What follows belongs to an exercise in optimizing a design on an open flow for small area; a production flow would make more cautious choices. Where RTL was checked, it was by simulation tests only, not by an equivalence proof against the original. The series may have gaps, and a smaller design here may also do less where the tests do not look. Function not checked in runs 1, 2, 10 and 11: the RTL went through the layout flow alone.

Fig. 1: run 1, power grid
Pins as bars on the die edge. Tap cells in gray.
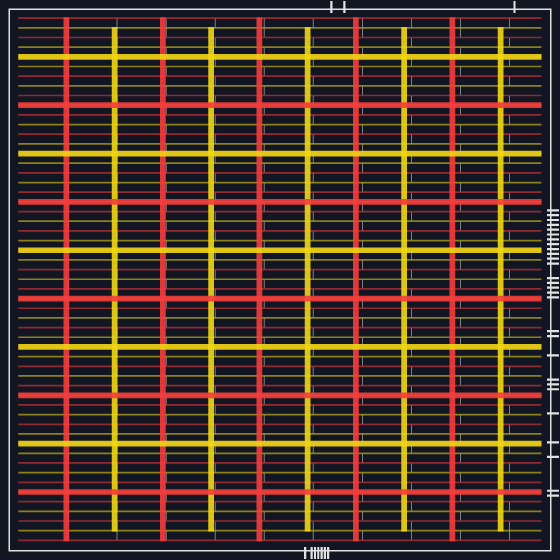
Fig. 2: run 1, placement by cell class
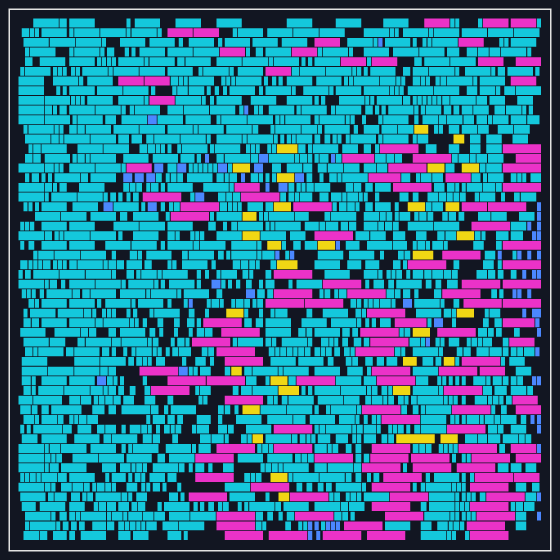
Fig. 3: run 1, routed clock nets over the placement
The bar under the picture is 50 um long.
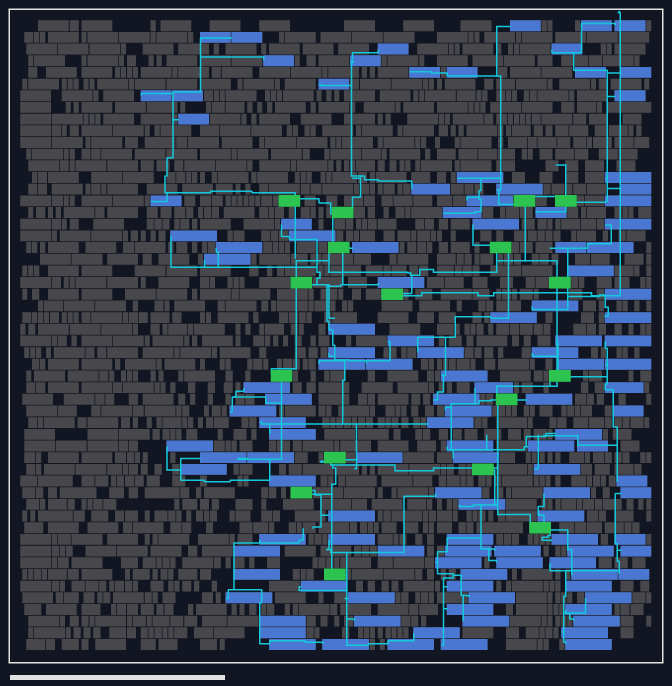
Fig. 4: run 1, wires after detailed routing
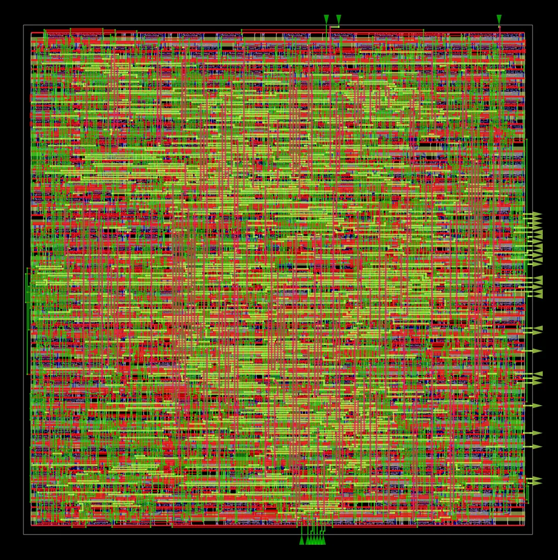
==> flow/run.sh <==
#!/bin/bash
# Own layout flow: the standard synthesis and layout, with port buffers of the smallest
# buffer and power recovery (downsizing of cells off the critical paths) after global routing.
set -euo pipefail
bash standard.sh synth > synth.log 2>&1
bash standard.sh RECOVER_POWER=100 "BUFFER_PORTS_ARGS=-buffer_cell sky130_fd_sc_hd__buf_1" finish > finish.log 2>&1
==> standard.sh <==
#!/bin/bash
# synth_recipe.tcl (not shown) runs the flow's synth.tcl, then flattens the netlist and writes it again
# the make line also repeats each setting of config.mk as NAME=value (left out here)
make -C /OpenROAD-flow-scripts/flow DESIGN_CONFIG=/design/flow/config.mk WORK_HOME=/design/flow/orfs CLKGATE_MAP_FILE= SYNTH_SCRIPT=/design/flow/synth_recipe.tcl "${@:-finish}"
==> config.mk <==
export PLATFORM = sky130hd
export DESIGN_NAME = CC
export DESIGN_NICKNAME = CC
export VERILOG_FILES = /design/flow/design.v
export SDC_FILE = /design/flow/constraint.sdc
export NUM_CORES = 8
export LEC_CHECK = 0
export CAP_MARGIN = 20
export CORE_MARGIN = 2
export CORE_UTILIZATION = 80
export CTS_BUF_LIST = sky130_fd_sc_hd__clkbuf_4 sky130_fd_sc_hd__clkbuf_8
export SLEW_MARGIN = 20
export SYNTH_HIERARCHICAL = 1
export SYNTH_MINIMUM_KEEP_SIZE = 0
==> constraint.sdc <==
create_clock -name core_clock -period 100.0 [get_ports {clk}]
set_input_delay 20.0000 -clock core_clock [delete_from_list [all_inputs] [get_ports {clk}]]
set_output_delay 20.0000 -clock core_clock [all_outputs]
set_load 0.01 [all_outputs]
==> design.v <==
module CC(
    clk,
    rst_n,
    in_valid,
    mode,
    xi,
    yi,
    out_valid,
    xo,
    yo
);
input               clk, rst_n, in_valid;
input       [1:0]   mode;
input       [7:0]   xi, yi;
output reg          out_valid;
output      [7:0]   xo, yo;
reg  [1:0] cnt;      
reg        t1;       
reg  [1:0] md;       
wire       last;     
wire in0 = in_valid & (cnt == 2'd0);
wire in1 = in_valid & (cnt == 2'd1);
wire in2 = in_valid & (cnt == 2'd2);
wire in3 = in_valid & (cnt == 2'd3);
wire m0  = (md == 2'd0);
wire m1  = (md == 2'd1);
wire m2  = (md == 2'd2);
wire run = out_valid & m0;           
always @(posedge clk or negedge rst_n) begin
    if (!rst_n) begin
        cnt       <= 2'd0;
        t1        <= 1'b0;
        out_valid <= 1'b0;
    end
    else begin
        if (in_valid) cnt <= cnt + 2'd1;
        t1        <= in3;
        out_valid <= t1 | (run & ~last);
    end
end
always @(posedge clk) if (in0) md <= mode;
reg  [7:0]  RX0, RY0;        
reg  [7:0]  RX1, RY1;        
reg  [7:0]  RL, RR;          
reg  [7:0]  X, Y;            
reg  [16:0] QA, QB;          
reg  [21:0] AREG;            
assign xo = X;
assign yo = Y;
wire n0, n1, n2, n3, n4, n5, n6, n7, n8, n9, n10, n11;
wire n12, n13, n14, n15, n16, n17, n18, n19, n20, n21, n22, n23;
wire n24, n25, n26, n27, n28, n29, n30, n31, n32, n33, n34, n35;
wire n36, n37, n38, n39, n40, n41, n42, n43, n44, n45, n46, n47;
wire n48, n49, n50, n51, n52, n53, n54, n55, n56, n57, n58, n59;
wire n60, n61, n62, n63, n64, n65, n66, n67, n68, n69, n70, n71;
wire n72, n73, n74, n75, n76, n77, n78, n79, n80, n81, n82, n83;
wire n84, n85, n86, n87, n88, n89, n90, n91, n92, n93, n94, n95;
wire n96, n97, n98, n99, n100, n101, n102, n103, n104, n105, n106, n107;
wire n108, n109, n110, n111, n112, n113, n114, n115, n116, n117, n118, n119;
wire n120, n121, n122, n123, n124, n125, n126, n127, n128, n129, n130, n131;
wire n132, n133, n134, n135, n136, n137, n138, n139, n140, n141, n142, n143;
wire n144, n145, n146, n147, n148, n149, n150, n151, n152, n153, n154, n155;
wire n156, n157, n158, n159, n160, n161, n162, n163, n164, n165, n166, n167;
wire n168, n169, n170, n171, n172, n173, n174, n175, n176, n177, n178, n179;
wire n180, n181, n182, n183, n184, n185, n186, n187, n188, n189, n190, n191;
wire n192, n193, n194, n195, n196, n197, n198, n199, n200, n201, n202, n203;
wire n204, n205, n206, n207, n208, n209, n210, n211, n212, n213, n214, n215;
wire n216, n217, n218, n219, n220, n221, n222, n223, n224, n225, n226, n227;
wire n228, n229, n230, n231, n232, n233, n234, n235, n236, n237, n238, n239;
wire n240, n241, n242, n243, n244, n245, n246, n247, n248, n249, n250, n251;
wire n252, n253, n254, n255, n256, n257, n258, n259, n260, n261, n262, n263;
wire n264, n265, n266, n267, n268, n269, n270, n271, n272, n273, n274, n275;
wire n276, n277, n278, n279, n280, n281, n282, n283, n284, n285, n286, n287;
wire n288, n289, n290, n291, n292, n293, n294, n295, n296, n297, n298, n299;
wire n300, n301, n302, n303, n304, n305, n306, n307, n308, n309, n310, n311;
wire n312, n313, n314, n315, n316, n317, n318, n319, n320, n321, n322, n323;
wire n324, n325, n326, n327, n328, n329, n330, n331, n332, n333, n334, n335;
wire n336, n337, n338, n339, n340, n341, n342, n343, n344, n345, n346, n347;
wire n348, n349, n350, n351, n352, n353, n354, n355, n356, n357, n358, n359;
wire n360, n361, n362, n363, n364, n365, n366, n367, n368, n369, n370, n371;
wire n372, n373, n374, n375, n376, n377, n378, n379, n380, n381, n382, n383;
wire n384, n385, n386, n387, n388, n389, n390, n391, n392, n393, n394, n395;
wire n396, n397, n398, n399, n400, n401, n402, n403, n404, n405, n406, n407;
wire n408, n409, n410, n411, n412, n413, n414, n415, n416, n417, n418, n419;
wire n420, n421, n422, n423, n424, n425, n426, n427, n428, n429, n430, n431;
wire n432, n433, n434, n435, n436, n437, n438, n439, n440, n441, n442, n443;
wire n444, n445, n446, n447, n448, n449, n450, n451, n452, n453, n454, n455;
wire n456, n457, n458, n459, n460, n461, n462, n463, n464, n465, n466, n467;
wire n468, n469, n470, n471, n472, n473, n474, n475, n476, n477, n478, n479;
wire n480, n481, n482, n483, n484, n485, n486, n487, n488, n489, n490, n491;
wire n492, n493, n494, n495, n496, n497, n498, n499, n500, n501, n502, n503;
wire n504, n505, n506, n507, n508, n509, n510, n511, n512, n513, n514, n515;
wire n516, n517, n518, n519, n520, n521, n522, n523, n524, n525, n526, n527;
wire n528, n529, n530, n531, n532, n533, n534, n535, n536, n537, n538, n539;
wire n540, n541, n542, n543, n544, n545, n546, n547, n548, n549, n550, n551;
wire n552, n553, n554, n555, n556, n557, n558, n559, n560, n561, n562, n563;
wire n564, n565, n566, n567, n568, n569, n570, n571, n572, n573, n574, n575;
wire n576, n577, n578, n579, n580, n581, n582, n583, n584, n585, n586, n587;
wire n588, n589, n590, n591, n592, n593, n594, n595, n596, n597, n598, n599;
wire n600, n601, n602, n603, n604, n605, n606, n607, n608, n609, n610, n611;
wire n612, n613, n614, n615, n616, n617, n618, n619, n620, n621, n622, n623;
wire n624, n625, n626, n627, n628, n629, n630, n631, n632, n633, n634, n635;
wire n636, n637, n638, n639, n640, n641, n642, n643, n644, n645, n646, n647;
wire n648, n649, n650, n651, n652, n653, n654, n655, n656, n657, n658, n659;
wire n660, n661, n662, n663, n664, n665, n666, n667, n668, n669, n670, n671;
wire n672, n673, n674, n675, n676, n677, n678, n679, n680, n681, n682, n683;
wire n684, n685, n686, n687, n688, n689, n690, n691, n692, n693, n694, n695;
wire n696, n697, n698, n699, n700, n701, n702, n703, n704, n705, n706, n707;
wire n708, n709, n710, n711, n712, n713, n714, n715, n716, n717, n718, n719;
wire n720, n721, n722, n723, n724, n725, n726, n727, n728, n729, n730, n731;
wire n732, n733, n734, n735, n736, n737, n738, n739, n740, n741, n742, n743;
wire n744, n745, n746, n747, n748, n749, n750, n751, n752, n753, n754, n755;
wire n756, n757, n758, n759, n760, n761, n762, n763, n764, n765, n766, n767;
wire n768, n769, n770, n771, n772, n773, n774, n775, n776, n777, n778, n779;
wire n780, n781, n782, n783, n784, n785, n786, n787, n788, n789, n790, n791;
wire n792, n793, n794, n795, n796, n797, n798, n799, n800, n801, n802, n803;
wire n804, n805, n806, n807, n808, n809, n810, n811, n812, n813, n814, n815;
wire n816, n817, n818, n819, n820, n821, n822, n823, n824, n825, n826, n827;
wire n828, n829, n830, n831, n832, n833, n834, n835, n836, n837, n838, n839;
wire n840, n841, n842, n843, n844, n845, n846, n847, n848, n849, n850, n851;
wire n852, n853, n854, n855, n856, n857, n858, n859, n860, n861, n862, n863;
wire n864, n865, n866, n867, n868, n869, n870, n871, n872, n873, n874, n875;
wire n876, n877, n878, n879, n880, n881, n882, n883, n884, n885, n886, n887;
wire n888, n889, n890, n891, n892, n893, n894, n895, n896, n897, n898, n899;
wire n900, n901, n902, n903, n904, n905, n906, n907, n908, n909, n910, n911;
wire n912, n913, n914, n915, n916, n917, n918, n919, n920, n921, n922, n923;
wire n924, n925, n926, n927, n928, n929, n930, n931, n932, n933, n934, n935;
wire n936, n937, n938, n939, n940, n941, n942, n943, n944, n945, n946, n947;
wire n948, n949, n950, n951, n952, n953, n954, n955, n956, n957, n958, n959;
wire n960, n961, n962, n963, n964, n965, n966, n967, n968, n969, n970, n971;
wire n972, n973, n974, n975, n976, n977, n978, n979, n980, n981, n982, n983;
wire n984, n985, n986, n987, n988, n989, n990, n991, n992, n993, n994, n995;
wire n996, n997, n998, n999, n1000, n1001, n1002, n1003, n1004, n1005, n1006, n1007;
wire n1008, n1009, n1010, n1011, n1012, n1013, n1014, n1015, n1016, n1017, n1018, n1019;
wire n1020, n1021, n1022, n1023, n1024, n1025, n1026, n1027, n1028, n1029, n1030, n1031;
wire n1032, n1033, n1034, n1035, n1036, n1037, n1038, n1039, n1040, n1041, n1042, n1043;
wire n1044, n1045, n1046, n1047, n1048, n1049, n1050, n1051, n1052, n1053, n1054, n1055;
wire n1056, n1057, n1058, n1059, n1060, n1061, n1062, n1063, n1064, n1065, n1066, n1067;
wire n1068, n1069, n1070, n1071, n1072, n1073, n1074, n1075, n1076, n1077, n1078, n1079;
wire n1080, n1081, n1082, n1083, n1084, n1085, n1086, n1087, n1088, n1089, n1090, n1091;
wire n1092, n1093, n1094, n1095, n1096, n1097, n1098, n1099, n1100, n1101, n1102, n1103;
wire n1104, n1105, n1106, n1107, n1108, n1109, n1110, n1111, n1112, n1113, n1114, n1115;
wire n1116, n1117, n1118, n1119, n1120, n1121, n1122, n1123, n1124, n1125, n1126, n1127;
wire n1128, n1129, n1130, n1131, n1132, n1133, n1134, n1135, n1136, n1137, n1138, n1139;
wire n1140, n1141, n1142, n1143, n1144, n1145, n1146, n1147, n1148, n1149, n1150, n1151;
wire n1152, n1153, n1154, n1155, n1156, n1157, n1158, n1159, n1160, n1161, n1162, n1163;
wire n1164, n1165, n1166, n1167, n1168, n1169, n1170, n1171, n1172, n1173, n1174, n1175;
wire n1176, n1177, n1178, n1179, n1180, n1181, n1182, n1183, n1184, n1185, n1186, n1187;
wire n1188, n1189, n1190, n1191, n1192, n1193, n1194, n1195, n1196, n1197, n1198, n1199;
wire n1200, n1201, n1202, n1203, n1204, n1205, n1206, n1207, n1208, n1209, n1210, n1211;
wire n1212, n1213, n1214, n1215, n1216, n1217, n1218, n1219, n1220, n1221, n1222, n1223;
wire n1224, n1225, n1226, n1227, n1228, n1229, n1230, n1231, n1232, n1233, n1234, n1235;
wire n1236, n1237, n1238, n1239, n1240, n1241, n1242, n1243, n1244, n1245, n1246, n1247;
wire n1248, n1249, n1250, n1251, n1252, n1253, n1254, n1255, n1256, n1257, n1258, n1259;
wire n1260, n1261, n1262, n1263, n1264, n1265, n1266, n1267, n1268, n1269, n1270, n1271;
wire n1272, n1273, n1274, n1275, n1276, n1277, n1278, n1279, n1280, n1281, n1282, n1283;
wire n1284, n1285, n1286, n1287, n1288, n1289, n1290, n1291, n1292, n1293, n1294, n1295;
wire n1296, n1297, n1298, n1299, n1300, n1301, n1302, n1303, n1304, n1305, n1306, n1307;
wire n1308, n1309, n1310, n1311, n1312, n1313, n1314, n1315, n1316, n1317, n1318, n1319;
wire n1320, n1321, n1322, n1323, n1324, n1325, n1326, n1327, n1328, n1329, n1330, n1331;
wire n1332, n1333, n1334, n1335, n1336, n1337, n1338, n1339, n1340, n1341, n1342, n1343;
wire n1344, n1345, n1346, n1347, n1348, n1349, n1350, n1351, n1352, n1353, n1354, n1355;
wire n1356, n1357, n1358, n1359, n1360, n1361, n1362, n1363, n1364, n1365, n1366, n1367;
wire n1368, n1369, n1370, n1371, n1372, n1373, n1374, n1375, n1376, n1377, n1378, n1379;
wire n1380, n1381, n1382, n1383, n1384, n1385, n1386, n1387, n1388, n1389, n1390, n1391;
wire n1392, n1393, n1394, n1395, n1396, n1397, n1398, n1399, n1400, n1401, n1402, n1403;
wire n1404, n1405, n1406, n1407, n1408, n1409, n1410;
assign n0 = t1 ? RX1[0] : ((in3 & ~m1) ? RX0[0] : xi[0]);
assign n1 = t1 ? RX1[1] : ((in3 & ~m1) ? RX0[1] : xi[1]);
assign n2 = t1 ? RX1[2] : ((in3 & ~m1) ? RX0[2] : xi[2]);
assign n3 = t1 ? RX1[3] : ((in3 & ~m1) ? RX0[3] : xi[3]);
assign n4 = t1 ? RX1[4] : ((in3 & ~m1) ? RX0[4] : xi[4]);
assign n5 = t1 ? RX1[5] : ((in3 & ~m1) ? RX0[5] : xi[5]);
assign n6 = t1 ? RX1[6] : ((in3 & ~m1) ? RX0[6] : xi[6]);
assign n7 = t1 ? RX1[7] : ((in3 & ~m1) ? RX0[7] : xi[7]);
assign n8 = t1 ? RR[0] : (in3 ? RL[0] : RX0[0]);
assign n9 = t1 ? RR[1] : (in3 ? RL[1] : RX0[1]);
assign n10 = t1 ? RR[2] : (in3 ? RL[2] : RX0[2]);
assign n11 = t1 ? RR[3] : (in3 ? RL[3] : RX0[3]);
assign n12 = t1 ? RR[4] : (in3 ? RL[4] : RX0[4]);
assign n13 = t1 ? RR[5] : (in3 ? RL[5] : RX0[5]);
assign n14 = t1 ? RR[6] : (in3 ? RL[6] : RX0[6]);
assign n15 = t1 ? RR[7] : (in3 ? RL[7] : RX0[7]);
assign n16 = n0 ^ n8;
assign n17 = n0 | ~n8;
assign n18 = ~n9;
cc_fa u_n19 (.a(n1), .b(n18), .c(n17), .s(n19), .co(n20));
assign n21 = ~n10;
cc_fa u_n22 (.a(n2), .b(n21), .c(n20), .s(n22), .co(n23));
assign n24 = ~n11;
cc_fa u_n25 (.a(n3), .b(n24), .c(n23), .s(n25), .co(n26));
assign n27 = ~n12;
cc_fa u_n28 (.a(n4), .b(n27), .c(n26), .s(n28), .co(n29));
assign n30 = ~n13;
cc_fa u_n31 (.a(n5), .b(n30), .c(n29), .s(n31), .co(n32));
assign n33 = ~n14;
cc_fa u_n34 (.a(n6), .b(n33), .c(n32), .s(n34), .co(n35));
assign n36 = ~n15;
cc_fa u_n37 (.a(n7), .b(n36), .c(n35), .s(n37), .co(n38));
assign n39 = n7 ^ n15;
assign n40 = n39 ^ n38;
assign n41 = (t1 | (in3 & m0)) ? Y[0] : yi[0];
assign n42 = (t1 | (in3 & m0)) ? Y[1] : yi[1];
assign n43 = (t1 | (in3 & m0)) ? Y[2] : yi[2];
assign n44 = (t1 | (in3 & m0)) ? Y[3] : yi[3];
assign n45 = (t1 | (in3 & m0)) ? Y[4] : yi[4];
assign n46 = (t1 | (in3 & m0)) ? Y[5] : yi[5];
assign n47 = (t1 | (in3 & m0)) ? Y[6] : yi[6];
assign n48 = (t1 | (in3 & m0)) ? Y[7] : yi[7];
assign n49 = in3 ? (m1 ? Y[0] : (m2 ? RY1[0] : RY0[0])) : RY0[0];
assign n50 = in3 ? (m1 ? Y[1] : (m2 ? RY1[1] : RY0[1])) : RY0[1];
assign n51 = in3 ? (m1 ? Y[2] : (m2 ? RY1[2] : RY0[2])) : RY0[2];
assign n52 = in3 ? (m1 ? Y[3] : (m2 ? RY1[3] : RY0[3])) : RY0[3];
assign n53 = in3 ? (m1 ? Y[4] : (m2 ? RY1[4] : RY0[4])) : RY0[4];
assign n54 = in3 ? (m1 ? Y[5] : (m2 ? RY1[5] : RY0[5])) : RY0[5];
assign n55 = in3 ? (m1 ? Y[6] : (m2 ? RY1[6] : RY0[6])) : RY0[6];
assign n56 = in3 ? (m1 ? Y[7] : (m2 ? RY1[7] : RY0[7])) : RY0[7];
assign n57 = n41 ^ n49;
assign n58 = n41 | ~n49;
assign n59 = ~n50;
cc_fa u_n60 (.a(n42), .b(n59), .c(n58), .s(n60), .co(n61));
assign n62 = ~n51;
cc_fa u_n63 (.a(n43), .b(n62), .c(n61), .s(n63), .co(n64));
assign n65 = ~n52;
cc_fa u_n66 (.a(n44), .b(n65), .c(n64), .s(n66), .co(n67));
assign n68 = ~n53;
cc_fa u_n69 (.a(n45), .b(n68), .c(n67), .s(n69), .co(n70));
assign n71 = ~n54;
cc_fa u_n72 (.a(n46), .b(n71), .c(n70), .s(n72), .co(n73));
assign n74 = ~n55;
cc_fa u_n75 (.a(n47), .b(n74), .c(n73), .s(n75), .co(n76));
assign n77 = ~n56;
cc_fa u_n78 (.a(n48), .b(n77), .c(n76), .s(n78), .co(n79));
assign n80 = n48 ^ n56;
assign n81 = n80 ^ n79;
assign n82 = n16 ^ n40;
assign n83 = n19 ^ n40;
assign n84 = n22 ^ n40;
assign n85 = n25 ^ n40;
assign n86 = n28 ^ n40;
assign n87 = n31 ^ n40;
assign n88 = n34 ^ n40;
assign n89 = n37 ^ n40;
assign n90 = ~n89;
cc_ha u_n91 (.a(n90), .b(n57), .s(n91), .co(n92));
assign n93 = n60 & n63 & n66 & n69 & n72 & n75 & n78;
assign n94 = n92 & n93;
assign n95 = n94 ? n91 : ~n89;
assign n96 = ~n88;
cc_ha u_n97 (.a(n96), .b(n57), .s(n97), .co(n98));
cc_fa u_n99 (.a(n95), .b(n60), .c(n98), .s(n99), .co(n100));
assign n101 = n63 & n66 & n69 & n72 & n75 & n78;
assign n102 = n100 & n101;
assign n103 = n102 ? n97 : ~n88;
assign n104 = n102 ? n99 : n95;
assign n105 = ~n87;
cc_ha u_n106 (.a(n105), .b(n57), .s(n106), .co(n107));
cc_fa u_n108 (.a(n103), .b(n60), .c(n107), .s(n108), .co(n109));
cc_fa u_n110 (.a(n104), .b(n63), .c(n109), .s(n110), .co(n111));
assign n112 = n66 & n69 & n72 & n75 & n78;
assign n113 = n111 & n112;
assign n114 = n113 ? n106 : ~n87;
assign n115 = n113 ? n108 : n103;
assign n116 = n113 ? n110 : n104;
assign n117 = ~n86;
cc_ha u_n118 (.a(n117), .b(n57), .s(n118), .co(n119));
cc_fa u_n120 (.a(n114), .b(n60), .c(n119), .s(n120), .co(n121));
cc_fa u_n122 (.a(n115), .b(n63), .c(n121), .s(n122), .co(n123));
cc_fa u_n124 (.a(n116), .b(n66), .c(n123), .s(n124), .co(n125));
assign n126 = n69 & n72 & n75 & n78;
assign n127 = n125 & n126;
assign n128 = n127 ? n118 : ~n86;
assign n129 = n127 ? n120 : n114;
assign n130 = n127 ? n122 : n115;
assign n131 = n127 ? n124 : n116;
assign n132 = ~n85;
cc_ha u_n133 (.a(n132), .b(n57), .s(n133), .co(n134));
cc_fa u_n135 (.a(n128), .b(n60), .c(n134), .s(n135), .co(n136));
cc_fa u_n137 (.a(n129), .b(n63), .c(n136), .s(n137), .co(n138));
cc_fa u_n139 (.a(n130), .b(n66), .c(n138), .s(n139), .co(n140));
cc_fa u_n141 (.a(n131), .b(n69), .c(n140), .s(n141), .co(n142));
assign n143 = n72 & n75 & n78;
assign n144 = n142 & n143;
assign n145 = n144 ? n133 : ~n85;
assign n146 = n144 ? n135 : n128;
assign n147 = n144 ? n137 : n129;
assign n148 = n144 ? n139 : n130;
assign n149 = n144 ? n141 : n131;
assign n150 = ~n84;
cc_ha u_n151 (.a(n150), .b(n57), .s(n151), .co(n152));
cc_fa u_n153 (.a(n145), .b(n60), .c(n152), .s(n153), .co(n154));
cc_fa u_n155 (.a(n146), .b(n63), .c(n154), .s(n155), .co(n156));
cc_fa u_n157 (.a(n147), .b(n66), .c(n156), .s(n157), .co(n158));
cc_fa u_n159 (.a(n148), .b(n69), .c(n158), .s(n159), .co(n160));
cc_fa u_n161 (.a(n149), .b(n72), .c(n160), .s(n161), .co(n162));
assign n163 = n75 & n78;
assign n164 = n162 & n163;
assign n165 = n164 ? n151 : ~n84;
assign n166 = n164 ? n153 : n145;
assign n167 = n164 ? n155 : n146;
assign n168 = n164 ? n157 : n147;
assign n169 = n164 ? n159 : n148;
assign n170 = n164 ? n161 : n149;
assign n171 = ~n83;
cc_ha u_n172 (.a(n171), .b(n57), .s(n172), .co(n173));
cc_fa u_n174 (.a(n165), .b(n60), .c(n173), .s(n174), .co(n175));
cc_fa u_n176 (.a(n166), .b(n63), .c(n175), .s(n176), .co(n177));
cc_fa u_n178 (.a(n167), .b(n66), .c(n177), .s(n178), .co(n179));
cc_fa u_n180 (.a(n168), .b(n69), .c(n179), .s(n180), .co(n181));
cc_fa u_n182 (.a(n169), .b(n72), .c(n181), .s(n182), .co(n183));
cc_fa u_n184 (.a(n170), .b(n75), .c(n183), .s(n184), .co(n185));
assign n186 = n78;
assign n187 = n185 & n186;
assign n188 = n187 ? n172 : ~n83;
assign n189 = n187 ? n174 : n165;
assign n190 = n187 ? n176 : n166;
assign n191 = n187 ? n178 : n167;
assign n192 = n187 ? n180 : n168;
assign n193 = n187 ? n182 : n169;
assign n194 = n187 ? n184 : n170;
assign n195 = ~n82;
cc_ha u_n196 (.a(n195), .b(n57), .s(n196), .co(n197));
cc_fa u_n198 (.a(n188), .b(n60), .c(n197), .s(n198), .co(n199));
cc_fa u_n200 (.a(n189), .b(n63), .c(n199), .s(n200), .co(n201));
cc_fa u_n202 (.a(n190), .b(n66), .c(n201), .s(n202), .co(n203));
cc_fa u_n204 (.a(n191), .b(n69), .c(n203), .s(n204), .co(n205));
cc_fa u_n206 (.a(n192), .b(n72), .c(n205), .s(n206), .co(n207));
cc_fa u_n208 (.a(n193), .b(n75), .c(n207), .s(n208), .co(n209));
cc_fa u_n210 (.a(n194), .b(n78), .c(n209), .s(n210), .co(n211));
assign n212 = n211 ? n196 : ~n82;
assign n213 = n211 ? n198 : n188;
assign n214 = n211 ? n200 : n189;
assign n215 = n211 ? n202 : n190;
assign n216 = n211 ? n204 : n191;
assign n217 = n211 ? n206 : n192;
assign n218 = n211 ? n208 : n193;
assign n219 = n211 ? n210 : n194;
assign n220 = n211 ^ n40;
assign n221 = n187 ^ n40;
assign n222 = n164 ^ n40;
assign n223 = n144 ^ n40;
assign n224 = n127 ^ n40;
assign n225 = n113 ^ n40;
assign n226 = n102 ^ n40;
assign n227 = n94 ^ n40;
cc_fa u_n228 (.a(RY1[0]), .b(QA[0]), .c(QA[16]), .s(n228), .co(n229));
cc_fa u_n230 (.a(RY1[1]), .b(QA[1]), .c(n229), .s(n230), .co(n231));
cc_fa u_n232 (.a(RY1[2]), .b(QA[2]), .c(n231), .s(n232), .co(n233));
cc_fa u_n234 (.a(RY1[3]), .b(QA[3]), .c(n233), .s(n234), .co(n235));
cc_fa u_n236 (.a(RY1[4]), .b(QA[4]), .c(n235), .s(n236), .co(n237));
cc_fa u_n238 (.a(RY1[5]), .b(QA[5]), .c(n237), .s(n238), .co(n239));
cc_fa u_n240 (.a(RY1[6]), .b(QA[6]), .c(n239), .s(n240), .co(n241));
cc_fa u_n242 (.a(RY1[7]), .b(QA[7]), .c(n241), .s(n242), .co(n243));
cc_ha u_n244 (.a(n228), .b(RX0[0]), .s(n244), .co(n245));
cc_fa u_n246 (.a(n230), .b(RX0[1]), .c(n245), .s(n246), .co(n247));
cc_fa u_n248 (.a(n232), .b(RX0[2]), .c(n247), .s(n248), .co(n249));
cc_fa u_n250 (.a(n234), .b(RX0[3]), .c(n249), .s(n250), .co(n251));
cc_fa u_n252 (.a(n236), .b(RX0[4]), .c(n251), .s(n252), .co(n253));
cc_fa u_n254 (.a(n238), .b(RX0[5]), .c(n253), .s(n254), .co(n255));
cc_fa u_n256 (.a(n240), .b(RX0[6]), .c(n255), .s(n256), .co(n257));
cc_fa u_n258 (.a(n242), .b(RX0[7]), .c(n257), .s(n258), .co(n259));
assign n260 = n243 ^ n259;
assign n261 = n243 | n259;
assign n262 = n261 ? n244 : n228;
assign n263 = n261 ? n246 : n230;
assign n264 = n261 ? n248 : n232;
assign n265 = n261 ? n250 : n234;
assign n266 = n261 ? n252 : n236;
assign n267 = n261 ? n254 : n238;
assign n268 = n261 ? n256 : n240;
assign n269 = n261 ? n258 : n242;
assign n270 = n261 ^ QA[16];
cc_fa u_n271 (.a(RL[0]), .b(QA[8]), .c(n270), .s(n271), .co(n272));
cc_fa u_n273 (.a(RL[1]), .b(QA[9]), .c(n272), .s(n273), .co(n274));
cc_fa u_n275 (.a(RL[2]), .b(QA[10]), .c(n274), .s(n275), .co(n276));
cc_fa u_n277 (.a(RL[3]), .b(QA[11]), .c(n276), .s(n277), .co(n278));
cc_fa u_n279 (.a(RL[4]), .b(QA[12]), .c(n278), .s(n279), .co(n280));
cc_fa u_n281 (.a(RL[5]), .b(QA[13]), .c(n280), .s(n281), .co(n282));
cc_fa u_n283 (.a(RL[6]), .b(QA[14]), .c(n282), .s(n283), .co(n284));
assign n285 = RL[7] ^ QA[15];
assign n286 = n285 ^ n284;
cc_fa u_n287 (.a(RX1[0]), .b(QB[0]), .c(QB[16]), .s(n287), .co(n288));
cc_fa u_n289 (.a(RX1[1]), .b(QB[1]), .c(n288), .s(n289), .co(n290));
cc_fa u_n291 (.a(RX1[2]), .b(QB[2]), .c(n290), .s(n291), .co(n292));
cc_fa u_n293 (.a(RX1[3]), .b(QB[3]), .c(n292), .s(n293), .co(n294));
cc_fa u_n295 (.a(RX1[4]), .b(QB[4]), .c(n294), .s(n295), .co(n296));
cc_fa u_n297 (.a(RX1[5]), .b(QB[5]), .c(n296), .s(n297), .co(n298));
cc_fa u_n299 (.a(RX1[6]), .b(QB[6]), .c(n298), .s(n299), .co(n300));
cc_fa u_n301 (.a(RX1[7]), .b(QB[7]), .c(n300), .s(n301), .co(n302));
cc_ha u_n303 (.a(n287), .b(RX0[0]), .s(n303), .co(n304));
cc_fa u_n305 (.a(n289), .b(RX0[1]), .c(n304), .s(n305), .co(n306));
cc_fa u_n307 (.a(n291), .b(RX0[2]), .c(n306), .s(n307), .co(n308));
cc_fa u_n309 (.a(n293), .b(RX0[3]), .c(n308), .s(n309), .co(n310));
cc_fa u_n311 (.a(n295), .b(RX0[4]), .c(n310), .s(n311), .co(n312));
cc_fa u_n313 (.a(n297), .b(RX0[5]), .c(n312), .s(n313), .co(n314));
cc_fa u_n315 (.a(n299), .b(RX0[6]), .c(n314), .s(n315), .co(n316));
cc_fa u_n317 (.a(n301), .b(RX0[7]), .c(n316), .s(n317), .co(n318));
assign n319 = n302 ^ n318;
assign n320 = n302 | n318;
assign n321 = n320 ? n303 : n287;
assign n322 = n320 ? n305 : n289;
assign n323 = n320 ? n307 : n291;
assign n324 = n320 ? n309 : n293;
assign n325 = n320 ? n311 : n295;
assign n326 = n320 ? n313 : n297;
assign n327 = n320 ? n315 : n299;
assign n328 = n320 ? n317 : n301;
assign n329 = n320 ^ QB[16];
cc_fa u_n330 (.a(RR[0]), .b(QB[8]), .c(n329), .s(n330), .co(n331));
cc_fa u_n332 (.a(RR[1]), .b(QB[9]), .c(n331), .s(n332), .co(n333));
cc_fa u_n334 (.a(RR[2]), .b(QB[10]), .c(n333), .s(n334), .co(n335));
cc_fa u_n336 (.a(RR[3]), .b(QB[11]), .c(n335), .s(n336), .co(n337));
cc_fa u_n338 (.a(RR[4]), .b(QB[12]), .c(n337), .s(n338), .co(n339));
cc_fa u_n340 (.a(RR[5]), .b(QB[13]), .c(n339), .s(n340), .co(n341));
cc_fa u_n342 (.a(RR[6]), .b(QB[14]), .c(n341), .s(n342), .co(n343));
assign n344 = RR[7] ^ QB[15];
assign n345 = n344 ^ n343;
cc_ha u_n346 (.a(X[1]), .b(X[0]), .s(n346), .co(n347));
cc_ha u_n348 (.a(X[2]), .b(n347), .s(n348), .co(n349));
cc_ha u_n350 (.a(X[3]), .b(n349), .s(n350), .co(n351));
cc_ha u_n352 (.a(X[4]), .b(n351), .s(n352), .co(n353));
cc_ha u_n354 (.a(X[5]), .b(n353), .s(n354), .co(n355));
cc_ha u_n356 (.a(X[6]), .b(n355), .s(n356), .co(n357));
assign n358 = X[7] ^ n357;
cc_ha u_n359 (.a(Y[1]), .b(Y[0]), .s(n359), .co(n360));
cc_ha u_n361 (.a(Y[2]), .b(n360), .s(n361), .co(n362));
cc_ha u_n363 (.a(Y[3]), .b(n362), .s(n363), .co(n364));
cc_ha u_n365 (.a(Y[4]), .b(n364), .s(n365), .co(n366));
cc_ha u_n367 (.a(Y[5]), .b(n366), .s(n367), .co(n368));
cc_ha u_n369 (.a(Y[6]), .b(n368), .s(n369), .co(n370));
assign n371 = Y[7] ^ n370;
assign n372 = RX1[0] ^ RX0[0];
assign n373 = RX1[0] | ~RX0[0];
assign n374 = ~RX0[1];
cc_fa u_n375 (.a(RX1[1]), .b(n374), .c(n373), .s(n375), .co(n376));
assign n377 = ~RX0[2];
cc_fa u_n378 (.a(RX1[2]), .b(n377), .c(n376), .s(n378), .co(n379));
assign n380 = ~RX0[3];
cc_fa u_n381 (.a(RX1[3]), .b(n380), .c(n379), .s(n381), .co(n382));
assign n383 = ~RX0[4];
cc_fa u_n384 (.a(RX1[4]), .b(n383), .c(n382), .s(n384), .co(n385));
assign n386 = ~RX0[5];
cc_fa u_n387 (.a(RX1[5]), .b(n386), .c(n385), .s(n387), .co(n388));
assign n389 = RX1[6] ^ RX0[6];
assign n390 = n389 ^ n388;
assign n391 = RY0[0] ^ RY1[0];
assign n392 = RY0[0] | ~RY1[0];
assign n393 = ~RY1[1];
cc_fa u_n394 (.a(RY0[1]), .b(n393), .c(n392), .s(n394), .co(n395));
assign n396 = ~RY1[2];
cc_fa u_n397 (.a(RY0[2]), .b(n396), .c(n395), .s(n397), .co(n398));
assign n399 = ~RY1[3];
cc_fa u_n400 (.a(RY0[3]), .b(n399), .c(n398), .s(n400), .co(n401));
assign n402 = ~RY1[4];
cc_fa u_n403 (.a(RY0[4]), .b(n402), .c(n401), .s(n403), .co(n404));
assign n405 = ~RY1[5];
cc_fa u_n406 (.a(RY0[5]), .b(n405), .c(n404), .s(n406), .co(n407));
assign n408 = RY0[6] ^ RY1[6];
assign n409 = n408 ^ n407;
assign n410 = in2 ? n391 : n16;
assign n411 = in2 ? n394 : n19;
assign n412 = in2 ? n397 : n22;
assign n413 = in2 ? n400 : n25;
assign n414 = in2 ? n403 : n28;
assign n415 = in2 ? n406 : n31;
assign n416 = in2 ? ~n409 : n34;
assign n417 = in2 ? n372 : n57;
assign n418 = in2 ? n375 : n60;
assign n419 = in2 ? n378 : n63;
assign n420 = in2 ? n381 : n66;
assign n421 = in2 ? n384 : n69;
assign n422 = in2 ? n387 : n72;
assign n423 = in2 ? ~n390 : n75;
assign n424 = ~(n410 & n16);
assign n425 = ~(n411 & n16);
assign n426 = ~(n412 & n16);
assign n427 = ~(n413 & n16);
assign n428 = ~(n414 & n16);
assign n429 = ~(n415 & n16);
assign n430 = n416 & n16;
assign n431 = ~(n410 & n19);
assign n432 = ~(n411 & n19);
assign n433 = ~(n412 & n19);
assign n434 = ~(n413 & n19);
assign n435 = ~(n414 & n19);
assign n436 = ~(n415 & n19);
assign n437 = n416 & n19;
assign n438 = ~(n410 & n22);
assign n439 = ~(n411 & n22);
assign n440 = ~(n412 & n22);
assign n441 = ~(n413 & n22);
assign n442 = ~(n414 & n22);
assign n443 = ~(n415 & n22);
assign n444 = n416 & n22;
assign n445 = ~(n410 & n25);
assign n446 = ~(n411 & n25);
assign n447 = ~(n412 & n25);
assign n448 = ~(n413 & n25);
assign n449 = ~(n414 & n25);
assign n450 = ~(n415 & n25);
assign n451 = n416 & n25;
assign n452 = ~(n410 & n28);
assign n453 = ~(n411 & n28);
assign n454 = ~(n412 & n28);
assign n455 = ~(n413 & n28);
assign n456 = ~(n414 & n28);
assign n457 = ~(n415 & n28);
assign n458 = n416 & n28;
assign n459 = ~(n410 & n31);
assign n460 = ~(n411 & n31);
assign n461 = ~(n412 & n31);
assign n462 = ~(n413 & n31);
assign n463 = ~(n414 & n31);
assign n464 = ~(n415 & n31);
assign n465 = n416 & n31;
assign n466 = n410 & n34;
assign n467 = n411 & n34;
assign n468 = n412 & n34;
assign n469 = n413 & n34;
assign n470 = n414 & n34;
assign n471 = n415 & n34;
assign n472 = ~(n416 & n34);
assign n473 = ~(n417 & n57);
assign n474 = ~(n418 & n57);
assign n475 = ~(n419 & n57);
assign n476 = ~(n420 & n57);
assign n477 = ~(n421 & n57);
assign n478 = ~(n422 & n57);
assign n479 = n423 & n57;
assign n480 = ~(n417 & n60);
assign n481 = ~(n418 & n60);
assign n482 = ~(n419 & n60);
assign n483 = ~(n420 & n60);
assign n484 = ~(n421 & n60);
assign n485 = ~(n422 & n60);
assign n486 = n423 & n60;
assign n487 = ~(n417 & n63);
assign n488 = ~(n418 & n63);
assign n489 = ~(n419 & n63);
assign n490 = ~(n420 & n63);
assign n491 = ~(n421 & n63);
assign n492 = ~(n422 & n63);
assign n493 = n423 & n63;
assign n494 = ~(n417 & n66);
assign n495 = ~(n418 & n66);
assign n496 = ~(n419 & n66);
assign n497 = ~(n420 & n66);
assign n498 = ~(n421 & n66);
assign n499 = ~(n422 & n66);
assign n500 = n423 & n66;
assign n501 = ~(n417 & n69);
assign n502 = ~(n418 & n69);
assign n503 = ~(n419 & n69);
assign n504 = ~(n420 & n69);
assign n505 = ~(n421 & n69);
assign n506 = ~(n422 & n69);
assign n507 = n423 & n69;
assign n508 = ~(n417 & n72);
assign n509 = ~(n418 & n72);
assign n510 = ~(n419 & n72);
assign n511 = ~(n420 & n72);
assign n512 = ~(n421 & n72);
assign n513 = ~(n422 & n72);
assign n514 = n423 & n72;
assign n515 = n417 & n75;
assign n516 = n418 & n75;
assign n517 = n419 & n75;
assign n518 = n420 & n75;
assign n519 = n421 & n75;
assign n520 = n422 & n75;
assign n521 = ~(n423 & n75);
assign n522 = ~n430;
assign n523 = ~n436;
cc_ha u_n524 (.a(n522), .b(n523), .s(n524), .co(n525));
assign n526 = ~n428;
assign n527 = ~n434;
cc_ha u_n528 (.a(n526), .b(n527), .s(n528), .co(n529));
cc_fa u_n530 (.a(n429), .b(n435), .c(n441), .s(n530), .co(n531));
cc_fa u_n532 (.a(n447), .b(n453), .c(n459), .s(n532), .co(n533));
cc_fa u_n534 (.a(n442), .b(n448), .c(n454), .s(n534), .co(n535));
cc_fa u_n536 (.a(n460), .b(n466), .c(n479), .s(n536), .co(n537));
cc_fa u_n538 (.a(n485), .b(n491), .c(n497), .s(n538), .co(n539));
cc_fa u_n540 (.a(n437), .b(n443), .c(n449), .s(n540), .co(n541));
cc_fa u_n542 (.a(n455), .b(n461), .c(n467), .s(n542), .co(n543));
cc_fa u_n544 (.a(n486), .b(n492), .c(n498), .s(n544), .co(n545));
assign n546 = ~n504;
assign n547 = ~n510;
cc_ha u_n548 (.a(n546), .b(n547), .s(n548), .co(n549));
cc_fa u_n550 (.a(n444), .b(n450), .c(n456), .s(n550), .co(n551));
cc_fa u_n552 (.a(n462), .b(n468), .c(n493), .s(n552), .co(n553));
cc_fa u_n554 (.a(n499), .b(n505), .c(n511), .s(n554), .co(n555));
cc_fa u_n556 (.a(n451), .b(n457), .c(n463), .s(n556), .co(n557));
cc_fa u_n558 (.a(n427), .b(n433), .c(n439), .s(n558), .co(n559));
cc_fa u_n560 (.a(n440), .b(n446), .c(n452), .s(n560), .co(n561));
cc_fa u_n562 (.a(n477), .b(n483), .c(n489), .s(n562), .co(n563));
cc_fa u_n564 (.a(n530), .b(n532), .c(n478), .s(n564), .co(n565));
cc_fa u_n566 (.a(n484), .b(n490), .c(n496), .s(n566), .co(n567));
assign n568 = ~n502;
assign n569 = ~n508;
cc_ha u_n570 (.a(n568), .b(n569), .s(n570), .co(n571));
cc_fa u_n572 (.a(n534), .b(n536), .c(n538), .s(n572), .co(n573));
cc_fa u_n574 (.a(n531), .b(n533), .c(n503), .s(n574), .co(n575));
assign n576 = ~n524;
cc_fa u_n577 (.a(n509), .b(n515), .c(n576), .s(n577), .co(n578));
cc_fa u_n579 (.a(n540), .b(n542), .c(n544), .s(n579), .co(n580));
cc_fa u_n581 (.a(n535), .b(n537), .c(n539), .s(n581), .co(n582));
assign n583 = ~n516;
cc_fa u_n584 (.a(n525), .b(n548), .c(n583), .s(n584), .co(n585));
cc_fa u_n586 (.a(n550), .b(n552), .c(n554), .s(n586), .co(n587));
cc_fa u_n588 (.a(n541), .b(n543), .c(n545), .s(n588), .co(n589));
assign n590 = n549 ^ n517;
assign n591 = n549 | ~n517;
cc_fa u_n592 (.a(n556), .b(n551), .c(n553), .s(n592), .co(n593));
cc_fa u_n594 (.a(n555), .b(n469), .c(n500), .s(n594), .co(n595));
cc_fa u_n596 (.a(n506), .b(n512), .c(n518), .s(n596), .co(n597));
cc_fa u_n598 (.a(n557), .b(n458), .c(n464), .s(n598), .co(n599));
cc_fa u_n600 (.a(n470), .b(n507), .c(n513), .s(n600), .co(n601));
cc_fa u_n602 (.a(n426), .b(n432), .c(n438), .s(n602), .co(n603));
cc_fa u_n604 (.a(n558), .b(n445), .c(n476), .s(n604), .co(n605));
assign n606 = ~n482;
assign n607 = ~n488;
cc_ha u_n608 (.a(n606), .b(n607), .s(n608), .co(n609));
cc_fa u_n610 (.a(n560), .b(n562), .c(n559), .s(n610), .co(n611));
assign n612 = ~n528;
cc_fa u_n613 (.a(n495), .b(n501), .c(n612), .s(n613), .co(n614));
cc_fa u_n615 (.a(n564), .b(n566), .c(n561), .s(n615), .co(n616));
assign n617 = ~n563;
cc_fa u_n618 (.a(n529), .b(n570), .c(n617), .s(n618), .co(n619));
cc_fa u_n620 (.a(n572), .b(n574), .c(n577), .s(n620), .co(n621));
assign n622 = ~n571;
cc_fa u_n623 (.a(n565), .b(n567), .c(n622), .s(n623), .co(n624));
cc_fa u_n625 (.a(n579), .b(n581), .c(n573), .s(n625), .co(n626));
assign n627 = ~n584;
cc_fa u_n628 (.a(n627), .b(n575), .c(n578), .s(n628), .co(n629));
cc_fa u_n630 (.a(n586), .b(n588), .c(n580), .s(n630), .co(n631));
assign n632 = ~n582;
cc_fa u_n633 (.a(n590), .b(n632), .c(n585), .s(n633), .co(n634));
cc_fa u_n635 (.a(n592), .b(n594), .c(n596), .s(n635), .co(n636));
assign n637 = ~n591;
cc_fa u_n638 (.a(n587), .b(n589), .c(n637), .s(n638), .co(n639));
cc_fa u_n640 (.a(n598), .b(n600), .c(n593), .s(n640), .co(n641));
cc_fa u_n642 (.a(n595), .b(n597), .c(n519), .s(n642), .co(n643));
cc_fa u_n644 (.a(n599), .b(n601), .c(n465), .s(n644), .co(n645));
cc_fa u_n646 (.a(n471), .b(n514), .c(n520), .s(n646), .co(n647));
assign n648 = ~n425;
assign n649 = ~n431;
cc_ha u_n650 (.a(n648), .b(n649), .s(n650), .co(n651));
cc_fa u_n652 (.a(n602), .b(n475), .c(n481), .s(n652), .co(n653));
cc_fa u_n654 (.a(n604), .b(n603), .c(n494), .s(n654), .co(n655));
cc_fa u_n656 (.a(n610), .b(n613), .c(n605), .s(n656), .co(n657));
cc_fa u_n658 (.a(n615), .b(n611), .c(n614), .s(n658), .co(n659));
cc_fa u_n660 (.a(n620), .b(n623), .c(n616), .s(n660), .co(n661));
cc_fa u_n662 (.a(n625), .b(n628), .c(n621), .s(n662), .co(n663));
cc_fa u_n664 (.a(n630), .b(n626), .c(n629), .s(n664), .co(n665));
cc_fa u_n666 (.a(n635), .b(n638), .c(n631), .s(n666), .co(n667));
cc_fa u_n668 (.a(n640), .b(n642), .c(n636), .s(n668), .co(n669));
cc_fa u_n670 (.a(n644), .b(n646), .c(n641), .s(n670), .co(n671));
cc_fa u_n672 (.a(n645), .b(n647), .c(n472), .s(n672), .co(n673));
assign n674 = ~n474;
assign n675 = ~n480;
cc_ha u_n676 (.a(n674), .b(n675), .s(n676), .co(n677));
assign n678 = ~n651;
cc_fa u_n679 (.a(n487), .b(n652), .c(n678), .s(n679), .co(n680));
assign n681 = ~n608;
cc_fa u_n682 (.a(n681), .b(n654), .c(n653), .s(n682), .co(n683));
assign n684 = ~n609;
cc_fa u_n685 (.a(n684), .b(n656), .c(n655), .s(n685), .co(n686));
assign n687 = ~n618;
cc_fa u_n688 (.a(n687), .b(n658), .c(n657), .s(n688), .co(n689));
assign n690 = ~n619;
cc_fa u_n691 (.a(n690), .b(n660), .c(n659), .s(n691), .co(n692));
cc_fa u_n693 (.a(n624), .b(n662), .c(n661), .s(n693), .co(n694));
assign n695 = ~n633;
cc_fa u_n696 (.a(n695), .b(n664), .c(n663), .s(n696), .co(n697));
assign n698 = ~n634;
cc_fa u_n699 (.a(n698), .b(n666), .c(n665), .s(n699), .co(n700));
cc_fa u_n701 (.a(n639), .b(n668), .c(n667), .s(n701), .co(n702));
cc_fa u_n703 (.a(n643), .b(n670), .c(n669), .s(n703), .co(n704));
cc_fa u_n705 (.a(n672), .b(n671), .c(n521), .s(n705), .co(n706));
assign n707 = ~n424;
assign n708 = ~n473;
cc_ha u_n709 (.a(n707), .b(n708), .s(n709), .co(n710));
cc_fa u_n711 (.a(n650), .b(n676), .c(n710), .s(n711), .co(n712));
assign n713 = ~n679;
cc_fa u_n714 (.a(n713), .b(n677), .c(n712), .s(n714), .co(n715));
assign n716 = ~n715;
cc_fa u_n717 (.a(n682), .b(n680), .c(n716), .s(n717), .co(n718));
cc_fa u_n719 (.a(n685), .b(n683), .c(n718), .s(n719), .co(n720));
cc_fa u_n721 (.a(n688), .b(n686), .c(n720), .s(n721), .co(n722));
cc_fa u_n723 (.a(n691), .b(n689), .c(n722), .s(n723), .co(n724));
cc_fa u_n725 (.a(n693), .b(n692), .c(n724), .s(n725), .co(n726));
cc_fa u_n727 (.a(n696), .b(n694), .c(n726), .s(n727), .co(n728));
cc_fa u_n729 (.a(n699), .b(n697), .c(n728), .s(n729), .co(n730));
cc_fa u_n731 (.a(n701), .b(n700), .c(n730), .s(n731), .co(n732));
cc_fa u_n733 (.a(n703), .b(n702), .c(n732), .s(n733), .co(n734));
cc_fa u_n735 (.a(n705), .b(n704), .c(n734), .s(n735), .co(n736));
cc_fa u_n737 (.a(n673), .b(n706), .c(n736), .s(n737), .co(n738));
assign n739 = in2 ? n709 : ((in3 & m1) ? QA[0] : n16);
assign n740 = in2 ? n711 : ((in3 & m1) ? QA[1] : n19);
assign n741 = in2 ? n714 : ((in3 & m1) ? QA[2] : n22);
assign n742 = in2 ? ~n717 : ((in3 & m1) ? QA[3] : n25);
assign n743 = in2 ? ~n719 : ((in3 & m1) ? QA[4] : n28);
assign n744 = in2 ? ~n721 : ((in3 & m1) ? QA[5] : n31);
assign n745 = in2 ? ~n723 : ((in3 & m1) ? QA[6] : n34);
assign n746 = in2 ? ~n725 : ((in3 & m1) ? QA[7] : n37);
assign n747 = in2 ? ~n727 : ((in3 & m1) ? QA[8] : ~n40);
assign n748 = in2 ? ~n729 : ((in3 & m1) ? QA[9] : ~n40);
assign n749 = in2 ? ~n731 : ((in3 & m1) ? QA[10] : ~n40);
assign n750 = in2 ? ~n733 : ((in3 & m1) ? QA[11] : ~n40);
assign n751 = in2 ? ~n733 : ((in3 & m1) ? QA[12] : ~n40);
assign n752 = in2 ? ~n733 : ((in3 & m1) ? 1'b0 : ~n40);
assign n753 = (in2 | (in3 & m1)) ? n709 : n57;
assign n754 = (in2 | (in3 & m1)) ? n711 : n60;
assign n755 = (in2 | (in3 & m1)) ? n714 : n63;
assign n756 = (in2 | (in3 & m1)) ? ~n717 : n66;
assign n757 = (in2 | (in3 & m1)) ? ~n719 : n69;
assign n758 = (in2 | (in3 & m1)) ? ~n721 : n72;
assign n759 = (in2 | (in3 & m1)) ? ~n723 : n75;
assign n760 = (in2 | (in3 & m1)) ? ~n725 : n78;
assign n761 = (in2 | (in3 & m1)) ? ~n727 : ~n81;
assign n762 = (in2 | (in3 & m1)) ? ~n729 : ~n81;
assign n763 = (in2 | (in3 & m1)) ? ~n731 : ~n81;
assign n764 = (in2 | (in3 & m1)) ? ~n733 : ~n81;
assign n765 = ~(n739 & n753);
assign n766 = ~(n740 & n753);
assign n767 = ~(n741 & n753);
assign n768 = ~(n742 & n753);
assign n769 = ~(n743 & n753);
assign n770 = ~(n744 & n753);
assign n771 = ~(n745 & n753);
assign n772 = ~(n746 & n753);
assign n773 = ~(n747 & n753);
assign n774 = ~(n748 & n753);
assign n775 = ~(n749 & n753);
assign n776 = ~(n750 & n753);
assign n777 = ~(n751 & n753);
assign n778 = n752 & n753;
assign n779 = ~(n739 & n754);
assign n780 = ~(n740 & n754);
assign n781 = ~(n741 & n754);
assign n782 = ~(n742 & n754);
assign n783 = ~(n743 & n754);
assign n784 = ~(n744 & n754);
assign n785 = ~(n745 & n754);
assign n786 = ~(n746 & n754);
assign n787 = ~(n747 & n754);
assign n788 = ~(n748 & n754);
assign n789 = ~(n749 & n754);
assign n790 = ~(n750 & n754);
assign n791 = ~(n751 & n754);
assign n792 = n752 & n754;
assign n793 = ~(n739 & n755);
assign n794 = ~(n740 & n755);
assign n795 = ~(n741 & n755);
assign n796 = ~(n742 & n755);
assign n797 = ~(n743 & n755);
assign n798 = ~(n744 & n755);
assign n799 = ~(n745 & n755);
assign n800 = ~(n746 & n755);
assign n801 = ~(n747 & n755);
assign n802 = ~(n748 & n755);
assign n803 = ~(n749 & n755);
assign n804 = ~(n750 & n755);
assign n805 = ~(n751 & n755);
assign n806 = n752 & n755;
assign n807 = ~(n739 & n756);
assign n808 = ~(n740 & n756);
assign n809 = ~(n741 & n756);
assign n810 = ~(n742 & n756);
assign n811 = ~(n743 & n756);
assign n812 = ~(n744 & n756);
assign n813 = ~(n745 & n756);
assign n814 = ~(n746 & n756);
assign n815 = ~(n747 & n756);
assign n816 = ~(n748 & n756);
assign n817 = ~(n749 & n756);
assign n818 = ~(n750 & n756);
assign n819 = ~(n751 & n756);
assign n820 = n752 & n756;
assign n821 = ~(n739 & n757);
assign n822 = ~(n740 & n757);
assign n823 = ~(n741 & n757);
assign n824 = ~(n742 & n757);
assign n825 = ~(n743 & n757);
assign n826 = ~(n744 & n757);
assign n827 = ~(n745 & n757);
assign n828 = ~(n746 & n757);
assign n829 = ~(n747 & n757);
assign n830 = ~(n748 & n757);
assign n831 = ~(n749 & n757);
assign n832 = ~(n750 & n757);
assign n833 = ~(n751 & n757);
assign n834 = n752 & n757;
assign n835 = ~(n739 & n758);
assign n836 = ~(n740 & n758);
assign n837 = ~(n741 & n758);
assign n838 = ~(n742 & n758);
assign n839 = ~(n743 & n758);
assign n840 = ~(n744 & n758);
assign n841 = ~(n745 & n758);
assign n842 = ~(n746 & n758);
assign n843 = ~(n747 & n758);
assign n844 = ~(n748 & n758);
assign n845 = ~(n749 & n758);
assign n846 = ~(n750 & n758);
assign n847 = ~(n751 & n758);
assign n848 = n752 & n758;
assign n849 = ~(n739 & n759);
assign n850 = ~(n740 & n759);
assign n851 = ~(n741 & n759);
assign n852 = ~(n742 & n759);
assign n853 = ~(n743 & n759);
assign n854 = ~(n744 & n759);
assign n855 = ~(n745 & n759);
assign n856 = ~(n746 & n759);
assign n857 = ~(n747 & n759);
assign n858 = ~(n748 & n759);
assign n859 = ~(n749 & n759);
assign n860 = ~(n750 & n759);
assign n861 = ~(n751 & n759);
assign n862 = n752 & n759;
assign n863 = ~(n739 & n760);
assign n864 = ~(n740 & n760);
assign n865 = ~(n741 & n760);
assign n866 = ~(n742 & n760);
assign n867 = ~(n743 & n760);
assign n868 = ~(n744 & n760);
assign n869 = ~(n745 & n760);
assign n870 = ~(n746 & n760);
assign n871 = ~(n747 & n760);
assign n872 = ~(n748 & n760);
assign n873 = ~(n749 & n760);
assign n874 = ~(n750 & n760);
assign n875 = ~(n751 & n760);
assign n876 = n752 & n760;
assign n877 = ~(n739 & n761);
assign n878 = ~(n740 & n761);
assign n879 = ~(n741 & n761);
assign n880 = ~(n742 & n761);
assign n881 = ~(n743 & n761);
assign n882 = ~(n744 & n761);
assign n883 = ~(n745 & n761);
assign n884 = ~(n746 & n761);
assign n885 = ~(n747 & n761);
assign n886 = ~(n748 & n761);
assign n887 = ~(n749 & n761);
assign n888 = ~(n750 & n761);
assign n889 = ~(n751 & n761);
assign n890 = n752 & n761;
assign n891 = ~(n739 & n762);
assign n892 = ~(n740 & n762);
assign n893 = ~(n741 & n762);
assign n894 = ~(n742 & n762);
assign n895 = ~(n743 & n762);
assign n896 = ~(n744 & n762);
assign n897 = ~(n745 & n762);
assign n898 = ~(n746 & n762);
assign n899 = ~(n747 & n762);
assign n900 = ~(n748 & n762);
assign n901 = ~(n749 & n762);
assign n902 = ~(n750 & n762);
assign n903 = ~(n751 & n762);
assign n904 = n752 & n762;
assign n905 = ~(n739 & n763);
assign n906 = ~(n740 & n763);
assign n907 = ~(n741 & n763);
assign n908 = ~(n742 & n763);
assign n909 = ~(n743 & n763);
assign n910 = ~(n744 & n763);
assign n911 = ~(n745 & n763);
assign n912 = ~(n746 & n763);
assign n913 = ~(n747 & n763);
assign n914 = ~(n748 & n763);
assign n915 = ~(n749 & n763);
assign n916 = ~(n750 & n763);
assign n917 = ~(n751 & n763);
assign n918 = n752 & n763;
assign n919 = n739 & n764;
assign n920 = n740 & n764;
assign n921 = n741 & n764;
assign n922 = n742 & n764;
assign n923 = n743 & n764;
assign n924 = n744 & n764;
assign n925 = n745 & n764;
assign n926 = n746 & n764;
assign n927 = n747 & n764;
assign n928 = n748 & n764;
assign n929 = n749 & n764;
assign n930 = n750 & n764;
assign n931 = n751 & n764;
assign n932 = ~(n752 & n764);
assign n933 = ~n774;
assign n934 = ~n787;
cc_ha u_n935 (.a(n933), .b(n934), .s(n935), .co(n936));
cc_fa u_n937 (.a(n775), .b(n788), .c(n801), .s(n937), .co(n938));
assign n939 = ~n814;
assign n940 = ~n827;
cc_ha u_n941 (.a(n939), .b(n940), .s(n941), .co(n942));
cc_fa u_n943 (.a(n776), .b(n789), .c(n802), .s(n943), .co(n944));
cc_fa u_n945 (.a(n815), .b(n828), .c(n841), .s(n945), .co(n946));
cc_fa u_n947 (.a(n854), .b(n867), .c(n880), .s(n947), .co(n948));
cc_fa u_n949 (.a(n777), .b(n790), .c(n803), .s(n949), .co(n950));
cc_fa u_n951 (.a(n816), .b(n829), .c(n842), .s(n951), .co(n952));
cc_fa u_n953 (.a(n855), .b(n868), .c(n881), .s(n953), .co(n954));
cc_fa u_n955 (.a(n778), .b(n791), .c(n804), .s(n955), .co(n956));
cc_fa u_n957 (.a(n817), .b(n830), .c(n843), .s(n957), .co(n958));
cc_fa u_n959 (.a(n856), .b(n869), .c(n882), .s(n959), .co(n960));
assign n961 = ~n895;
assign n962 = ~n908;
cc_ha u_n963 (.a(n961), .b(n962), .s(n963), .co(n964));
cc_fa u_n965 (.a(n792), .b(n805), .c(n818), .s(n965), .co(n966));
cc_fa u_n967 (.a(n831), .b(n844), .c(n857), .s(n967), .co(n968));
cc_fa u_n969 (.a(n870), .b(n883), .c(n896), .s(n969), .co(n970));
cc_fa u_n971 (.a(n806), .b(n819), .c(n832), .s(n971), .co(n972));
cc_fa u_n973 (.a(n845), .b(n858), .c(n871), .s(n973), .co(n974));
cc_fa u_n975 (.a(n820), .b(n833), .c(n846), .s(n975), .co(n976));
assign n977 = ~n771;
assign n978 = ~n784;
cc_ha u_n979 (.a(n977), .b(n978), .s(n979), .co(n980));
cc_fa u_n981 (.a(n772), .b(n785), .c(n798), .s(n981), .co(n982));
assign n983 = ~n811;
assign n984 = ~n824;
cc_ha u_n985 (.a(n983), .b(n984), .s(n985), .co(n986));
cc_fa u_n987 (.a(n773), .b(n786), .c(n799), .s(n987), .co(n988));
cc_fa u_n989 (.a(n812), .b(n825), .c(n838), .s(n989), .co(n990));
assign n991 = ~n851;
assign n992 = ~n864;
cc_ha u_n993 (.a(n991), .b(n992), .s(n993), .co(n994));
cc_fa u_n995 (.a(n800), .b(n813), .c(n826), .s(n995), .co(n996));
cc_fa u_n997 (.a(n839), .b(n852), .c(n865), .s(n997), .co(n998));
assign n999 = ~n935;
cc_fa u_n1000 (.a(n878), .b(n891), .c(n999), .s(n1000), .co(n1001));
cc_fa u_n1002 (.a(n937), .b(n840), .c(n853), .s(n1002), .co(n1003));
cc_fa u_n1004 (.a(n866), .b(n879), .c(n892), .s(n1004), .co(n1005));
assign n1006 = ~n905;
cc_fa u_n1007 (.a(n941), .b(n936), .c(n1006), .s(n1007), .co(n1008));
cc_fa u_n1009 (.a(n943), .b(n945), .c(n947), .s(n1009), .co(n1010));
cc_fa u_n1011 (.a(n938), .b(n893), .c(n906), .s(n1011), .co(n1012));
assign n1013 = n942 ^ n919;
assign n1014 = n942 | ~n919;
cc_fa u_n1015 (.a(n949), .b(n951), .c(n953), .s(n1015), .co(n1016));
cc_fa u_n1017 (.a(n944), .b(n946), .c(n948), .s(n1017), .co(n1018));
cc_fa u_n1019 (.a(n894), .b(n907), .c(n920), .s(n1019), .co(n1020));
cc_fa u_n1021 (.a(n955), .b(n957), .c(n959), .s(n1021), .co(n1022));
cc_fa u_n1023 (.a(n950), .b(n952), .c(n954), .s(n1023), .co(n1024));
assign n1025 = n963 ^ n921;
assign n1026 = n963 | ~n921;
cc_fa u_n1027 (.a(n965), .b(n967), .c(n969), .s(n1027), .co(n1028));
cc_fa u_n1029 (.a(n956), .b(n958), .c(n960), .s(n1029), .co(n1030));
assign n1031 = ~n964;
cc_fa u_n1032 (.a(n909), .b(n922), .c(n1031), .s(n1032), .co(n1033));
cc_fa u_n1034 (.a(n971), .b(n973), .c(n966), .s(n1034), .co(n1035));
cc_fa u_n1036 (.a(n968), .b(n970), .c(n884), .s(n1036), .co(n1037));
cc_fa u_n1038 (.a(n897), .b(n910), .c(n923), .s(n1038), .co(n1039));
cc_fa u_n1040 (.a(n975), .b(n972), .c(n974), .s(n1040), .co(n1041));
cc_fa u_n1042 (.a(n859), .b(n872), .c(n885), .s(n1042), .co(n1043));
cc_fa u_n1044 (.a(n898), .b(n911), .c(n924), .s(n1044), .co(n1045));
cc_fa u_n1046 (.a(n976), .b(n834), .c(n847), .s(n1046), .co(n1047));
cc_fa u_n1048 (.a(n860), .b(n873), .c(n886), .s(n1048), .co(n1049));
cc_fa u_n1050 (.a(n899), .b(n912), .c(n925), .s(n1050), .co(n1051));
cc_fa u_n1052 (.a(n848), .b(n861), .c(n874), .s(n1052), .co(n1053));
cc_fa u_n1054 (.a(n887), .b(n900), .c(n913), .s(n1054), .co(n1055));
cc_fa u_n1056 (.a(n862), .b(n875), .c(n888), .s(n1056), .co(n1057));
assign n1058 = ~n769;
assign n1059 = ~n782;
cc_ha u_n1060 (.a(n1058), .b(n1059), .s(n1060), .co(n1061));
cc_fa u_n1062 (.a(n770), .b(n783), .c(n796), .s(n1062), .co(n1063));
assign n1064 = ~n809;
assign n1065 = ~n822;
cc_ha u_n1066 (.a(n1064), .b(n1065), .s(n1066), .co(n1067));
cc_fa u_n1068 (.a(n797), .b(n810), .c(n823), .s(n1068), .co(n1069));
assign n1070 = ~n979;
cc_fa u_n1071 (.a(n836), .b(n849), .c(n1070), .s(n1071), .co(n1072));
cc_fa u_n1073 (.a(n981), .b(n837), .c(n850), .s(n1073), .co(n1074));
assign n1075 = ~n863;
cc_fa u_n1076 (.a(n985), .b(n980), .c(n1075), .s(n1076), .co(n1077));
cc_fa u_n1078 (.a(n987), .b(n989), .c(n982), .s(n1078), .co(n1079));
assign n1080 = ~n877;
cc_fa u_n1081 (.a(n993), .b(n986), .c(n1080), .s(n1081), .co(n1082));
cc_fa u_n1083 (.a(n995), .b(n997), .c(n1000), .s(n1083), .co(n1084));
assign n1085 = ~n994;
cc_fa u_n1086 (.a(n988), .b(n990), .c(n1085), .s(n1086), .co(n1087));
cc_fa u_n1088 (.a(n1002), .b(n1004), .c(n996), .s(n1088), .co(n1089));
assign n1090 = ~n1007;
cc_fa u_n1091 (.a(n1090), .b(n998), .c(n1001), .s(n1091), .co(n1092));
cc_fa u_n1093 (.a(n1009), .b(n1011), .c(n1003), .s(n1093), .co(n1094));
assign n1095 = ~n1005;
cc_fa u_n1096 (.a(n1013), .b(n1095), .c(n1008), .s(n1096), .co(n1097));
cc_fa u_n1098 (.a(n1015), .b(n1017), .c(n1019), .s(n1098), .co(n1099));
assign n1100 = ~n1014;
cc_fa u_n1101 (.a(n1010), .b(n1012), .c(n1100), .s(n1101), .co(n1102));
cc_fa u_n1103 (.a(n1021), .b(n1023), .c(n1016), .s(n1103), .co(n1104));
assign n1105 = ~n1025;
cc_fa u_n1106 (.a(n1018), .b(n1020), .c(n1105), .s(n1106), .co(n1107));
cc_fa u_n1108 (.a(n1027), .b(n1029), .c(n1032), .s(n1108), .co(n1109));
assign n1110 = ~n1026;
cc_fa u_n1111 (.a(n1022), .b(n1024), .c(n1110), .s(n1111), .co(n1112));
cc_fa u_n1113 (.a(n1034), .b(n1036), .c(n1038), .s(n1113), .co(n1114));
cc_fa u_n1115 (.a(n1028), .b(n1030), .c(n1033), .s(n1115), .co(n1116));
cc_fa u_n1117 (.a(n1040), .b(n1042), .c(n1044), .s(n1117), .co(n1118));
cc_fa u_n1119 (.a(n1035), .b(n1037), .c(n1039), .s(n1119), .co(n1120));
cc_fa u_n1121 (.a(n1046), .b(n1048), .c(n1050), .s(n1121), .co(n1122));
cc_fa u_n1123 (.a(n1041), .b(n1043), .c(n1045), .s(n1123), .co(n1124));
cc_fa u_n1125 (.a(n1052), .b(n1054), .c(n1047), .s(n1125), .co(n1126));
cc_fa u_n1127 (.a(n1049), .b(n1051), .c(n926), .s(n1127), .co(n1128));
cc_fa u_n1129 (.a(n1056), .b(n1053), .c(n1055), .s(n1129), .co(n1130));
cc_fa u_n1131 (.a(n901), .b(n914), .c(n927), .s(n1131), .co(n1132));
cc_fa u_n1133 (.a(n1057), .b(n876), .c(n889), .s(n1133), .co(n1134));
cc_fa u_n1135 (.a(n902), .b(n915), .c(n928), .s(n1135), .co(n1136));
cc_fa u_n1137 (.a(n890), .b(n903), .c(n916), .s(n1137), .co(n1138));
assign n1139 = ~n768;
assign n1140 = ~n781;
cc_ha u_n1141 (.a(n1139), .b(n1140), .s(n1141), .co(n1142));
cc_fa u_n1143 (.a(n795), .b(n808), .c(n821), .s(n1143), .co(n1144));
assign n1145 = ~n835;
cc_fa u_n1146 (.a(n1066), .b(n1061), .c(n1145), .s(n1146), .co(n1147));
cc_fa u_n1148 (.a(n1068), .b(n1071), .c(n1063), .s(n1148), .co(n1149));
cc_fa u_n1150 (.a(n1073), .b(n1069), .c(n1072), .s(n1150), .co(n1151));
assign n1152 = ~n1081;
cc_fa u_n1153 (.a(n1078), .b(n1152), .c(n1074), .s(n1153), .co(n1154));
cc_fa u_n1155 (.a(n1083), .b(n1086), .c(n1079), .s(n1155), .co(n1156));
cc_fa u_n1157 (.a(n1088), .b(n1091), .c(n1084), .s(n1157), .co(n1158));
cc_fa u_n1159 (.a(n1093), .b(n1089), .c(n1092), .s(n1159), .co(n1160));
cc_fa u_n1161 (.a(n1098), .b(n1101), .c(n1094), .s(n1161), .co(n1162));
cc_fa u_n1163 (.a(n1103), .b(n1106), .c(n1099), .s(n1163), .co(n1164));
cc_fa u_n1165 (.a(n1108), .b(n1111), .c(n1104), .s(n1165), .co(n1166));
cc_fa u_n1167 (.a(n1113), .b(n1115), .c(n1109), .s(n1167), .co(n1168));
cc_fa u_n1169 (.a(n1117), .b(n1119), .c(n1114), .s(n1169), .co(n1170));
cc_fa u_n1171 (.a(n1121), .b(n1123), .c(n1118), .s(n1171), .co(n1172));
cc_fa u_n1173 (.a(n1125), .b(n1127), .c(n1122), .s(n1173), .co(n1174));
cc_fa u_n1175 (.a(n1129), .b(n1131), .c(n1126), .s(n1175), .co(n1176));
cc_fa u_n1177 (.a(n1133), .b(n1135), .c(n1130), .s(n1177), .co(n1178));
cc_fa u_n1179 (.a(n1137), .b(n1134), .c(n1136), .s(n1179), .co(n1180));
cc_fa u_n1181 (.a(n1138), .b(n904), .c(n917), .s(n1181), .co(n1182));
assign n1183 = ~n767;
assign n1184 = ~n780;
cc_ha u_n1185 (.a(n1183), .b(n1184), .s(n1185), .co(n1186));
assign n1187 = ~n1141;
cc_fa u_n1188 (.a(n794), .b(n807), .c(n1187), .s(n1188), .co(n1189));
assign n1190 = ~n1143;
cc_fa u_n1191 (.a(n1060), .b(n1190), .c(n1142), .s(n1191), .co(n1192));
assign n1193 = ~n1146;
cc_fa u_n1194 (.a(n1062), .b(n1193), .c(n1144), .s(n1194), .co(n1195));
assign n1196 = ~n1148;
cc_fa u_n1197 (.a(n1067), .b(n1196), .c(n1147), .s(n1197), .co(n1198));
assign n1199 = ~n1076;
cc_fa u_n1200 (.a(n1199), .b(n1150), .c(n1149), .s(n1200), .co(n1201));
assign n1202 = ~n1077;
cc_fa u_n1203 (.a(n1202), .b(n1153), .c(n1151), .s(n1203), .co(n1204));
assign n1205 = ~n1082;
cc_fa u_n1206 (.a(n1205), .b(n1155), .c(n1154), .s(n1206), .co(n1207));
cc_fa u_n1208 (.a(n1087), .b(n1157), .c(n1156), .s(n1208), .co(n1209));
assign n1210 = ~n1096;
cc_fa u_n1211 (.a(n1210), .b(n1159), .c(n1158), .s(n1211), .co(n1212));
assign n1213 = ~n1097;
cc_fa u_n1214 (.a(n1213), .b(n1161), .c(n1160), .s(n1214), .co(n1215));
cc_fa u_n1216 (.a(n1102), .b(n1163), .c(n1162), .s(n1216), .co(n1217));
cc_fa u_n1218 (.a(n1107), .b(n1165), .c(n1164), .s(n1218), .co(n1219));
cc_fa u_n1220 (.a(n1112), .b(n1167), .c(n1166), .s(n1220), .co(n1221));
cc_fa u_n1222 (.a(n1116), .b(n1169), .c(n1168), .s(n1222), .co(n1223));
cc_fa u_n1224 (.a(n1120), .b(n1171), .c(n1170), .s(n1224), .co(n1225));
cc_fa u_n1226 (.a(n1124), .b(n1173), .c(n1172), .s(n1226), .co(n1227));
cc_fa u_n1228 (.a(n1128), .b(n1175), .c(n1174), .s(n1228), .co(n1229));
cc_fa u_n1230 (.a(n1132), .b(n1177), .c(n1176), .s(n1230), .co(n1231));
cc_fa u_n1232 (.a(n1179), .b(n1178), .c(n929), .s(n1232), .co(n1233));
cc_fa u_n1234 (.a(n1181), .b(n1180), .c(n930), .s(n1234), .co(n1235));
cc_fa u_n1236 (.a(n1182), .b(n918), .c(n931), .s(n1236), .co(n1237));
assign n1238 = ~n766;
assign n1239 = ~n779;
cc_ha u_n1240 (.a(n1238), .b(n1239), .s(n1240), .co(n1241));
assign n1242 = ~n793;
cc_fa u_n1243 (.a(n1242), .b(n1185), .c(n1241), .s(n1243), .co(n1244));
assign n1245 = ~n1188;
cc_fa u_n1246 (.a(n1245), .b(n1186), .c(n1244), .s(n1246), .co(n1247));
assign n1248 = ~n1189;
cc_fa u_n1249 (.a(n1191), .b(n1248), .c(n1247), .s(n1249), .co(n1250));
assign n1251 = ~n1194;
cc_fa u_n1252 (.a(n1251), .b(n1192), .c(n1250), .s(n1252), .co(n1253));
assign n1254 = ~n1195;
cc_fa u_n1255 (.a(n1197), .b(n1254), .c(n1253), .s(n1255), .co(n1256));
assign n1257 = ~n1200;
cc_fa u_n1258 (.a(n1257), .b(n1198), .c(n1256), .s(n1258), .co(n1259));
assign n1260 = ~n1259;
cc_fa u_n1261 (.a(n1203), .b(n1201), .c(n1260), .s(n1261), .co(n1262));
cc_fa u_n1263 (.a(n1206), .b(n1204), .c(n1262), .s(n1263), .co(n1264));
cc_fa u_n1265 (.a(n1208), .b(n1207), .c(n1264), .s(n1265), .co(n1266));
cc_fa u_n1267 (.a(n1211), .b(n1209), .c(n1266), .s(n1267), .co(n1268));
cc_fa u_n1269 (.a(n1214), .b(n1212), .c(n1268), .s(n1269), .co(n1270));
cc_fa u_n1271 (.a(n1216), .b(n1215), .c(n1270), .s(n1271), .co(n1272));
cc_fa u_n1273 (.a(n1218), .b(n1217), .c(n1272), .s(n1273), .co(n1274));
cc_fa u_n1275 (.a(n1220), .b(n1219), .c(n1274), .s(n1275), .co(n1276));
cc_fa u_n1277 (.a(n1222), .b(n1221), .c(n1276), .s(n1277), .co(n1278));
cc_fa u_n1279 (.a(n1224), .b(n1223), .c(n1278), .s(n1279), .co(n1280));
cc_fa u_n1281 (.a(n1226), .b(n1225), .c(n1280), .s(n1281), .co(n1282));
cc_fa u_n1283 (.a(n1228), .b(n1227), .c(n1282), .s(n1283), .co(n1284));
cc_fa u_n1285 (.a(n1230), .b(n1229), .c(n1284), .s(n1285), .co(n1286));
cc_fa u_n1287 (.a(n1232), .b(n1231), .c(n1286), .s(n1287), .co(n1288));
cc_fa u_n1289 (.a(n1234), .b(n1233), .c(n1288), .s(n1289), .co(n1290));
cc_fa u_n1291 (.a(n1236), .b(n1235), .c(n1290), .s(n1291), .co(n1292));
assign n1293 = n932 ^ n1237;
assign n1294 = n1293 ^ n1292;
assign n1295 = m2 & AREG[21];
assign n1296 = n765 ^ AREG[0];
assign n1297 = ~n765 | ~AREG[0];
assign n1298 = ~AREG[1];
cc_fa u_n1299 (.a(n1240), .b(n1298), .c(n1297), .s(n1299), .co(n1300));
assign n1301 = ~AREG[2];
cc_fa u_n1302 (.a(n1243), .b(n1301), .c(n1300), .s(n1302), .co(n1303));
assign n1304 = ~AREG[3];
cc_fa u_n1305 (.a(n1246), .b(n1304), .c(n1303), .s(n1305), .co(n1306));
assign n1307 = ~AREG[4];
cc_fa u_n1308 (.a(n1249), .b(n1307), .c(n1306), .s(n1308), .co(n1309));
assign n1310 = ~AREG[5];
cc_fa u_n1311 (.a(n1252), .b(n1310), .c(n1309), .s(n1311), .co(n1312));
assign n1313 = ~AREG[6];
cc_fa u_n1314 (.a(n1255), .b(n1313), .c(n1312), .s(n1314), .co(n1315));
assign n1316 = ~AREG[7];
cc_fa u_n1317 (.a(n1258), .b(n1316), .c(n1315), .s(n1317), .co(n1318));
assign n1319 = ~n1318;
cc_fa u_n1320 (.a(n1261), .b(AREG[8]), .c(n1319), .s(n1320), .co(n1321));
cc_fa u_n1322 (.a(n1263), .b(AREG[9]), .c(n1321), .s(n1322), .co(n1323));
cc_fa u_n1324 (.a(n1265), .b(AREG[10]), .c(n1323), .s(n1324), .co(n1325));
cc_fa u_n1326 (.a(n1267), .b(AREG[11]), .c(n1325), .s(n1326), .co(n1327));
cc_fa u_n1328 (.a(n1269), .b(AREG[12]), .c(n1327), .s(n1328), .co(n1329));
cc_fa u_n1330 (.a(n1271), .b(AREG[13]), .c(n1329), .s(n1330), .co(n1331));
cc_fa u_n1332 (.a(n1273), .b(AREG[14]), .c(n1331), .s(n1332), .co(n1333));
cc_fa u_n1334 (.a(n1275), .b(AREG[15]), .c(n1333), .s(n1334), .co(n1335));
cc_fa u_n1336 (.a(n1277), .b(AREG[16]), .c(n1335), .s(n1336), .co(n1337));
cc_fa u_n1338 (.a(n1279), .b(AREG[17]), .c(n1337), .s(n1338), .co(n1339));
cc_fa u_n1340 (.a(n1281), .b(AREG[18]), .c(n1339), .s(n1340), .co(n1341));
cc_fa u_n1342 (.a(n1283), .b(AREG[19]), .c(n1341), .s(n1342), .co(n1343));
cc_fa u_n1344 (.a(n1285), .b(AREG[20]), .c(n1343), .s(n1344), .co(n1345));
cc_fa u_n1346 (.a(n1287), .b(AREG[21]), .c(n1345), .s(n1346), .co(n1347));
cc_fa u_n1348 (.a(n1289), .b(n1295), .c(n1347), .s(n1348), .co(n1349));
cc_fa u_n1350 (.a(n1291), .b(n1295), .c(n1349), .s(n1350), .co(n1351));
assign n1352 = n1294 ^ n1295;
assign n1353 = n1352 ^ n1351;
assign n1354 = ~(~n1296 | n1299 | n1302 | n1305 | n1308 | n1311 | n1314 | n1317 | ~n1320 | ~n1322 | ~n1324 | ~n1326 | ~n1328 | ~n1330 | ~n1332 | ~n1334 | ~n1336 | ~n1338 | ~n1340 | ~n1342 | ~n1344 | ~n1346 | ~n1348 | ~n1350 | ~n1353);
assign n1355 = ~n1354 & n1353;
assign n1356 = n1299 ^ n1353;
assign n1357 = n1302 ^ n1353;
assign n1358 = n1305 ^ n1353;
assign n1359 = n1308 ^ n1353;
assign n1360 = n1311 ^ n1353;
assign n1361 = n1314 ^ n1353;
assign n1362 = n1317 ^ n1353;
assign n1363 = n1320 ^ n1353;
assign n1364 = n1322 ^ n1353;
assign n1365 = n1324 ^ n1353;
assign n1366 = n1326 ^ n1353;
assign n1367 = n1328 ^ n1353;
assign n1368 = n1330 ^ n1353;
assign n1369 = n1332 ^ n1353;
assign n1370 = n1334 ^ n1353;
assign n1371 = n1336 ^ n1353;
assign n1372 = ~n1353 & n1296;
assign n1373 = ~n1356;
cc_ha u_n1374 (.a(n1373), .b(n1372), .s(n1374), .co(n1375));
assign n1376 = ~n1357;
cc_ha u_n1377 (.a(n1376), .b(n1375), .s(n1377), .co(n1378));
assign n1379 = ~n1358;
cc_ha u_n1380 (.a(n1379), .b(n1378), .s(n1380), .co(n1381));
assign n1382 = ~n1359;
cc_ha u_n1383 (.a(n1382), .b(n1381), .s(n1383), .co(n1384));
assign n1385 = ~n1360;
cc_ha u_n1386 (.a(n1385), .b(n1384), .s(n1386), .co(n1387));
assign n1388 = ~n1361;
cc_ha u_n1389 (.a(n1388), .b(n1387), .s(n1389), .co(n1390));
assign n1391 = ~n1362;
cc_ha u_n1392 (.a(n1391), .b(n1390), .s(n1392), .co(n1393));
cc_ha u_n1394 (.a(n1363), .b(n1393), .s(n1394), .co(n1395));
cc_ha u_n1396 (.a(n1364), .b(n1395), .s(n1396), .co(n1397));
cc_ha u_n1398 (.a(n1365), .b(n1397), .s(n1398), .co(n1399));
cc_ha u_n1400 (.a(n1366), .b(n1399), .s(n1400), .co(n1401));
cc_ha u_n1402 (.a(n1367), .b(n1401), .s(n1402), .co(n1403));
cc_ha u_n1404 (.a(n1368), .b(n1403), .s(n1404), .co(n1405));
cc_ha u_n1406 (.a(n1369), .b(n1405), .s(n1406), .co(n1407));
cc_ha u_n1408 (.a(n1370), .b(n1407), .s(n1408), .co(n1409));
assign n1410 = n1371 ^ n1409;
wire       rowend = (X == RR);
assign     last   = rowend & (Y == RY0);
wire       step   = run & rowend;
always @(posedge clk) begin
    if (in0) begin
        RX0 <= xi;
        RY0 <= yi;
    end
    else if (t1 & m0)
        RX0 <= {n78, n75, n72, n69, n66, n63, n60, n57};
    if (in1) begin
        RX1 <= xi;
        RY1 <= yi;
    end
    else if (t1 & m0) begin
        RY1 <= QA[16] ? {~n78, ~n75, ~n72, ~n69, ~n66, ~n63, ~n60, ~n57} : 8'd0;
        RX1 <= {~n40} ? {~n78, ~n75, ~n72, ~n69, ~n66, ~n63, ~n60, ~n57} : 8'd0;
    end
    else if (step) begin
        RY1 <= {n269, n268, n267, n266, n265, n264, n263, n262};
        RX1 <= {n328, n327, n326, n325, n324, n323, n322, n321};
    end
    if (in1 & m1)      QA[12:0] <= {~n735, ~n733, ~n731, ~n729, ~n727, ~n725, ~n723, ~n721, ~n719, ~n717, n714, n711, n709};
    else if (in3 & m0) QA[12:0] <= {{~n224, ~n223, ~n222, ~n221, ~n220}, {n219, n218, n217, n216, n215, n214, n213, n212}};
    if (in3 & m0)      QA[16:13] <= {{~n40}, {~n227, ~n226, ~n225}};
    if (t1 & m0)       QB <= {{~n40}, {~n227, ~n226, ~n225, ~n224, ~n223, ~n222, ~n221, ~n220}, {n219, n218, n217, n216, n215, n214, n213, n212}};
    AREG <= {~n1287, ~n1285, ~n1283, ~n1281, ~n1279, ~n1277, ~n1275, ~n1273, ~n1271, ~n1269, ~n1267, ~n1265, ~n1263, ~n1261, n1258, n1255, n1252, n1249, n1246, n1243, n1240, ~n765};
    if (in2)       RL <= xi;
    else if (step) RL <= {n286, n283, n281, n279, n277, n275, n273, n271};
    if (in3)       RR <= xi;
    else if (step) RR <= {n345, n342, n340, n338, n336, n334, n332, n330};
    if (in3 & m1)       X <= 8'd0;
    else if (t1 & m0)   X <= RL;
    else if (t1 & m2)   X <= {n1410, n1408, n1406, n1404, n1402, n1400, n1398, n1396};
    else if (step)      X <= {n286, n283, n281, n279, n277, n275, n273, n271};
    else if (run)       X <= {n358, n356, n354, n352, n350, n348, n346, ~X[0]};
    if (in2)            Y <= yi;
    else if (in3 & m1)  Y <= {6'd0, {n1354}, {n1355}};
    else if (t1 & m2)   Y <= {n1394, n1392, n1389, n1386, n1383, n1380, n1377, n1374};
    else if (step)      Y <= {n371, n369, n367, n365, n363, n361, n359, ~Y[0]};
end
endmodule
module cc_fa(a, b, c, s, co);
input a, b, c;
output s, co;
assign s  = a ^ b ^ c;
assign co = (a & b) | (a & c) | (b & c);
endmodule
module cc_bth(one, two, neg, a, am, p);
input one, two, neg, a, am;
output p;
assign p = ((one & a) | (two & am)) ^ neg;
endmodule
module cc_ha(a, b, s, co);
input a, b;
output s, co;
assign s  = a ^ b;
assign co = a & b;
endmodule
==> run notes, run 1 <==
Routing
The DRC violations left is 0. The number of DRC markers in iteration 0 is 1846. Once detail routing completed, the nets flagged for antenna violations numbered 0. The number of iterations in the first detailed-routing pass is 9. The number of vias in the routed layout is 14155. In the routed layout, each cell is associated on average with a via count of 6.99.

Flow run
The number of maximum-capacitance constraint violations is 3.

Timing
The minimum hold slack is 0.572 ns. The final setup skew is 0.0206 ns. The number of hold-slack violations in the final timing report is 0. Once routing completed, OpenROAD measured the worst setup slack at 52.94 ns.

The final-report max-slew violation count is 131. In the final timing run, aggregate negative setup slack is 0 ns.

Critical path
The cell occurring most often along the worst timing path is sky130_fd_sc_hd__fa_1. The master of the slowest instance on the critical path is sky130_fd_sc_hd__xnor2_1.

Finish
Relative to the synthesized area, the layout overhead comes to 3.78%. The number of multi-input logic gates is 1411. Measured on the finished design, the core utilization comes to 0.840. The area of all sequential standard cells is 3460 um^2.

Synthesis
The xor and xnor area share after synthesis is 0.0423. The async set or reset register ratio after synthesis is 0.0317. The top cell type by total area after synthesis is sky130_fd_sc_hd__fa_1. The mux cell area share after synthesis is 0.0317.

The post-synthesis instance total is 1743. The area fraction in compound gates after synthesis is 0.0908. The most common cell in the synthesized netlist is sky130_fd_sc_hd__nand2_1.

Die
The die covers 23100 um^2.

Status
The run finished, with violations left. A clean result was blocked by capacitance limit, slew limit.

CTS
The total clock sinks is 126. Post-CTS timing repair inserted 0 buffers for setup.

GRT
In the global route stage, met1 resource usage came out at 0.631. The maximum number of pins on one net before global-route repair is 66. The remaining global-route overflow is 0.

Placement
The post-detailed-placement half-perimeter wirelength is 40800 um. The cell area after placement is 17800 um^2.
About Fig. 1:
color	net
red	VSS
yellow	VDD
met1 rails	55
tap cells	280

About Fig. 2:
color	class	cells	share of their area
magenta	flip-flops	126	19%
cyan	all other logic	1520	76%
yellow	clock drivers and dummy loads	32	2.4%
blue	other buffers and delay cells	67	1.9%

About Fig. 3:
[blue] flip-flops | count: 126
[cyan] clock wires | length: 1900 um
[green] cells driving clock nets | count: 17
routed clock nets	18

About Fig. 4:
GR Util All Layers: 0.476
amount of wire on met3 after detailed routing: 7890 um

run 1: path summary, 6_finish.rpt:
check | start | end | slack (ns) | cells after the start
min in group asynchronous | rst_n | cnt[0]$_DFFE_PN0P_ | 19.40 | 1
hold reg to reg | cnt[0]$_DFFE_PN0P_ | cnt[0]$_DFFE_PN0P_ | 0.57 | 1
setup / recovery | in_valid | X[6]$_SDFFE_PP0P_ | 52.94 | 72
hold / removal | cnt[0]$_DFFE_PN0P_ | cnt[0]$_DFFE_PN0P_ | 0.57 | 1
max in group asynchronous | rst_n | cnt[1]$_DFFE_PN0P_ | 80.33 | 1
setup reg to reg | cnt[0]$_DFFE_PN0P_ | X[6]$_SDFFE_PP0P_ | 72.10 | 72
run 1: flip-flops by register name, summed over array words and instances (netlist names), 8 cells and up:
signal  cells
RY1         8
Y           8
AREG       22
RY0         8
QA         17
RX1         8
X           8
RL          8
RR          8
QB         17
RX0         8
## Run 2: files that changed since run 1, shown whole
==> design.v <==
module CC(
    clk,
    rst_n,
    in_valid,
    mode,
    xi,
    yi,
    out_valid,
    xo,
    yo
);
input               clk, rst_n, in_valid;
input       [1:0]   mode;
input       [7:0]   xi, yi;
output reg          out_valid;
output      [7:0]   xo, yo;
reg  [1:0] cnt;      
reg        t1;       
reg  [1:0] md;       
wire       last;     
wire in0 = in_valid & (cnt == 2'd0);
wire in1 = in_valid & (cnt == 2'd1);
wire in2 = in_valid & (cnt == 2'd2);
wire in3 = in_valid & (cnt == 2'd3);
wire m0  = (md == 2'd0);
wire m1  = (md == 2'd1);
wire m2  = (md == 2'd2);
wire run = out_valid & m0;           
always @(posedge clk or negedge rst_n) begin
    if (!rst_n) begin
        cnt       <= 2'd0;
        t1        <= 1'b0;
        out_valid <= 1'b0;
    end
    else begin
        if (in_valid) cnt <= cnt + 2'd1;
        t1        <= in3;
        out_valid <= t1 | (run & ~last);
    end
end
always @(posedge clk) if (in0) md <= mode;
reg  [7:0]  RX0, RY0;        
reg  [7:0]  RX1, RY1;        
reg  [7:0]  RL, RR;          
reg  [7:0]  X, Y;            
reg  [16:0] QA, QB;          
assign xo = X;
assign yo = Y;
wire n0, n1, n2, n3, n4, n5, n6, n7, n8, n9, n10, n11;
wire n12, n13, n14, n15, n16, n17, n18, n19, n20, n21, n22, n23;
wire n24, n25, n26, n27, n28, n29, n30, n31, n32, n33, n34, n35;
wire n36, n37, n38, n39, n40, n41, n42, n43, n44, n45, n46, n47;
wire n48, n49, n50, n51, n52, n53, n54, n55, n56, n57, n58, n59;
wire n60, n61, n62, n63, n64, n65, n66, n67, n68, n69, n70, n71;
wire n72, n73, n74, n75, n76, n77, n78, n79, n80, n81, n82, n83;
wire n84, n85, n86, n87, n88, n89, n90, n91, n92, n93, n94, n95;
wire n96, n97, n98, n99, n100, n101, n102, n103, n104, n105, n106, n107;
wire n108, n109, n110, n111, n112, n113, n114, n115, n116, n117, n118, n119;
wire n120, n121, n122, n123, n124, n125, n126, n127, n128, n129, n130, n131;
wire n132, n133, n134, n135, n136, n137, n138, n139, n140, n141, n142, n143;
wire n144, n145, n146, n147, n148, n149, n150, n151, n152, n153, n154, n155;
wire n156, n157, n158, n159, n160, n161, n162, n163, n164, n165, n166, n167;
wire n168, n169, n170, n171, n172, n173, n174, n175, n176, n177, n178, n179;
wire n180, n181, n182, n183, n184, n185, n186, n187, n188, n189, n190, n191;
wire n192, n193, n194, n195, n196, n197, n198, n199, n200, n201, n202, n203;
wire n204, n205, n206, n207, n208, n209, n210, n211, n212, n213, n214, n215;
wire n216, n217, n218, n219, n220, n221, n222, n223, n224, n225, n226, n227;
wire n228, n229, n230, n231, n232, n233, n234, n235, n236, n237, n238, n239;
wire n240, n241, n242, n243, n244, n245, n246, n247, n248, n249, n250, n251;
wire n252, n253, n254, n255, n256, n257, n258, n259, n260, n261, n262, n263;
wire n264, n265, n266, n267, n268, n269, n270, n271, n272, n273, n274, n275;
wire n276, n277, n278, n279, n280, n281, n282, n283, n284, n285, n286, n287;
wire n288, n289, n290, n291, n292, n293, n294, n295, n296, n297, n298, n299;
wire n300, n301, n302, n303, n304, n305, n306, n307, n308, n309, n310, n311;
wire n312, n313, n314, n315, n316, n317, n318, n319, n320, n321, n322, n323;
wire n324, n325, n326, n327, n328, n329, n330, n331, n332, n333, n334, n335;
wire n336, n337, n338, n339, n340, n341, n342, n343, n344, n345, n346, n347;
wire n348, n349, n350, n351, n352, n353, n354, n355, n356, n357, n358, n359;
wire n360, n361, n362, n363, n364, n365, n366, n367, n368, n369, n370, n371;
wire n372, n373, n374, n375, n376, n377, n378, n379, n380, n381, n382, n383;
wire n384, n385, n386, n387, n388, n389, n390, n391, n392, n393, n394, n395;
wire n396, n397, n398, n399, n400, n401, n402, n403, n404, n405, n406, n407;
wire n408, n409, n410, n411, n412, n413, n414, n415, n416, n417, n418, n419;
wire n420, n421, n422, n423, n424, n425, n426, n427, n428, n429, n430, n431;
wire n432, n433, n434, n435, n436, n437, n438, n439, n440, n441, n442, n443;
wire n444, n445, n446, n447, n448, n449, n450, n451, n452, n453, n454, n455;
wire n456, n457, n458, n459, n460, n461, n462, n463, n464, n465, n466, n467;
wire n468, n469, n470, n471, n472, n473, n474, n475, n476, n477, n478, n479;
wire n480, n481, n482, n483, n484, n485, n486, n487, n488, n489, n490, n491;
wire n492, n493, n494, n495, n496, n497, n498, n499, n500, n501, n502, n503;
wire n504, n505, n506, n507, n508, n509, n510, n511, n512, n513, n514, n515;
wire n516, n517, n518, n519, n520, n521, n522, n523, n524, n525, n526, n527;
wire n528, n529, n530, n531, n532, n533, n534, n535, n536, n537, n538, n539;
wire n540, n541, n542, n543, n544, n545, n546, n547, n548, n549, n550, n551;
wire n552, n553, n554, n555, n556, n557, n558, n559, n560, n561, n562, n563;
wire n564, n565, n566, n567, n568, n569, n570, n571, n572, n573, n574, n575;
wire n576, n577, n578, n579, n580, n581, n582, n583, n584, n585, n586, n587;
wire n588, n589, n590, n591, n592, n593, n594, n595, n596, n597, n598, n599;
wire n600, n601, n602, n603, n604, n605, n606, n607, n608, n609, n610, n611;
wire n612, n613, n614, n615, n616, n617, n618, n619, n620, n621, n622, n623;
wire n624, n625, n626, n627, n628, n629, n630, n631, n632, n633, n634, n635;
wire n636, n637, n638, n639, n640, n641, n642, n643, n644, n645, n646, n647;
wire n648, n649, n650, n651, n652, n653, n654, n655, n656, n657, n658, n659;
wire n660, n661, n662, n663, n664, n665, n666, n667, n668, n669, n670, n671;
wire n672, n673, n674, n675, n676, n677, n678, n679, n680, n681, n682, n683;
wire n684, n685, n686, n687, n688, n689, n690, n691, n692, n693, n694, n695;
wire n696, n697, n698, n699, n700, n701, n702, n703, n704, n705, n706, n707;
wire n708, n709, n710, n711, n712, n713, n714, n715, n716, n717, n718, n719;
wire n720, n721, n722, n723, n724, n725, n726, n727, n728, n729, n730, n731;
wire n732, n733, n734, n735, n736, n737, n738, n739, n740, n741, n742, n743;
wire n744, n745, n746, n747, n748, n749, n750, n751, n752, n753, n754, n755;
wire n756, n757, n758, n759, n760, n761, n762, n763, n764, n765, n766, n767;
wire n768, n769, n770, n771, n772, n773, n774, n775, n776, n777, n778, n779;
wire n780, n781, n782, n783, n784, n785, n786, n787, n788, n789, n790, n791;
wire n792, n793, n794, n795, n796, n797, n798, n799, n800, n801, n802, n803;
wire n804, n805, n806, n807, n808, n809, n810, n811, n812, n813, n814, n815;
wire n816, n817, n818, n819, n820, n821, n822, n823, n824, n825, n826, n827;
wire n828, n829, n830, n831, n832, n833, n834, n835, n836, n837, n838, n839;
wire n840, n841, n842, n843, n844, n845, n846, n847, n848, n849, n850, n851;
wire n852, n853, n854, n855, n856, n857, n858, n859, n860, n861, n862, n863;
wire n864, n865, n866, n867, n868, n869, n870, n871, n872, n873, n874, n875;
wire n876, n877, n878, n879, n880, n881, n882, n883, n884, n885, n886, n887;
wire n888, n889, n890, n891, n892, n893, n894, n895, n896, n897, n898, n899;
wire n900, n901, n902, n903, n904, n905, n906, n907, n908, n909, n910, n911;
wire n912, n913, n914, n915, n916, n917, n918, n919, n920, n921, n922, n923;
wire n924, n925, n926, n927, n928, n929, n930, n931, n932, n933, n934, n935;
wire n936, n937, n938, n939, n940, n941, n942, n943, n944, n945, n946, n947;
wire n948, n949, n950, n951, n952, n953, n954, n955, n956, n957, n958, n959;
wire n960, n961, n962, n963, n964, n965, n966, n967, n968, n969, n970, n971;
wire n972, n973, n974, n975, n976, n977, n978, n979, n980, n981, n982, n983;
wire n984, n985, n986, n987, n988, n989, n990, n991, n992, n993, n994, n995;
wire n996, n997, n998, n999, n1000, n1001, n1002, n1003, n1004, n1005, n1006, n1007;
wire n1008, n1009, n1010, n1011, n1012, n1013, n1014, n1015, n1016, n1017, n1018, n1019;
wire n1020, n1021, n1022, n1023, n1024, n1025, n1026, n1027, n1028, n1029, n1030, n1031;
wire n1032, n1033, n1034, n1035, n1036, n1037, n1038, n1039, n1040, n1041, n1042, n1043;
wire n1044, n1045, n1046, n1047, n1048, n1049, n1050, n1051, n1052, n1053, n1054, n1055;
wire n1056, n1057, n1058, n1059, n1060, n1061, n1062, n1063, n1064, n1065, n1066, n1067;
wire n1068, n1069, n1070, n1071, n1072, n1073, n1074, n1075, n1076, n1077, n1078, n1079;
wire n1080, n1081, n1082, n1083, n1084, n1085, n1086, n1087, n1088, n1089, n1090, n1091;
wire n1092, n1093, n1094, n1095, n1096, n1097, n1098, n1099, n1100, n1101, n1102, n1103;
wire n1104, n1105, n1106, n1107, n1108, n1109, n1110, n1111, n1112, n1113, n1114, n1115;
wire n1116, n1117, n1118, n1119, n1120, n1121, n1122, n1123, n1124, n1125, n1126, n1127;
wire n1128, n1129, n1130, n1131, n1132, n1133, n1134, n1135, n1136, n1137, n1138, n1139;
wire n1140, n1141, n1142, n1143, n1144, n1145, n1146, n1147, n1148, n1149, n1150, n1151;
wire n1152, n1153, n1154, n1155, n1156, n1157, n1158, n1159, n1160, n1161, n1162, n1163;
wire n1164, n1165, n1166, n1167, n1168, n1169, n1170, n1171, n1172, n1173, n1174, n1175;
wire n1176, n1177, n1178, n1179, n1180, n1181, n1182, n1183, n1184, n1185, n1186, n1187;
wire n1188, n1189, n1190, n1191, n1192, n1193, n1194, n1195, n1196, n1197, n1198, n1199;
wire n1200, n1201, n1202, n1203, n1204, n1205, n1206, n1207, n1208, n1209, n1210, n1211;
wire n1212, n1213, n1214, n1215, n1216, n1217, n1218, n1219, n1220, n1221, n1222;
assign n0 = t1 ? RX1[0] : ((in3 & ~m1) ? ~RX0[0] : xi[0]);
assign n1 = t1 ? RX1[1] : ((in3 & ~m1) ? ~RX0[1] : xi[1]);
assign n2 = t1 ? RX1[2] : ((in3 & ~m1) ? ~RX0[2] : xi[2]);
assign n3 = t1 ? RX1[3] : ((in3 & ~m1) ? ~RX0[3] : xi[3]);
assign n4 = t1 ? RX1[4] : ((in3 & ~m1) ? ~RX0[4] : xi[4]);
assign n5 = t1 ? RX1[5] : ((in3 & ~m1) ? ~RX0[5] : xi[5]);
assign n6 = t1 ? RX1[6] : ((in3 & ~m1) ? ~RX0[6] : xi[6]);
assign n7 = t1 ? RX1[7] : ((in3 & ~m1) ? ~RX0[7] : xi[7]);
assign n8 = t1 ? RR[0] : (in3 ? RL[0] : ~RX0[0]);
assign n9 = t1 ? RR[1] : (in3 ? RL[1] : ~RX0[1]);
assign n10 = t1 ? RR[2] : (in3 ? RL[2] : ~RX0[2]);
assign n11 = t1 ? RR[3] : (in3 ? RL[3] : ~RX0[3]);
assign n12 = t1 ? RR[4] : (in3 ? RL[4] : ~RX0[4]);
assign n13 = t1 ? RR[5] : (in3 ? RL[5] : ~RX0[5]);
assign n14 = t1 ? RR[6] : (in3 ? RL[6] : ~RX0[6]);
assign n15 = t1 ? RR[7] : (in3 ? RL[7] : ~RX0[7]);
assign n16 = n0 ^ n8;
assign n17 = n0 | ~n8;
assign n18 = ~n9;
cc_fa u_n19 (.a(n1), .b(n18), .c(n17), .s(n19), .co(n20));
assign n21 = ~n10;
cc_fa u_n22 (.a(n2), .b(n21), .c(n20), .s(n22), .co(n23));
assign n24 = ~n11;
cc_fa u_n25 (.a(n3), .b(n24), .c(n23), .s(n25), .co(n26));
assign n27 = ~n12;
cc_fa u_n28 (.a(n4), .b(n27), .c(n26), .s(n28), .co(n29));
assign n30 = ~n13;
cc_fa u_n31 (.a(n5), .b(n30), .c(n29), .s(n31), .co(n32));
assign n33 = ~n14;
cc_fa u_n34 (.a(n6), .b(n33), .c(n32), .s(n34), .co(n35));
assign n36 = ~n15;
cc_fa u_n37 (.a(n7), .b(n36), .c(n35), .s(n37), .co(n38));
assign n39 = n7 ^ n15;
assign n40 = n39 ^ n38;
assign n41 = (t1 | (in3 & m0)) ? Y[0] : yi[0];
assign n42 = (t1 | (in3 & m0)) ? Y[1] : yi[1];
assign n43 = (t1 | (in3 & m0)) ? Y[2] : yi[2];
assign n44 = (t1 | (in3 & m0)) ? Y[3] : yi[3];
assign n45 = (t1 | (in3 & m0)) ? Y[4] : yi[4];
assign n46 = (t1 | (in3 & m0)) ? Y[5] : yi[5];
assign n47 = (t1 | (in3 & m0)) ? Y[6] : yi[6];
assign n48 = (t1 | (in3 & m0)) ? Y[7] : yi[7];
assign n49 = in3 ? (m1 ? Y[0] : (m2 ? ~RY1[0] : RY0[0])) : RY0[0];
assign n50 = in3 ? (m1 ? Y[1] : (m2 ? ~RY1[1] : RY0[1])) : RY0[1];
assign n51 = in3 ? (m1 ? Y[2] : (m2 ? ~RY1[2] : RY0[2])) : RY0[2];
assign n52 = in3 ? (m1 ? Y[3] : (m2 ? ~RY1[3] : RY0[3])) : RY0[3];
assign n53 = in3 ? (m1 ? Y[4] : (m2 ? ~RY1[4] : RY0[4])) : RY0[4];
assign n54 = in3 ? (m1 ? Y[5] : (m2 ? ~RY1[5] : RY0[5])) : RY0[5];
assign n55 = in3 ? (m1 ? Y[6] : (m2 ? ~RY1[6] : RY0[6])) : RY0[6];
assign n56 = in3 ? (m1 ? Y[7] : (m2 ? ~RY1[7] : RY0[7])) : RY0[7];
assign n57 = n41 ^ n49;
assign n58 = n41 | ~n49;
assign n59 = ~n50;
cc_fa u_n60 (.a(n42), .b(n59), .c(n58), .s(n60), .co(n61));
assign n62 = ~n51;
cc_fa u_n63 (.a(n43), .b(n62), .c(n61), .s(n63), .co(n64));
assign n65 = ~n52;
cc_fa u_n66 (.a(n44), .b(n65), .c(n64), .s(n66), .co(n67));
assign n68 = ~n53;
cc_fa u_n69 (.a(n45), .b(n68), .c(n67), .s(n69), .co(n70));
assign n71 = ~n54;
cc_fa u_n72 (.a(n46), .b(n71), .c(n70), .s(n72), .co(n73));
assign n74 = ~n55;
cc_fa u_n75 (.a(n47), .b(n74), .c(n73), .s(n75), .co(n76));
assign n77 = ~n56;
cc_fa u_n78 (.a(n48), .b(n77), .c(n76), .s(n78), .co(n79));
assign n80 = n48 ^ n56;
assign n81 = n80 ^ n79;
assign n82 = n16 ^ n40;
assign n83 = n19 ^ n40;
assign n84 = n22 ^ n40;
assign n85 = n25 ^ n40;
assign n86 = n28 ^ n40;
assign n87 = n31 ^ n40;
assign n88 = n34 ^ n40;
assign n89 = n37 ^ n40;
assign n90 = ~n89;
cc_ha u_n91 (.a(n90), .b(n57), .s(n91), .co(n92));
assign n93 = n60 & n63 & n66 & n69 & n72 & n75 & n78;
assign n94 = n92 & n93;
assign n95 = n94 ? n91 : ~n89;
assign n96 = ~n88;
cc_ha u_n97 (.a(n96), .b(n57), .s(n97), .co(n98));
cc_fa u_n99 (.a(n95), .b(n60), .c(n98), .s(n99), .co(n100));
assign n101 = n63 & n66 & n69 & n72 & n75 & n78;
assign n102 = n100 & n101;
assign n103 = n102 ? n97 : ~n88;
assign n104 = n102 ? n99 : n95;
assign n105 = ~n87;
cc_ha u_n106 (.a(n105), .b(n57), .s(n106), .co(n107));
cc_fa u_n108 (.a(n103), .b(n60), .c(n107), .s(n108), .co(n109));
cc_fa u_n110 (.a(n104), .b(n63), .c(n109), .s(n110), .co(n111));
assign n112 = n66 & n69 & n72 & n75 & n78;
assign n113 = n111 & n112;
assign n114 = n113 ? n106 : ~n87;
assign n115 = n113 ? n108 : n103;
assign n116 = n113 ? n110 : n104;
assign n117 = ~n86;
cc_ha u_n118 (.a(n117), .b(n57), .s(n118), .co(n119));
cc_fa u_n120 (.a(n114), .b(n60), .c(n119), .s(n120), .co(n121));
cc_fa u_n122 (.a(n115), .b(n63), .c(n121), .s(n122), .co(n123));
cc_fa u_n124 (.a(n116), .b(n66), .c(n123), .s(n124), .co(n125));
assign n126 = n69 & n72 & n75 & n78;
assign n127 = n125 & n126;
assign n128 = n127 ? n118 : ~n86;
assign n129 = n127 ? n120 : n114;
assign n130 = n127 ? n122 : n115;
assign n131 = n127 ? n124 : n116;
assign n132 = ~n85;
cc_ha u_n133 (.a(n132), .b(n57), .s(n133), .co(n134));
cc_fa u_n135 (.a(n128), .b(n60), .c(n134), .s(n135), .co(n136));
cc_fa u_n137 (.a(n129), .b(n63), .c(n136), .s(n137), .co(n138));
cc_fa u_n139 (.a(n130), .b(n66), .c(n138), .s(n139), .co(n140));
cc_fa u_n141 (.a(n131), .b(n69), .c(n140), .s(n141), .co(n142));
assign n143 = n72 & n75 & n78;
assign n144 = n142 & n143;
assign n145 = n144 ? n133 : ~n85;
assign n146 = n144 ? n135 : n128;
assign n147 = n144 ? n137 : n129;
assign n148 = n144 ? n139 : n130;
assign n149 = n144 ? n141 : n131;
assign n150 = ~n84;
cc_ha u_n151 (.a(n150), .b(n57), .s(n151), .co(n152));
cc_fa u_n153 (.a(n145), .b(n60), .c(n152), .s(n153), .co(n154));
cc_fa u_n155 (.a(n146), .b(n63), .c(n154), .s(n155), .co(n156));
cc_fa u_n157 (.a(n147), .b(n66), .c(n156), .s(n157), .co(n158));
cc_fa u_n159 (.a(n148), .b(n69), .c(n158), .s(n159), .co(n160));
cc_fa u_n161 (.a(n149), .b(n72), .c(n160), .s(n161), .co(n162));
assign n163 = n75 & n78;
assign n164 = n162 & n163;
assign n165 = n164 ? n151 : ~n84;
assign n166 = n164 ? n153 : n145;
assign n167 = n164 ? n155 : n146;
assign n168 = n164 ? n157 : n147;
assign n169 = n164 ? n159 : n148;
assign n170 = n164 ? n161 : n149;
assign n171 = ~n83;
cc_ha u_n172 (.a(n171), .b(n57), .s(n172), .co(n173));
cc_fa u_n174 (.a(n165), .b(n60), .c(n173), .s(n174), .co(n175));
cc_fa u_n176 (.a(n166), .b(n63), .c(n175), .s(n176), .co(n177));
cc_fa u_n178 (.a(n167), .b(n66), .c(n177), .s(n178), .co(n179));
cc_fa u_n180 (.a(n168), .b(n69), .c(n179), .s(n180), .co(n181));
cc_fa u_n182 (.a(n169), .b(n72), .c(n181), .s(n182), .co(n183));
cc_fa u_n184 (.a(n170), .b(n75), .c(n183), .s(n184), .co(n185));
assign n186 = n78;
assign n187 = n185 & n186;
assign n188 = n187 ? n172 : ~n83;
assign n189 = n187 ? n174 : n165;
assign n190 = n187 ? n176 : n166;
assign n191 = n187 ? n178 : n167;
assign n192 = n187 ? n180 : n168;
assign n193 = n187 ? n182 : n169;
assign n194 = n187 ? n184 : n170;
assign n195 = ~n82;
cc_ha u_n196 (.a(n195), .b(n57), .s(n196), .co(n197));
cc_fa u_n198 (.a(n188), .b(n60), .c(n197), .s(n198), .co(n199));
cc_fa u_n200 (.a(n189), .b(n63), .c(n199), .s(n200), .co(n201));
cc_fa u_n202 (.a(n190), .b(n66), .c(n201), .s(n202), .co(n203));
cc_fa u_n204 (.a(n191), .b(n69), .c(n203), .s(n204), .co(n205));
cc_fa u_n206 (.a(n192), .b(n72), .c(n205), .s(n206), .co(n207));
cc_fa u_n208 (.a(n193), .b(n75), .c(n207), .s(n208), .co(n209));
cc_fa u_n210 (.a(n194), .b(n78), .c(n209), .s(n210), .co(n211));
assign n212 = n211 ? n196 : ~n82;
assign n213 = n211 ? n198 : n188;
assign n214 = n211 ? n200 : n189;
assign n215 = n211 ? n202 : n190;
assign n216 = n211 ? n204 : n191;
assign n217 = n211 ? n206 : n192;
assign n218 = n211 ? n208 : n193;
assign n219 = n211 ? n210 : n194;
assign n220 = n211 ^ n40;
assign n221 = n187 ^ n40;
assign n222 = n164 ^ n40;
assign n223 = n144 ^ n40;
assign n224 = n127 ^ n40;
assign n225 = n113 ^ n40;
assign n226 = n102 ^ n40;
assign n227 = n94 ^ n40;
cc_fa u_n228 (.a(RY1[0]), .b(QA[0]), .c(QA[16]), .s(n228), .co(n229));
cc_fa u_n230 (.a(RY1[1]), .b(QA[1]), .c(n229), .s(n230), .co(n231));
cc_fa u_n232 (.a(RY1[2]), .b(QA[2]), .c(n231), .s(n232), .co(n233));
cc_fa u_n234 (.a(RY1[3]), .b(QA[3]), .c(n233), .s(n234), .co(n235));
cc_fa u_n236 (.a(RY1[4]), .b(QA[4]), .c(n235), .s(n236), .co(n237));
cc_fa u_n238 (.a(RY1[5]), .b(QA[5]), .c(n237), .s(n238), .co(n239));
cc_fa u_n240 (.a(RY1[6]), .b(QA[6]), .c(n239), .s(n240), .co(n241));
cc_fa u_n242 (.a(RY1[7]), .b(QA[7]), .c(n241), .s(n242), .co(n243));
cc_ha u_n244 (.a(n228), .b(RX0[0]), .s(n244), .co(n245));
cc_fa u_n246 (.a(n230), .b(RX0[1]), .c(n245), .s(n246), .co(n247));
cc_fa u_n248 (.a(n232), .b(RX0[2]), .c(n247), .s(n248), .co(n249));
cc_fa u_n250 (.a(n234), .b(RX0[3]), .c(n249), .s(n250), .co(n251));
cc_fa u_n252 (.a(n236), .b(RX0[4]), .c(n251), .s(n252), .co(n253));
cc_fa u_n254 (.a(n238), .b(RX0[5]), .c(n253), .s(n254), .co(n255));
cc_fa u_n256 (.a(n240), .b(RX0[6]), .c(n255), .s(n256), .co(n257));
cc_fa u_n258 (.a(n242), .b(RX0[7]), .c(n257), .s(n258), .co(n259));
assign n260 = n243 ^ n259;
assign n261 = n260 ? n244 : n228;
assign n262 = n260 ? n246 : n230;
assign n263 = n260 ? n248 : n232;
assign n264 = n260 ? n250 : n234;
assign n265 = n260 ? n252 : n236;
assign n266 = n260 ? n254 : n238;
assign n267 = n260 ? n256 : n240;
assign n268 = n260 ? n258 : n242;
assign n269 = n260 ^ QA[16];
cc_fa u_n270 (.a(RL[0]), .b(QA[8]), .c(n269), .s(n270), .co(n271));
cc_fa u_n272 (.a(RL[1]), .b(QA[9]), .c(n271), .s(n272), .co(n273));
cc_fa u_n274 (.a(RL[2]), .b(QA[10]), .c(n273), .s(n274), .co(n275));
cc_fa u_n276 (.a(RL[3]), .b(QA[11]), .c(n275), .s(n276), .co(n277));
cc_fa u_n278 (.a(RL[4]), .b(QA[12]), .c(n277), .s(n278), .co(n279));
cc_fa u_n280 (.a(RL[5]), .b(QA[13]), .c(n279), .s(n280), .co(n281));
cc_fa u_n282 (.a(RL[6]), .b(QA[14]), .c(n281), .s(n282), .co(n283));
assign n284 = RL[7] ^ QA[15];
assign n285 = n284 ^ n283;
cc_fa u_n286 (.a(RX1[0]), .b(QB[0]), .c(QB[16]), .s(n286), .co(n287));
cc_fa u_n288 (.a(RX1[1]), .b(QB[1]), .c(n287), .s(n288), .co(n289));
cc_fa u_n290 (.a(RX1[2]), .b(QB[2]), .c(n289), .s(n290), .co(n291));
cc_fa u_n292 (.a(RX1[3]), .b(QB[3]), .c(n291), .s(n292), .co(n293));
cc_fa u_n294 (.a(RX1[4]), .b(QB[4]), .c(n293), .s(n294), .co(n295));
cc_fa u_n296 (.a(RX1[5]), .b(QB[5]), .c(n295), .s(n296), .co(n297));
cc_fa u_n298 (.a(RX1[6]), .b(QB[6]), .c(n297), .s(n298), .co(n299));
cc_fa u_n300 (.a(RX1[7]), .b(QB[7]), .c(n299), .s(n300), .co(n301));
cc_ha u_n302 (.a(n286), .b(RX0[0]), .s(n302), .co(n303));
cc_fa u_n304 (.a(n288), .b(RX0[1]), .c(n303), .s(n304), .co(n305));
cc_fa u_n306 (.a(n290), .b(RX0[2]), .c(n305), .s(n306), .co(n307));
cc_fa u_n308 (.a(n292), .b(RX0[3]), .c(n307), .s(n308), .co(n309));
cc_fa u_n310 (.a(n294), .b(RX0[4]), .c(n309), .s(n310), .co(n311));
cc_fa u_n312 (.a(n296), .b(RX0[5]), .c(n311), .s(n312), .co(n313));
cc_fa u_n314 (.a(n298), .b(RX0[6]), .c(n313), .s(n314), .co(n315));
cc_fa u_n316 (.a(n300), .b(RX0[7]), .c(n315), .s(n316), .co(n317));
assign n318 = n301 ^ n317;
assign n319 = n318 ? n302 : n286;
assign n320 = n318 ? n304 : n288;
assign n321 = n318 ? n306 : n290;
assign n322 = n318 ? n308 : n292;
assign n323 = n318 ? n310 : n294;
assign n324 = n318 ? n312 : n296;
assign n325 = n318 ? n314 : n298;
assign n326 = n318 ? n316 : n300;
assign n327 = n318 ^ QB[16];
cc_fa u_n328 (.a(RR[0]), .b(QB[8]), .c(n327), .s(n328), .co(n329));
cc_fa u_n330 (.a(RR[1]), .b(QB[9]), .c(n329), .s(n330), .co(n331));
cc_fa u_n332 (.a(RR[2]), .b(QB[10]), .c(n331), .s(n332), .co(n333));
cc_fa u_n334 (.a(RR[3]), .b(QB[11]), .c(n333), .s(n334), .co(n335));
cc_fa u_n336 (.a(RR[4]), .b(QB[12]), .c(n335), .s(n336), .co(n337));
cc_fa u_n338 (.a(RR[5]), .b(QB[13]), .c(n337), .s(n338), .co(n339));
cc_fa u_n340 (.a(RR[6]), .b(QB[14]), .c(n339), .s(n340), .co(n341));
assign n342 = RR[7] ^ QB[15];
assign n343 = n342 ^ n341;
cc_ha u_n344 (.a(X[1]), .b(X[0]), .s(n344), .co(n345));
cc_ha u_n346 (.a(X[2]), .b(n345), .s(n346), .co(n347));
cc_ha u_n348 (.a(X[3]), .b(n347), .s(n348), .co(n349));
cc_ha u_n350 (.a(X[4]), .b(n349), .s(n350), .co(n351));
cc_ha u_n352 (.a(X[5]), .b(n351), .s(n352), .co(n353));
cc_ha u_n354 (.a(X[6]), .b(n353), .s(n354), .co(n355));
assign n356 = X[7] ^ n355;
cc_ha u_n357 (.a(Y[1]), .b(Y[0]), .s(n357), .co(n358));
cc_ha u_n359 (.a(Y[2]), .b(n358), .s(n359), .co(n360));
cc_ha u_n361 (.a(Y[3]), .b(n360), .s(n361), .co(n362));
cc_ha u_n363 (.a(Y[4]), .b(n362), .s(n363), .co(n364));
cc_ha u_n365 (.a(Y[5]), .b(n364), .s(n365), .co(n366));
cc_ha u_n367 (.a(Y[6]), .b(n366), .s(n367), .co(n368));
assign n369 = Y[7] ^ n368;
assign n370 = RX1[0] ^ RX0[0];
assign n371 = RX1[0] | RX0[0];
cc_fa u_n372 (.a(RX1[1]), .b(RX0[1]), .c(n371), .s(n372), .co(n373));
cc_fa u_n374 (.a(RX1[2]), .b(RX0[2]), .c(n373), .s(n374), .co(n375));
cc_fa u_n376 (.a(RX1[3]), .b(RX0[3]), .c(n375), .s(n376), .co(n377));
cc_fa u_n378 (.a(RX1[4]), .b(RX0[4]), .c(n377), .s(n378), .co(n379));
cc_fa u_n380 (.a(RX1[5]), .b(RX0[5]), .c(n379), .s(n380), .co(n381));
assign n382 = RX1[6] ^ RX0[6];
assign n383 = n382 ^ n381;
assign n384 = RY0[0] ^ RY1[0];
assign n385 = RY0[0] | RY1[0];
cc_fa u_n386 (.a(RY0[1]), .b(RY1[1]), .c(n385), .s(n386), .co(n387));
cc_fa u_n388 (.a(RY0[2]), .b(RY1[2]), .c(n387), .s(n388), .co(n389));
cc_fa u_n390 (.a(RY0[3]), .b(RY1[3]), .c(n389), .s(n390), .co(n391));
cc_fa u_n392 (.a(RY0[4]), .b(RY1[4]), .c(n391), .s(n392), .co(n393));
cc_fa u_n394 (.a(RY0[5]), .b(RY1[5]), .c(n393), .s(n394), .co(n395));
assign n396 = RY0[6] ^ RY1[6];
assign n397 = n396 ^ n395;
assign n398 = in2 ? ~n384 : n16;
assign n399 = in2 ? n386 : n19;
assign n400 = in2 ? n388 : n22;
assign n401 = in2 ? n390 : n25;
assign n402 = in2 ? n392 : n28;
assign n403 = in2 ? n394 : n31;
assign n404 = in2 ? n397 : n34;
assign n405 = in2 ? ~n370 : n57;
assign n406 = in2 ? n372 : n60;
assign n407 = in2 ? n374 : n63;
assign n408 = in2 ? n376 : n66;
assign n409 = in2 ? n378 : n69;
assign n410 = in2 ? n380 : n72;
assign n411 = in2 ? n383 : n75;
assign n412 = n398 & n16;
assign n413 = n399 & n16;
assign n414 = n400 & n16;
assign n415 = n401 & n16;
assign n416 = n402 & n16;
assign n417 = n403 & n16;
assign n418 = ~(n404 & n16);
assign n419 = n398 & n19;
assign n420 = n399 & n19;
assign n421 = n400 & n19;
assign n422 = n401 & n19;
assign n423 = n402 & n19;
assign n424 = n403 & n19;
assign n425 = ~(n404 & n19);
assign n426 = n398 & n22;
assign n427 = n399 & n22;
assign n428 = n400 & n22;
assign n429 = n401 & n22;
assign n430 = n402 & n22;
assign n431 = n403 & n22;
assign n432 = ~(n404 & n22);
assign n433 = n398 & n25;
assign n434 = n399 & n25;
assign n435 = n400 & n25;
assign n436 = n401 & n25;
assign n437 = n402 & n25;
assign n438 = n403 & n25;
assign n439 = ~(n404 & n25);
assign n440 = n398 & n28;
assign n441 = n399 & n28;
assign n442 = n400 & n28;
assign n443 = n401 & n28;
assign n444 = n402 & n28;
assign n445 = n403 & n28;
assign n446 = ~(n404 & n28);
assign n447 = n398 & n31;
assign n448 = n399 & n31;
assign n449 = n400 & n31;
assign n450 = n401 & n31;
assign n451 = n402 & n31;
assign n452 = n403 & n31;
assign n453 = ~(n404 & n31);
assign n454 = ~(n398 & n34);
assign n455 = ~(n399 & n34);
assign n456 = ~(n400 & n34);
assign n457 = ~(n401 & n34);
assign n458 = ~(n402 & n34);
assign n459 = ~(n403 & n34);
assign n460 = n404 & n34;
assign n461 = n405 & n57;
assign n462 = n406 & n57;
assign n463 = n407 & n57;
assign n464 = n408 & n57;
assign n465 = n409 & n57;
assign n466 = n410 & n57;
assign n467 = ~(n411 & n57);
assign n468 = n405 & n60;
assign n469 = n406 & n60;
assign n470 = n407 & n60;
assign n471 = n408 & n60;
assign n472 = n409 & n60;
assign n473 = n410 & n60;
assign n474 = ~(n411 & n60);
assign n475 = n405 & n63;
assign n476 = n406 & n63;
assign n477 = n407 & n63;
assign n478 = n408 & n63;
assign n479 = n409 & n63;
assign n480 = n410 & n63;
assign n481 = ~(n411 & n63);
assign n482 = n405 & n66;
assign n483 = n406 & n66;
assign n484 = n407 & n66;
assign n485 = n408 & n66;
assign n486 = n409 & n66;
assign n487 = n410 & n66;
assign n488 = ~(n411 & n66);
assign n489 = n405 & n69;
assign n490 = n406 & n69;
assign n491 = n407 & n69;
assign n492 = n408 & n69;
assign n493 = n409 & n69;
assign n494 = n410 & n69;
assign n495 = ~(n411 & n69);
assign n496 = n405 & n72;
assign n497 = n406 & n72;
assign n498 = n407 & n72;
assign n499 = n408 & n72;
assign n500 = n409 & n72;
assign n501 = n410 & n72;
assign n502 = ~(n411 & n72);
assign n503 = ~(n405 & n75);
assign n504 = ~(n406 & n75);
assign n505 = ~(n407 & n75);
assign n506 = ~(n408 & n75);
assign n507 = ~(n409 & n75);
assign n508 = ~(n410 & n75);
assign n509 = n411 & n75;
cc_ha u_n510 (.a(n418), .b(n424), .s(n510), .co(n511));
cc_ha u_n512 (.a(n416), .b(n422), .s(n512), .co(n513));
cc_fa u_n514 (.a(n417), .b(n423), .c(n429), .s(n514), .co(n515));
cc_fa u_n516 (.a(n435), .b(n441), .c(n447), .s(n516), .co(n517));
cc_fa u_n518 (.a(n510), .b(n430), .c(n436), .s(n518), .co(n519));
cc_fa u_n520 (.a(n442), .b(n448), .c(n454), .s(n520), .co(n521));
cc_fa u_n522 (.a(n467), .b(n473), .c(n479), .s(n522), .co(n523));
cc_fa u_n524 (.a(n511), .b(n425), .c(n431), .s(n524), .co(n525));
cc_fa u_n526 (.a(n437), .b(n443), .c(n449), .s(n526), .co(n527));
cc_fa u_n528 (.a(n455), .b(n474), .c(n480), .s(n528), .co(n529));
cc_ha u_n530 (.a(n486), .b(n492), .s(n530), .co(n531));
cc_fa u_n532 (.a(n432), .b(n438), .c(n444), .s(n532), .co(n533));
cc_fa u_n534 (.a(n450), .b(n456), .c(n481), .s(n534), .co(n535));
cc_fa u_n536 (.a(n487), .b(n493), .c(n499), .s(n536), .co(n537));
cc_fa u_n538 (.a(n439), .b(n445), .c(n451), .s(n538), .co(n539));
cc_fa u_n540 (.a(n415), .b(n421), .c(n427), .s(n540), .co(n541));
cc_fa u_n542 (.a(n512), .b(n428), .c(n434), .s(n542), .co(n543));
cc_fa u_n544 (.a(n440), .b(n465), .c(n471), .s(n544), .co(n545));
cc_fa u_n546 (.a(n514), .b(n516), .c(n513), .s(n546), .co(n547));
cc_fa u_n548 (.a(n466), .b(n472), .c(n478), .s(n548), .co(n549));
cc_ha u_n550 (.a(n484), .b(n490), .s(n550), .co(n551));
cc_fa u_n552 (.a(n518), .b(n520), .c(n522), .s(n552), .co(n553));
cc_fa u_n554 (.a(n515), .b(n517), .c(n485), .s(n554), .co(n555));
cc_fa u_n556 (.a(n491), .b(n497), .c(n503), .s(n556), .co(n557));
cc_fa u_n558 (.a(n524), .b(n526), .c(n528), .s(n558), .co(n559));
cc_fa u_n560 (.a(n530), .b(n519), .c(n521), .s(n560), .co(n561));
cc_fa u_n562 (.a(n523), .b(n498), .c(n504), .s(n562), .co(n563));
cc_fa u_n564 (.a(n532), .b(n534), .c(n536), .s(n564), .co(n565));
cc_fa u_n566 (.a(n525), .b(n527), .c(n529), .s(n566), .co(n567));
assign n568 = n531 ^ n505;
assign n569 = n531 | n505;
cc_fa u_n570 (.a(n538), .b(n533), .c(n535), .s(n570), .co(n571));
cc_fa u_n572 (.a(n537), .b(n457), .c(n488), .s(n572), .co(n573));
cc_fa u_n574 (.a(n494), .b(n500), .c(n506), .s(n574), .co(n575));
cc_fa u_n576 (.a(n539), .b(n446), .c(n452), .s(n576), .co(n577));
cc_fa u_n578 (.a(n458), .b(n495), .c(n501), .s(n578), .co(n579));
cc_fa u_n580 (.a(n414), .b(n420), .c(n426), .s(n580), .co(n581));
cc_fa u_n582 (.a(n540), .b(n433), .c(n464), .s(n582), .co(n583));
cc_ha u_n584 (.a(n470), .b(n476), .s(n584), .co(n585));
cc_fa u_n586 (.a(n542), .b(n544), .c(n541), .s(n586), .co(n587));
cc_fa u_n588 (.a(n477), .b(n483), .c(n489), .s(n588), .co(n589));
cc_fa u_n590 (.a(n546), .b(n548), .c(n550), .s(n590), .co(n591));
cc_fa u_n592 (.a(n543), .b(n545), .c(n496), .s(n592), .co(n593));
cc_fa u_n594 (.a(n552), .b(n554), .c(n556), .s(n594), .co(n595));
cc_fa u_n596 (.a(n547), .b(n549), .c(n551), .s(n596), .co(n597));
cc_fa u_n598 (.a(n558), .b(n560), .c(n562), .s(n598), .co(n599));
cc_fa u_n600 (.a(n553), .b(n555), .c(n557), .s(n600), .co(n601));
cc_fa u_n602 (.a(n564), .b(n566), .c(n559), .s(n602), .co(n603));
assign n604 = ~n568;
cc_fa u_n605 (.a(n561), .b(n563), .c(n604), .s(n605), .co(n606));
cc_fa u_n607 (.a(n570), .b(n572), .c(n574), .s(n607), .co(n608));
cc_fa u_n609 (.a(n565), .b(n567), .c(n569), .s(n609), .co(n610));
cc_fa u_n611 (.a(n576), .b(n578), .c(n571), .s(n611), .co(n612));
cc_fa u_n613 (.a(n573), .b(n575), .c(n507), .s(n613), .co(n614));
cc_fa u_n615 (.a(n577), .b(n579), .c(n453), .s(n615), .co(n616));
cc_fa u_n617 (.a(n459), .b(n502), .c(n508), .s(n617), .co(n618));
cc_ha u_n619 (.a(n413), .b(n419), .s(n619), .co(n620));
cc_fa u_n621 (.a(n580), .b(n463), .c(n469), .s(n621), .co(n622));
cc_fa u_n623 (.a(n582), .b(n584), .c(n581), .s(n623), .co(n624));
cc_fa u_n625 (.a(n586), .b(n588), .c(n583), .s(n625), .co(n626));
cc_fa u_n627 (.a(n590), .b(n592), .c(n587), .s(n627), .co(n628));
cc_fa u_n629 (.a(n594), .b(n596), .c(n591), .s(n629), .co(n630));
cc_fa u_n631 (.a(n598), .b(n600), .c(n595), .s(n631), .co(n632));
cc_fa u_n633 (.a(n602), .b(n605), .c(n599), .s(n633), .co(n634));
cc_fa u_n635 (.a(n607), .b(n609), .c(n603), .s(n635), .co(n636));
cc_fa u_n637 (.a(n611), .b(n613), .c(n608), .s(n637), .co(n638));
cc_fa u_n639 (.a(n615), .b(n617), .c(n612), .s(n639), .co(n640));
cc_fa u_n641 (.a(n616), .b(n618), .c(n460), .s(n641), .co(n642));
cc_ha u_n643 (.a(n462), .b(n468), .s(n643), .co(n644));
cc_fa u_n645 (.a(n621), .b(n620), .c(n475), .s(n645), .co(n646));
cc_fa u_n647 (.a(n623), .b(n622), .c(n482), .s(n647), .co(n648));
cc_fa u_n649 (.a(n585), .b(n625), .c(n624), .s(n649), .co(n650));
cc_fa u_n651 (.a(n589), .b(n627), .c(n626), .s(n651), .co(n652));
cc_fa u_n653 (.a(n593), .b(n629), .c(n628), .s(n653), .co(n654));
cc_fa u_n655 (.a(n597), .b(n631), .c(n630), .s(n655), .co(n656));
cc_fa u_n657 (.a(n601), .b(n633), .c(n632), .s(n657), .co(n658));
cc_fa u_n659 (.a(n606), .b(n635), .c(n634), .s(n659), .co(n660));
cc_fa u_n661 (.a(n610), .b(n637), .c(n636), .s(n661), .co(n662));
cc_fa u_n663 (.a(n614), .b(n639), .c(n638), .s(n663), .co(n664));
cc_fa u_n665 (.a(n641), .b(n640), .c(n509), .s(n665), .co(n666));
cc_ha u_n667 (.a(n412), .b(n461), .s(n667), .co(n668));
cc_fa u_n669 (.a(n619), .b(n643), .c(n668), .s(n669), .co(n670));
cc_fa u_n671 (.a(n645), .b(n644), .c(n670), .s(n671), .co(n672));
cc_fa u_n673 (.a(n647), .b(n646), .c(n672), .s(n673), .co(n674));
cc_fa u_n675 (.a(n649), .b(n648), .c(n674), .s(n675), .co(n676));
cc_fa u_n677 (.a(n651), .b(n650), .c(n676), .s(n677), .co(n678));
cc_fa u_n679 (.a(n653), .b(n652), .c(n678), .s(n679), .co(n680));
cc_fa u_n681 (.a(n655), .b(n654), .c(n680), .s(n681), .co(n682));
cc_fa u_n683 (.a(n657), .b(n656), .c(n682), .s(n683), .co(n684));
cc_fa u_n685 (.a(n659), .b(n658), .c(n684), .s(n685), .co(n686));
cc_fa u_n687 (.a(n661), .b(n660), .c(n686), .s(n687), .co(n688));
cc_fa u_n689 (.a(n663), .b(n662), .c(n688), .s(n689), .co(n690));
cc_fa u_n691 (.a(n665), .b(n664), .c(n690), .s(n691), .co(n692));
cc_fa u_n693 (.a(n642), .b(n666), .c(n692), .s(n693), .co(n694));
assign n695 = in2 ? n667 : ((in3 & m1) ? QA[0] : n16);
assign n696 = in2 ? n669 : ((in3 & m1) ? QA[1] : n19);
assign n697 = in2 ? n671 : ((in3 & m1) ? QA[2] : n22);
assign n698 = in2 ? n673 : ((in3 & m1) ? QA[3] : n25);
assign n699 = in2 ? n675 : ((in3 & m1) ? QA[4] : n28);
assign n700 = in2 ? n677 : ((in3 & m1) ? QA[5] : n31);
assign n701 = in2 ? n679 : ((in3 & m1) ? QA[6] : n34);
assign n702 = in2 ? n681 : ((in3 & m1) ? QA[7] : n37);
assign n703 = in2 ? n683 : ((in3 & m1) ? QA[8] : ~n40);
assign n704 = in2 ? n685 : ((in3 & m1) ? QA[9] : ~n40);
assign n705 = in2 ? n687 : ((in3 & m1) ? QA[10] : ~n40);
assign n706 = in2 ? n689 : ((in3 & m1) ? QA[11] : ~n40);
assign n707 = in2 ? n689 : ((in3 & m1) ? QA[12] : ~n40);
assign n708 = in2 ? n689 : ((in3 & m1) ? 1'b0 : ~n40);
assign n709 = (in2 | (in3 & m1)) ? n667 : n57;
assign n710 = (in2 | (in3 & m1)) ? n669 : n60;
assign n711 = (in2 | (in3 & m1)) ? n671 : n63;
assign n712 = (in2 | (in3 & m1)) ? n673 : n66;
assign n713 = (in2 | (in3 & m1)) ? n675 : n69;
assign n714 = (in2 | (in3 & m1)) ? n677 : n72;
assign n715 = (in2 | (in3 & m1)) ? n679 : n75;
assign n716 = (in2 | (in3 & m1)) ? n681 : n78;
assign n717 = (in2 | (in3 & m1)) ? n683 : ~n81;
assign n718 = (in2 | (in3 & m1)) ? n685 : ~n81;
assign n719 = (in2 | (in3 & m1)) ? n687 : ~n81;
assign n720 = (in2 | (in3 & m1)) ? n689 : ~n81;
cc_ha u_n721 (.a(n696), .b(n695), .s(n721), .co(n722));
cc_fa u_n723 (.a(n697), .b(n696), .c(n722), .s(n723), .co(n724));
cc_fa u_n725 (.a(n698), .b(n697), .c(n724), .s(n725), .co(n726));
cc_fa u_n727 (.a(n699), .b(n698), .c(n726), .s(n727), .co(n728));
cc_fa u_n729 (.a(n700), .b(n699), .c(n728), .s(n729), .co(n730));
cc_fa u_n731 (.a(n701), .b(n700), .c(n730), .s(n731), .co(n732));
cc_fa u_n733 (.a(n702), .b(n701), .c(n732), .s(n733), .co(n734));
cc_fa u_n735 (.a(n703), .b(n702), .c(n734), .s(n735), .co(n736));
cc_fa u_n737 (.a(n704), .b(n703), .c(n736), .s(n737), .co(n738));
cc_fa u_n739 (.a(n705), .b(n704), .c(n738), .s(n739), .co(n740));
cc_fa u_n741 (.a(n706), .b(n705), .c(n740), .s(n741), .co(n742));
cc_fa u_n743 (.a(n707), .b(n706), .c(n742), .s(n743), .co(n744));
cc_fa u_n745 (.a(n708), .b(n707), .c(n744), .s(n745), .co(n746));
cc_fa u_n747 (.a(n708), .b(n708), .c(n746), .s(n747), .co(n748));
assign n749 = n708 ^ n708;
assign n750 = n749 ^ n748;
assign n751 = n709 & ~n710;
assign n752 = ~n709 & n710;
assign n753 = n709 & n710;
cc_s3 u_n754 (.a(n695), .b(1'b0), .c(n695), .s1(n751), .s2(n752), .s3(n753), .y(n754));
cc_s3 u_n755 (.a(n696), .b(n695), .c(n721), .s1(n751), .s2(n752), .s3(n753), .y(n755));
cc_s3 u_n756 (.a(n697), .b(n696), .c(n723), .s1(n751), .s2(n752), .s3(n753), .y(n756));
cc_s3 u_n757 (.a(n698), .b(n697), .c(n725), .s1(n751), .s2(n752), .s3(n753), .y(n757));
cc_s3 u_n758 (.a(n699), .b(n698), .c(n727), .s1(n751), .s2(n752), .s3(n753), .y(n758));
cc_s3 u_n759 (.a(n700), .b(n699), .c(n729), .s1(n751), .s2(n752), .s3(n753), .y(n759));
cc_s3 u_n760 (.a(n701), .b(n700), .c(n731), .s1(n751), .s2(n752), .s3(n753), .y(n760));
cc_s3 u_n761 (.a(n702), .b(n701), .c(n733), .s1(n751), .s2(n752), .s3(n753), .y(n761));
cc_s3 u_n762 (.a(n703), .b(n702), .c(n735), .s1(n751), .s2(n752), .s3(n753), .y(n762));
cc_s3 u_n763 (.a(n704), .b(n703), .c(n737), .s1(n751), .s2(n752), .s3(n753), .y(n763));
cc_s3 u_n764 (.a(n705), .b(n704), .c(n739), .s1(n751), .s2(n752), .s3(n753), .y(n764));
cc_s3 u_n765 (.a(n706), .b(n705), .c(n741), .s1(n751), .s2(n752), .s3(n753), .y(n765));
cc_s3 u_n766 (.a(n707), .b(n706), .c(n743), .s1(n751), .s2(n752), .s3(n753), .y(n766));
cc_s3 u_n767 (.a(n708), .b(n707), .c(n745), .s1(n751), .s2(n752), .s3(n753), .y(n767));
cc_s3 u_n768 (.a(n708), .b(n708), .c(n747), .s1(n751), .s2(n752), .s3(n753), .y(n768));
cc_s3 u_n769 (.a(n708), .b(n708), .c(n750), .s1(n751), .s2(n752), .s3(n753), .y(n769));
assign n770 = n711 & ~n712;
assign n771 = ~n711 & n712;
assign n772 = n711 & n712;
cc_s3 u_n773 (.a(n695), .b(1'b0), .c(n695), .s1(n770), .s2(n771), .s3(n772), .y(n773));
cc_s3 u_n774 (.a(n696), .b(n695), .c(n721), .s1(n770), .s2(n771), .s3(n772), .y(n774));
cc_s3 u_n775 (.a(n697), .b(n696), .c(n723), .s1(n770), .s2(n771), .s3(n772), .y(n775));
cc_s3 u_n776 (.a(n698), .b(n697), .c(n725), .s1(n770), .s2(n771), .s3(n772), .y(n776));
cc_s3 u_n777 (.a(n699), .b(n698), .c(n727), .s1(n770), .s2(n771), .s3(n772), .y(n777));
cc_s3 u_n778 (.a(n700), .b(n699), .c(n729), .s1(n770), .s2(n771), .s3(n772), .y(n778));
cc_s3 u_n779 (.a(n701), .b(n700), .c(n731), .s1(n770), .s2(n771), .s3(n772), .y(n779));
cc_s3 u_n780 (.a(n702), .b(n701), .c(n733), .s1(n770), .s2(n771), .s3(n772), .y(n780));
cc_s3 u_n781 (.a(n703), .b(n702), .c(n735), .s1(n770), .s2(n771), .s3(n772), .y(n781));
cc_s3 u_n782 (.a(n704), .b(n703), .c(n737), .s1(n770), .s2(n771), .s3(n772), .y(n782));
cc_s3 u_n783 (.a(n705), .b(n704), .c(n739), .s1(n770), .s2(n771), .s3(n772), .y(n783));
cc_s3 u_n784 (.a(n706), .b(n705), .c(n741), .s1(n770), .s2(n771), .s3(n772), .y(n784));
cc_s3 u_n785 (.a(n707), .b(n706), .c(n743), .s1(n770), .s2(n771), .s3(n772), .y(n785));
cc_s3 u_n786 (.a(n708), .b(n707), .c(n745), .s1(n770), .s2(n771), .s3(n772), .y(n786));
cc_s3 u_n787 (.a(n708), .b(n708), .c(n747), .s1(n770), .s2(n771), .s3(n772), .y(n787));
cc_s3 u_n788 (.a(n708), .b(n708), .c(n750), .s1(n770), .s2(n771), .s3(n772), .y(n788));
assign n789 = n713 & ~n714;
assign n790 = ~n713 & n714;
assign n791 = n713 & n714;
cc_s3 u_n792 (.a(n695), .b(1'b0), .c(n695), .s1(n789), .s2(n790), .s3(n791), .y(n792));
cc_s3 u_n793 (.a(n696), .b(n695), .c(n721), .s1(n789), .s2(n790), .s3(n791), .y(n793));
cc_s3 u_n794 (.a(n697), .b(n696), .c(n723), .s1(n789), .s2(n790), .s3(n791), .y(n794));
cc_s3 u_n795 (.a(n698), .b(n697), .c(n725), .s1(n789), .s2(n790), .s3(n791), .y(n795));
cc_s3 u_n796 (.a(n699), .b(n698), .c(n727), .s1(n789), .s2(n790), .s3(n791), .y(n796));
cc_s3 u_n797 (.a(n700), .b(n699), .c(n729), .s1(n789), .s2(n790), .s3(n791), .y(n797));
cc_s3 u_n798 (.a(n701), .b(n700), .c(n731), .s1(n789), .s2(n790), .s3(n791), .y(n798));
cc_s3 u_n799 (.a(n702), .b(n701), .c(n733), .s1(n789), .s2(n790), .s3(n791), .y(n799));
cc_s3 u_n800 (.a(n703), .b(n702), .c(n735), .s1(n789), .s2(n790), .s3(n791), .y(n800));
cc_s3 u_n801 (.a(n704), .b(n703), .c(n737), .s1(n789), .s2(n790), .s3(n791), .y(n801));
cc_s3 u_n802 (.a(n705), .b(n704), .c(n739), .s1(n789), .s2(n790), .s3(n791), .y(n802));
cc_s3 u_n803 (.a(n706), .b(n705), .c(n741), .s1(n789), .s2(n790), .s3(n791), .y(n803));
cc_s3 u_n804 (.a(n707), .b(n706), .c(n743), .s1(n789), .s2(n790), .s3(n791), .y(n804));
cc_s3 u_n805 (.a(n708), .b(n707), .c(n745), .s1(n789), .s2(n790), .s3(n791), .y(n805));
cc_s3 u_n806 (.a(n708), .b(n708), .c(n747), .s1(n789), .s2(n790), .s3(n791), .y(n806));
cc_s3 u_n807 (.a(n708), .b(n708), .c(n750), .s1(n789), .s2(n790), .s3(n791), .y(n807));
assign n808 = n715 & ~n716;
assign n809 = ~n715 & n716;
assign n810 = n715 & n716;
cc_s3 u_n811 (.a(n695), .b(1'b0), .c(n695), .s1(n808), .s2(n809), .s3(n810), .y(n811));
cc_s3 u_n812 (.a(n696), .b(n695), .c(n721), .s1(n808), .s2(n809), .s3(n810), .y(n812));
cc_s3 u_n813 (.a(n697), .b(n696), .c(n723), .s1(n808), .s2(n809), .s3(n810), .y(n813));
cc_s3 u_n814 (.a(n698), .b(n697), .c(n725), .s1(n808), .s2(n809), .s3(n810), .y(n814));
cc_s3 u_n815 (.a(n699), .b(n698), .c(n727), .s1(n808), .s2(n809), .s3(n810), .y(n815));
cc_s3 u_n816 (.a(n700), .b(n699), .c(n729), .s1(n808), .s2(n809), .s3(n810), .y(n816));
cc_s3 u_n817 (.a(n701), .b(n700), .c(n731), .s1(n808), .s2(n809), .s3(n810), .y(n817));
cc_s3 u_n818 (.a(n702), .b(n701), .c(n733), .s1(n808), .s2(n809), .s3(n810), .y(n818));
cc_s3 u_n819 (.a(n703), .b(n702), .c(n735), .s1(n808), .s2(n809), .s3(n810), .y(n819));
cc_s3 u_n820 (.a(n704), .b(n703), .c(n737), .s1(n808), .s2(n809), .s3(n810), .y(n820));
cc_s3 u_n821 (.a(n705), .b(n704), .c(n739), .s1(n808), .s2(n809), .s3(n810), .y(n821));
cc_s3 u_n822 (.a(n706), .b(n705), .c(n741), .s1(n808), .s2(n809), .s3(n810), .y(n822));
cc_s3 u_n823 (.a(n707), .b(n706), .c(n743), .s1(n808), .s2(n809), .s3(n810), .y(n823));
cc_s3 u_n824 (.a(n708), .b(n707), .c(n745), .s1(n808), .s2(n809), .s3(n810), .y(n824));
cc_s3 u_n825 (.a(n708), .b(n708), .c(n747), .s1(n808), .s2(n809), .s3(n810), .y(n825));
cc_s3 u_n826 (.a(n708), .b(n708), .c(n750), .s1(n808), .s2(n809), .s3(n810), .y(n826));
assign n827 = n717 & ~n718;
assign n828 = ~n717 & n718;
assign n829 = n717 & n718;
cc_s3 u_n830 (.a(n695), .b(1'b0), .c(n695), .s1(n827), .s2(n828), .s3(n829), .y(n830));
cc_s3 u_n831 (.a(n696), .b(n695), .c(n721), .s1(n827), .s2(n828), .s3(n829), .y(n831));
cc_s3 u_n832 (.a(n697), .b(n696), .c(n723), .s1(n827), .s2(n828), .s3(n829), .y(n832));
cc_s3 u_n833 (.a(n698), .b(n697), .c(n725), .s1(n827), .s2(n828), .s3(n829), .y(n833));
cc_s3 u_n834 (.a(n699), .b(n698), .c(n727), .s1(n827), .s2(n828), .s3(n829), .y(n834));
cc_s3 u_n835 (.a(n700), .b(n699), .c(n729), .s1(n827), .s2(n828), .s3(n829), .y(n835));
cc_s3 u_n836 (.a(n701), .b(n700), .c(n731), .s1(n827), .s2(n828), .s3(n829), .y(n836));
cc_s3 u_n837 (.a(n702), .b(n701), .c(n733), .s1(n827), .s2(n828), .s3(n829), .y(n837));
cc_s3 u_n838 (.a(n703), .b(n702), .c(n735), .s1(n827), .s2(n828), .s3(n829), .y(n838));
cc_s3 u_n839 (.a(n704), .b(n703), .c(n737), .s1(n827), .s2(n828), .s3(n829), .y(n839));
cc_s3 u_n840 (.a(n705), .b(n704), .c(n739), .s1(n827), .s2(n828), .s3(n829), .y(n840));
cc_s3 u_n841 (.a(n706), .b(n705), .c(n741), .s1(n827), .s2(n828), .s3(n829), .y(n841));
cc_s3 u_n842 (.a(n707), .b(n706), .c(n743), .s1(n827), .s2(n828), .s3(n829), .y(n842));
cc_s3 u_n843 (.a(n708), .b(n707), .c(n745), .s1(n827), .s2(n828), .s3(n829), .y(n843));
cc_s3 u_n844 (.a(n708), .b(n708), .c(n747), .s1(n827), .s2(n828), .s3(n829), .y(n844));
cc_s3 u_n845 (.a(n708), .b(n708), .c(n750), .s1(n827), .s2(n828), .s3(n829), .y(n845));
assign n846 = ~(n695 & n719);
assign n847 = ~(n696 & n719);
assign n848 = ~(n697 & n719);
assign n849 = ~(n698 & n719);
assign n850 = ~(n699 & n719);
assign n851 = ~(n700 & n719);
assign n852 = ~(n701 & n719);
assign n853 = ~(n702 & n719);
assign n854 = ~(n703 & n719);
assign n855 = ~(n704 & n719);
assign n856 = ~(n705 & n719);
assign n857 = ~(n706 & n719);
assign n858 = ~(n707 & n719);
assign n859 = n708 & n719;
assign n860 = n695 & n720;
assign n861 = n696 & n720;
assign n862 = n697 & n720;
assign n863 = n698 & n720;
assign n864 = n699 & n720;
assign n865 = n700 & n720;
assign n866 = n701 & n720;
assign n867 = n702 & n720;
assign n868 = n703 & n720;
assign n869 = n704 & n720;
assign n870 = n705 & n720;
assign n871 = n706 & n720;
assign n872 = n707 & n720;
assign n873 = ~(n708 & n720);
cc_fa u_n874 (.a(n765), .b(n782), .c(n799), .s(n874), .co(n875));
cc_fa u_n876 (.a(n766), .b(n783), .c(n800), .s(n876), .co(n877));
cc_fa u_n878 (.a(n767), .b(n784), .c(n801), .s(n878), .co(n879));
cc_fa u_n880 (.a(n768), .b(n785), .c(n802), .s(n880), .co(n881));
cc_fa u_n882 (.a(n786), .b(n803), .c(n820), .s(n882), .co(n883));
cc_fa u_n884 (.a(n787), .b(n804), .c(n821), .s(n884), .co(n885));
assign n886 = ~n852;
assign n887 = ~n838;
cc_ha u_n888 (.a(n887), .b(n886), .s(n888), .co(n889));
cc_fa u_n890 (.a(n805), .b(n822), .c(n839), .s(n890), .co(n891));
cc_ha u_n892 (.a(n806), .b(n823), .s(n892), .co(n893));
assign n894 = ~(n892 | n893);
cc_ha u_n895 (.a(n762), .b(n779), .s(n895), .co(n896));
assign n897 = ~(n895 | n896);
cc_fa u_n898 (.a(n763), .b(n780), .c(n797), .s(n898), .co(n899));
cc_fa u_n900 (.a(n764), .b(n781), .c(n798), .s(n900), .co(n901));
cc_ha u_n902 (.a(n815), .b(n832), .s(n902), .co(n903));
assign n904 = ~(n902 | n903);
cc_fa u_n905 (.a(n816), .b(n833), .c(n874), .s(n905), .co(n906));
assign n907 = n847 ^ n860;
assign n908 = ~n847 | ~n860;
cc_fa u_n909 (.a(n817), .b(n834), .c(n876), .s(n909), .co(n910));
cc_fa u_n911 (.a(n875), .b(n848), .c(n861), .s(n911), .co(n912));
cc_fa u_n913 (.a(n818), .b(n835), .c(n878), .s(n913), .co(n914));
cc_fa u_n915 (.a(n877), .b(n849), .c(n862), .s(n915), .co(n916));
cc_fa u_n917 (.a(n819), .b(n836), .c(n880), .s(n917), .co(n918));
cc_fa u_n919 (.a(n879), .b(n850), .c(n863), .s(n919), .co(n920));
cc_fa u_n921 (.a(n837), .b(n882), .c(n769), .s(n921), .co(n922));
cc_fa u_n923 (.a(n881), .b(n851), .c(n864), .s(n923), .co(n924));
cc_fa u_n925 (.a(n884), .b(n883), .c(n865), .s(n925), .co(n926));
assign n927 = n888 ^ n769;
assign n928 = n888 | n769;
cc_fa u_n929 (.a(n890), .b(n885), .c(n853), .s(n929), .co(n930));
assign n931 = ~n866;
cc_fa u_n932 (.a(n788), .b(n889), .c(n931), .s(n932), .co(n933));
cc_fa u_n934 (.a(n840), .b(n891), .c(n854), .s(n934), .co(n935));
assign n936 = n892 ^ n867;
assign n937 = n892 | ~n867;
cc_fa u_n938 (.a(n824), .b(n841), .c(n855), .s(n938), .co(n939));
assign n940 = ~n868;
cc_fa u_n941 (.a(n807), .b(n894), .c(n940), .s(n941), .co(n942));
cc_fa u_n943 (.a(n825), .b(n842), .c(n856), .s(n943), .co(n944));
cc_fa u_n945 (.a(n843), .b(n857), .c(n870), .s(n945), .co(n946));
assign n947 = ~n858;
assign n948 = ~n844;
cc_ha u_n949 (.a(n948), .b(n947), .s(n949), .co(n950));
cc_ha u_n951 (.a(n760), .b(n777), .s(n951), .co(n952));
assign n953 = ~(n951 | n952);
cc_fa u_n954 (.a(n761), .b(n778), .c(n795), .s(n954), .co(n955));
cc_fa u_n956 (.a(n796), .b(n813), .c(n830), .s(n956), .co(n957));
cc_fa u_n958 (.a(n814), .b(n831), .c(n898), .s(n958), .co(n959));
cc_fa u_n960 (.a(n900), .b(n899), .c(n846), .s(n960), .co(n961));
cc_fa u_n962 (.a(n905), .b(n901), .c(n907), .s(n962), .co(n963));
cc_fa u_n964 (.a(n909), .b(n911), .c(n906), .s(n964), .co(n965));
cc_fa u_n966 (.a(n913), .b(n915), .c(n910), .s(n966), .co(n967));
cc_fa u_n968 (.a(n917), .b(n919), .c(n914), .s(n968), .co(n969));
cc_fa u_n970 (.a(n921), .b(n923), .c(n918), .s(n970), .co(n971));
cc_fa u_n972 (.a(n925), .b(n922), .c(n924), .s(n972), .co(n973));
assign n974 = ~n928;
cc_fa u_n975 (.a(n929), .b(n926), .c(n974), .s(n975), .co(n976));
assign n977 = ~n936;
cc_fa u_n978 (.a(n934), .b(n930), .c(n977), .s(n978), .co(n979));
assign n980 = ~n937;
cc_fa u_n981 (.a(n938), .b(n935), .c(n980), .s(n981), .co(n982));
assign n983 = ~n869;
cc_fa u_n984 (.a(n943), .b(n939), .c(n983), .s(n984), .co(n985));
cc_fa u_n986 (.a(n945), .b(n944), .c(n869), .s(n986), .co(n987));
assign n988 = n871 ^ n946;
assign n989 = ~n871 | ~n946;
cc_fa u_n990 (.a(n845), .b(n859), .c(n872), .s(n990), .co(n991));
cc_ha u_n992 (.a(n758), .b(n775), .s(n992), .co(n993));
assign n994 = ~(n992 | n993);
cc_fa u_n995 (.a(n759), .b(n776), .c(n793), .s(n995), .co(n996));
assign n997 = ~n951;
cc_fa u_n998 (.a(n794), .b(n811), .c(n997), .s(n998), .co(n999));
assign n1000 = ~n953;
cc_fa u_n1001 (.a(n812), .b(n954), .c(n1000), .s(n1001), .co(n1002));
assign n1003 = ~n895;
cc_fa u_n1004 (.a(n1003), .b(n956), .c(n955), .s(n1004), .co(n1005));
assign n1006 = ~n897;
cc_fa u_n1007 (.a(n958), .b(n957), .c(n1006), .s(n1007), .co(n1008));
assign n1009 = ~n902;
cc_fa u_n1010 (.a(n1009), .b(n960), .c(n959), .s(n1010), .co(n1011));
assign n1012 = ~n904;
cc_fa u_n1013 (.a(n962), .b(n961), .c(n1012), .s(n1013), .co(n1014));
assign n1015 = ~n908;
cc_fa u_n1016 (.a(n964), .b(n963), .c(n1015), .s(n1016), .co(n1017));
cc_fa u_n1018 (.a(n912), .b(n966), .c(n965), .s(n1018), .co(n1019));
cc_fa u_n1020 (.a(n916), .b(n968), .c(n967), .s(n1020), .co(n1021));
cc_fa u_n1022 (.a(n920), .b(n970), .c(n969), .s(n1022), .co(n1023));
cc_fa u_n1024 (.a(n972), .b(n971), .c(n927), .s(n1024), .co(n1025));
assign n1026 = ~n932;
cc_fa u_n1027 (.a(n1026), .b(n975), .c(n973), .s(n1027), .co(n1028));
assign n1029 = ~n933;
cc_fa u_n1030 (.a(n1029), .b(n978), .c(n976), .s(n1030), .co(n1031));
assign n1032 = ~n941;
cc_fa u_n1033 (.a(n1032), .b(n981), .c(n979), .s(n1033), .co(n1034));
assign n1035 = ~n942;
cc_fa u_n1036 (.a(n1035), .b(n984), .c(n982), .s(n1036), .co(n1037));
assign n1038 = ~n826;
cc_fa u_n1039 (.a(n1038), .b(n986), .c(n985), .s(n1039), .co(n1040));
assign n1041 = ~n949;
cc_fa u_n1042 (.a(n1041), .b(n988), .c(n987), .s(n1042), .co(n1043));
assign n1044 = ~n990;
cc_fa u_n1045 (.a(n950), .b(n1044), .c(n989), .s(n1045), .co(n1046));
cc_fa u_n1047 (.a(n845), .b(n991), .c(n873), .s(n1047), .co(n1048));
cc_ha u_n1049 (.a(n756), .b(n773), .s(n1049), .co(n1050));
assign n1051 = ~(n1049 | n1050);
assign n1052 = ~n1051;
cc_fa u_n1053 (.a(n757), .b(n774), .c(n1052), .s(n1053), .co(n1054));
assign n1055 = ~n992;
cc_fa u_n1056 (.a(n792), .b(n1055), .c(n1054), .s(n1056), .co(n1057));
assign n1058 = ~n994;
cc_fa u_n1059 (.a(n995), .b(n1058), .c(n1057), .s(n1059), .co(n1060));
cc_fa u_n1061 (.a(n998), .b(n996), .c(n1060), .s(n1061), .co(n1062));
cc_fa u_n1063 (.a(n1001), .b(n999), .c(n1062), .s(n1063), .co(n1064));
cc_fa u_n1065 (.a(n1004), .b(n1002), .c(n1064), .s(n1065), .co(n1066));
cc_fa u_n1067 (.a(n1007), .b(n1005), .c(n1066), .s(n1067), .co(n1068));
cc_fa u_n1069 (.a(n1010), .b(n1008), .c(n1068), .s(n1069), .co(n1070));
cc_fa u_n1071 (.a(n1013), .b(n1011), .c(n1070), .s(n1071), .co(n1072));
cc_fa u_n1073 (.a(n1016), .b(n1014), .c(n1072), .s(n1073), .co(n1074));
cc_fa u_n1075 (.a(n1018), .b(n1017), .c(n1074), .s(n1075), .co(n1076));
cc_fa u_n1077 (.a(n1020), .b(n1019), .c(n1076), .s(n1077), .co(n1078));
cc_fa u_n1079 (.a(n1022), .b(n1021), .c(n1078), .s(n1079), .co(n1080));
cc_fa u_n1081 (.a(n1024), .b(n1023), .c(n1080), .s(n1081), .co(n1082));
cc_fa u_n1083 (.a(n1027), .b(n1025), .c(n1082), .s(n1083), .co(n1084));
cc_fa u_n1085 (.a(n1030), .b(n1028), .c(n1084), .s(n1085), .co(n1086));
cc_fa u_n1087 (.a(n1033), .b(n1031), .c(n1086), .s(n1087), .co(n1088));
cc_fa u_n1089 (.a(n1036), .b(n1034), .c(n1088), .s(n1089), .co(n1090));
cc_fa u_n1091 (.a(n1039), .b(n1037), .c(n1090), .s(n1091), .co(n1092));
cc_fa u_n1093 (.a(n1042), .b(n1040), .c(n1092), .s(n1093), .co(n1094));
assign n1095 = ~n1045;
cc_fa u_n1096 (.a(n1095), .b(n1043), .c(n1094), .s(n1096), .co(n1097));
assign n1098 = n1047 ^ n1046;
assign n1099 = n1098 ^ n1097;
assign n1100 = m2 & QB[16];
assign n1101 = m1 ? X[0] : n1100;
assign n1102 = m1 ? X[1] : n1100;
assign n1103 = m1 ? X[2] : n1100;
assign n1104 = m1 ? X[3] : n1100;
assign n1105 = m1 ? X[4] : n1100;
assign n1106 = n754 ^ QB[0];
assign n1107 = ~n754 | ~QB[0];
assign n1108 = ~n1107;
cc_fa u_n1109 (.a(n755), .b(QB[1]), .c(n1108), .s(n1109), .co(n1110));
assign n1111 = ~n1049;
cc_fa u_n1112 (.a(n1111), .b(QB[2]), .c(n1110), .s(n1112), .co(n1113));
cc_fa u_n1114 (.a(n1053), .b(QB[3]), .c(n1113), .s(n1114), .co(n1115));
cc_fa u_n1116 (.a(n1056), .b(QB[4]), .c(n1115), .s(n1116), .co(n1117));
cc_fa u_n1118 (.a(n1059), .b(QB[5]), .c(n1117), .s(n1118), .co(n1119));
cc_fa u_n1120 (.a(n1061), .b(QB[6]), .c(n1119), .s(n1120), .co(n1121));
cc_fa u_n1122 (.a(n1063), .b(QB[7]), .c(n1121), .s(n1122), .co(n1123));
cc_fa u_n1124 (.a(n1065), .b(QB[8]), .c(n1123), .s(n1124), .co(n1125));
cc_fa u_n1126 (.a(n1067), .b(QB[9]), .c(n1125), .s(n1126), .co(n1127));
cc_fa u_n1128 (.a(n1069), .b(QB[10]), .c(n1127), .s(n1128), .co(n1129));
cc_fa u_n1130 (.a(n1071), .b(QB[11]), .c(n1129), .s(n1130), .co(n1131));
cc_fa u_n1132 (.a(n1073), .b(QB[12]), .c(n1131), .s(n1132), .co(n1133));
cc_fa u_n1134 (.a(n1075), .b(QB[13]), .c(n1133), .s(n1134), .co(n1135));
cc_fa u_n1136 (.a(n1077), .b(QB[14]), .c(n1135), .s(n1136), .co(n1137));
cc_fa u_n1138 (.a(n1079), .b(QB[15]), .c(n1137), .s(n1138), .co(n1139));
cc_fa u_n1140 (.a(n1081), .b(QB[16]), .c(n1139), .s(n1140), .co(n1141));
cc_fa u_n1142 (.a(n1083), .b(n1101), .c(n1141), .s(n1142), .co(n1143));
cc_fa u_n1144 (.a(n1085), .b(n1102), .c(n1143), .s(n1144), .co(n1145));
cc_fa u_n1146 (.a(n1087), .b(n1103), .c(n1145), .s(n1146), .co(n1147));
cc_fa u_n1148 (.a(n1089), .b(n1104), .c(n1147), .s(n1148), .co(n1149));
cc_fa u_n1150 (.a(n1091), .b(n1105), .c(n1149), .s(n1150), .co(n1151));
cc_fa u_n1152 (.a(n1093), .b(n1100), .c(n1151), .s(n1152), .co(n1153));
cc_fa u_n1154 (.a(n1096), .b(n1100), .c(n1153), .s(n1154), .co(n1155));
assign n1156 = n1099 ^ n1100;
assign n1157 = n1156 ^ n1155;
assign n1158 = ~(~n1106 | ~n1109 | ~n1112 | ~n1114 | ~n1116 | ~n1118 | ~n1120 | ~n1122 | ~n1124 | ~n1126 | ~n1128 | ~n1130 | ~n1132 | ~n1134 | ~n1136 | ~n1138 | ~n1140 | ~n1142 | ~n1144 | ~n1146 | ~n1148 | ~n1150 | ~n1152 | ~n1154 | n1157);
assign n1159 = ~n1158 & ~n1157;
assign n1160 = n1109 ^ n1157;
assign n1161 = n1112 ^ n1157;
assign n1162 = n1114 ^ n1157;
assign n1163 = n1116 ^ n1157;
assign n1164 = n1118 ^ n1157;
assign n1165 = n1120 ^ n1157;
assign n1166 = n1122 ^ n1157;
assign n1167 = n1124 ^ n1157;
assign n1168 = n1126 ^ n1157;
assign n1169 = n1128 ^ n1157;
assign n1170 = n1130 ^ n1157;
assign n1171 = n1132 ^ n1157;
assign n1172 = n1134 ^ n1157;
assign n1173 = n1136 ^ n1157;
assign n1174 = n1138 ^ n1157;
assign n1175 = n1140 ^ n1157;
assign n1176 = n1157 & n1106;
assign n1177 = ~n1160;
cc_ha u_n1178 (.a(n1177), .b(n1176), .s(n1178), .co(n1179));
assign n1180 = ~n1161;
cc_ha u_n1181 (.a(n1180), .b(n1179), .s(n1181), .co(n1182));
assign n1183 = ~n1162;
cc_ha u_n1184 (.a(n1183), .b(n1182), .s(n1184), .co(n1185));
assign n1186 = ~n1163;
cc_ha u_n1187 (.a(n1186), .b(n1185), .s(n1187), .co(n1188));
assign n1189 = ~n1164;
cc_ha u_n1190 (.a(n1189), .b(n1188), .s(n1190), .co(n1191));
assign n1192 = ~n1165;
cc_ha u_n1193 (.a(n1192), .b(n1191), .s(n1193), .co(n1194));
assign n1195 = ~n1166;
cc_ha u_n1196 (.a(n1195), .b(n1194), .s(n1196), .co(n1197));
assign n1198 = ~n1167;
cc_ha u_n1199 (.a(n1198), .b(n1197), .s(n1199), .co(n1200));
assign n1201 = ~n1168;
cc_ha u_n1202 (.a(n1201), .b(n1200), .s(n1202), .co(n1203));
assign n1204 = ~n1169;
cc_ha u_n1205 (.a(n1204), .b(n1203), .s(n1205), .co(n1206));
assign n1207 = ~n1170;
cc_ha u_n1208 (.a(n1207), .b(n1206), .s(n1208), .co(n1209));
assign n1210 = ~n1171;
cc_ha u_n1211 (.a(n1210), .b(n1209), .s(n1211), .co(n1212));
assign n1213 = ~n1172;
cc_ha u_n1214 (.a(n1213), .b(n1212), .s(n1214), .co(n1215));
assign n1216 = ~n1173;
cc_ha u_n1217 (.a(n1216), .b(n1215), .s(n1217), .co(n1218));
assign n1219 = ~n1174;
cc_ha u_n1220 (.a(n1219), .b(n1218), .s(n1220), .co(n1221));
assign n1222 = n1175 ^ n1221;
wire       rowend = (X == RR);
assign     last   = rowend & (Y == RY0);
wire       step   = run & rowend;
always @(posedge clk) begin
    if (in0) begin
        RX0 <= ~xi;
        RY0 <= yi;
    end
    else if (t1 & m0)
        RX0 <= {n78, n75, n72, n69, n66, n63, n60, n57};
    if (in1) begin
        RX1 <= xi;
        RY1 <= ~yi;
    end
    else if (t1 & m0) begin
        RY1 <= QA[16] ? {~n78, ~n75, ~n72, ~n69, ~n66, ~n63, ~n60, ~n57} : 8'd0;
        RX1 <= {~n40} ? {~n78, ~n75, ~n72, ~n69, ~n66, ~n63, ~n60, ~n57} : 8'd0;
    end
    else if (step) begin
        RY1 <= {n268, n267, n266, n265, n264, n263, n262, n261};
        RX1 <= {n326, n325, n324, n323, n322, n321, n320, n319};
    end
    if (in1 & m1)      QA[12:0] <= {n691, n689, n687, n685, n683, n681, n679, n677, n675, n673, n671, n669, n667};
    else if (in3 & m0) QA[12:0] <= {{~n224, ~n223, ~n222, ~n221, ~n220}, {n219, n218, n217, n216, n215, n214, n213, n212}};
    if (in3 & m0)      QA[16:13] <= {{~n40}, {~n227, ~n226, ~n225}};
    if (t1 & m0)       QB <= {{~n40}, {~n227, ~n226, ~n225, ~n224, ~n223, ~n222, ~n221, ~n220}, {n219, n218, n217, n216, n215, n214, n213, n212}};
    else if ((in2 & m1) | (in3 & m2)) QB <= {~n1081, ~n1079, ~n1077, ~n1075, ~n1073, ~n1071, ~n1069, ~n1067, ~n1065, ~n1063, ~n1061, ~n1059, ~n1056, ~n1053, n1049, ~n755, ~n754};
    if (in2)       RL <= xi;
    else if (step) RL <= {n285, n282, n280, n278, n276, n274, n272, n270};
    if (in3)       RR <= xi;
    else if (step) RR <= {n343, n340, n338, n336, n334, n332, n330, n328};
    if (in2 & m1)       X <= {n1099, ~n1096, ~n1093, ~n1091, ~n1089, ~n1087, ~n1085, ~n1083};
    else if (t1 & m0)   X <= RL;
    else if (t1)        X <= {~n1222, n1220, n1217, n1214, n1211, n1208, n1205, n1202} & {8{m2}};
    else if (step)      X <= {n285, n282, n280, n278, n276, n274, n272, n270};
    else                X <= {n356, n354, n352, n350, n348, n346, n344, ~X[0]};
    if (in2)            Y <= yi;
    else if (in3 & m1)  Y <= {6'd0, {n1158}, {n1159}};
    else if (t1 & m2)   Y <= {n1199, n1196, n1193, n1190, n1187, n1184, n1181, n1178};
    else if (step)      Y <= {n369, n367, n365, n363, n361, n359, n357, ~Y[0]};
end
endmodule
module cc_fa(a, b, c, s, co);
input a, b, c;
output s, co;
assign s  = a ^ b ^ c;
assign co = (a & b) | (a & c) | (b & c);
endmodule
module cc_bth(one, two, neg, a, am, p);
input one, two, neg, a, am;
output p;
assign p = ((one & a) | (two & am)) ^ neg;
endmodule
module cc_s3(a, b, c, s1, s2, s3, y);
input a, b, c, s1, s2, s3;
output y;
assign y = ~((a & s1) | (b & s2) | (c & s3));
endmodule
module cc_ha(a, b, s, co);
input a, b;
output s, co;
assign s  = a ^ b;
assign co = a & b;
endmodule
==> flow/run.sh <==
#!/bin/bash
# Own layout flow: the standard synthesis and layout, with port buffers of the smallest buffer.
set -euo pipefail
bash standard.sh synth > synth.log 2>&1
bash standard.sh "BUFFER_PORTS_ARGS=-buffer_cell sky130_fd_sc_hd__buf_1" finish > finish.log 2>&1
==> config.mk <==
export PLATFORM = sky130hd
export DESIGN_NAME = CC
export DESIGN_NICKNAME = CC
export VERILOG_FILES = /design/flow/design.v
export SDC_FILE = /design/flow/constraint.sdc
export NUM_CORES = 8
export LEC_CHECK = 0
export CAP_MARGIN = 20
export CORE_MARGIN = 2
export CORE_UTILIZATION = 50
export CTS_BUF_LIST = sky130_fd_sc_hd__clkbuf_4 sky130_fd_sc_hd__clkbuf_8
export PLACE_DENSITY = 0.45
export SLEW_MARGIN = 20
export SYNTH_HIERARCHICAL = 1
export SYNTH_MINIMUM_KEEP_SIZE = 0
Fig. 5: run 2, placement by cell class
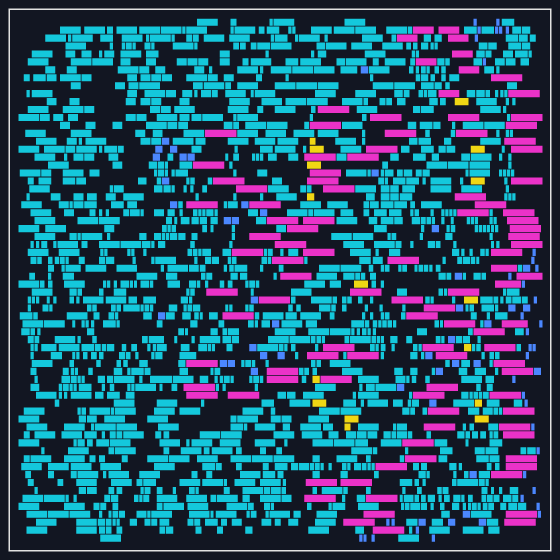
color	class	cells	share of their area
cyan	all other logic	1399	78%
yellow	clock drivers and dummy loads	16	1.1%
blue	other buffers and delay cells	80	2.8%
magenta	flip-flops	104	18%

==> run 2 against run 1 <==
  * The run now finishes clean
  * Register-to-register slack improved by 2.7 ns
  * Wire length is 6.5% higher
  * Worst hold slack got worse by 0.0074 ns
  * Die area is 48% higher
  * Worst setup slack improved by 2.6 ns
  * Fmax is 5.8% higher
  * Final area fell by 4.8%
  * Synthesized cell count is 9.4% lower
  * Via count decreased by 7.7%
  * Critical endpoint is now X[7]$_DFF_P_
  * Largest cell class unchanged
==> run notes, run 2 <==
Synthesis
The top cell type by total area after synthesis is sky130_fd_sc_hd__fa_1. After synthesis, the share of flip-flops with an asynchronous set or reset is 0.0385. The cell count after synthesis came out at 1580. The area fraction in compound gates after synthesis was 0.139. Measured against the total synthesized area, the mux share comes to 0.0385.

The dominant cell by count in the synthesized netlist is sky130_fd_sc_hd__fa_1.

CTS
The total clock sinks is 104. The number of buffers inserted by post-CTS setup repair is 0.

Critical path
The reg2reg setup slack is 74.83 ns. The most numerous cell type found on the critical path is sky130_fd_sc_hd__fa_1. For this design, the slowest cell found on the critical path is sky130_fd_sc_hd__inv_1. The reg-to-reg endpoint is X[7]$_DFF_P_. The worst-case reg-to-reg path depth is 79.

Routing
After the first detailed-routing iteration, the DRC count stood at 2180. The amount of wire on met3 after detailed routing is 5560 um. The DRC violations left is 0. The number of vias per cell is 6.40.

GRT
The total global-route track usage is 0.340. Entering global routing, the biggest net connects 54 pins. The remaining global-route overflow is 0.

Timing
The number of hold-slack violations in the final timing report is 0. The total negative slack for setup checks is 0 ns. The setup slack of the critical path after layout is 55.53 ns. The final-report max-slew violation count is 0.

Flow run
The number of maximum-capacitance constraint violations is 0.

Min path
The worst hold path begins at cnt[0]$_DFFE_PN0P_. The number of stages on the worst hold path is 1.

Finish
The core utilization of the finished layout is 0.534. In the final layout, the registers with the most flip-flops are QA (17), QB (17). The layout-stage area growth over the synthesis result is 5.49%.

Status
The run finished with no timing, DRC or antenna violations.

Placement
The post-detailed-placement half-perimeter wirelength is 43300 um. The cell area after placement is 17100 um^2.
Fig. 6: run 2, routed clock nets over the placement
The bar under the picture is 50 um long.
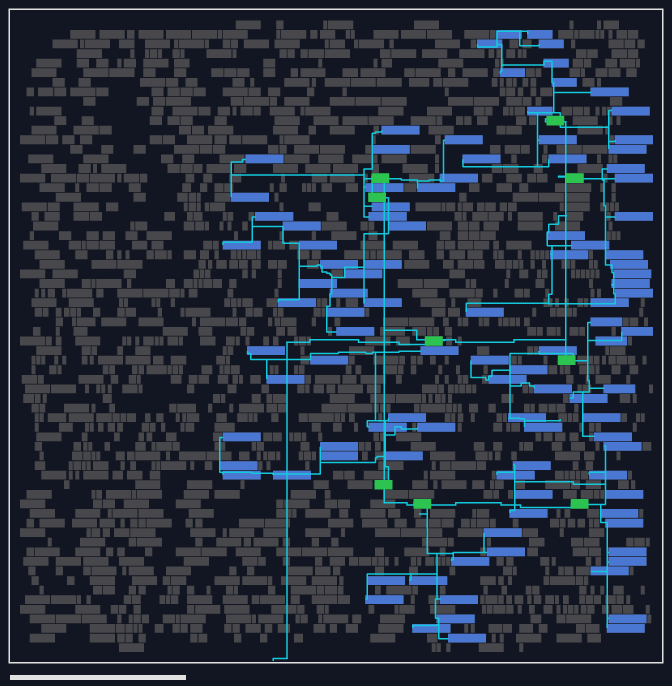
[cyan] clock wires | length: 1580 um
[blue] flip-flops | count: 104
[green] cells driving clock nets | count: 9
routed clock nets	10

## run 2: cell count changes after synthesis, sizes merged, moves of 14 or more
cell | before | now
and2 | 49 | 22
a222oi | 0 | 80
a21oi | 91 | 77
fa | 342 | 297
o21ai | 105 | 76
inv | 108 | 45
nand2 | 351 | 197
nand3b | 0 | 14
dfxtp | 30 | 8
nor2 | 94 | 124
nor2b | 31 | 59
## run 2: modules after synthesis, one instance, submodules excluded
module | flops+latches | times used | area [um^2] | cells inside
CC | 104 | 1 | 8970 | 1149
cc_fa | 0 | 297 | 20.0 | 1
cc_ha | 0 | 54 | 12.5 | 1
cc_s3 | 0 | 80 | 10.0 | 1
## run 2: cells by family after synthesis
family	count (synthesis)
XOR/XNOR	71
buffers and inverters	126
multiplexers	61
flip-flops	104
other	1
adder cells (fa/ha/maj)	365
AO/OA/AOI/OAI	324
AND/OR/NAND/NOR	528
## run 2: cell type report
type,count,area (um^2),area share
Tap cell,442,553,0.0320
Timing Repair Buffer,80,462,0.0267
Inverter,45,171,0.00991
Sequential cell,104,3020,0.175
Clock buffer,14,168,0.00969
Clock inverter,2,12.5,0.000723
Multi-Input combinational cell,1354,12900,0.746
## Run 3: large edit since run 2, in outline
design.v: 1085 -> 1126 lines; modules unchanged: 4
  CC: edited, 1063 -> 1104 lines
--- a/config.mk
+++ b/config.mk
@@ -8,7 +8,6 @@
 export CAP_MARGIN = 20
 export CORE_MARGIN = 2
-export CORE_UTILIZATION = 50
+export CORE_UTILIZATION = 80
 export CTS_BUF_LIST = sky130_fd_sc_hd__clkbuf_4 sky130_fd_sc_hd__clkbuf_8
-export PLACE_DENSITY = 0.45
 export SLEW_MARGIN = 20
 export SYNTH_HIERARCHICAL = 1
Fig. 7: run 3, routed clock nets over the placement
The bar under the picture is 50 um long.
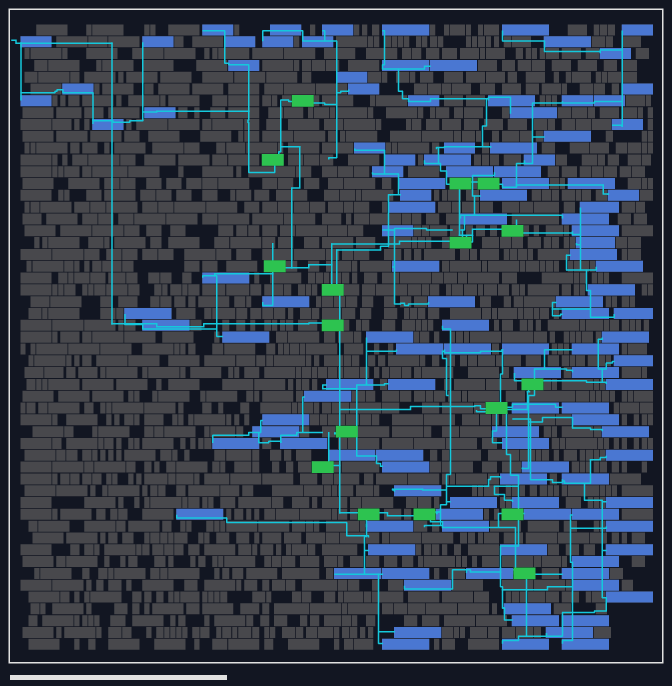
[green] cells driving clock nets | count: 17
[cyan] clock wires | length: 2010 um
[blue] flip-flops | count: 126
routed clock nets	18

==> run 3 against run 2 <==
  * Core utilization grew 32 points
  * Worst hold slack is essentially flat
  * Critical path depth shrank 6
  * Via count grew 10%
  * Wire length shrank 4.7%
  * Critical path type unchanged
==> run notes, run 3 <==
Synthesis
Of the post-synthesis cell area, the part taken by muxes is 0.0431. The xor and xnor area share after synthesis is 0.0473. For this run, asynchronously set or reset flops after synthesis account for 0.0317. Counting every instance in the synthesized netlist gives 1593. Among all cell types in the netlist, the one instantiated most often is sky130_fd_sc_hd__fa_1. The largest total area in the synthesized netlist belongs to sky130_fd_sc_hd__fa_1.

Routing
For this run, design rule violations remaining after detail routing come to 0. The final antenna-violating net count is 0. The number of DRC markers in iteration 0 is 3104.

The first detailed-routing pass ran for 22 iterations. After detailed routing, the met3 layer carries 8750 um of wire.

Min path
The source of the worst hold timing path is cnt[0]$_DFFE_PN0P_. The path with the worst hold slack has its endpoint at cnt[0]$_DFFE_PN0P_.

GRT
The maximum number of pins on one net before global-route repair is 49. The met1 layer usage reported by global route is 0.613. For this run the aggregate overflow at the end of global routing stands at 0.

Finish
Counting flops per register, the top entry is AREG. For this run, combinational gates with multiple inputs come to 1303. The largest registers in the layout are AREG (22), QA (17), QB (17). The number of logic inverters in the finished layout is 92. Multi-input logic gates represent a cell area share of 0.721.

The biggest slice of the area belongs to multi-input combinational cells. The layout buffering overhead excluding clock cells is 0.0232. Compared with the post-synthesis result, the final layout area differs by 5.30%.

Placement
After detailed placement, the total cell area comes to 17500 um^2.

Status
The flow ran to the end and the layout has no timing, DRC or antenna violations.

CTS
The clock net in this run drives a total of 126 sinks. In this run the post-CTS setup repair buffer count came out at 0.

Critical path
The startpoint identified for the worst register-to-register timing path is md[0]$_DFFE_PP_. The reg-to-reg endpoint is X[7]$_SDFFE_PP0P_. The cell that appears most often on the critical path is sky130_fd_sc_hd__fa_1. The most critical setup path has its endpoint at X[7]$_SDFFE_PP0P_. The master of the slowest instance on the critical path is sky130_fd_sc_hd__fa_1.

Timing
The final-report max-slew violation count is 0. The number of hold-slack violations in the final timing report is 0. The total negative slack for setup checks is 0 ns. Clock skew on the completed layout was measured at 0.0282 ns.

Die
The area enclosed by the die boundary is 22500 um^2. The tap cell instance count is 275.

Flow run
The number of maximum-capacitance constraint violations is 0.
Fig. 8: run 3, power grid
Pins as bars on the die edge. Tap cells in gray.
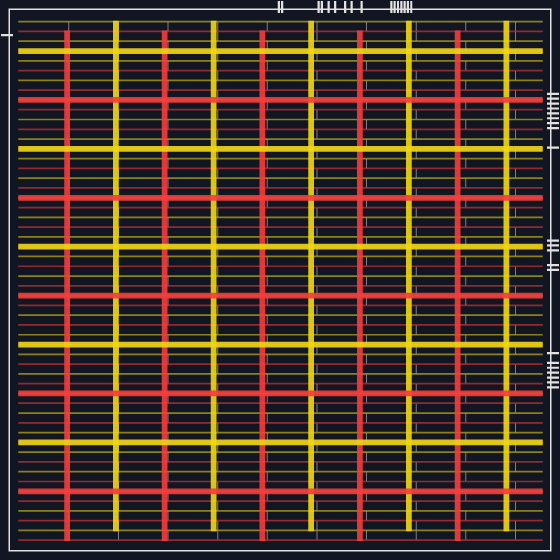
color	net
yellow	VDD
red	VSS
signal pins	38
met4 straps	10
tap cells	275
met5 straps	10

==> run 3: cell count changes after synthesis, sizes merged, moves of 9 or more <==
cell | previous run | this run
clkbuf | 67 | 56
o221ai | 1 | 12
dfxtp | 8 | 30
nand2b | 23 | 14
nor2 | 124 | 63
nor2b | 59 | 16
nand2 | 197 | 237
mux2i | 45 | 32
a21oi | 77 | 64
inv | 45 | 91
mux2 | 16 | 36
and2 | 22 | 50
==> run 3: critical path, delay by kind of cell <==
| family | cells | cell delay, ns |
|---|---|---|
| compound gates | 6 | 1.45 |
| xor+xnor | 6 | 1.00 |
| fa+ha+maj | 51 | 19.10 |
| buf+inv | 3 | 1.07 |
| mux | 1 | 0.28 |
| simple gates | 6 | 1.56 |
==> run 3: logic make-up after synthesis <==
logic type | count (synthesis)
fa+ha+maj | 365
mux | 68
flops | 126
other cells | 1
compound gates | 312
xor+xnor | 79
buf+inv | 168
simple gates | 474
==> run 4, diff against run 3 <==
==> run.sh (new file) <==
#!/bin/bash
# synth_recipe.tcl (not shown) runs the flow's synth.tcl, then flattens the netlist and writes it again
# the make line also repeats each setting of config.mk as NAME=value (left out here)
make -C /OpenROAD-flow-scripts/flow DESIGN_CONFIG=/design/flow/config.mk WORK_HOME=/design/flow/orfs CLKGATE_MAP_FILE= SYNTH_SCRIPT=/design/flow/synth_recipe.tcl finish
removed: flow/run.sh
removed: standard.sh
Fig. 9: run 4, routed clock nets over the placement
The bar under the picture is 50 um long.
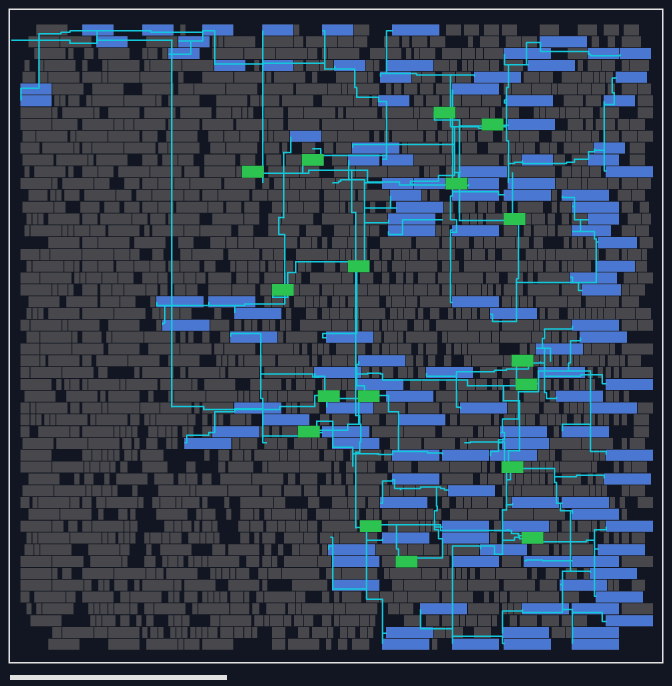
[blue] flip-flops | count: 126
[green] cells driving clock nets | count: 17
[cyan] clock wires | length: 2060 um
routed clock nets	18

==> run 4 against run 3 <==
  * Still clean
  * Sequential share of layout area fell by 0.19 points
  * Fmax fell by 1.9%
  * Highest routed layer unchanged
==> run notes, run 4 <==
Timing
On the final layout, the worst clock skew is 0.0244 ns. The number of hold-slack violations in the final timing report came to 0. Static timing analysis puts the maximum clock frequency at 0.0222 GHz. On the final layout, the worst hold slack is 0.585 ns.

The final-report max-slew violation count is 0. The worst path meets setup with 54.99 ns of slack.

Routing
The number of vias in the routed layout is 14587. The number of DRC markers in iteration 0 is 3078. Dividing the detail-routed via count by the number of cells gives 7.67.

After detailed routing, the number of remaining DRC violations is 0. The count of nets left with antenna violations once routing finished came out at 0. The number of iterations in the first detailed-routing pass is 28.

Critical path
Counting stages on the worst path, the most repeated cell is sky130_fd_sc_hd__fa_1. The reg-to-reg endpoint is X[7]$_SDFFE_PP0P_. The worst-case reg-to-reg path depth is 73. The master of the slowest instance on the critical path is sky130_fd_sc_hd__fa_1. The reg2reg setup slack is 74.60 ns.

The kind of cell adding the most delay to the critical path is adder cells.

Die
The tap cell instance count is 275. The area enclosed by the die boundary is 22500 um^2.

Min path
The worst min-delay path endpoint is cnt[0]$_DFFE_PN0P_. The startpoint identified for the worst hold timing path is cnt[0]$_DFFE_PN0P_.

GRT
The remaining global-route overflow is 0. Entering global routing, the biggest net connects 49 pins. For this run, global-route usage on met1 was measured as 0.614.

Synthesis
The synthesized design spends more area on one cell type than any other, namely sky130_fd_sc_hd__fa_1. The area fraction in compound gates after synthesis came to 0.136. After technology mapping, the gate count stands at 1593.

Of the total synthesized cell area, the portion taken by XOR and XNOR cells is 0.0473. The dominant cell by count in the synthesized netlist is sky130_fd_sc_hd__fa_1. After synthesis, the share of flip-flops with an asynchronous set or reset is 0.0317.

Finish
The biggest slice of the area belongs to multi-input combinational cells. The layout has 18 clock buffers. The multi-input gate area in the final layout is 13000 um^2. The fraction of area in multi-input gates is 0.714. Measured on the finished design, the core utilization comes to 0.864. The non-clock buffer total of the final layout is 71. The register with the most flip-flops in the layout has 22 of them. The layout-stage area growth over the synthesis result is 6.35%. The fraction of final cell area spent on non-clock buffers in this run is 0.0344. In the final layout, flip-flops and latches occupy 3460 um^2. Counting the inverters off the clock network in the layout gives 92. Of the total standard cell area in the layout, the sequential portion is 0.191. The register ranked first by flip-flop count is AREG. The final layout contains a sequential cell count of 126.

The largest registers in the layout are AREG (22), QA (17), QB (17).

CTS
The number of buffers created by CTS is 17. The total clock sinks is 126. After clock tree synthesis, the setup repair step added 0 buffers.

Placement
The post-detailed-placement half-perimeter wirelength is 39600 um. Once placement finished, the instance area stood at 17700 um^2.

Flow run
The number of maximum-capacitance constraint violations is 0.

Status
The flow ran to the end and the layout has no timing, DRC or antenna violations.
Fig. 10: run 4, wires after detailed routing
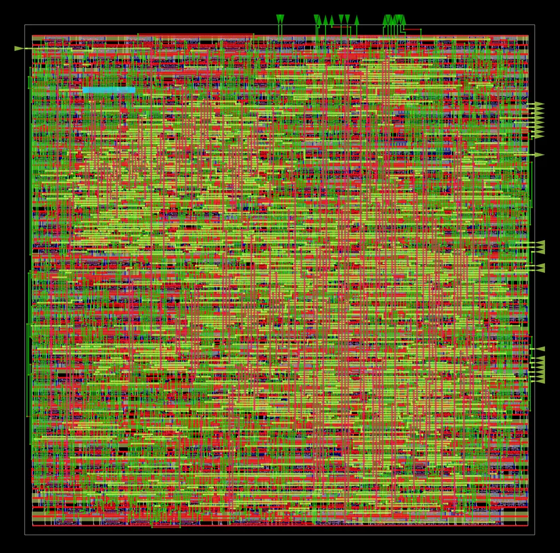
amount of wire on met3 after detailed routing: 8910 um
GR Util All Layers: 0.510

-- run 4: cell types whose count changed in the layout (fill, tap and decap cells not counted), moves of 2 or more --
cell                              before  now
sky130_fd_sc_hd__buf_4                37   34
sky130_fd_sc_hd__bufinv_16             4    2
sky130_fd_sc_hd__inv_4                 0    2
sky130_fd_sc_hd__clkdlybuf4s50_1       0   37
sky130_fd_sc_hd__buf_1                37    0
sky130_fd_sc_hd__diode_2               1    3
-- run 4: how the worst max path moves through the flow --
stage / start / to / slack [ns] / cells past startpoint
floorplan: in_valid / X[7]$_SDFFE_PP0P_ / 56.76 / 74
global placement: in_valid / X[7]$_SDFFE_PP0P_ / 56.06 / 73
detailed placement: in_valid / X[7]$_SDFFE_PP0P_ / 54.91 / 73
CTS: in_valid / X[7]$_SDFFE_PP0P_ / 55.24 / 73
global route: in_valid / X[7]$_SDFFE_PP0P_ / 54.25 / 73
finish: in_valid / X[7]$_SDFFE_PP0P_ / 54.99 / 73
==> run 5, diff against run 4 <==
--- a/design.v
+++ b/design.v
@@ -45,5 +45,4 @@
 reg  [7:0]  X, Y;            
 reg  [16:0] QA, QB;          
-reg  [21:0] AREG;            
 assign xo = X;
 assign yo = Y;
@@ -153,4 +152,5 @@
 wire n1236, n1237, n1238, n1239, n1240, n1241, n1242, n1243, n1244, n1245, n1246, n1247;
 wire n1248, n1249, n1250, n1251, n1252, n1253, n1254, n1255, n1256, n1257, n1258, n1259;
+wire n1260, n1261, n1262, n1263, n1264;
 assign n0 = t1 ? RX1[0] : ((in3 & ~m1) ? RX0[0] : xi[0]);
 assign n1 = t1 ? RX1[1] : ((in3 & ~m1) ? RX0[1] : xi[1]);
@@ -981,84 +981,89 @@
 assign n1140 = n1089 ^ n1088;
 assign n1141 = n1140 ^ n1139;
-assign n1142 = m2 & AREG[21];
-assign n1143 = n796 ^ AREG[0];
-assign n1144 = ~n796 | ~AREG[0];
-assign n1145 = ~n1144;
-cc_fa u_n1146 (.a(n797), .b(AREG[1]), .c(n1145), .s(n1146), .co(n1147));
-assign n1148 = ~n1091;
-cc_fa u_n1149 (.a(n1148), .b(AREG[2]), .c(n1147), .s(n1149), .co(n1150));
-cc_fa u_n1151 (.a(n1095), .b(AREG[3]), .c(n1150), .s(n1151), .co(n1152));
-cc_fa u_n1153 (.a(n1098), .b(AREG[4]), .c(n1152), .s(n1153), .co(n1154));
-cc_fa u_n1155 (.a(n1101), .b(AREG[5]), .c(n1154), .s(n1155), .co(n1156));
-cc_fa u_n1157 (.a(n1103), .b(AREG[6]), .c(n1156), .s(n1157), .co(n1158));
-cc_fa u_n1159 (.a(n1105), .b(AREG[7]), .c(n1158), .s(n1159), .co(n1160));
-cc_fa u_n1161 (.a(n1107), .b(AREG[8]), .c(n1160), .s(n1161), .co(n1162));
-cc_fa u_n1163 (.a(n1109), .b(AREG[9]), .c(n1162), .s(n1163), .co(n1164));
-cc_fa u_n1165 (.a(n1111), .b(AREG[10]), .c(n1164), .s(n1165), .co(n1166));
-cc_fa u_n1167 (.a(n1113), .b(AREG[11]), .c(n1166), .s(n1167), .co(n1168));
-cc_fa u_n1169 (.a(n1115), .b(AREG[12]), .c(n1168), .s(n1169), .co(n1170));
-cc_fa u_n1171 (.a(n1117), .b(AREG[13]), .c(n1170), .s(n1171), .co(n1172));
-cc_fa u_n1173 (.a(n1119), .b(AREG[14]), .c(n1172), .s(n1173), .co(n1174));
-cc_fa u_n1175 (.a(n1121), .b(AREG[15]), .c(n1174), .s(n1175), .co(n1176));
-cc_fa u_n1177 (.a(n1123), .b(AREG[16]), .c(n1176), .s(n1177), .co(n1178));
-cc_fa u_n1179 (.a(n1125), .b(AREG[17]), .c(n1178), .s(n1179), .co(n1180));
-cc_fa u_n1181 (.a(n1127), .b(AREG[18]), .c(n1180), .s(n1181), .co(n1182));
-cc_fa u_n1183 (.a(n1129), .b(AREG[19]), .c(n1182), .s(n1183), .co(n1184));
-cc_fa u_n1185 (.a(n1131), .b(AREG[20]), .c(n1184), .s(n1185), .co(n1186));
-cc_fa u_n1187 (.a(n1133), .b(AREG[21]), .c(n1186), .s(n1187), .co(n1188));
-cc_fa u_n1189 (.a(n1135), .b(n1142), .c(n1188), .s(n1189), .co(n1190));
-cc_fa u_n1191 (.a(n1138), .b(n1142), .c(n1190), .s(n1191), .co(n1192));
-assign n1193 = n1141 ^ n1142;
-assign n1194 = n1193 ^ n1192;
-assign n1195 = ~(~n1143 | ~n1146 | ~n1149 | ~n1151 | ~n1153 | ~n1155 | ~n1157 | ~n1159 | ~n1161 | ~n1163 | ~n1165 | ~n1167 | ~n1169 | ~n1171 | ~n1173 | ~n1175 | ~n1177 | ~n1179 | ~n1181 | ~n1183 | ~n1185 | ~n1187 | ~n1189 | ~n1191 | n1194);
-assign n1196 = ~n1195 & ~n1194;
-assign n1197 = n1146 ^ n1194;
-assign n1198 = n1149 ^ n1194;
-assign n1199 = n1151 ^ n1194;
-assign n1200 = n1153 ^ n1194;
-assign n1201 = n1155 ^ n1194;
-assign n1202 = n1157 ^ n1194;
-assign n1203 = n1159 ^ n1194;
-assign n1204 = n1161 ^ n1194;
-assign n1205 = n1163 ^ n1194;
-assign n1206 = n1165 ^ n1194;
-assign n1207 = n1167 ^ n1194;
-assign n1208 = n1169 ^ n1194;
-assign n1209 = n1171 ^ n1194;
-assign n1210 = n1173 ^ n1194;
-assign n1211 = n1175 ^ n1194;
-assign n1212 = n1177 ^ n1194;
-assign n1213 = n1194 & n1143;
-assign n1214 = ~n1197;
-cc_ha u_n1215 (.a(n1214), .b(n1213), .s(n1215), .co(n1216));
-assign n1217 = ~n1198;
-cc_ha u_n1218 (.a(n1217), .b(n1216), .s(n1218), .co(n1219));
-assign n1220 = ~n1199;
-cc_ha u_n1221 (.a(n1220), .b(n1219), .s(n1221), .co(n1222));
-assign n1223 = ~n1200;
-cc_ha u_n1224 (.a(n1223), .b(n1222), .s(n1224), .co(n1225));
-assign n1226 = ~n1201;
-cc_ha u_n1227 (.a(n1226), .b(n1225), .s(n1227), .co(n1228));
-assign n1229 = ~n1202;
-cc_ha u_n1230 (.a(n1229), .b(n1228), .s(n1230), .co(n1231));
-assign n1232 = ~n1203;
-cc_ha u_n1233 (.a(n1232), .b(n1231), .s(n1233), .co(n1234));
-assign n1235 = ~n1204;
-cc_ha u_n1236 (.a(n1235), .b(n1234), .s(n1236), .co(n1237));
-assign n1238 = ~n1205;
-cc_ha u_n1239 (.a(n1238), .b(n1237), .s(n1239), .co(n1240));
-assign n1241 = ~n1206;
-cc_ha u_n1242 (.a(n1241), .b(n1240), .s(n1242), .co(n1243));
-assign n1244 = ~n1207;
-cc_ha u_n1245 (.a(n1244), .b(n1243), .s(n1245), .co(n1246));
-assign n1247 = ~n1208;
-cc_ha u_n1248 (.a(n1247), .b(n1246), .s(n1248), .co(n1249));
-assign n1250 = ~n1209;
-cc_ha u_n1251 (.a(n1250), .b(n1249), .s(n1251), .co(n1252));
-assign n1253 = ~n1210;
-cc_ha u_n1254 (.a(n1253), .b(n1252), .s(n1254), .co(n1255));
-assign n1256 = ~n1211;
-cc_ha u_n1257 (.a(n1256), .b(n1255), .s(n1257), .co(n1258));
-assign n1259 = n1212 ^ n1258;
+assign n1142 = m2 & QB[16];
+assign n1143 = m1 ? X[0] : n1142;
+assign n1144 = m1 ? X[1] : n1142;
+assign n1145 = m1 ? X[2] : n1142;
+assign n1146 = m1 ? X[3] : n1142;
+assign n1147 = m1 ? X[4] : n1142;
+assign n1148 = n796 ^ QB[0];
+assign n1149 = ~n796 | ~QB[0];
+assign n1150 = ~n1149;
+cc_fa u_n1151 (.a(n797), .b(QB[1]), .c(n1150), .s(n1151), .co(n1152));
+assign n1153 = ~n1091;
+cc_fa u_n1154 (.a(n1153), .b(QB[2]), .c(n1152), .s(n1154), .co(n1155));
+cc_fa u_n1156 (.a(n1095), .b(QB[3]), .c(n1155), .s(n1156), .co(n1157));
+cc_fa u_n1158 (.a(n1098), .b(QB[4]), .c(n1157), .s(n1158), .co(n1159));
+cc_fa u_n1160 (.a(n1101), .b(QB[5]), .c(n1159), .s(n1160), .co(n1161));
+cc_fa u_n1162 (.a(n1103), .b(QB[6]), .c(n1161), .s(n1162), .co(n1163));
+cc_fa u_n1164 (.a(n1105), .b(QB[7]), .c(n1163), .s(n1164), .co(n1165));
+cc_fa u_n1166 (.a(n1107), .b(QB[8]), .c(n1165), .s(n1166), .co(n1167));
+cc_fa u_n1168 (.a(n1109), .b(QB[9]), .c(n1167), .s(n1168), .co(n1169));
+cc_fa u_n1170 (.a(n1111), .b(QB[10]), .c(n1169), .s(n1170), .co(n1171));
+cc_fa u_n1172 (.a(n1113), .b(QB[11]), .c(n1171), .s(n1172), .co(n1173));
+cc_fa u_n1174 (.a(n1115), .b(QB[12]), .c(n1173), .s(n1174), .co(n1175));
+cc_fa u_n1176 (.a(n1117), .b(QB[13]), .c(n1175), .s(n1176), .co(n1177));
+cc_fa u_n1178 (.a(n1119), .b(QB[14]), .c(n1177), .s(n1178), .co(n1179));
+cc_fa u_n1180 (.a(n1121), .b(QB[15]), .c(n1179), .s(n1180), .co(n1181));
+cc_fa u_n1182 (.a(n1123), .b(QB[16]), .c(n1181), .s(n1182), .co(n1183));
+cc_fa u_n1184 (.a(n1125), .b(n1143), .c(n1183), .s(n1184), .co(n1185));
+cc_fa u_n1186 (.a(n1127), .b(n1144), .c(n1185), .s(n1186), .co(n1187));
+cc_fa u_n1188 (.a(n1129), .b(n1145), .c(n1187), .s(n1188), .co(n1189));
+cc_fa u_n1190 (.a(n1131), .b(n1146), .c(n1189), .s(n1190), .co(n1191));
+cc_fa u_n1192 (.a(n1133), .b(n1147), .c(n1191), .s(n1192), .co(n1193));
+cc_fa u_n1194 (.a(n1135), .b(n1142), .c(n1193), .s(n1194), .co(n1195));
+cc_fa u_n1196 (.a(n1138), .b(n1142), .c(n1195), .s(n1196), .co(n1197));
+assign n1198 = n1141 ^ n1142;
+assign n1199 = n1198 ^ n1197;
+assign n1200 = ~(~n1148 | ~n1151 | ~n1154 | ~n1156 | ~n1158 | ~n1160 | ~n1162 | ~n1164 | ~n1166 | ~n1168 | ~n1170 | ~n1172 | ~n1174 | ~n1176 | ~n1178 | ~n1180 | ~n1182 | ~n1184 | ~n1186 | ~n1188 | ~n1190 | ~n1192 | ~n1194 | ~n1196 | n1199);
+assign n1201 = ~n1200 & ~n1199;
+assign n1202 = n1151 ^ n1199;
+assign n1203 = n1154 ^ n1199;
+assign n1204 = n1156 ^ n1199;
+assign n1205 = n1158 ^ n1199;
+assign n1206 = n1160 ^ n1199;
+assign n1207 = n1162 ^ n1199;
+assign n1208 = n1164 ^ n1199;
+assign n1209 = n1166 ^ n1199;
+assign n1210 = n1168 ^ n1199;
+assign n1211 = n1170 ^ n1199;
+assign n1212 = n1172 ^ n1199;
+assign n1213 = n1174 ^ n1199;
+assign n1214 = n1176 ^ n1199;
+assign n1215 = n1178 ^ n1199;
+assign n1216 = n1180 ^ n1199;
+assign n1217 = n1182 ^ n1199;
+assign n1218 = n1199 & n1148;
+assign n1219 = ~n1202;
+cc_ha u_n1220 (.a(n1219), .b(n1218), .s(n1220), .co(n1221));
+assign n1222 = ~n1203;
+cc_ha u_n1223 (.a(n1222), .b(n1221), .s(n1223), .co(n1224));
+assign n1225 = ~n1204;
+cc_ha u_n1226 (.a(n1225), .b(n1224), .s(n1226), .co(n1227));
+assign n1228 = ~n1205;
+cc_ha u_n1229 (.a(n1228), .b(n1227), .s(n1229), .co(n1230));
+assign n1231 = ~n1206;
+cc_ha u_n1232 (.a(n1231), .b(n1230), .s(n1232), .co(n1233));
+assign n1234 = ~n1207;
+cc_ha u_n1235 (.a(n1234), .b(n1233), .s(n1235), .co(n1236));
+assign n1237 = ~n1208;
+cc_ha u_n1238 (.a(n1237), .b(n1236), .s(n1238), .co(n1239));
+assign n1240 = ~n1209;
+cc_ha u_n1241 (.a(n1240), .b(n1239), .s(n1241), .co(n1242));
+assign n1243 = ~n1210;
+cc_ha u_n1244 (.a(n1243), .b(n1242), .s(n1244), .co(n1245));
+assign n1246 = ~n1211;
+cc_ha u_n1247 (.a(n1246), .b(n1245), .s(n1247), .co(n1248));
+assign n1249 = ~n1212;
+cc_ha u_n1250 (.a(n1249), .b(n1248), .s(n1250), .co(n1251));
+assign n1252 = ~n1213;
+cc_ha u_n1253 (.a(n1252), .b(n1251), .s(n1253), .co(n1254));
+assign n1255 = ~n1214;
+cc_ha u_n1256 (.a(n1255), .b(n1254), .s(n1256), .co(n1257));
+assign n1258 = ~n1215;
+cc_ha u_n1259 (.a(n1258), .b(n1257), .s(n1259), .co(n1260));
+assign n1261 = ~n1216;
+cc_ha u_n1262 (.a(n1261), .b(n1260), .s(n1262), .co(n1263));
+assign n1264 = n1217 ^ n1263;
 wire       rowend = (X == RR);
 assign     last   = rowend & (Y == RY0);
@@ -1087,17 +1092,18 @@
     if (in3 & m0)      QA[16:13] <= {{~n40}, {~n227, ~n226, ~n225}};
     if (t1 & m0)       QB <= {{~n40}, {~n227, ~n226, ~n225, ~n224, ~n223, ~n222, ~n221, ~n220}, {n219, n218, n217, n216, n215, n214, n213, n212}};
-    AREG <= {~n1133, ~n1131, ~n1129, ~n1127, ~n1125, ~n1123, ~n1121, ~n1119, ~n1117, ~n1115, ~n1113, ~n1111, ~n1109, ~n1107, ~n1105, ~n1103, ~n1101, ~n1098, ~n1095, n1091, ~n797, ~n796};
+    else if ((in2 & m1) | (in3 & m2)) QB <= {~n1123, ~n1121, ~n1119, ~n1117, ~n1115, ~n1113, ~n1111, ~n1109, ~n1107, ~n1105, ~n1103, ~n1101, ~n1098, ~n1095, n1091, ~n797, ~n796};
     if (in2)       RL <= xi;
     else if (step) RL <= {n285, n282, n280, n278, n276, n274, n272, n270};
     if (in3)       RR <= xi;
     else if (step) RR <= {n343, n340, n338, n336, n334, n332, n330, n328};
-    if (in3 & m1)       X <= 8'd0;
+    if (in2 & m1)       X <= {n1141, ~n1138, ~n1135, ~n1133, ~n1131, ~n1129, ~n1127, ~n1125};
+    else if (t1 & m1)   X <= 8'd0;
     else if (t1 & m0)   X <= RL;
-    else if (t1 & m2)   X <= {~n1259, n1257, n1254, n1251, n1248, n1245, n1242, n1239};
+    else if (t1 & m2)   X <= {~n1264, n1262, n1259, n1256, n1253, n1250, n1247, n1244};
     else if (step)      X <= {n285, n282, n280, n278, n276, n274, n272, n270};
-    else if (run)       X <= {n356, n354, n352, n350, n348, n346, n344, ~X[0]};
+    else                X <= {n356, n354, n352, n350, n348, n346, n344, ~X[0]};
     if (in2)            Y <= yi;
-    else if (in3 & m1)  Y <= {6'd0, {n1195}, {n1196}};
-    else if (t1 & m2)   Y <= {n1236, n1233, n1230, n1227, n1224, n1221, n1218, n1215};
+    else if (in3 & m1)  Y <= {6'd0, {n1200}, {n1201}};
+    else if (t1 & m2)   Y <= {n1241, n1238, n1235, n1232, n1229, n1226, n1223, n1220};
     else if (step)      Y <= {n369, n367, n365, n363, n361, n359, n357, ~Y[0]};
 end
--- a/config.mk
+++ b/config.mk
@@ -8,5 +8,5 @@
 export CAP_MARGIN = 20
 export CORE_MARGIN = 2
-export CORE_UTILIZATION = 80
+export CORE_UTILIZATION = 65
 export CTS_BUF_LIST = sky130_fd_sc_hd__clkbuf_4 sky130_fd_sc_hd__clkbuf_8
 export SLEW_MARGIN = 20
Fig. 11: run 5, wires after detailed routing
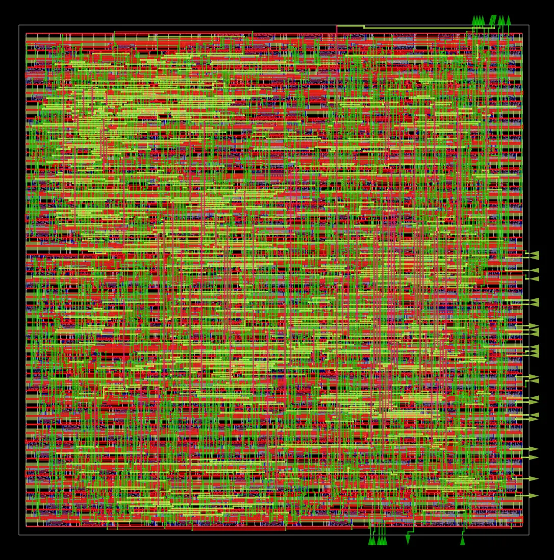
vias post-DR: 13614
GR Util All Layers: 0.419

==> run 5 against run 4 <==
  * Via count decreased by 6.7%
  * Synthesized cell count decreased by 0.25%
  * Still clean
==> run notes, run 5 <==
Status
The run finished with no timing, DRC or antenna violations.

Routing
The pre-antenna-repair detailed-routing pass consisted of 19 iterations. The number of DRC markers in iteration 0 is 2489. Once detail routing completed, the nets flagged for antenna violations numbered 0. For this run, design rule violations remaining after detail routing come to 0.

Synthesis
The async set or reset register ratio after synthesis is 0.0385. The area fraction in compound gates after synthesis came to 0.133. The mux cell area share after synthesis is 0.0495.

The top cell type by total area after synthesis is sky130_fd_sc_hd__fa_1. The dominant cell by count in the synthesized netlist is sky130_fd_sc_hd__fa_1.

Timing
The maximum achievable frequency is 0.0225 GHz. The number of hold-slack violations in the final timing report is 0. After routing, the total negative slack on setup checks comes to 0 ns.

Critical path
The slowest stage of the critical path is the sky130_fd_sc_hd__nor3_1 cell.

Finish
In the layout the tool counted multi-input logic cells amounting to 1341. In the final layout, flip-flops and latches occupy 3020 um^2. Among all cell classes, the greatest summed area belongs to multi-input combinational cells.

Once layout is complete, the utilization of the core stands at 0.699. Summing all multi-input logic gate instances after layout gives 12900 um^2. The total of clock buffers placed in the layout is 9.

The largest registers in the layout are QA (17), QB (17).

Flow run
Max-cap violations in this run came to 0.

Die
Tap insertion was completed with 330 tapcells.

CTS
TritonCTS created 9 clock buffers. The number of buffers inserted by post-CTS setup repair is 0.

Placement
The cell area after placement is 17300 um^2.
Fig. 12: run 5, routed clock nets over the placement
The bar under the picture is 50 um long.
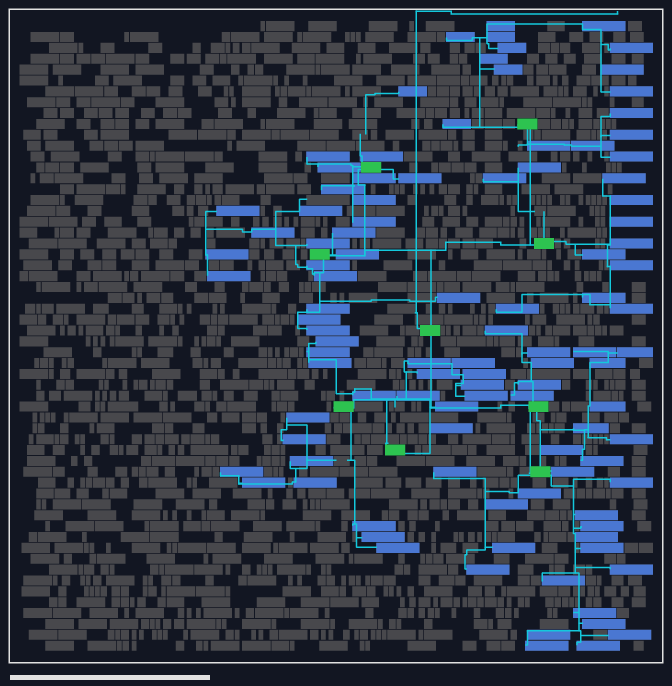
[cyan] clock wires | length: 1430 um
[green] cells driving clock nets | count: 9
[blue] flip-flops | count: 104
routed clock nets	10

==> run 5: per-module statistics from Yosys, one instance, submodules excluded <==
module  cell area [um^2]  flip-flops and latches
CC                  9040                     104
cc_fa               20.0                       0
cc_ha               12.5                       0
cc_s3               10.0                       0
==> run 5: path summary, 6_finish.rpt <==
kind / startpoint / end / slack, ns / cells past startpoint
worst min register to register: cnt[0]$_DFFE_PN0P_ / cnt[0]$_DFFE_PN0P_ / 0.56 / 1
min in group asynchronous: rst_n / cnt[0]$_DFFE_PN0P_ / 19.80 / 1
worst min-delay path: cnt[0]$_DFFE_PN0P_ / cnt[0]$_DFFE_PN0P_ / 0.56 / 1
max in group asynchronous: rst_n / t1$_DFF_PN0_ / 80.03 / 1
worst max-delay path: in_valid / X[7]$_DFF_P_ / 55.58 / 75
worst max register to register: cnt[0]$_DFFE_PN0P_ / X[7]$_DFF_P_ / 75.25 / 75
==> run 5: metal layers <==
layer | global-route usage | wire length (um)
met3 | 0.0856 | 7410
met5 | 0 | 0
met2 | 0.614 | 22600
met4 | 0.154 | 2380
met1 | 0.623 | 20600
==> run 6, diff against run 5 <==
--- a/config.mk
+++ b/config.mk
@@ -10,4 +10,5 @@
 export CORE_UTILIZATION = 65
 export CTS_BUF_LIST = sky130_fd_sc_hd__clkbuf_4 sky130_fd_sc_hd__clkbuf_8
+export GPL_TIMING_DRIVEN = 0
 export SLEW_MARGIN = 20
 export SYNTH_HIERARCHICAL = 1
Fig. 13: run 6, routed clock nets over the placement
The bar under the picture is 50 um long.
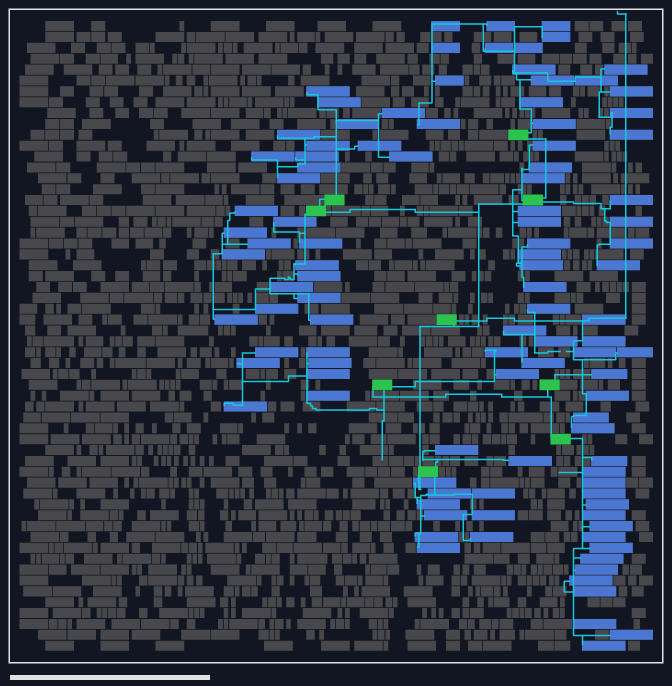
[green] cells driving clock nets | count: 9
[cyan] clock wires | length: 1290 um
[blue] flip-flops | count: 104
routed clock nets	10

==> run 6 against run 5 <==
  * Still clean
  * First-iteration DRC count shrank 6.3%
  * Fmax decreased by 2.6%
  * Via count rose by 2.6%
  * Register-to-register slack got worse by 1.5 ns
  * Sequential cell count unchanged
  * Sequential share of layout area decreased by 0.16 points
  * Critical endpoint unchanged
==> run notes, run 6 <==
Timing
Final hold analysis gives a worst-case slack of 0.570 ns. The number of hold-slack violations in the final timing report is 0. Based on the critical path, the design can be clocked at up to 0.0219 GHz. The setup slack of the critical path after layout is 54.37 ns. The final setup skew is 0.0161 ns.

GRT
In the global route stage, met2 resource usage came out at 0.651. Entering global routing, the biggest net connects 33 pins.

Routing
The number of DRC markers in iteration 0 is 2333. The met1 routed wirelength after detailed routing is 21000 um. The wire length on met2 is 24300 um.

Critical path
For this design, the slowest cell found on the critical path is sky130_fd_sc_hd__fa_1. The startpoint identified for the worst register-to-register timing path is md[0]$_DFFE_PP_. The capturing element of the worst setup path is X[7]$_DFF_P_.

Flow run
Max-cap violations in this run came to 0.

CTS
Counting the buffers created by CTS gives 9. Once the clock tree was built, the setup fixing pass inserted 0 buffers.

Finish
The area growth from synthesis to layout is 7.25%. In the final layout, the registers with the most flip-flops are QA (17), QB (17).

Status
The run finished with no timing, DRC or antenna violations.

Min path
The worst hold path terminates at cnt[0]$_DFFE_PN0P_.

Placement
The post-detailed-placement half-perimeter wirelength is 43900 um.

Synthesis
The top cell type by total area after synthesis is sky130_fd_sc_hd__fa_1.
Fig. 14: run 6, placement by cell class
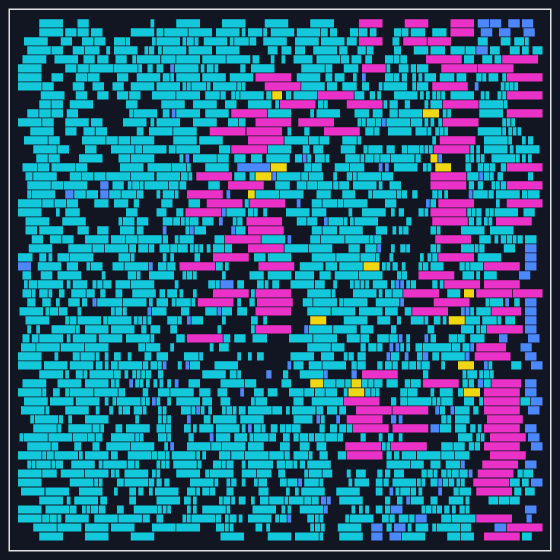
color	class	cells	share of their area
yellow	clock drivers and dummy loads	16	1.1%
cyan	all other logic	1407	77%
magenta	flip-flops	104	18%
blue	other buffers and delay cells	125	4.4%

run 6: cell counts after synthesis:
No cell type changed its count.
run 6: layout make-up:
class / instances / area (um^2)
sequential: 104 / 3020
clock inverter: 6 / 50.0
inverter: 66 / 248
antenna: 2 / 5.00
buffer: 82 / 324
clock buffer: 10 / 138
fill: 1890 / 7380
timing repair buffer: 43 / 443
multi-input combinational: 1341 / 13000
tap: 330 / 413
run 6: cells by family (layout without fill, tap and decap cells):
family | count (synthesis) | in the layout | synth area share
other | 1 | 7 | 0.000228
buffers and inverters | 148 | 207 | 0.0347
AOI/OAI and AO/OA | 302 | 302 | 0.133
adders and majority gates | 365 | 365 | 0.413
muxes | 78 | 78 | 0.0495
xor gates and xnor gates | 69 | 69 | 0.0381
and+or+nand+nor | 522 | 522 | 0.148
DFF | 104 | 104 | 0.184
run 6: worst max-delay path, delay by kind of cell:
family	cells	cell delay, ns
adders and majority gates	51	19.50
buffers and inverters	8	2.92
AOI/OAI and AO/OA	8	1.72
xor gates and xnor gates	4	0.98
and+or+nand+nor	5	0.74
==> run 7, diff against run 6 <==
--- a/config.mk
+++ b/config.mk
@@ -8,7 +8,6 @@
 export CAP_MARGIN = 20
 export CORE_MARGIN = 2
-export CORE_UTILIZATION = 65
+export CORE_UTILIZATION = 50
 export CTS_BUF_LIST = sky130_fd_sc_hd__clkbuf_4 sky130_fd_sc_hd__clkbuf_8
-export GPL_TIMING_DRIVEN = 0
 export SLEW_MARGIN = 20
 export SYNTH_HIERARCHICAL = 1
Fig. 15: run 7, placement by cell class
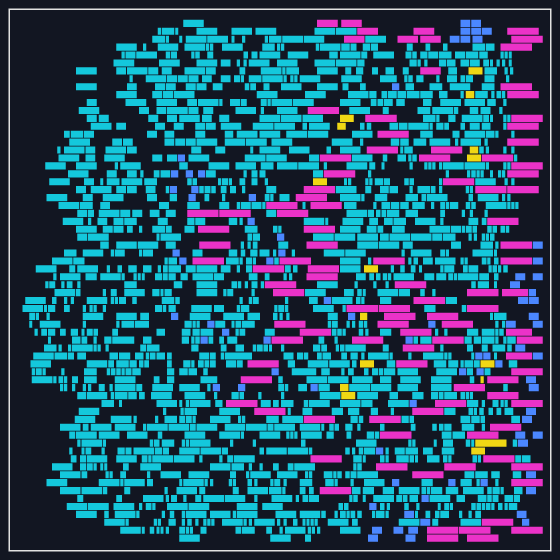
color	class	cells	share of their area
blue	other buffers and delay cells	79	4.0%
cyan	all other logic	1407	77%
magenta	flip-flops	104	18%
yellow	clock drivers and dummy loads	16	1.2%

==> run 7 against run 6 <==
  * Register-to-register slack improved by 1.4 ns
  * Final cell count rose by 3.3%
  * Area after synthesis did not move
  * Clock skew rose by 0.0018 ns
  * Critical endpoint unchanged
  * Via count fell by 4.7%
  * First-iteration DRC count fell by 7.5%
  * Wire length fell by 1.3%
  * Sequential cell count did not move
  * Still clean on timing, DRC and antenna
  * Die area rose by 29%
==> run notes, run 7 <==
Synthesis
Of the total synthesized cell area, the portion taken by XOR and XNOR cells is 0.0381. The area fraction in compound gates after synthesis is 0.133. The post-synthesis instance total is 1589. The dominant combinational cell family by area after synthesis is adder cells. In the post-synthesis netlist, the cell with the most instances is sky130_fd_sc_hd__fa_1. The mux cell area share after synthesis is 0.0495.

Critical path
Measured in cells, the most critical reg-to-reg path has a length of 75. The beginning of the worst register-to-register path is cnt[0]$_DFFE_PN0P_. The number of stages on the worst setup path is 75.

The critical path startpoint is in_valid. The master of the slowest instance on the critical path is sky130_fd_sc_hd__nor3_1. The capturing element of the worst setup path is X[7]$_DFF_P_. The critical path contains buffers and inverters numbering 5 combined. The endpoint identified for the worst register-to-register timing path is X[7]$_DFF_P_. Counting stages on the worst path, the most repeated cell is sky130_fd_sc_hd__fa_1. The cell family contributing the most delay on the critical path is adder cells.

Routing
For this block, the initial DRC count from the detailed router was 2158. The detailed router placed 13317 vias in this run. The final antenna-violating net count is 0. In the routed layout, each cell is associated on average with a via count of 6.50. The first detailed-routing pass took 13 iterations. In the final routing, the length of wire on met1 measures 23400 um. For this run, design rule violations remaining after detail routing come to 0.

Min path
For hold timing, the worst endpoint is cnt[0]$_DFFE_PN0P_.

Timing
The final setup skew is 0.0179 ns. The final-report max-slew violation count is 0. Final hold analysis gives a worst-case slack of 0.550 ns.

GRT
The total global-route track usage is 0.335. The maximum number of pins on one net before global-route repair is 50. The remaining global-route overflow is 0. The met3 track demand over resource in global routing is 0.0536. The met1 layer usage reported by global route is 0.490. The routing usage on met2 is 0.515.

Finish
The largest registers in the layout are QA (17), QB (17). Measured on the finished design, the core utilization comes to 0.543.

Flow run
Across the run, the number of max-cap violations was 0.

CTS
The total clock sinks is 104. TritonCTS created 9 clock buffers. Once the clock tree was built, the setup fixing pass inserted 0 buffers.

Status
The run finished with no timing, DRC or antenna violations.

Placement
The post-detailed-placement half-perimeter wirelength is 42300 um. The cell area after placement is 17400 um^2.
Fig. 16: run 7, wires after detailed routing
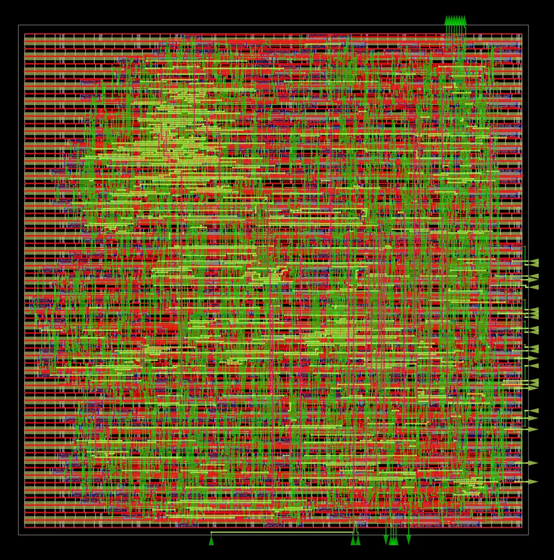
amount of wire on met3 after detailed routing: 5320 um
top metal layer carrying routed signals: met4

[run 7: cell counts after synthesis]
No cell type changed its count.
[run 7: layout make-up]
class | instances | area (um^2)
antenna | 1 | 2.50
tap | 442 | 553
clock inverter | 6 | 68.8
timing repair buffer | 79 | 686
clock buffer | 10 | 131
multi-input combinational | 1341 | 12900
inverter | 66 | 248
sequential | 104 | 3020
fill | 2895 | 14800
[run 7: logic make-up after synthesis]
logic type,after synthesis
other cells,1
fa+ha+maj,365
xor+xnor,69
simple gates,522
buf+inv,148
compound gates,302
flops,104
mux,78
[run 7: per-module statistics from Yosys, one instance, submodules excluded]
module	flip-flops and latches	cells inside	area, um^2	times used
cc_fa	0	1	20.0	297
cc_ha	0	1	12.5	54
CC	104	1158	9040	1
cc_s3	0	1	10.0	80
==> run 8, diff against run 7 <==
--- a/design.v
+++ b/design.v
@@ -1098,7 +1098,6 @@
     else if (step) RR <= {n343, n340, n338, n336, n334, n332, n330, n328};
     if (in2 & m1)       X <= {n1141, ~n1138, ~n1135, ~n1133, ~n1131, ~n1129, ~n1127, ~n1125};
-    else if (t1 & m1)   X <= 8'd0;
     else if (t1 & m0)   X <= RL;
-    else if (t1 & m2)   X <= {~n1264, n1262, n1259, n1256, n1253, n1250, n1247, n1244};
+    else if (t1)        X <= {~n1264, n1262, n1259, n1256, n1253, n1250, n1247, n1244} & {8{m2}};
     else if (step)      X <= {n285, n282, n280, n278, n276, n274, n272, n270};
     else                X <= {n356, n354, n352, n350, n348, n346, n344, ~X[0]};
Fig. 17: run 8, power grid
Pins as bars on the die edge. Tap cells in gray.
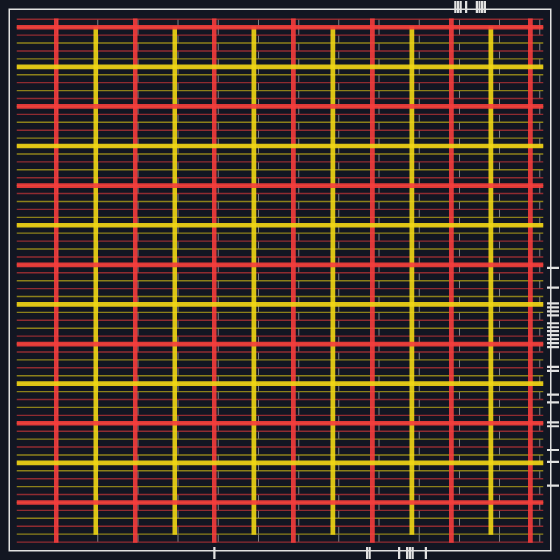
color	net
yellow	VDD
red	VSS
met4 straps	13
tap cells	442
signal pins	38
met1 rails	67
met5 straps	13

==> run 8 against run 7 <==
  * Count of clock-buffer cells in the layout rose by 3
  * Still clean
  * First-iteration DRC count is 11% lower
  * Sequential share of layout area about the same
  * Via count decreased by 0.89%
  * Register-to-register slack gained 0.26 ns
  * Critical path depth decreased by 2
  * Worst setup slack improved by 0.22 ns
  * Core utilization hardly changed
==> run notes, run 8 <==
Die
The floorplan step defined a die boundary enclosing 34400 um^2. 38 I/O pins were placed.

Finish
At the end of the flow the core is filled with cells to 0.543. The count of inserted antenna diode cells is 0. Relative to the synthesized area, the layout overhead comes to 7.15%. In the final layout, the registers with the most flip-flops are QA (17), QB (17).

Routing
The met1 routed wirelength after detailed routing is 23500 um. Wire segments on met2 add up to 24900 um in the final route. The DRC violations left is 0. The detailed router finished its first iteration with 1916 violations. The uppermost layer routed is met4. In the detailed route, the total length drawn on met3 is 4950 um. The number of iterations in the first detailed-routing pass is 9. In the routed layout, each cell is associated on average with a via count of 6.43. The number of vias in the routed layout is 13199. The final antenna-violating net count is 0.

Critical path
By instance count, the cell type seen most on the critical path is sky130_fd_sc_hd__fa_1. The master of the slowest instance on the critical path is sky130_fd_sc_hd__nor3_1. The reg2reg setup slack is 75.43 ns. The worst path buffer plus inverter count is 5.

The kind of cell adding the most delay to the critical path is adder cells.

Timing
Derived from the worst setup path, the maximum achievable clock frequency is 0.0226 GHz. Clock skew on the completed layout was measured at 0.0250 ns. The number of hold-slack violations in the final timing report came to 0. Hold is met by 0.571 ns. The worst slew slack as a fraction of its limit is 0.312.

The final-report max-slew violation count is 0. Setup slack on the critical path of the routed design comes to 55.75 ns. The total negative slack for setup checks is 0 ns.

GRT
The initial antenna violation count is 0. The maximum number of pins on one net before global-route repair is 54. In the global route stage, met3 resource usage came out at 0.0486. The met1 layer usage reported by global route is 0.491. The peak-usage layer in the global routing report is met2. In the global route stage, met2 resource usage came out at 0.520. The remaining global-route overflow is 0.

The via count of the first global-routing pass is 13386. The total global-route track usage is 0.336.

Synthesis
In the synthesized netlist the async set-or-reset flop fraction comes to 0.0385. The post-synthesis instance total is 1593. Of all cell types, the one taking the most synthesized area is sky130_fd_sc_hd__fa_1. The number of synthesized register bits is 104.

Flow run
The number of maximum-capacitance constraint violations is 0.

CTS
Buffers inserted during clock tree synthesis total 9. Post-CTS timing repair inserted 0 buffers for setup.

Placement
The post-detailed-placement half-perimeter wirelength is 42400 um. Summing all placed instances gives a cell area of 17400 um^2.

Status
The flow ran to the end and the layout has no timing, DRC or antenna violations.
Fig. 18: run 8, the clock network
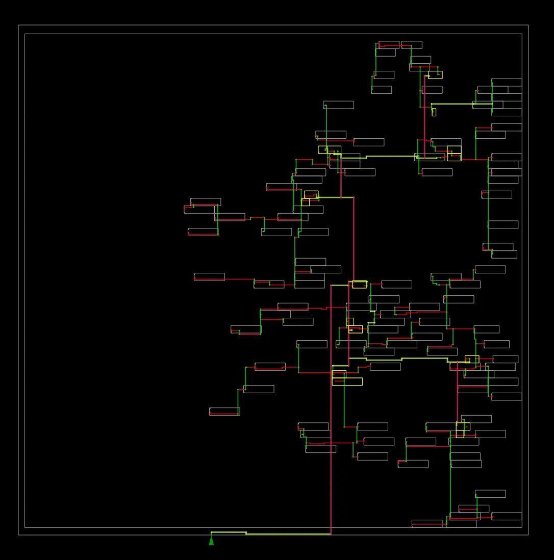
number of sinks on the clock net: 104
source-to-sink clock delay at the later pin of the worst-skew pair: 0.41 ns
clk_buf instances: 13

-- run 8: cell types whose count changed after synthesis, sizes merged, moves of 5 or more --
cell and delta:
o22ai -7, a211oi -7, o21ai +5, a22oi +7
-- run 8: worst paths after layout --
check,startpoint,to,cells after the start
worst max register to register,cnt[0]$_DFFE_PN0P_,X[7]$_DFF_P_,73
max in group asynchronous,rst_n,t1$_DFF_PN0_,1
worst min-delay path,cnt[0]$_DFFE_PN0P_,cnt[0]$_DFFE_PN0P_,1
worst min register to register,cnt[0]$_DFFE_PN0P_,cnt[0]$_DFFE_PN0P_,1
min in group asynchronous,rst_n,cnt[1]$_DFFE_PN0P_,1
worst max-delay path,in_valid,X[7]$_DFF_P_,73
-- run 8: kinds of logic after synthesis --
logic type      synth area share
fa+ha+maj                  0.413
simple gates               0.150
compound gates             0.132
flops                      0.184
buf+inv                   0.0351
mux                       0.0483
other cells             0.000228
xor+xnor                  0.0381
-- run 8: cell type report --
cell class / count / area (um^2)
Inverter: 66 / 248
Clock inverter: 3 / 42.5
Timing Repair Buffer: 82 / 708
Tap cell: 442 / 553
Clock buffer: 13 / 160
Sequential cell: 104 / 3020
Fill cell: 2930 / 14800
Multi-Input combinational cell: 1344 / 12900
==> run 9, diff against run 8 <==
==> flow/run.sh (new file) <==
#!/bin/bash
# Own layout flow: the standard synthesis and layout, with port buffers of the smallest buffer.
set -euo pipefail
bash standard.sh synth > synth.log 2>&1
bash standard.sh "BUFFER_PORTS_ARGS=-buffer_cell sky130_fd_sc_hd__buf_1" finish > finish.log 2>&1
==> standard.sh (new file) <==
#!/bin/bash
# synth_recipe.tcl (not shown) runs the flow's synth.tcl, then flattens the netlist and writes it again
# the make line also repeats each setting of config.mk as NAME=value (left out here)
make -C /OpenROAD-flow-scripts/flow DESIGN_CONFIG=/design/flow/config.mk WORK_HOME=/design/flow/orfs CLKGATE_MAP_FILE= SYNTH_SCRIPT=/design/flow/synth_recipe.tcl "${@:-finish}"
removed: run.sh
Fig. 19: run 9, routed clock nets over the placement
The bar under the picture is 50 um long.
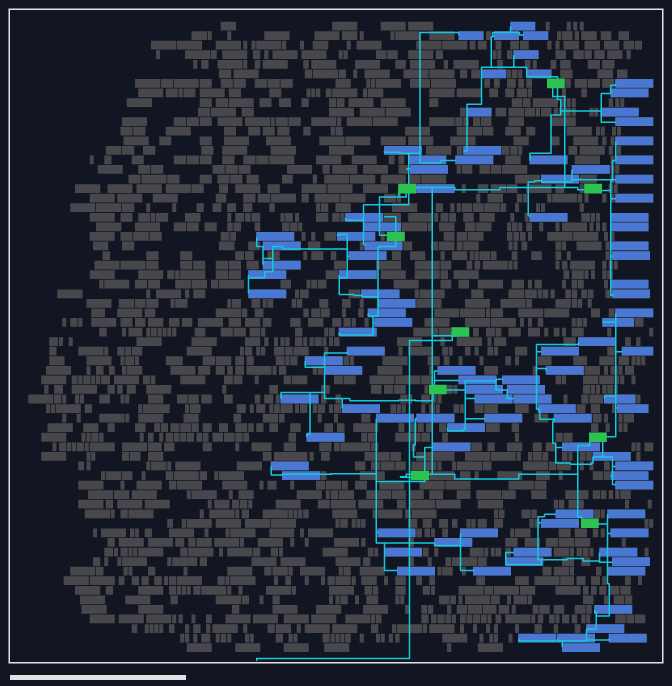
[cyan] clock wires | length: 1550 um
[blue] flip-flops | count: 104
[green] cells driving clock nets | count: 9
routed clock nets	10

==> run 9 against run 8 <==
  * Still clean
  * First-iteration DRC count up 18%
  * Worst hold slack got worse by 0.030 ns
  * Sequential share of layout area is 0.23 points higher
==> run notes, run 9 <==
Status
The flow ran to the end and the layout has no timing, DRC or antenna violations.

Critical path
The beginning of the worst register-to-register path is cnt[0]$_DFFE_PN0P_. For this design, the slowest cell found on the critical path is sky130_fd_sc_hd__nor3_1. The critical path startpoint is in_valid. The worst-case reg-to-reg path depth is 71.

Timing
The minimum hold slack is 0.541 ns. The total negative slack for setup checks is 0 ns. The maximum achievable frequency is 0.0227 GHz.

The final-report max-slew violation count came to 0. The worst slew slack as a fraction of its limit is 0.314.

Min path
The number of stages on the worst hold path is 1. The source of the worst hold timing path is cnt[0]$_DFFE_PN0P_.

CTS
Clock tree synthesis inserted a total of 9 buffers. The clock net in this run drives a total of 104 sinks.

GRT
In the global route stage, met2 resource usage came out at 0.497. For met3 alone, demand over resource in global routing was 0.0584. In this run the most used layer during global routing was met2. The initial antenna violation count is 1.

Finish
The multi-input combinational cells in the finished layout cover a total of 12900 um^2.

Placement
Summed over all nets, the half-perimeter wirelength after detailed placement is 42000 um.

Routing
The number of DRC markers in iteration 0 is 2255. The final antenna-violating net count is 0. The uppermost layer routed is met4.
Fig. 20: run 9, the clock network
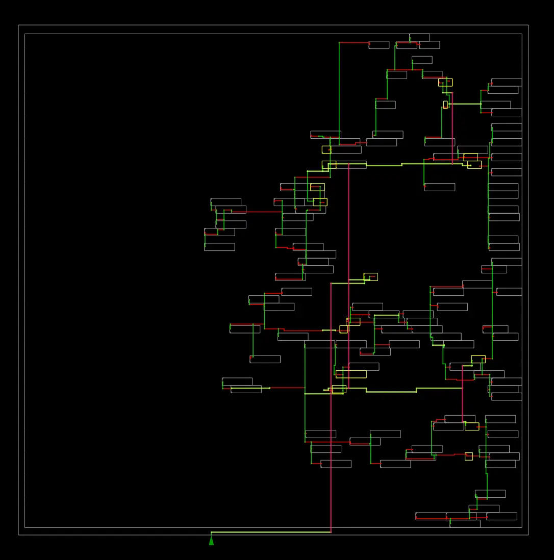
number of flip-flops and latches: 104
Layout Skew: 0.0217 ns

[run 9: cell counts after synthesis]
Identical to the previous run, type by type.
[run 9: per-stage QoR]
stage                     utilization
after floorplan                     -
after global placement          0.530
after detailed placement        0.530
after CTS                       0.536
after global routing            0.536
final                           0.536
[run 9: cell type report]
class,count,area share
Sequential cell,104,0.174
Multi-Input combinational cell,1344,0.741
Clock buffer,13,0.00956
Inverter,66,0.0142
Tap cell,442,0.0318
Clock inverter,3,0.00244
Timing Repair Buffer,81,0.0270
[run 9: worst max-delay path: cells and delay by family]
kind	cells	cell delay, ns
multiplexers	1	0.37
AO/OA/AOI/OAI	7	1.49
adder cells (fa/ha/maj)	51	18.86
XOR/XNOR	4	0.60
AND/OR/NAND/NOR	4	1.72
buffers and inverters	4	1.19
[run 9: cell families (layout without fill, tap and decap cells)]
logic type | count (synthesis) | after routing | synth area share
simple gates | 527 | 527 | 0.150
fa+ha+maj | 365 | 365 | 0.413
compound gates | 302 | 302 | 0.132
buf+inv | 149 | 163 | 0.0351
flops | 104 | 104 | 0.184
mux | 76 | 76 | 0.0483
xor+xnor | 69 | 69 | 0.0381
other cells | 1 | 5 | 0.000228
## Run 10: large edit since run 9, in outline
design.v: 1131 -> 1108 lines; modules unchanged: 4
  CC: edited, 1109 -> 1086 lines
--- a/config.mk
+++ b/config.mk
@@ -9,5 +9,5 @@
 export CORE_MARGIN = 2
 export CORE_UTILIZATION = 50
-export CTS_BUF_LIST = sky130_fd_sc_hd__clkbuf_4 sky130_fd_sc_hd__clkbuf_8
+export CTS_BUF_LIST = sky130_fd_sc_hd__clkbuf_16
 export SLEW_MARGIN = 20
 export SYNTH_HIERARCHICAL = 1
Fig. 21: run 10, the clock network
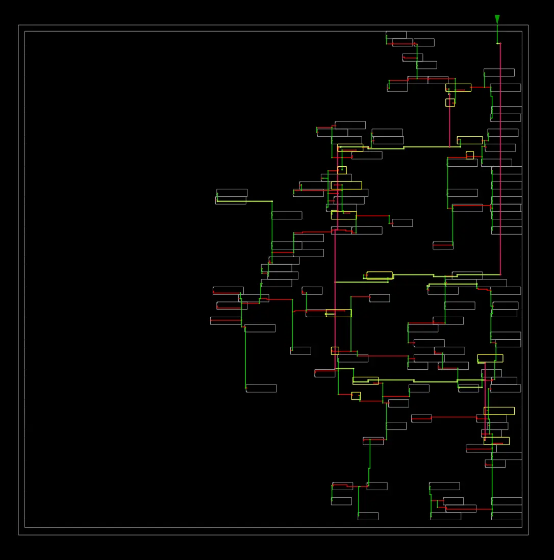
number of clock buffers inserted by TritonCTS: 9
Layout Skew: 0.0213 ns

==> run 10 against run 9 <==
  * Synthesized cell count rose by 1.3%
  * Sequential cell count is the same
  * Fmax decreased by 0.37%
  * Non-clock buffer count fell by 6
  * Final cell count grew 0.39%
  * Worst setup slack worse by 0.16 ns
  * Area after synthesis shrank 1.0%
  * Worst hold slack worse by 0.0048 ns
  * Count of clock-buffer cells in the layout down 4
  * Die area fell by 1.0%
  * Global-route usage is 0.60 points higher
==> run notes, run 10 <==
Routing
The number of DRC markers in iteration 0 is 2067. The number of vias per cell is 6.45. The met1 routed wirelength after detailed routing is 22900 um. Detailed routing placed a total of 5460 um of wire on met3. The number of vias in the routed layout is 13297.

After detailed routing, the number of remaining DRC violations is 0.

Timing
The worst pin sits at a relative slew slack of 0.342. Adding up every negative setup slack in the final design gives 0 ns.

CTS
The number of buffers inserted by post-CTS setup repair is 0. The clock network latency to the later pin of the worst-skew pair is 0.38 ns.

Synthesis
Of the total synthesized cell area, the portion taken by AND, OR, NAND and NOR gates is 0.162. The cell count after synthesis came out at 1613. The area fraction in compound gates after synthesis came to 0.142. Of the post-synthesis cell area, the part taken by muxes is 0.0368. The adder and majority cell fraction of the synthesized area is 0.418.

Critical path
The beginning of the worst register-to-register path is md[1]$_DFFE_PP_. The largest individual stage delay along the critical path comes from the cell sky130_fd_sc_hd__nor3_1. The worst register-to-register path ends at X[7]$_DFF_P_. The worst path buffer plus inverter count is 6. The most critical setup path has its startpoint at in_valid. The number of stages on the worst setup path is 76. The most numerous cell type found on the critical path is sky130_fd_sc_hd__fa_1.

GRT
The maximum number of pins on one net before global-route repair is 50. For met3 alone, demand over resource in global routing was 0.0654. met2 is the most crowded layer. For met2 alone, demand over resource in global routing was 0.500. The initial antenna violation count is 1. For this run the aggregate overflow at the end of global routing stands at 0.

Finish
The largest registers in the layout are QA (17), QB (17). The layout-stage area growth over the synthesis result is 6.04%.

Placement
Summing all placed instances gives a cell area of 16900 um^2.

Min path
The number of stages on the worst hold path is 1.

Die
The die covers 34000 um^2. The I/O pin total is 38.

Status
The flow ran to the end and the layout has no timing, DRC or antenna violations.
Fig. 22: run 10, routed clock nets over the placement
The bar under the picture is 50 um long.
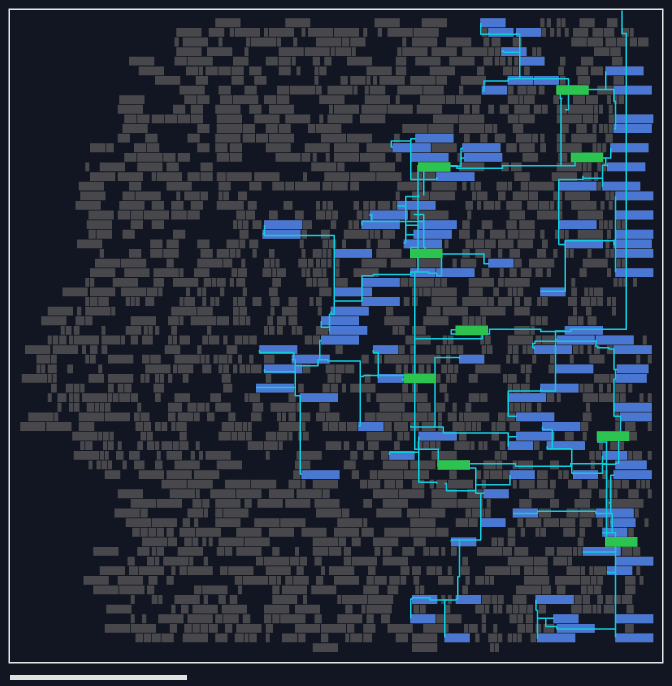
[green] cells driving clock nets | count: 9
[blue] flip-flops | count: 104
[cyan] clock wires | length: 1480 um
routed clock nets	10

[run 10: cell types whose count changed in the layout (fill, tap and decap cells not counted), sizes merged, moves of 13 or more]
cell    before  now
nor2        90  114
o21ai       65   90
nor2b       16   49
inv         65   47
dfxtp        8   32
edfxtp      92   68
and3        21    8
nand2      252  208
[run 10: layout make-up]
type                       instances  area (um^2)
clock buffer                       9          225
tap                              442          553
multi-input combinational       1379        13000
clock inverter                     7          101
fill                            2913        15000
timing repair buffer              75          424
inverter                          45          169
sequential                       104         2780
[run 10: through the flow]
step / util / hold WS, ns
finish: 0.535 / 0.536
floorplan: - / 0.492
global route: 0.535 / 0.551
global placement: 0.525 / 0.514
detailed placement: 0.525 / 0.517
CTS: 0.535 / 0.535
[run 10: kinds of logic after synthesis]
group                    Yosys count
AND/OR/NAND/NOR                  546
adder cells (fa/ha/maj)          366
AO/OA/AOI/OAI                    337
buffers and inverters            130
flip-flops                       104
XOR/XNOR                          72
multiplexers                      58
[run 10: per-module statistics from Yosys (local to each module, per instance)]
module	cells inside	copies in the design	flops+latches
cc_ha	1	55	0
cc_s3	1	75	0
cc_fa	1	297	0
CC	1186	1	104
==> run 11, diff against run 10 <==
--- a/config.mk
+++ b/config.mk
@@ -8,6 +8,6 @@
 export CAP_MARGIN = 20
 export CORE_MARGIN = 2
-export CORE_UTILIZATION = 50
-export CTS_BUF_LIST = sky130_fd_sc_hd__clkbuf_16
+export CORE_UTILIZATION = 65
+export CTS_BUF_LIST = sky130_fd_sc_hd__clkbuf_8
 export SLEW_MARGIN = 20
 export SYNTH_HIERARCHICAL = 1
Fig. 23: run 11, routed clock nets over the placement
The bar under the picture is 50 um long.
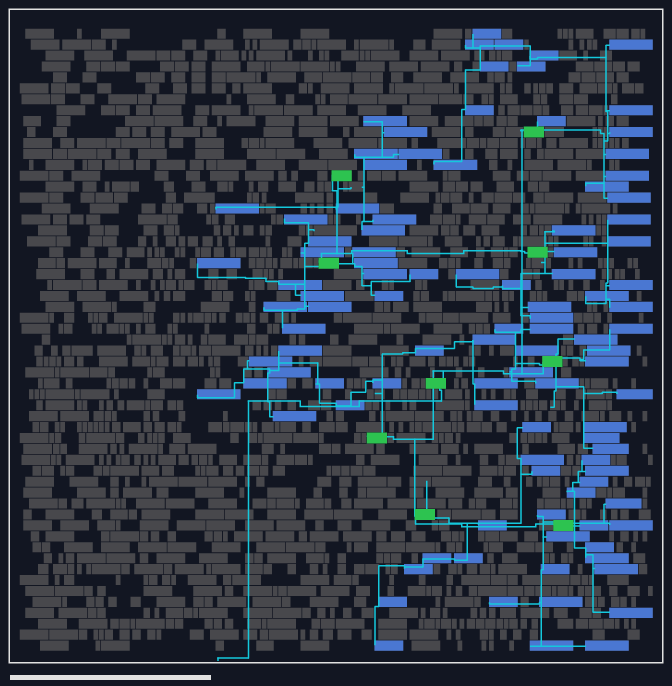
[green] cells driving clock nets | count: 9
[blue] flip-flops | count: 104
[cyan] clock wires | length: 1420 um
routed clock nets	10

==> run 11 against run 10 <==
  * Final area fell by 1.7%
  * Worst hold slack better by 0.013 ns
  * Fmax is 1.5% lower
  * Sequential cell count is the same
  * First-iteration DRC count up 8.6%
  * Core utilization grew 16 points
  * Global-route usage rose by 7.9 points
  * Critical path depth down 1
  * Highest routed layer is now met4
==> run notes, run 11 <==
Timing
The total negative slack for setup checks is 0 ns. The final-report max-slew violation count was 0. The number of hold-slack violations in the final timing report came to 0. In this run the tightest slew margin relative to its limit is 0.281. The minimum hold slack is 0.549 ns. The final setup skew is 0.0148 ns.

Min path
The startpoint identified for the worst hold timing path is cnt[0]$_DFFE_PN0P_. The number of stages on the worst hold path is 1. For hold timing, the worst endpoint is cnt[0]$_DFFE_PN0P_.

GRT
For met3 alone, demand over resource in global routing was 0.114. The met1 layer usage reported by global route is 0.608. Entering global routing, the biggest net connects 50 pins. For this run, global-route usage on met2 was measured as 0.603.

The initial antenna violation count is 0.

Finish
In the final layout, the multi-input gates occupy 13000 um^2. In the finished layout, the clock tree contains a buffer count of 10. The filler cells instantiated in the layout total 1941. The sequential portion of the cell area is 0.164. The layout has 71 buffers outside the clock class. 0 antenna diodes ended up in the layout.

The clock network contribution to total cell area is 0.0126. The core utilization of the finished layout is 0.694. The largest registers in the layout are QA (17), QB (17). The sequential cell count of the final layout is 104.

Synthesis
The synthesized design contains 104 register bits. The top cell type by total area after synthesis is sky130_fd_sc_hd__fa_1. The adder and majority cell fraction of the synthesized area is 0.418.

Of the total synthesized cell area, the portion taken by AND, OR, NAND and NOR gates is 0.162. The mux cell area share after synthesis is 0.0368.

Routing
The number of vias in the routed layout is 13549. The final antenna-violating net count is 0. After detailed routing, the number of vias per cell comes to 6.99. The amount of wire on met3 after detailed routing is 7090 um. Routed signal wires occupy layers up through met4. The met1 routed wirelength after detailed routing is 20900 um.

Die
The area enclosed by the die boundary is 26300 um^2. The I/O pin total is 38.

Status
The flow ran to the end and the layout has no timing, DRC or antenna violations.

Placement
Detailed placement ended at an HPWL of 40900 um. The cell area after placement is 16800 um^2.

Critical path
The worst register-to-register path has a setup slack of 74.68 ns. The worst-case reg-to-reg path depth is 75. The cell occurring most often along the worst timing path is sky130_fd_sc_hd__fa_1.

CTS
The total clock sinks is 104. Clock tree synthesis inserted a total of 9 buffers. The clock network latency to the later pin of the worst-skew pair is 0.41 ns.
Fig. 24: run 11, power grid
Pins as bars on the die edge. Tap cells in gray.
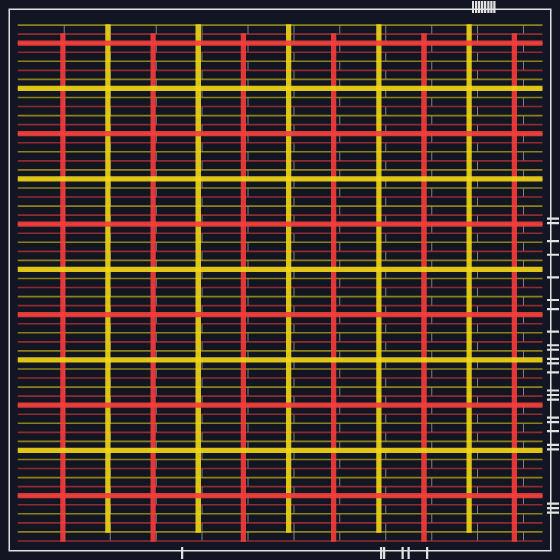
color	net
yellow	VDD
red	VSS
met4 straps	11
met5 straps	11
rows	57
signal pins	38
tap cells	324

-- run 11: Yosys stat by module, one instance, submodules excluded --
module  times used  cell area (um^2)  flip-flops and latches
cc_fa          297              20.0                       0
CC               1              8900                     104
cc_s3           75              10.0                       0
cc_ha           55              12.5                       0
-- run 11: worst max-delay path by stage --
stage | cells past startpoint | from | slack, ns | to
3_5_place_dp | 75 | in_valid | 54.97 | X[7]$_DFF_P_
4_1_cts | 75 | in_valid | 55.43 | X[7]$_DFF_P_
6_report | 75 | in_valid | 55.18 | X[7]$_DFF_P_
2_1_floorplan | 75 | in_valid | 56.83 | X[7]$_DFF_P_
5_1_grt | 77 | in_valid | 54.07 | X[7]$_DFF_P_
3_3_place_gp | 73 | in_valid | 55.61 | X[7]$_DFF_P_
-- run 11: critical path, delay by kind of cell --
kind / cells / cell delay, ns
AO/OA/AOI/OAI: 7 / 1.57
adder cells (fa/ha/maj): 52 / 19.02
multiplexers: 1 / 0.27
AND/OR/NAND/NOR: 6 / 2.20
buffers and inverters: 5 / 1.40
XOR/XNOR: 4 / 0.57
## Run 12: large edit since run 11, in outline
design.v: 1108 -> 1122 lines; modules unchanged: 4
  CC: edited, 1086 -> 1100 lines
--- a/config.mk
+++ b/config.mk
@@ -8,6 +8,6 @@
 export CAP_MARGIN = 20
 export CORE_MARGIN = 2
-export CORE_UTILIZATION = 65
-export CTS_BUF_LIST = sky130_fd_sc_hd__clkbuf_8
+export CORE_UTILIZATION = 50
+export CTS_BUF_LIST = sky130_fd_sc_hd__clkbuf_16
 export SLEW_MARGIN = 20
 export SYNTH_HIERARCHICAL = 1
Fig. 25: run 12, metal layers overlaid
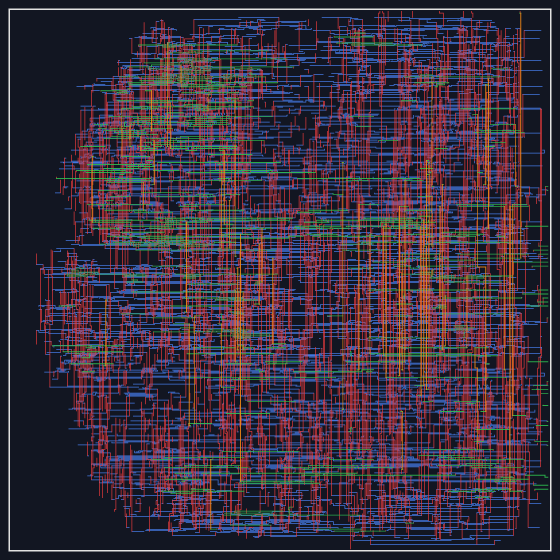
color	layer	wire length
red	met2	24.0 mm
green	met3	4820 um
blue	met1	23.0 mm
orange	met4	2120 um

==> run 12 against run 11 <==
  * Sequential cell count unchanged
  * Worst hold slack got worse by 0.018 ns
  * Wire length grew 1.8%
  * Largest cell class unchanged
  * Still clean on timing, DRC and antenna
  * Register-to-register slack lost 0.40 ns
  * First-iteration DRC count rose by 4.4%
  * Fmax is 0.76% lower
  * Die area up 29%
  * Critical path type unchanged
  * Global-route usage decreased by 9.0 points
==> run notes, run 12 <==
Synthesis
The top cell type by total area after synthesis is sky130_fd_sc_hd__fa_1. In this run, synthesis produced a sequential element count of 104. Sorting the synthesized cells by area gives the leading types as sky130_fd_sc_hd__fa_1 (35%), sky130_fd_sc_hd__edfxtp_1 (13%), sky130_fd_sc_hd__ha_1 (5.7%). The post-synthesis instance total is 1603. The area fraction in compound gates after synthesis is 0.153. Of the total synthesized cell area, the portion taken by full adders, half adders and majority gates is 0.407.

The dominant cell by count in the synthesized netlist is sky130_fd_sc_hd__fa_1. The async set or reset register ratio after synthesis is 0.0385. The basic-gate share of the synthesized area counting and, or, nand and nor cells is 0.143. By area, the combinational part of the netlist is dominated by adder cells. After synthesis, the share of cell area in mux cells is 0.0431.

Critical path
The worst register-to-register path has a setup slack of 74.28 ns. The number of cells on the worst reg-to-reg path is 78. Together, buffers and inverters on the worst path number 7.

The kind of cell adding the most delay to the critical path is adder cells. The most critical setup path has its startpoint at in_valid. In this run the worst setup path terminates at X[7]$_DFF_P_. The most numerous cell type found on the critical path is sky130_fd_sc_hd__fa_1.

CTS
Clock latency on the worst-skew pair, taken at its later pin, is 0.37 ns. Buffers inserted during clock tree synthesis total 9. The total clock sinks is 104.

Min path
The source of the worst hold timing path is cnt[0]$_DFFE_PN0P_. The worst min-delay path endpoint is cnt[0]$_DFFE_PN0P_. Along the worst hold path, the cell count comes to 1.

Finish
The count of inserted antenna diode cells is 0. The layout-stage area growth over the synthesis result is 5.81%. The multi-input gate area in the final layout is 12900 um^2. The number of fillers in the final layout is 2922. The area of all sequential standard cells is 2780 um^2.

Routing
The number of vias in the routed layout is 13278. The detailed router finished its first iteration with 2343 violations. In the routed layout, each cell is associated on average with a via count of 6.47. The number of iterations in the first detailed-routing pass is 14.

Timing
The final-report max-slew violation count is 0. The worst path meets setup with 54.84 ns of slack. The number of hold-slack violations in the final timing report is 0.

After routing, the total negative slack on setup checks comes to 0 ns. The maximum achievable frequency is 0.0221 GHz.

Die
The floorplan step defined a die boundary enclosing 34000 um^2. In this run the count of I/O pins placed on the die edge is 38.

Placement
Summing all placed instances gives a cell area of 16900 um^2. The post-detailed-placement half-perimeter wirelength is 41800 um. Buffers placed on the I/O ports in this run total 37.

GRT
The via count of the first global-routing pass is 13091. The initial antenna violation count came to 0. The total overflow left after global routing is 0.

Status
The run finished with no timing, DRC or antenna violations.

Flow run
Max-cap violations in this run came to 0.
Fig. 26: run 12, the clock network
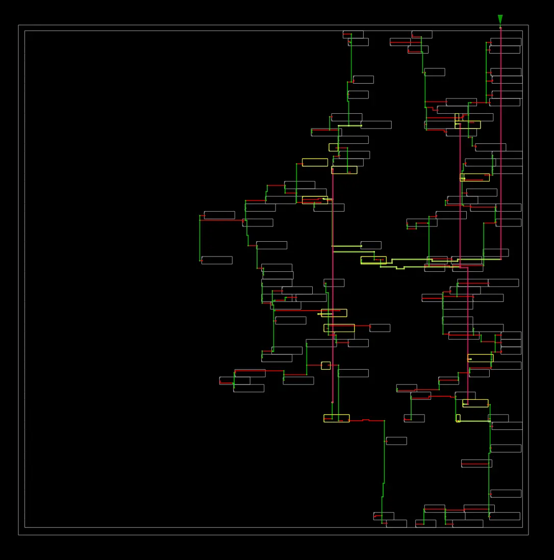
Layout Skew: 0.0103 ns
clk_buf instances: 10

-- run 12: routing by layer --
metal | part of all wire | global-route usage
met5 | 0 | 0
met3 | 0.089 | 0.0496
met2 | 0.44 | 0.502
met4 | 0.039 | 0.120
met1 | 0.43 | 0.471
-- run 12: layout make-up --
type / instances / share of cell area
Clock buffer: 10 / 0.0145
Clock inverter: 6 / 0.00342
Inverter: 78 / 0.0170
Multi-Input combinational cell: 1339 / 0.748
Sequential cell: 104 / 0.162
Tap cell: 442 / 0.0322
Timing Repair Buffer: 72 / 0.0234
-- run 12: per-stage QoR --
stage / util / hold slack, ns
after floorplan: - / 0.491
after CTS: 0.532 / 0.532
after global routing: 0.533 / 0.582
after global placement: 0.523 / 0.529
final: 0.533 / 0.531
after detailed placement: 0.523 / 0.525
==> run 13, diff against run 12 <==
--- a/design.v
+++ b/design.v
@@ -974,9 +974,9 @@
 assign n1124 = n1123 ^ n1122;
 assign n1125 = m2 & QB[16];
-assign n1126 = m1 ? X[0] : n1125;
-assign n1127 = m1 ? X[1] : n1125;
-assign n1128 = m1 ? X[2] : n1125;
-assign n1129 = m1 ? X[3] : n1125;
-assign n1130 = m1 ? X[4] : n1125;
+assign n1126 = m1 ? RR[0] : n1125;
+assign n1127 = m1 ? RR[1] : n1125;
+assign n1128 = m1 ? RR[2] : n1125;
+assign n1129 = m1 ? RR[3] : n1125;
+assign n1130 = m1 ? RR[4] : n1125;
 assign n1131 = n776 ^ QB[0];
 assign n1132 = ~n776 | ~QB[0];
@@ -1087,7 +1087,7 @@
     else if (step) RL <= {n295, n292, n290, n288, n286, n284, n282, n280};
     if (in3)       RR <= xi;
+    else if (in2 & m1) RR <= {n1124, n1121, n1119, ~n1116, ~n1113, ~n1111, ~n1109, ~n1107};
     else if (step) RR <= {n363, n360, n358, n356, n354, n352, n350, n348};
-    if (in2 & m1)       X <= {n1124, n1121, n1119, ~n1116, ~n1113, ~n1111, ~n1109, ~n1107};
-    else if (t1 & m0)   X <= RL;
+    if (t1 & m0)        X <= RL;
     else if (t1)        X <= {~n1249, n1247, n1244, n1241, n1238, n1235, n1232, n1229} & {8{m2}};
     else if (step)      X <= {n295, n292, n290, n288, n286, n284, n282, n280};
--- a/config.mk
+++ b/config.mk
@@ -8,6 +8,6 @@
 export CAP_MARGIN = 20
 export CORE_MARGIN = 2
-export CORE_UTILIZATION = 50
-export CTS_BUF_LIST = sky130_fd_sc_hd__clkbuf_16
+export CORE_UTILIZATION = 72
+export CTS_BUF_LIST = sky130_fd_sc_hd__clkbuf_8
 export SLEW_MARGIN = 20
 export SYNTH_HIERARCHICAL = 1
Fig. 27: run 13, the clock network
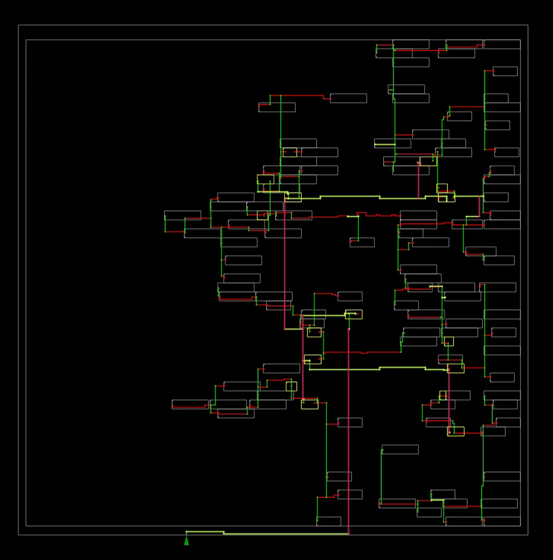
clk_buf instances: 9
Layout Skew: 0.0203 ns

==> run 13 against run 12 <==
  * Via count is 3.1% higher
  * Worst setup slack better by 0.46 ns
  * Largest cell class unchanged
==> run notes, run 13 <==
Critical path
The kind of cell adding the most delay to the critical path is adder cells. The worst-case reg-to-reg path depth is 79. The beginning of the worst register-to-register path is cnt[0]$_DFFE_PN0P_. The slowest stage of the critical path is the sky130_fd_sc_hd__fa_1 cell. The cell that appears most often on the critical path is sky130_fd_sc_hd__fa_1. The capturing element of the worst setup path is X[7]$_DFF_P_.

The critical path startpoint is in_valid. For flop-to-flop paths, the worst setup slack is 74.73 ns. The worst path buffer plus inverter count is 7.

Finish
For this run, the share of the core covered by cells in the final layout is 0.767. The number of antenna diodes in the final layout is 0. The largest registers in the layout are QA (17), QB (17). The area growth from synthesis to layout is 3.85%.

Status
The flow ran to the end and the layout has no timing, DRC or antenna violations.

Synthesis
After synthesis, the share of flip-flops with an asynchronous set or reset is 0.0385. The number of synthesized register bits is 104. Ranked by total cell area, the synthesized netlist is headed by sky130_fd_sc_hd__fa_1 (35%), sky130_fd_sc_hd__edfxtp_1 (13%), sky130_fd_sc_hd__ha_1 (5.7%).

The post-synthesis instance total is 1601. The top cell type by total area after synthesis is sky130_fd_sc_hd__fa_1.

Flow run
The number of maximum-capacitance constraint violations is 0.

GRT
The initial antenna violation count is 0. In the global route stage, met3 resource usage came out at 0.113. In the global route stage, met2 resource usage came out at 0.660. For this run, the total global-route usage over all layers was measured as 0.444.

The total overflow left after global routing is 0.

Routing
The met1 routed wirelength after detailed routing is 18600 um. The first routing iteration left 2502 violations. After detailed routing, the number of vias per cell comes to 7.25.

After detailed routing, the number of remaining DRC violations is 0.

Placement
During placement, the flow inserted port buffers numbering 37. The post-detailed-placement half-perimeter wirelength is 38700 um.

Timing
The final-report max-slew violation count was 0. The worst slew slack as a fraction of its limit is 0.250. The minimum hold slack is 0.548 ns.

The total negative slack for setup checks is 0 ns.

CTS
The number of buffers created by CTS is 9. The clock drives 104 sinks. Clock latency on the worst-skew pair, taken at its later pin, is 0.41 ns.

Min path
The source of the worst hold timing path is cnt[0]$_DFFE_PN0P_. The number of stages on the worst hold path is 1.

Die
Pin placement for this block handled 38 I/O pins.
Fig. 28: run 13, wires after detailed routing
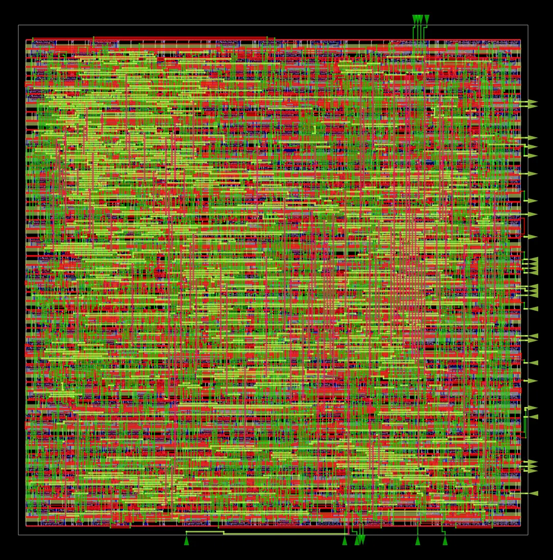
amount of wire on met3 after detailed routing: 7520 um
Met2 Wirelength: 22000 um

## run 13: cell count changes after synthesis, moves of 2 or more
cell and change:
sky130_fd_sc_hd__o21ai_0 +5, sky130_fd_sc_hd__a211oi_1 -2, sky130_fd_sc_hd__a21oi_1 +4, sky130_fd_sc_hd__nand2_1 -16, sky130_fd_sc_hd__buf_6 -2, sky130_fd_sc_hd__nor2_1 +5, sky130_fd_sc_hd__o21ai_1 +4
## run 13: worst reg2reg max path: cells and delay by family (launching register included)
family,cells,cell delay [ns]
and+or+nand+nor,7,1.17
AOI/OAI and AO/OA,8,1.49
buffers and inverters,6,1.69
adders and majority gates,54,19.76
xor gates and xnor gates,4,0.63
DFF,1,0.44
## run 13: cell families after synthesis
family / share of synthesized area
buf+inv: 0.0381
fa+ha+maj: 0.408
simple gates: 0.140
mux: 0.0432
xor+xnor: 0.0435
compound gates: 0.156
flops: 0.172
## run 13: cell type report
cell class,instances,area (um^2)
inverter,78,293
timing repair buffer,72,402
clock buffer,9,124
tap,280,350
sequential,104,2780
clock inverter,7,61.3
fill,1551,5120
multi-input combinational,1337,12800
==> run 14, diff against run 13 <==
--- a/config.mk
+++ b/config.mk
@@ -8,5 +8,5 @@
 export CAP_MARGIN = 20
 export CORE_MARGIN = 2
-export CORE_UTILIZATION = 72
+export CORE_UTILIZATION = 65
 export CTS_BUF_LIST = sky130_fd_sc_hd__clkbuf_8
 export SLEW_MARGIN = 20
Fig. 29: run 14, routed clock nets over the placement
The bar under the picture is 50 um long.
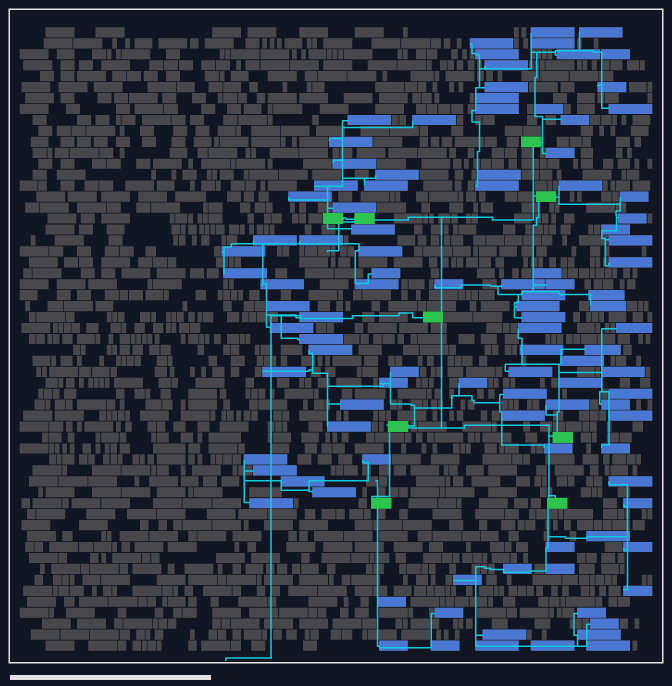
[green] cells driving clock nets | count: 9
[blue] flip-flops | count: 104
[cyan] clock wires | length: 1390 um
routed clock nets	10

==> run 14 against run 13 <==
  * Still clean
  * Via count decreased by 2.4%
  * Worst setup slack gained 0.18 ns
  * Final area up 0.31%
  * Core utilization fell by 7.4 points
  * Non-clock buffer count rose by 1
  * Global-route usage decreased by 3.9 points
  * Critical endpoint unchanged
  * Highest routed layer unchanged
==> run notes, run 14 <==
Finish
Measured on the finished design, the core utilization comes to 0.693. 0 antenna diodes ended up in the layout. The area growth from synthesis to layout is 4.17%.

Status
The run finished with no timing, DRC or antenna violations.

CTS
After clock tree synthesis, the setup repair step added 0 buffers. The number of clock buffers added by TritonCTS is 9. The clock network latency to the later pin of the worst-skew pair is 0.39 ns.

Routing
The amount of wire on met3 after detailed routing is 5700 um. The number of vias in the routed layout is 13355. The wire length on met2 is 22500 um.

After detailed routing, the wire length on met1 is 20800 um. The detail route stage leaves a number of antenna-violating nets equal to 0. The first TritonRoute pass finished after 15 iterations. After the first detailed-routing iteration, the DRC count stood at 2338.

The highest metal layer carrying signal wires in the routed design is met4. The number of vias per cell is 6.91.

Timing
The final setup skew is 0.0132 ns. The final-report max-slew violation count is 0. The maximum achievable frequency is 0.0225 GHz.

Die
In this run the count of I/O pins placed on the die edge is 38. The floorplan step defined a die boundary enclosing 26200 um^2.

Critical path
The number of stages on the worst setup path is 79. The master of the slowest instance on the critical path is sky130_fd_sc_hd__fa_1. The worst-case reg-to-reg path depth is 79.

In this run the worst setup path terminates at X[7]$_DFF_P_. The beginning of the worst register-to-register path is cnt[0]$_DFFE_PN0P_. Broken down by cell family, the worst path's largest delay share belongs to adder cells. The cell occurring most often along the worst timing path is sky130_fd_sc_hd__fa_1.

Min path
Along the worst hold path, the cell count comes to 1.

Synthesis
The async set or reset register ratio after synthesis is 0.0385. Yosys attributes the largest share of cell area to sky130_fd_sc_hd__fa_1 (35%), sky130_fd_sc_hd__edfxtp_1 (13%), sky130_fd_sc_hd__ha_1 (5.7%). The number of synthesized register bits is 104.

Placement
The cell area after placement is 16700 um^2.

GRT
The met1 layer usage reported by global route is 0.605. The initial antenna violation count was 0. The routing usage on met2 is 0.601. Entering global routing, the biggest net connects 55 pins.

The via count of the first global-routing pass came to 13275. Global routing finished with a remaining overflow of 0. The total global-route track usage is 0.405.

The peak-usage layer in the global routing report is met1.

Flow run
The number of maximum-capacitance constraint violations is 0.
Fig. 30: run 14, power grid
Pins as bars on the die edge. Tap cells in gray.
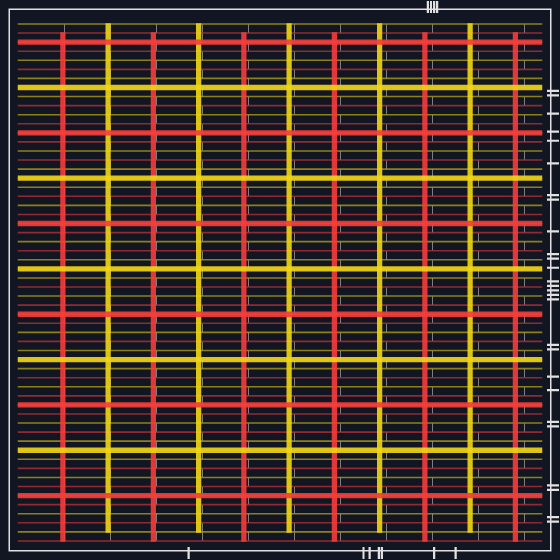
color	net
red	VSS
yellow	VDD
rows	57
met5 straps	11

-- run 14: cell counts after synthesis --
Identical to the previous run, type by type.
-- run 14: kinds of logic (layout without fill, tap and decap cells) --
family,Yosys count,in the layout,synth area share
AOI/OAI and AO/OA,360,360,0.156
xor gates and xnor gates,75,75,0.0435
adders and majority gates,358,358,0.408
buffers and inverters,160,167,0.0381
DFF,104,104,0.172
muxes,68,68,0.0432
and+or+nand+nor,476,476,0.140
-- run 14: stage by stage --
step	setup slack (ns)	std cells	hold slack, ns
4_1_cts	55.59	1932	0.549
6_report	55.48	1932	0.555
3_5_place_dp	55.17	1916	0.532
5_1_grt	54.22	1932	0.584
2_1_floorplan	57.16	1601	0.491
3_3_place_gp	55.87	1916	0.522
-- run 14: final cells by class --
cell class / instances / area (um^2)
Multi-Input combinational cell: 1337 / 12800
Fill cell: 1942 / 7500
Sequential cell: 104 / 2780
Timing Repair Buffer: 73 / 409
Tap cell: 324 / 405
Inverter: 78 / 293
Clock buffer: 9 / 124
Clock inverter: 7 / 51.3
==> run 15, diff against run 14 <==
--- a/config.mk
+++ b/config.mk
@@ -8,6 +8,6 @@
 export CAP_MARGIN = 20
 export CORE_MARGIN = 2
-export CORE_UTILIZATION = 65
-export CTS_BUF_LIST = sky130_fd_sc_hd__clkbuf_8
+export CORE_UTILIZATION = 50
+export CTS_BUF_LIST = sky130_fd_sc_hd__clkbuf_16
 export SLEW_MARGIN = 20
 export SYNTH_HIERARCHICAL = 1
Fig. 31: run 15, wires after detailed routing
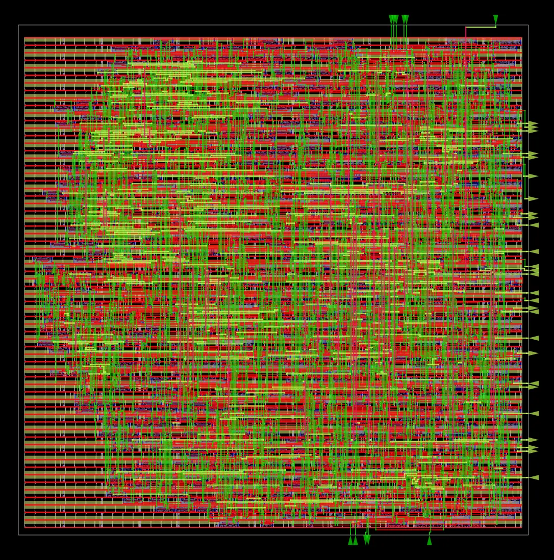
amount of wire on met3 after detailed routing: 4930 um
routed metal-1 wirelength: 22900 um
vias post-DR: 13093
Met2 Wirelength: 23600 um

==> run 15 against run 14 <==
  * Synthesized cell count unchanged
  * Via count fell by 2.0%
  * Largest cell class unchanged
  * Clock skew rose by 0.0031 ns
  * Register-to-register slack improved by 0.02 ns
==> run notes, run 15 <==
Finish
Fill cells in the final layout number 2882. The fraction of final cell area spent on clock buffers and inverters in this run is 0.0169. The fraction of area in multi-input gates is 0.749. The sequential cell count of the final layout is 104. The number of logic inverters in the finished layout is 78.

Critical path
The reg-to-reg endpoint is X[7]$_DFF_P_. Counting both buffers and inverters, the worst setup path holds a total of 7. The cell occurring most often along the worst timing path is sky130_fd_sc_hd__fa_1.

The kind of cell with the highest combined delay along the critical path is adder cells.

Synthesis
The async set or reset register ratio after synthesis is 0.0385. The area fraction in compound gates after synthesis is 0.156. The post-synthesis instance total is 1601.

The number of synthesized register bits is 104.

Routing
The final antenna-violating net count is 0. The DRC violations left is 0. The highest metal layer carrying signal wires in the routed design is met4.

GRT
For met1 alone, demand over resource in global routing was 0.475. For this run, global-route usage on met3 was measured as 0.0573. Across every metal layer, demand over resource in global routing totals 0.328.

Flow run
The tool flagged a number of max-cap violations equal to 0.

Timing
Measured against its own limit, the worst slew margin works out to 0.340. The number of hold-slack violations in the final timing report was 0. The maximum achievable frequency is 0.0224 GHz.

Status
The flow ran to the end and the layout has no timing, DRC or antenna violations.
Fig. 32: run 15, metal layers overlaid
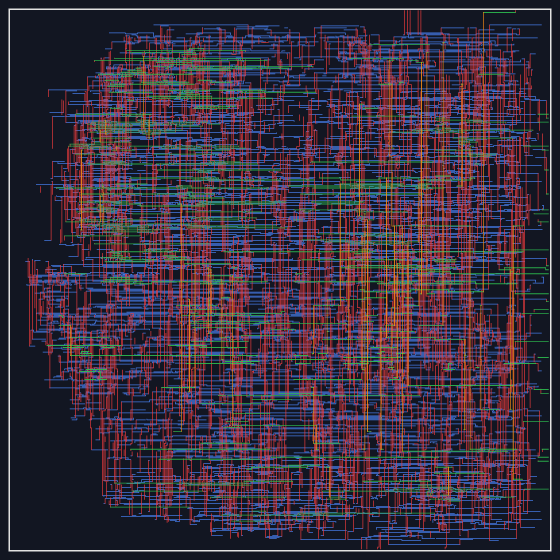
color	layer	wire length
orange	met4	1870 um
red	met2	23.6 mm
blue	met1	22.9 mm
green	met3	4930 um

==> run 15: worst min-delay path by stage <==
stage                        from                 end  slack [ns]  cells past startpoint
2_1_floorplan  cnt[0]$_DFFE_PN0P_  cnt[0]$_DFFE_PN0P_        0.49                      1
3_3_place_gp   cnt[0]$_DFFE_PN0P_  cnt[0]$_DFFE_PN0P_        0.53                      1
3_5_place_dp   cnt[0]$_DFFE_PN0P_  cnt[0]$_DFFE_PN0P_        0.54                      1
4_1_cts        cnt[0]$_DFFE_PN0P_  cnt[0]$_DFFE_PN0P_        0.55                      1
5_1_grt        cnt[0]$_DFFE_PN0P_  cnt[0]$_DFFE_PN0P_        0.57                      1
6_report       cnt[0]$_DFFE_PN0P_  cnt[0]$_DFFE_PN0P_        0.55                      1
==> run 15: per-stage QoR <==
stage | hold slack [ns] | setup slack (ns)
2_1_floorplan | 0.491 | 57.16
3_3_place_gp | 0.529 | 55.78
3_5_place_dp | 0.540 | 55.18
4_1_cts | 0.549 | 55.61
5_1_grt | 0.570 | 54.28
6_report | 0.547 | 55.45

static timing again, ports no longer ideal:
Ports are ideal in the flow. The routed layouts listed here were re-timed in OpenROAD.
Step 1, drivers: a clkbuf_16 drives clk and a buf_2 each remaining input, both assumed.
Step 2 moves the port delays by t, midway between the first and last clock arrival at a register: inputs arrive t later, outputs are due t later. That takes back most of the time a late clock gives input paths.
Three values: ideal ports, drivers, drivers and shift; two values: the first two.
run	t, ns	slack for setup (ns)	clock arrival spread, ns
run 1	0.514	52.935 / 52.931 / 52.417	0.020 / 0.020
run 2	0.449	55.534 / 55.550 / 55.101	0.022 / 0.022
run 3	0.514	55.836 / 55.858 / 55.344	0.028 / 0.028
run 4	0.526	54.991 / 55.011 / 54.485	0.024 / 0.024
run 5	0.437	55.580 / 55.597 / 55.160	0.023 / 0.024
run 6	0.439	54.371 / 54.389 / 53.950	0.016 / 0.017
run 7	0.453	55.532 / 55.541 / 55.088	0.018 / 0.018
run 8	0.439	55.753 / 55.769 / 55.330	0.025 / 0.025
run 9	0.445	56.018 / 56.036 / 55.591	0.022 / 0.022
run 10	0.416	55.856 / 55.879 / 55.463	0.021 / 0.022
run 11	0.450	55.179 / 55.196 / 54.746	0.015 / 0.015
run 12	0.408	54.837 / 54.859 / 54.450	0.010 / 0.011
run 13	0.437	55.296 / 55.311 / 54.874	0.021 / 0.020
run 14	0.429	55.479 / 55.500 / 55.070	0.013 / 0.013
run 15	0.413	55.447 / 55.466 / 55.053	0.016 / 0.016
For run 1, which loses most, drivers alone change the setup slack by -0.004 ns; drivers and shift together by -0.518 ns.
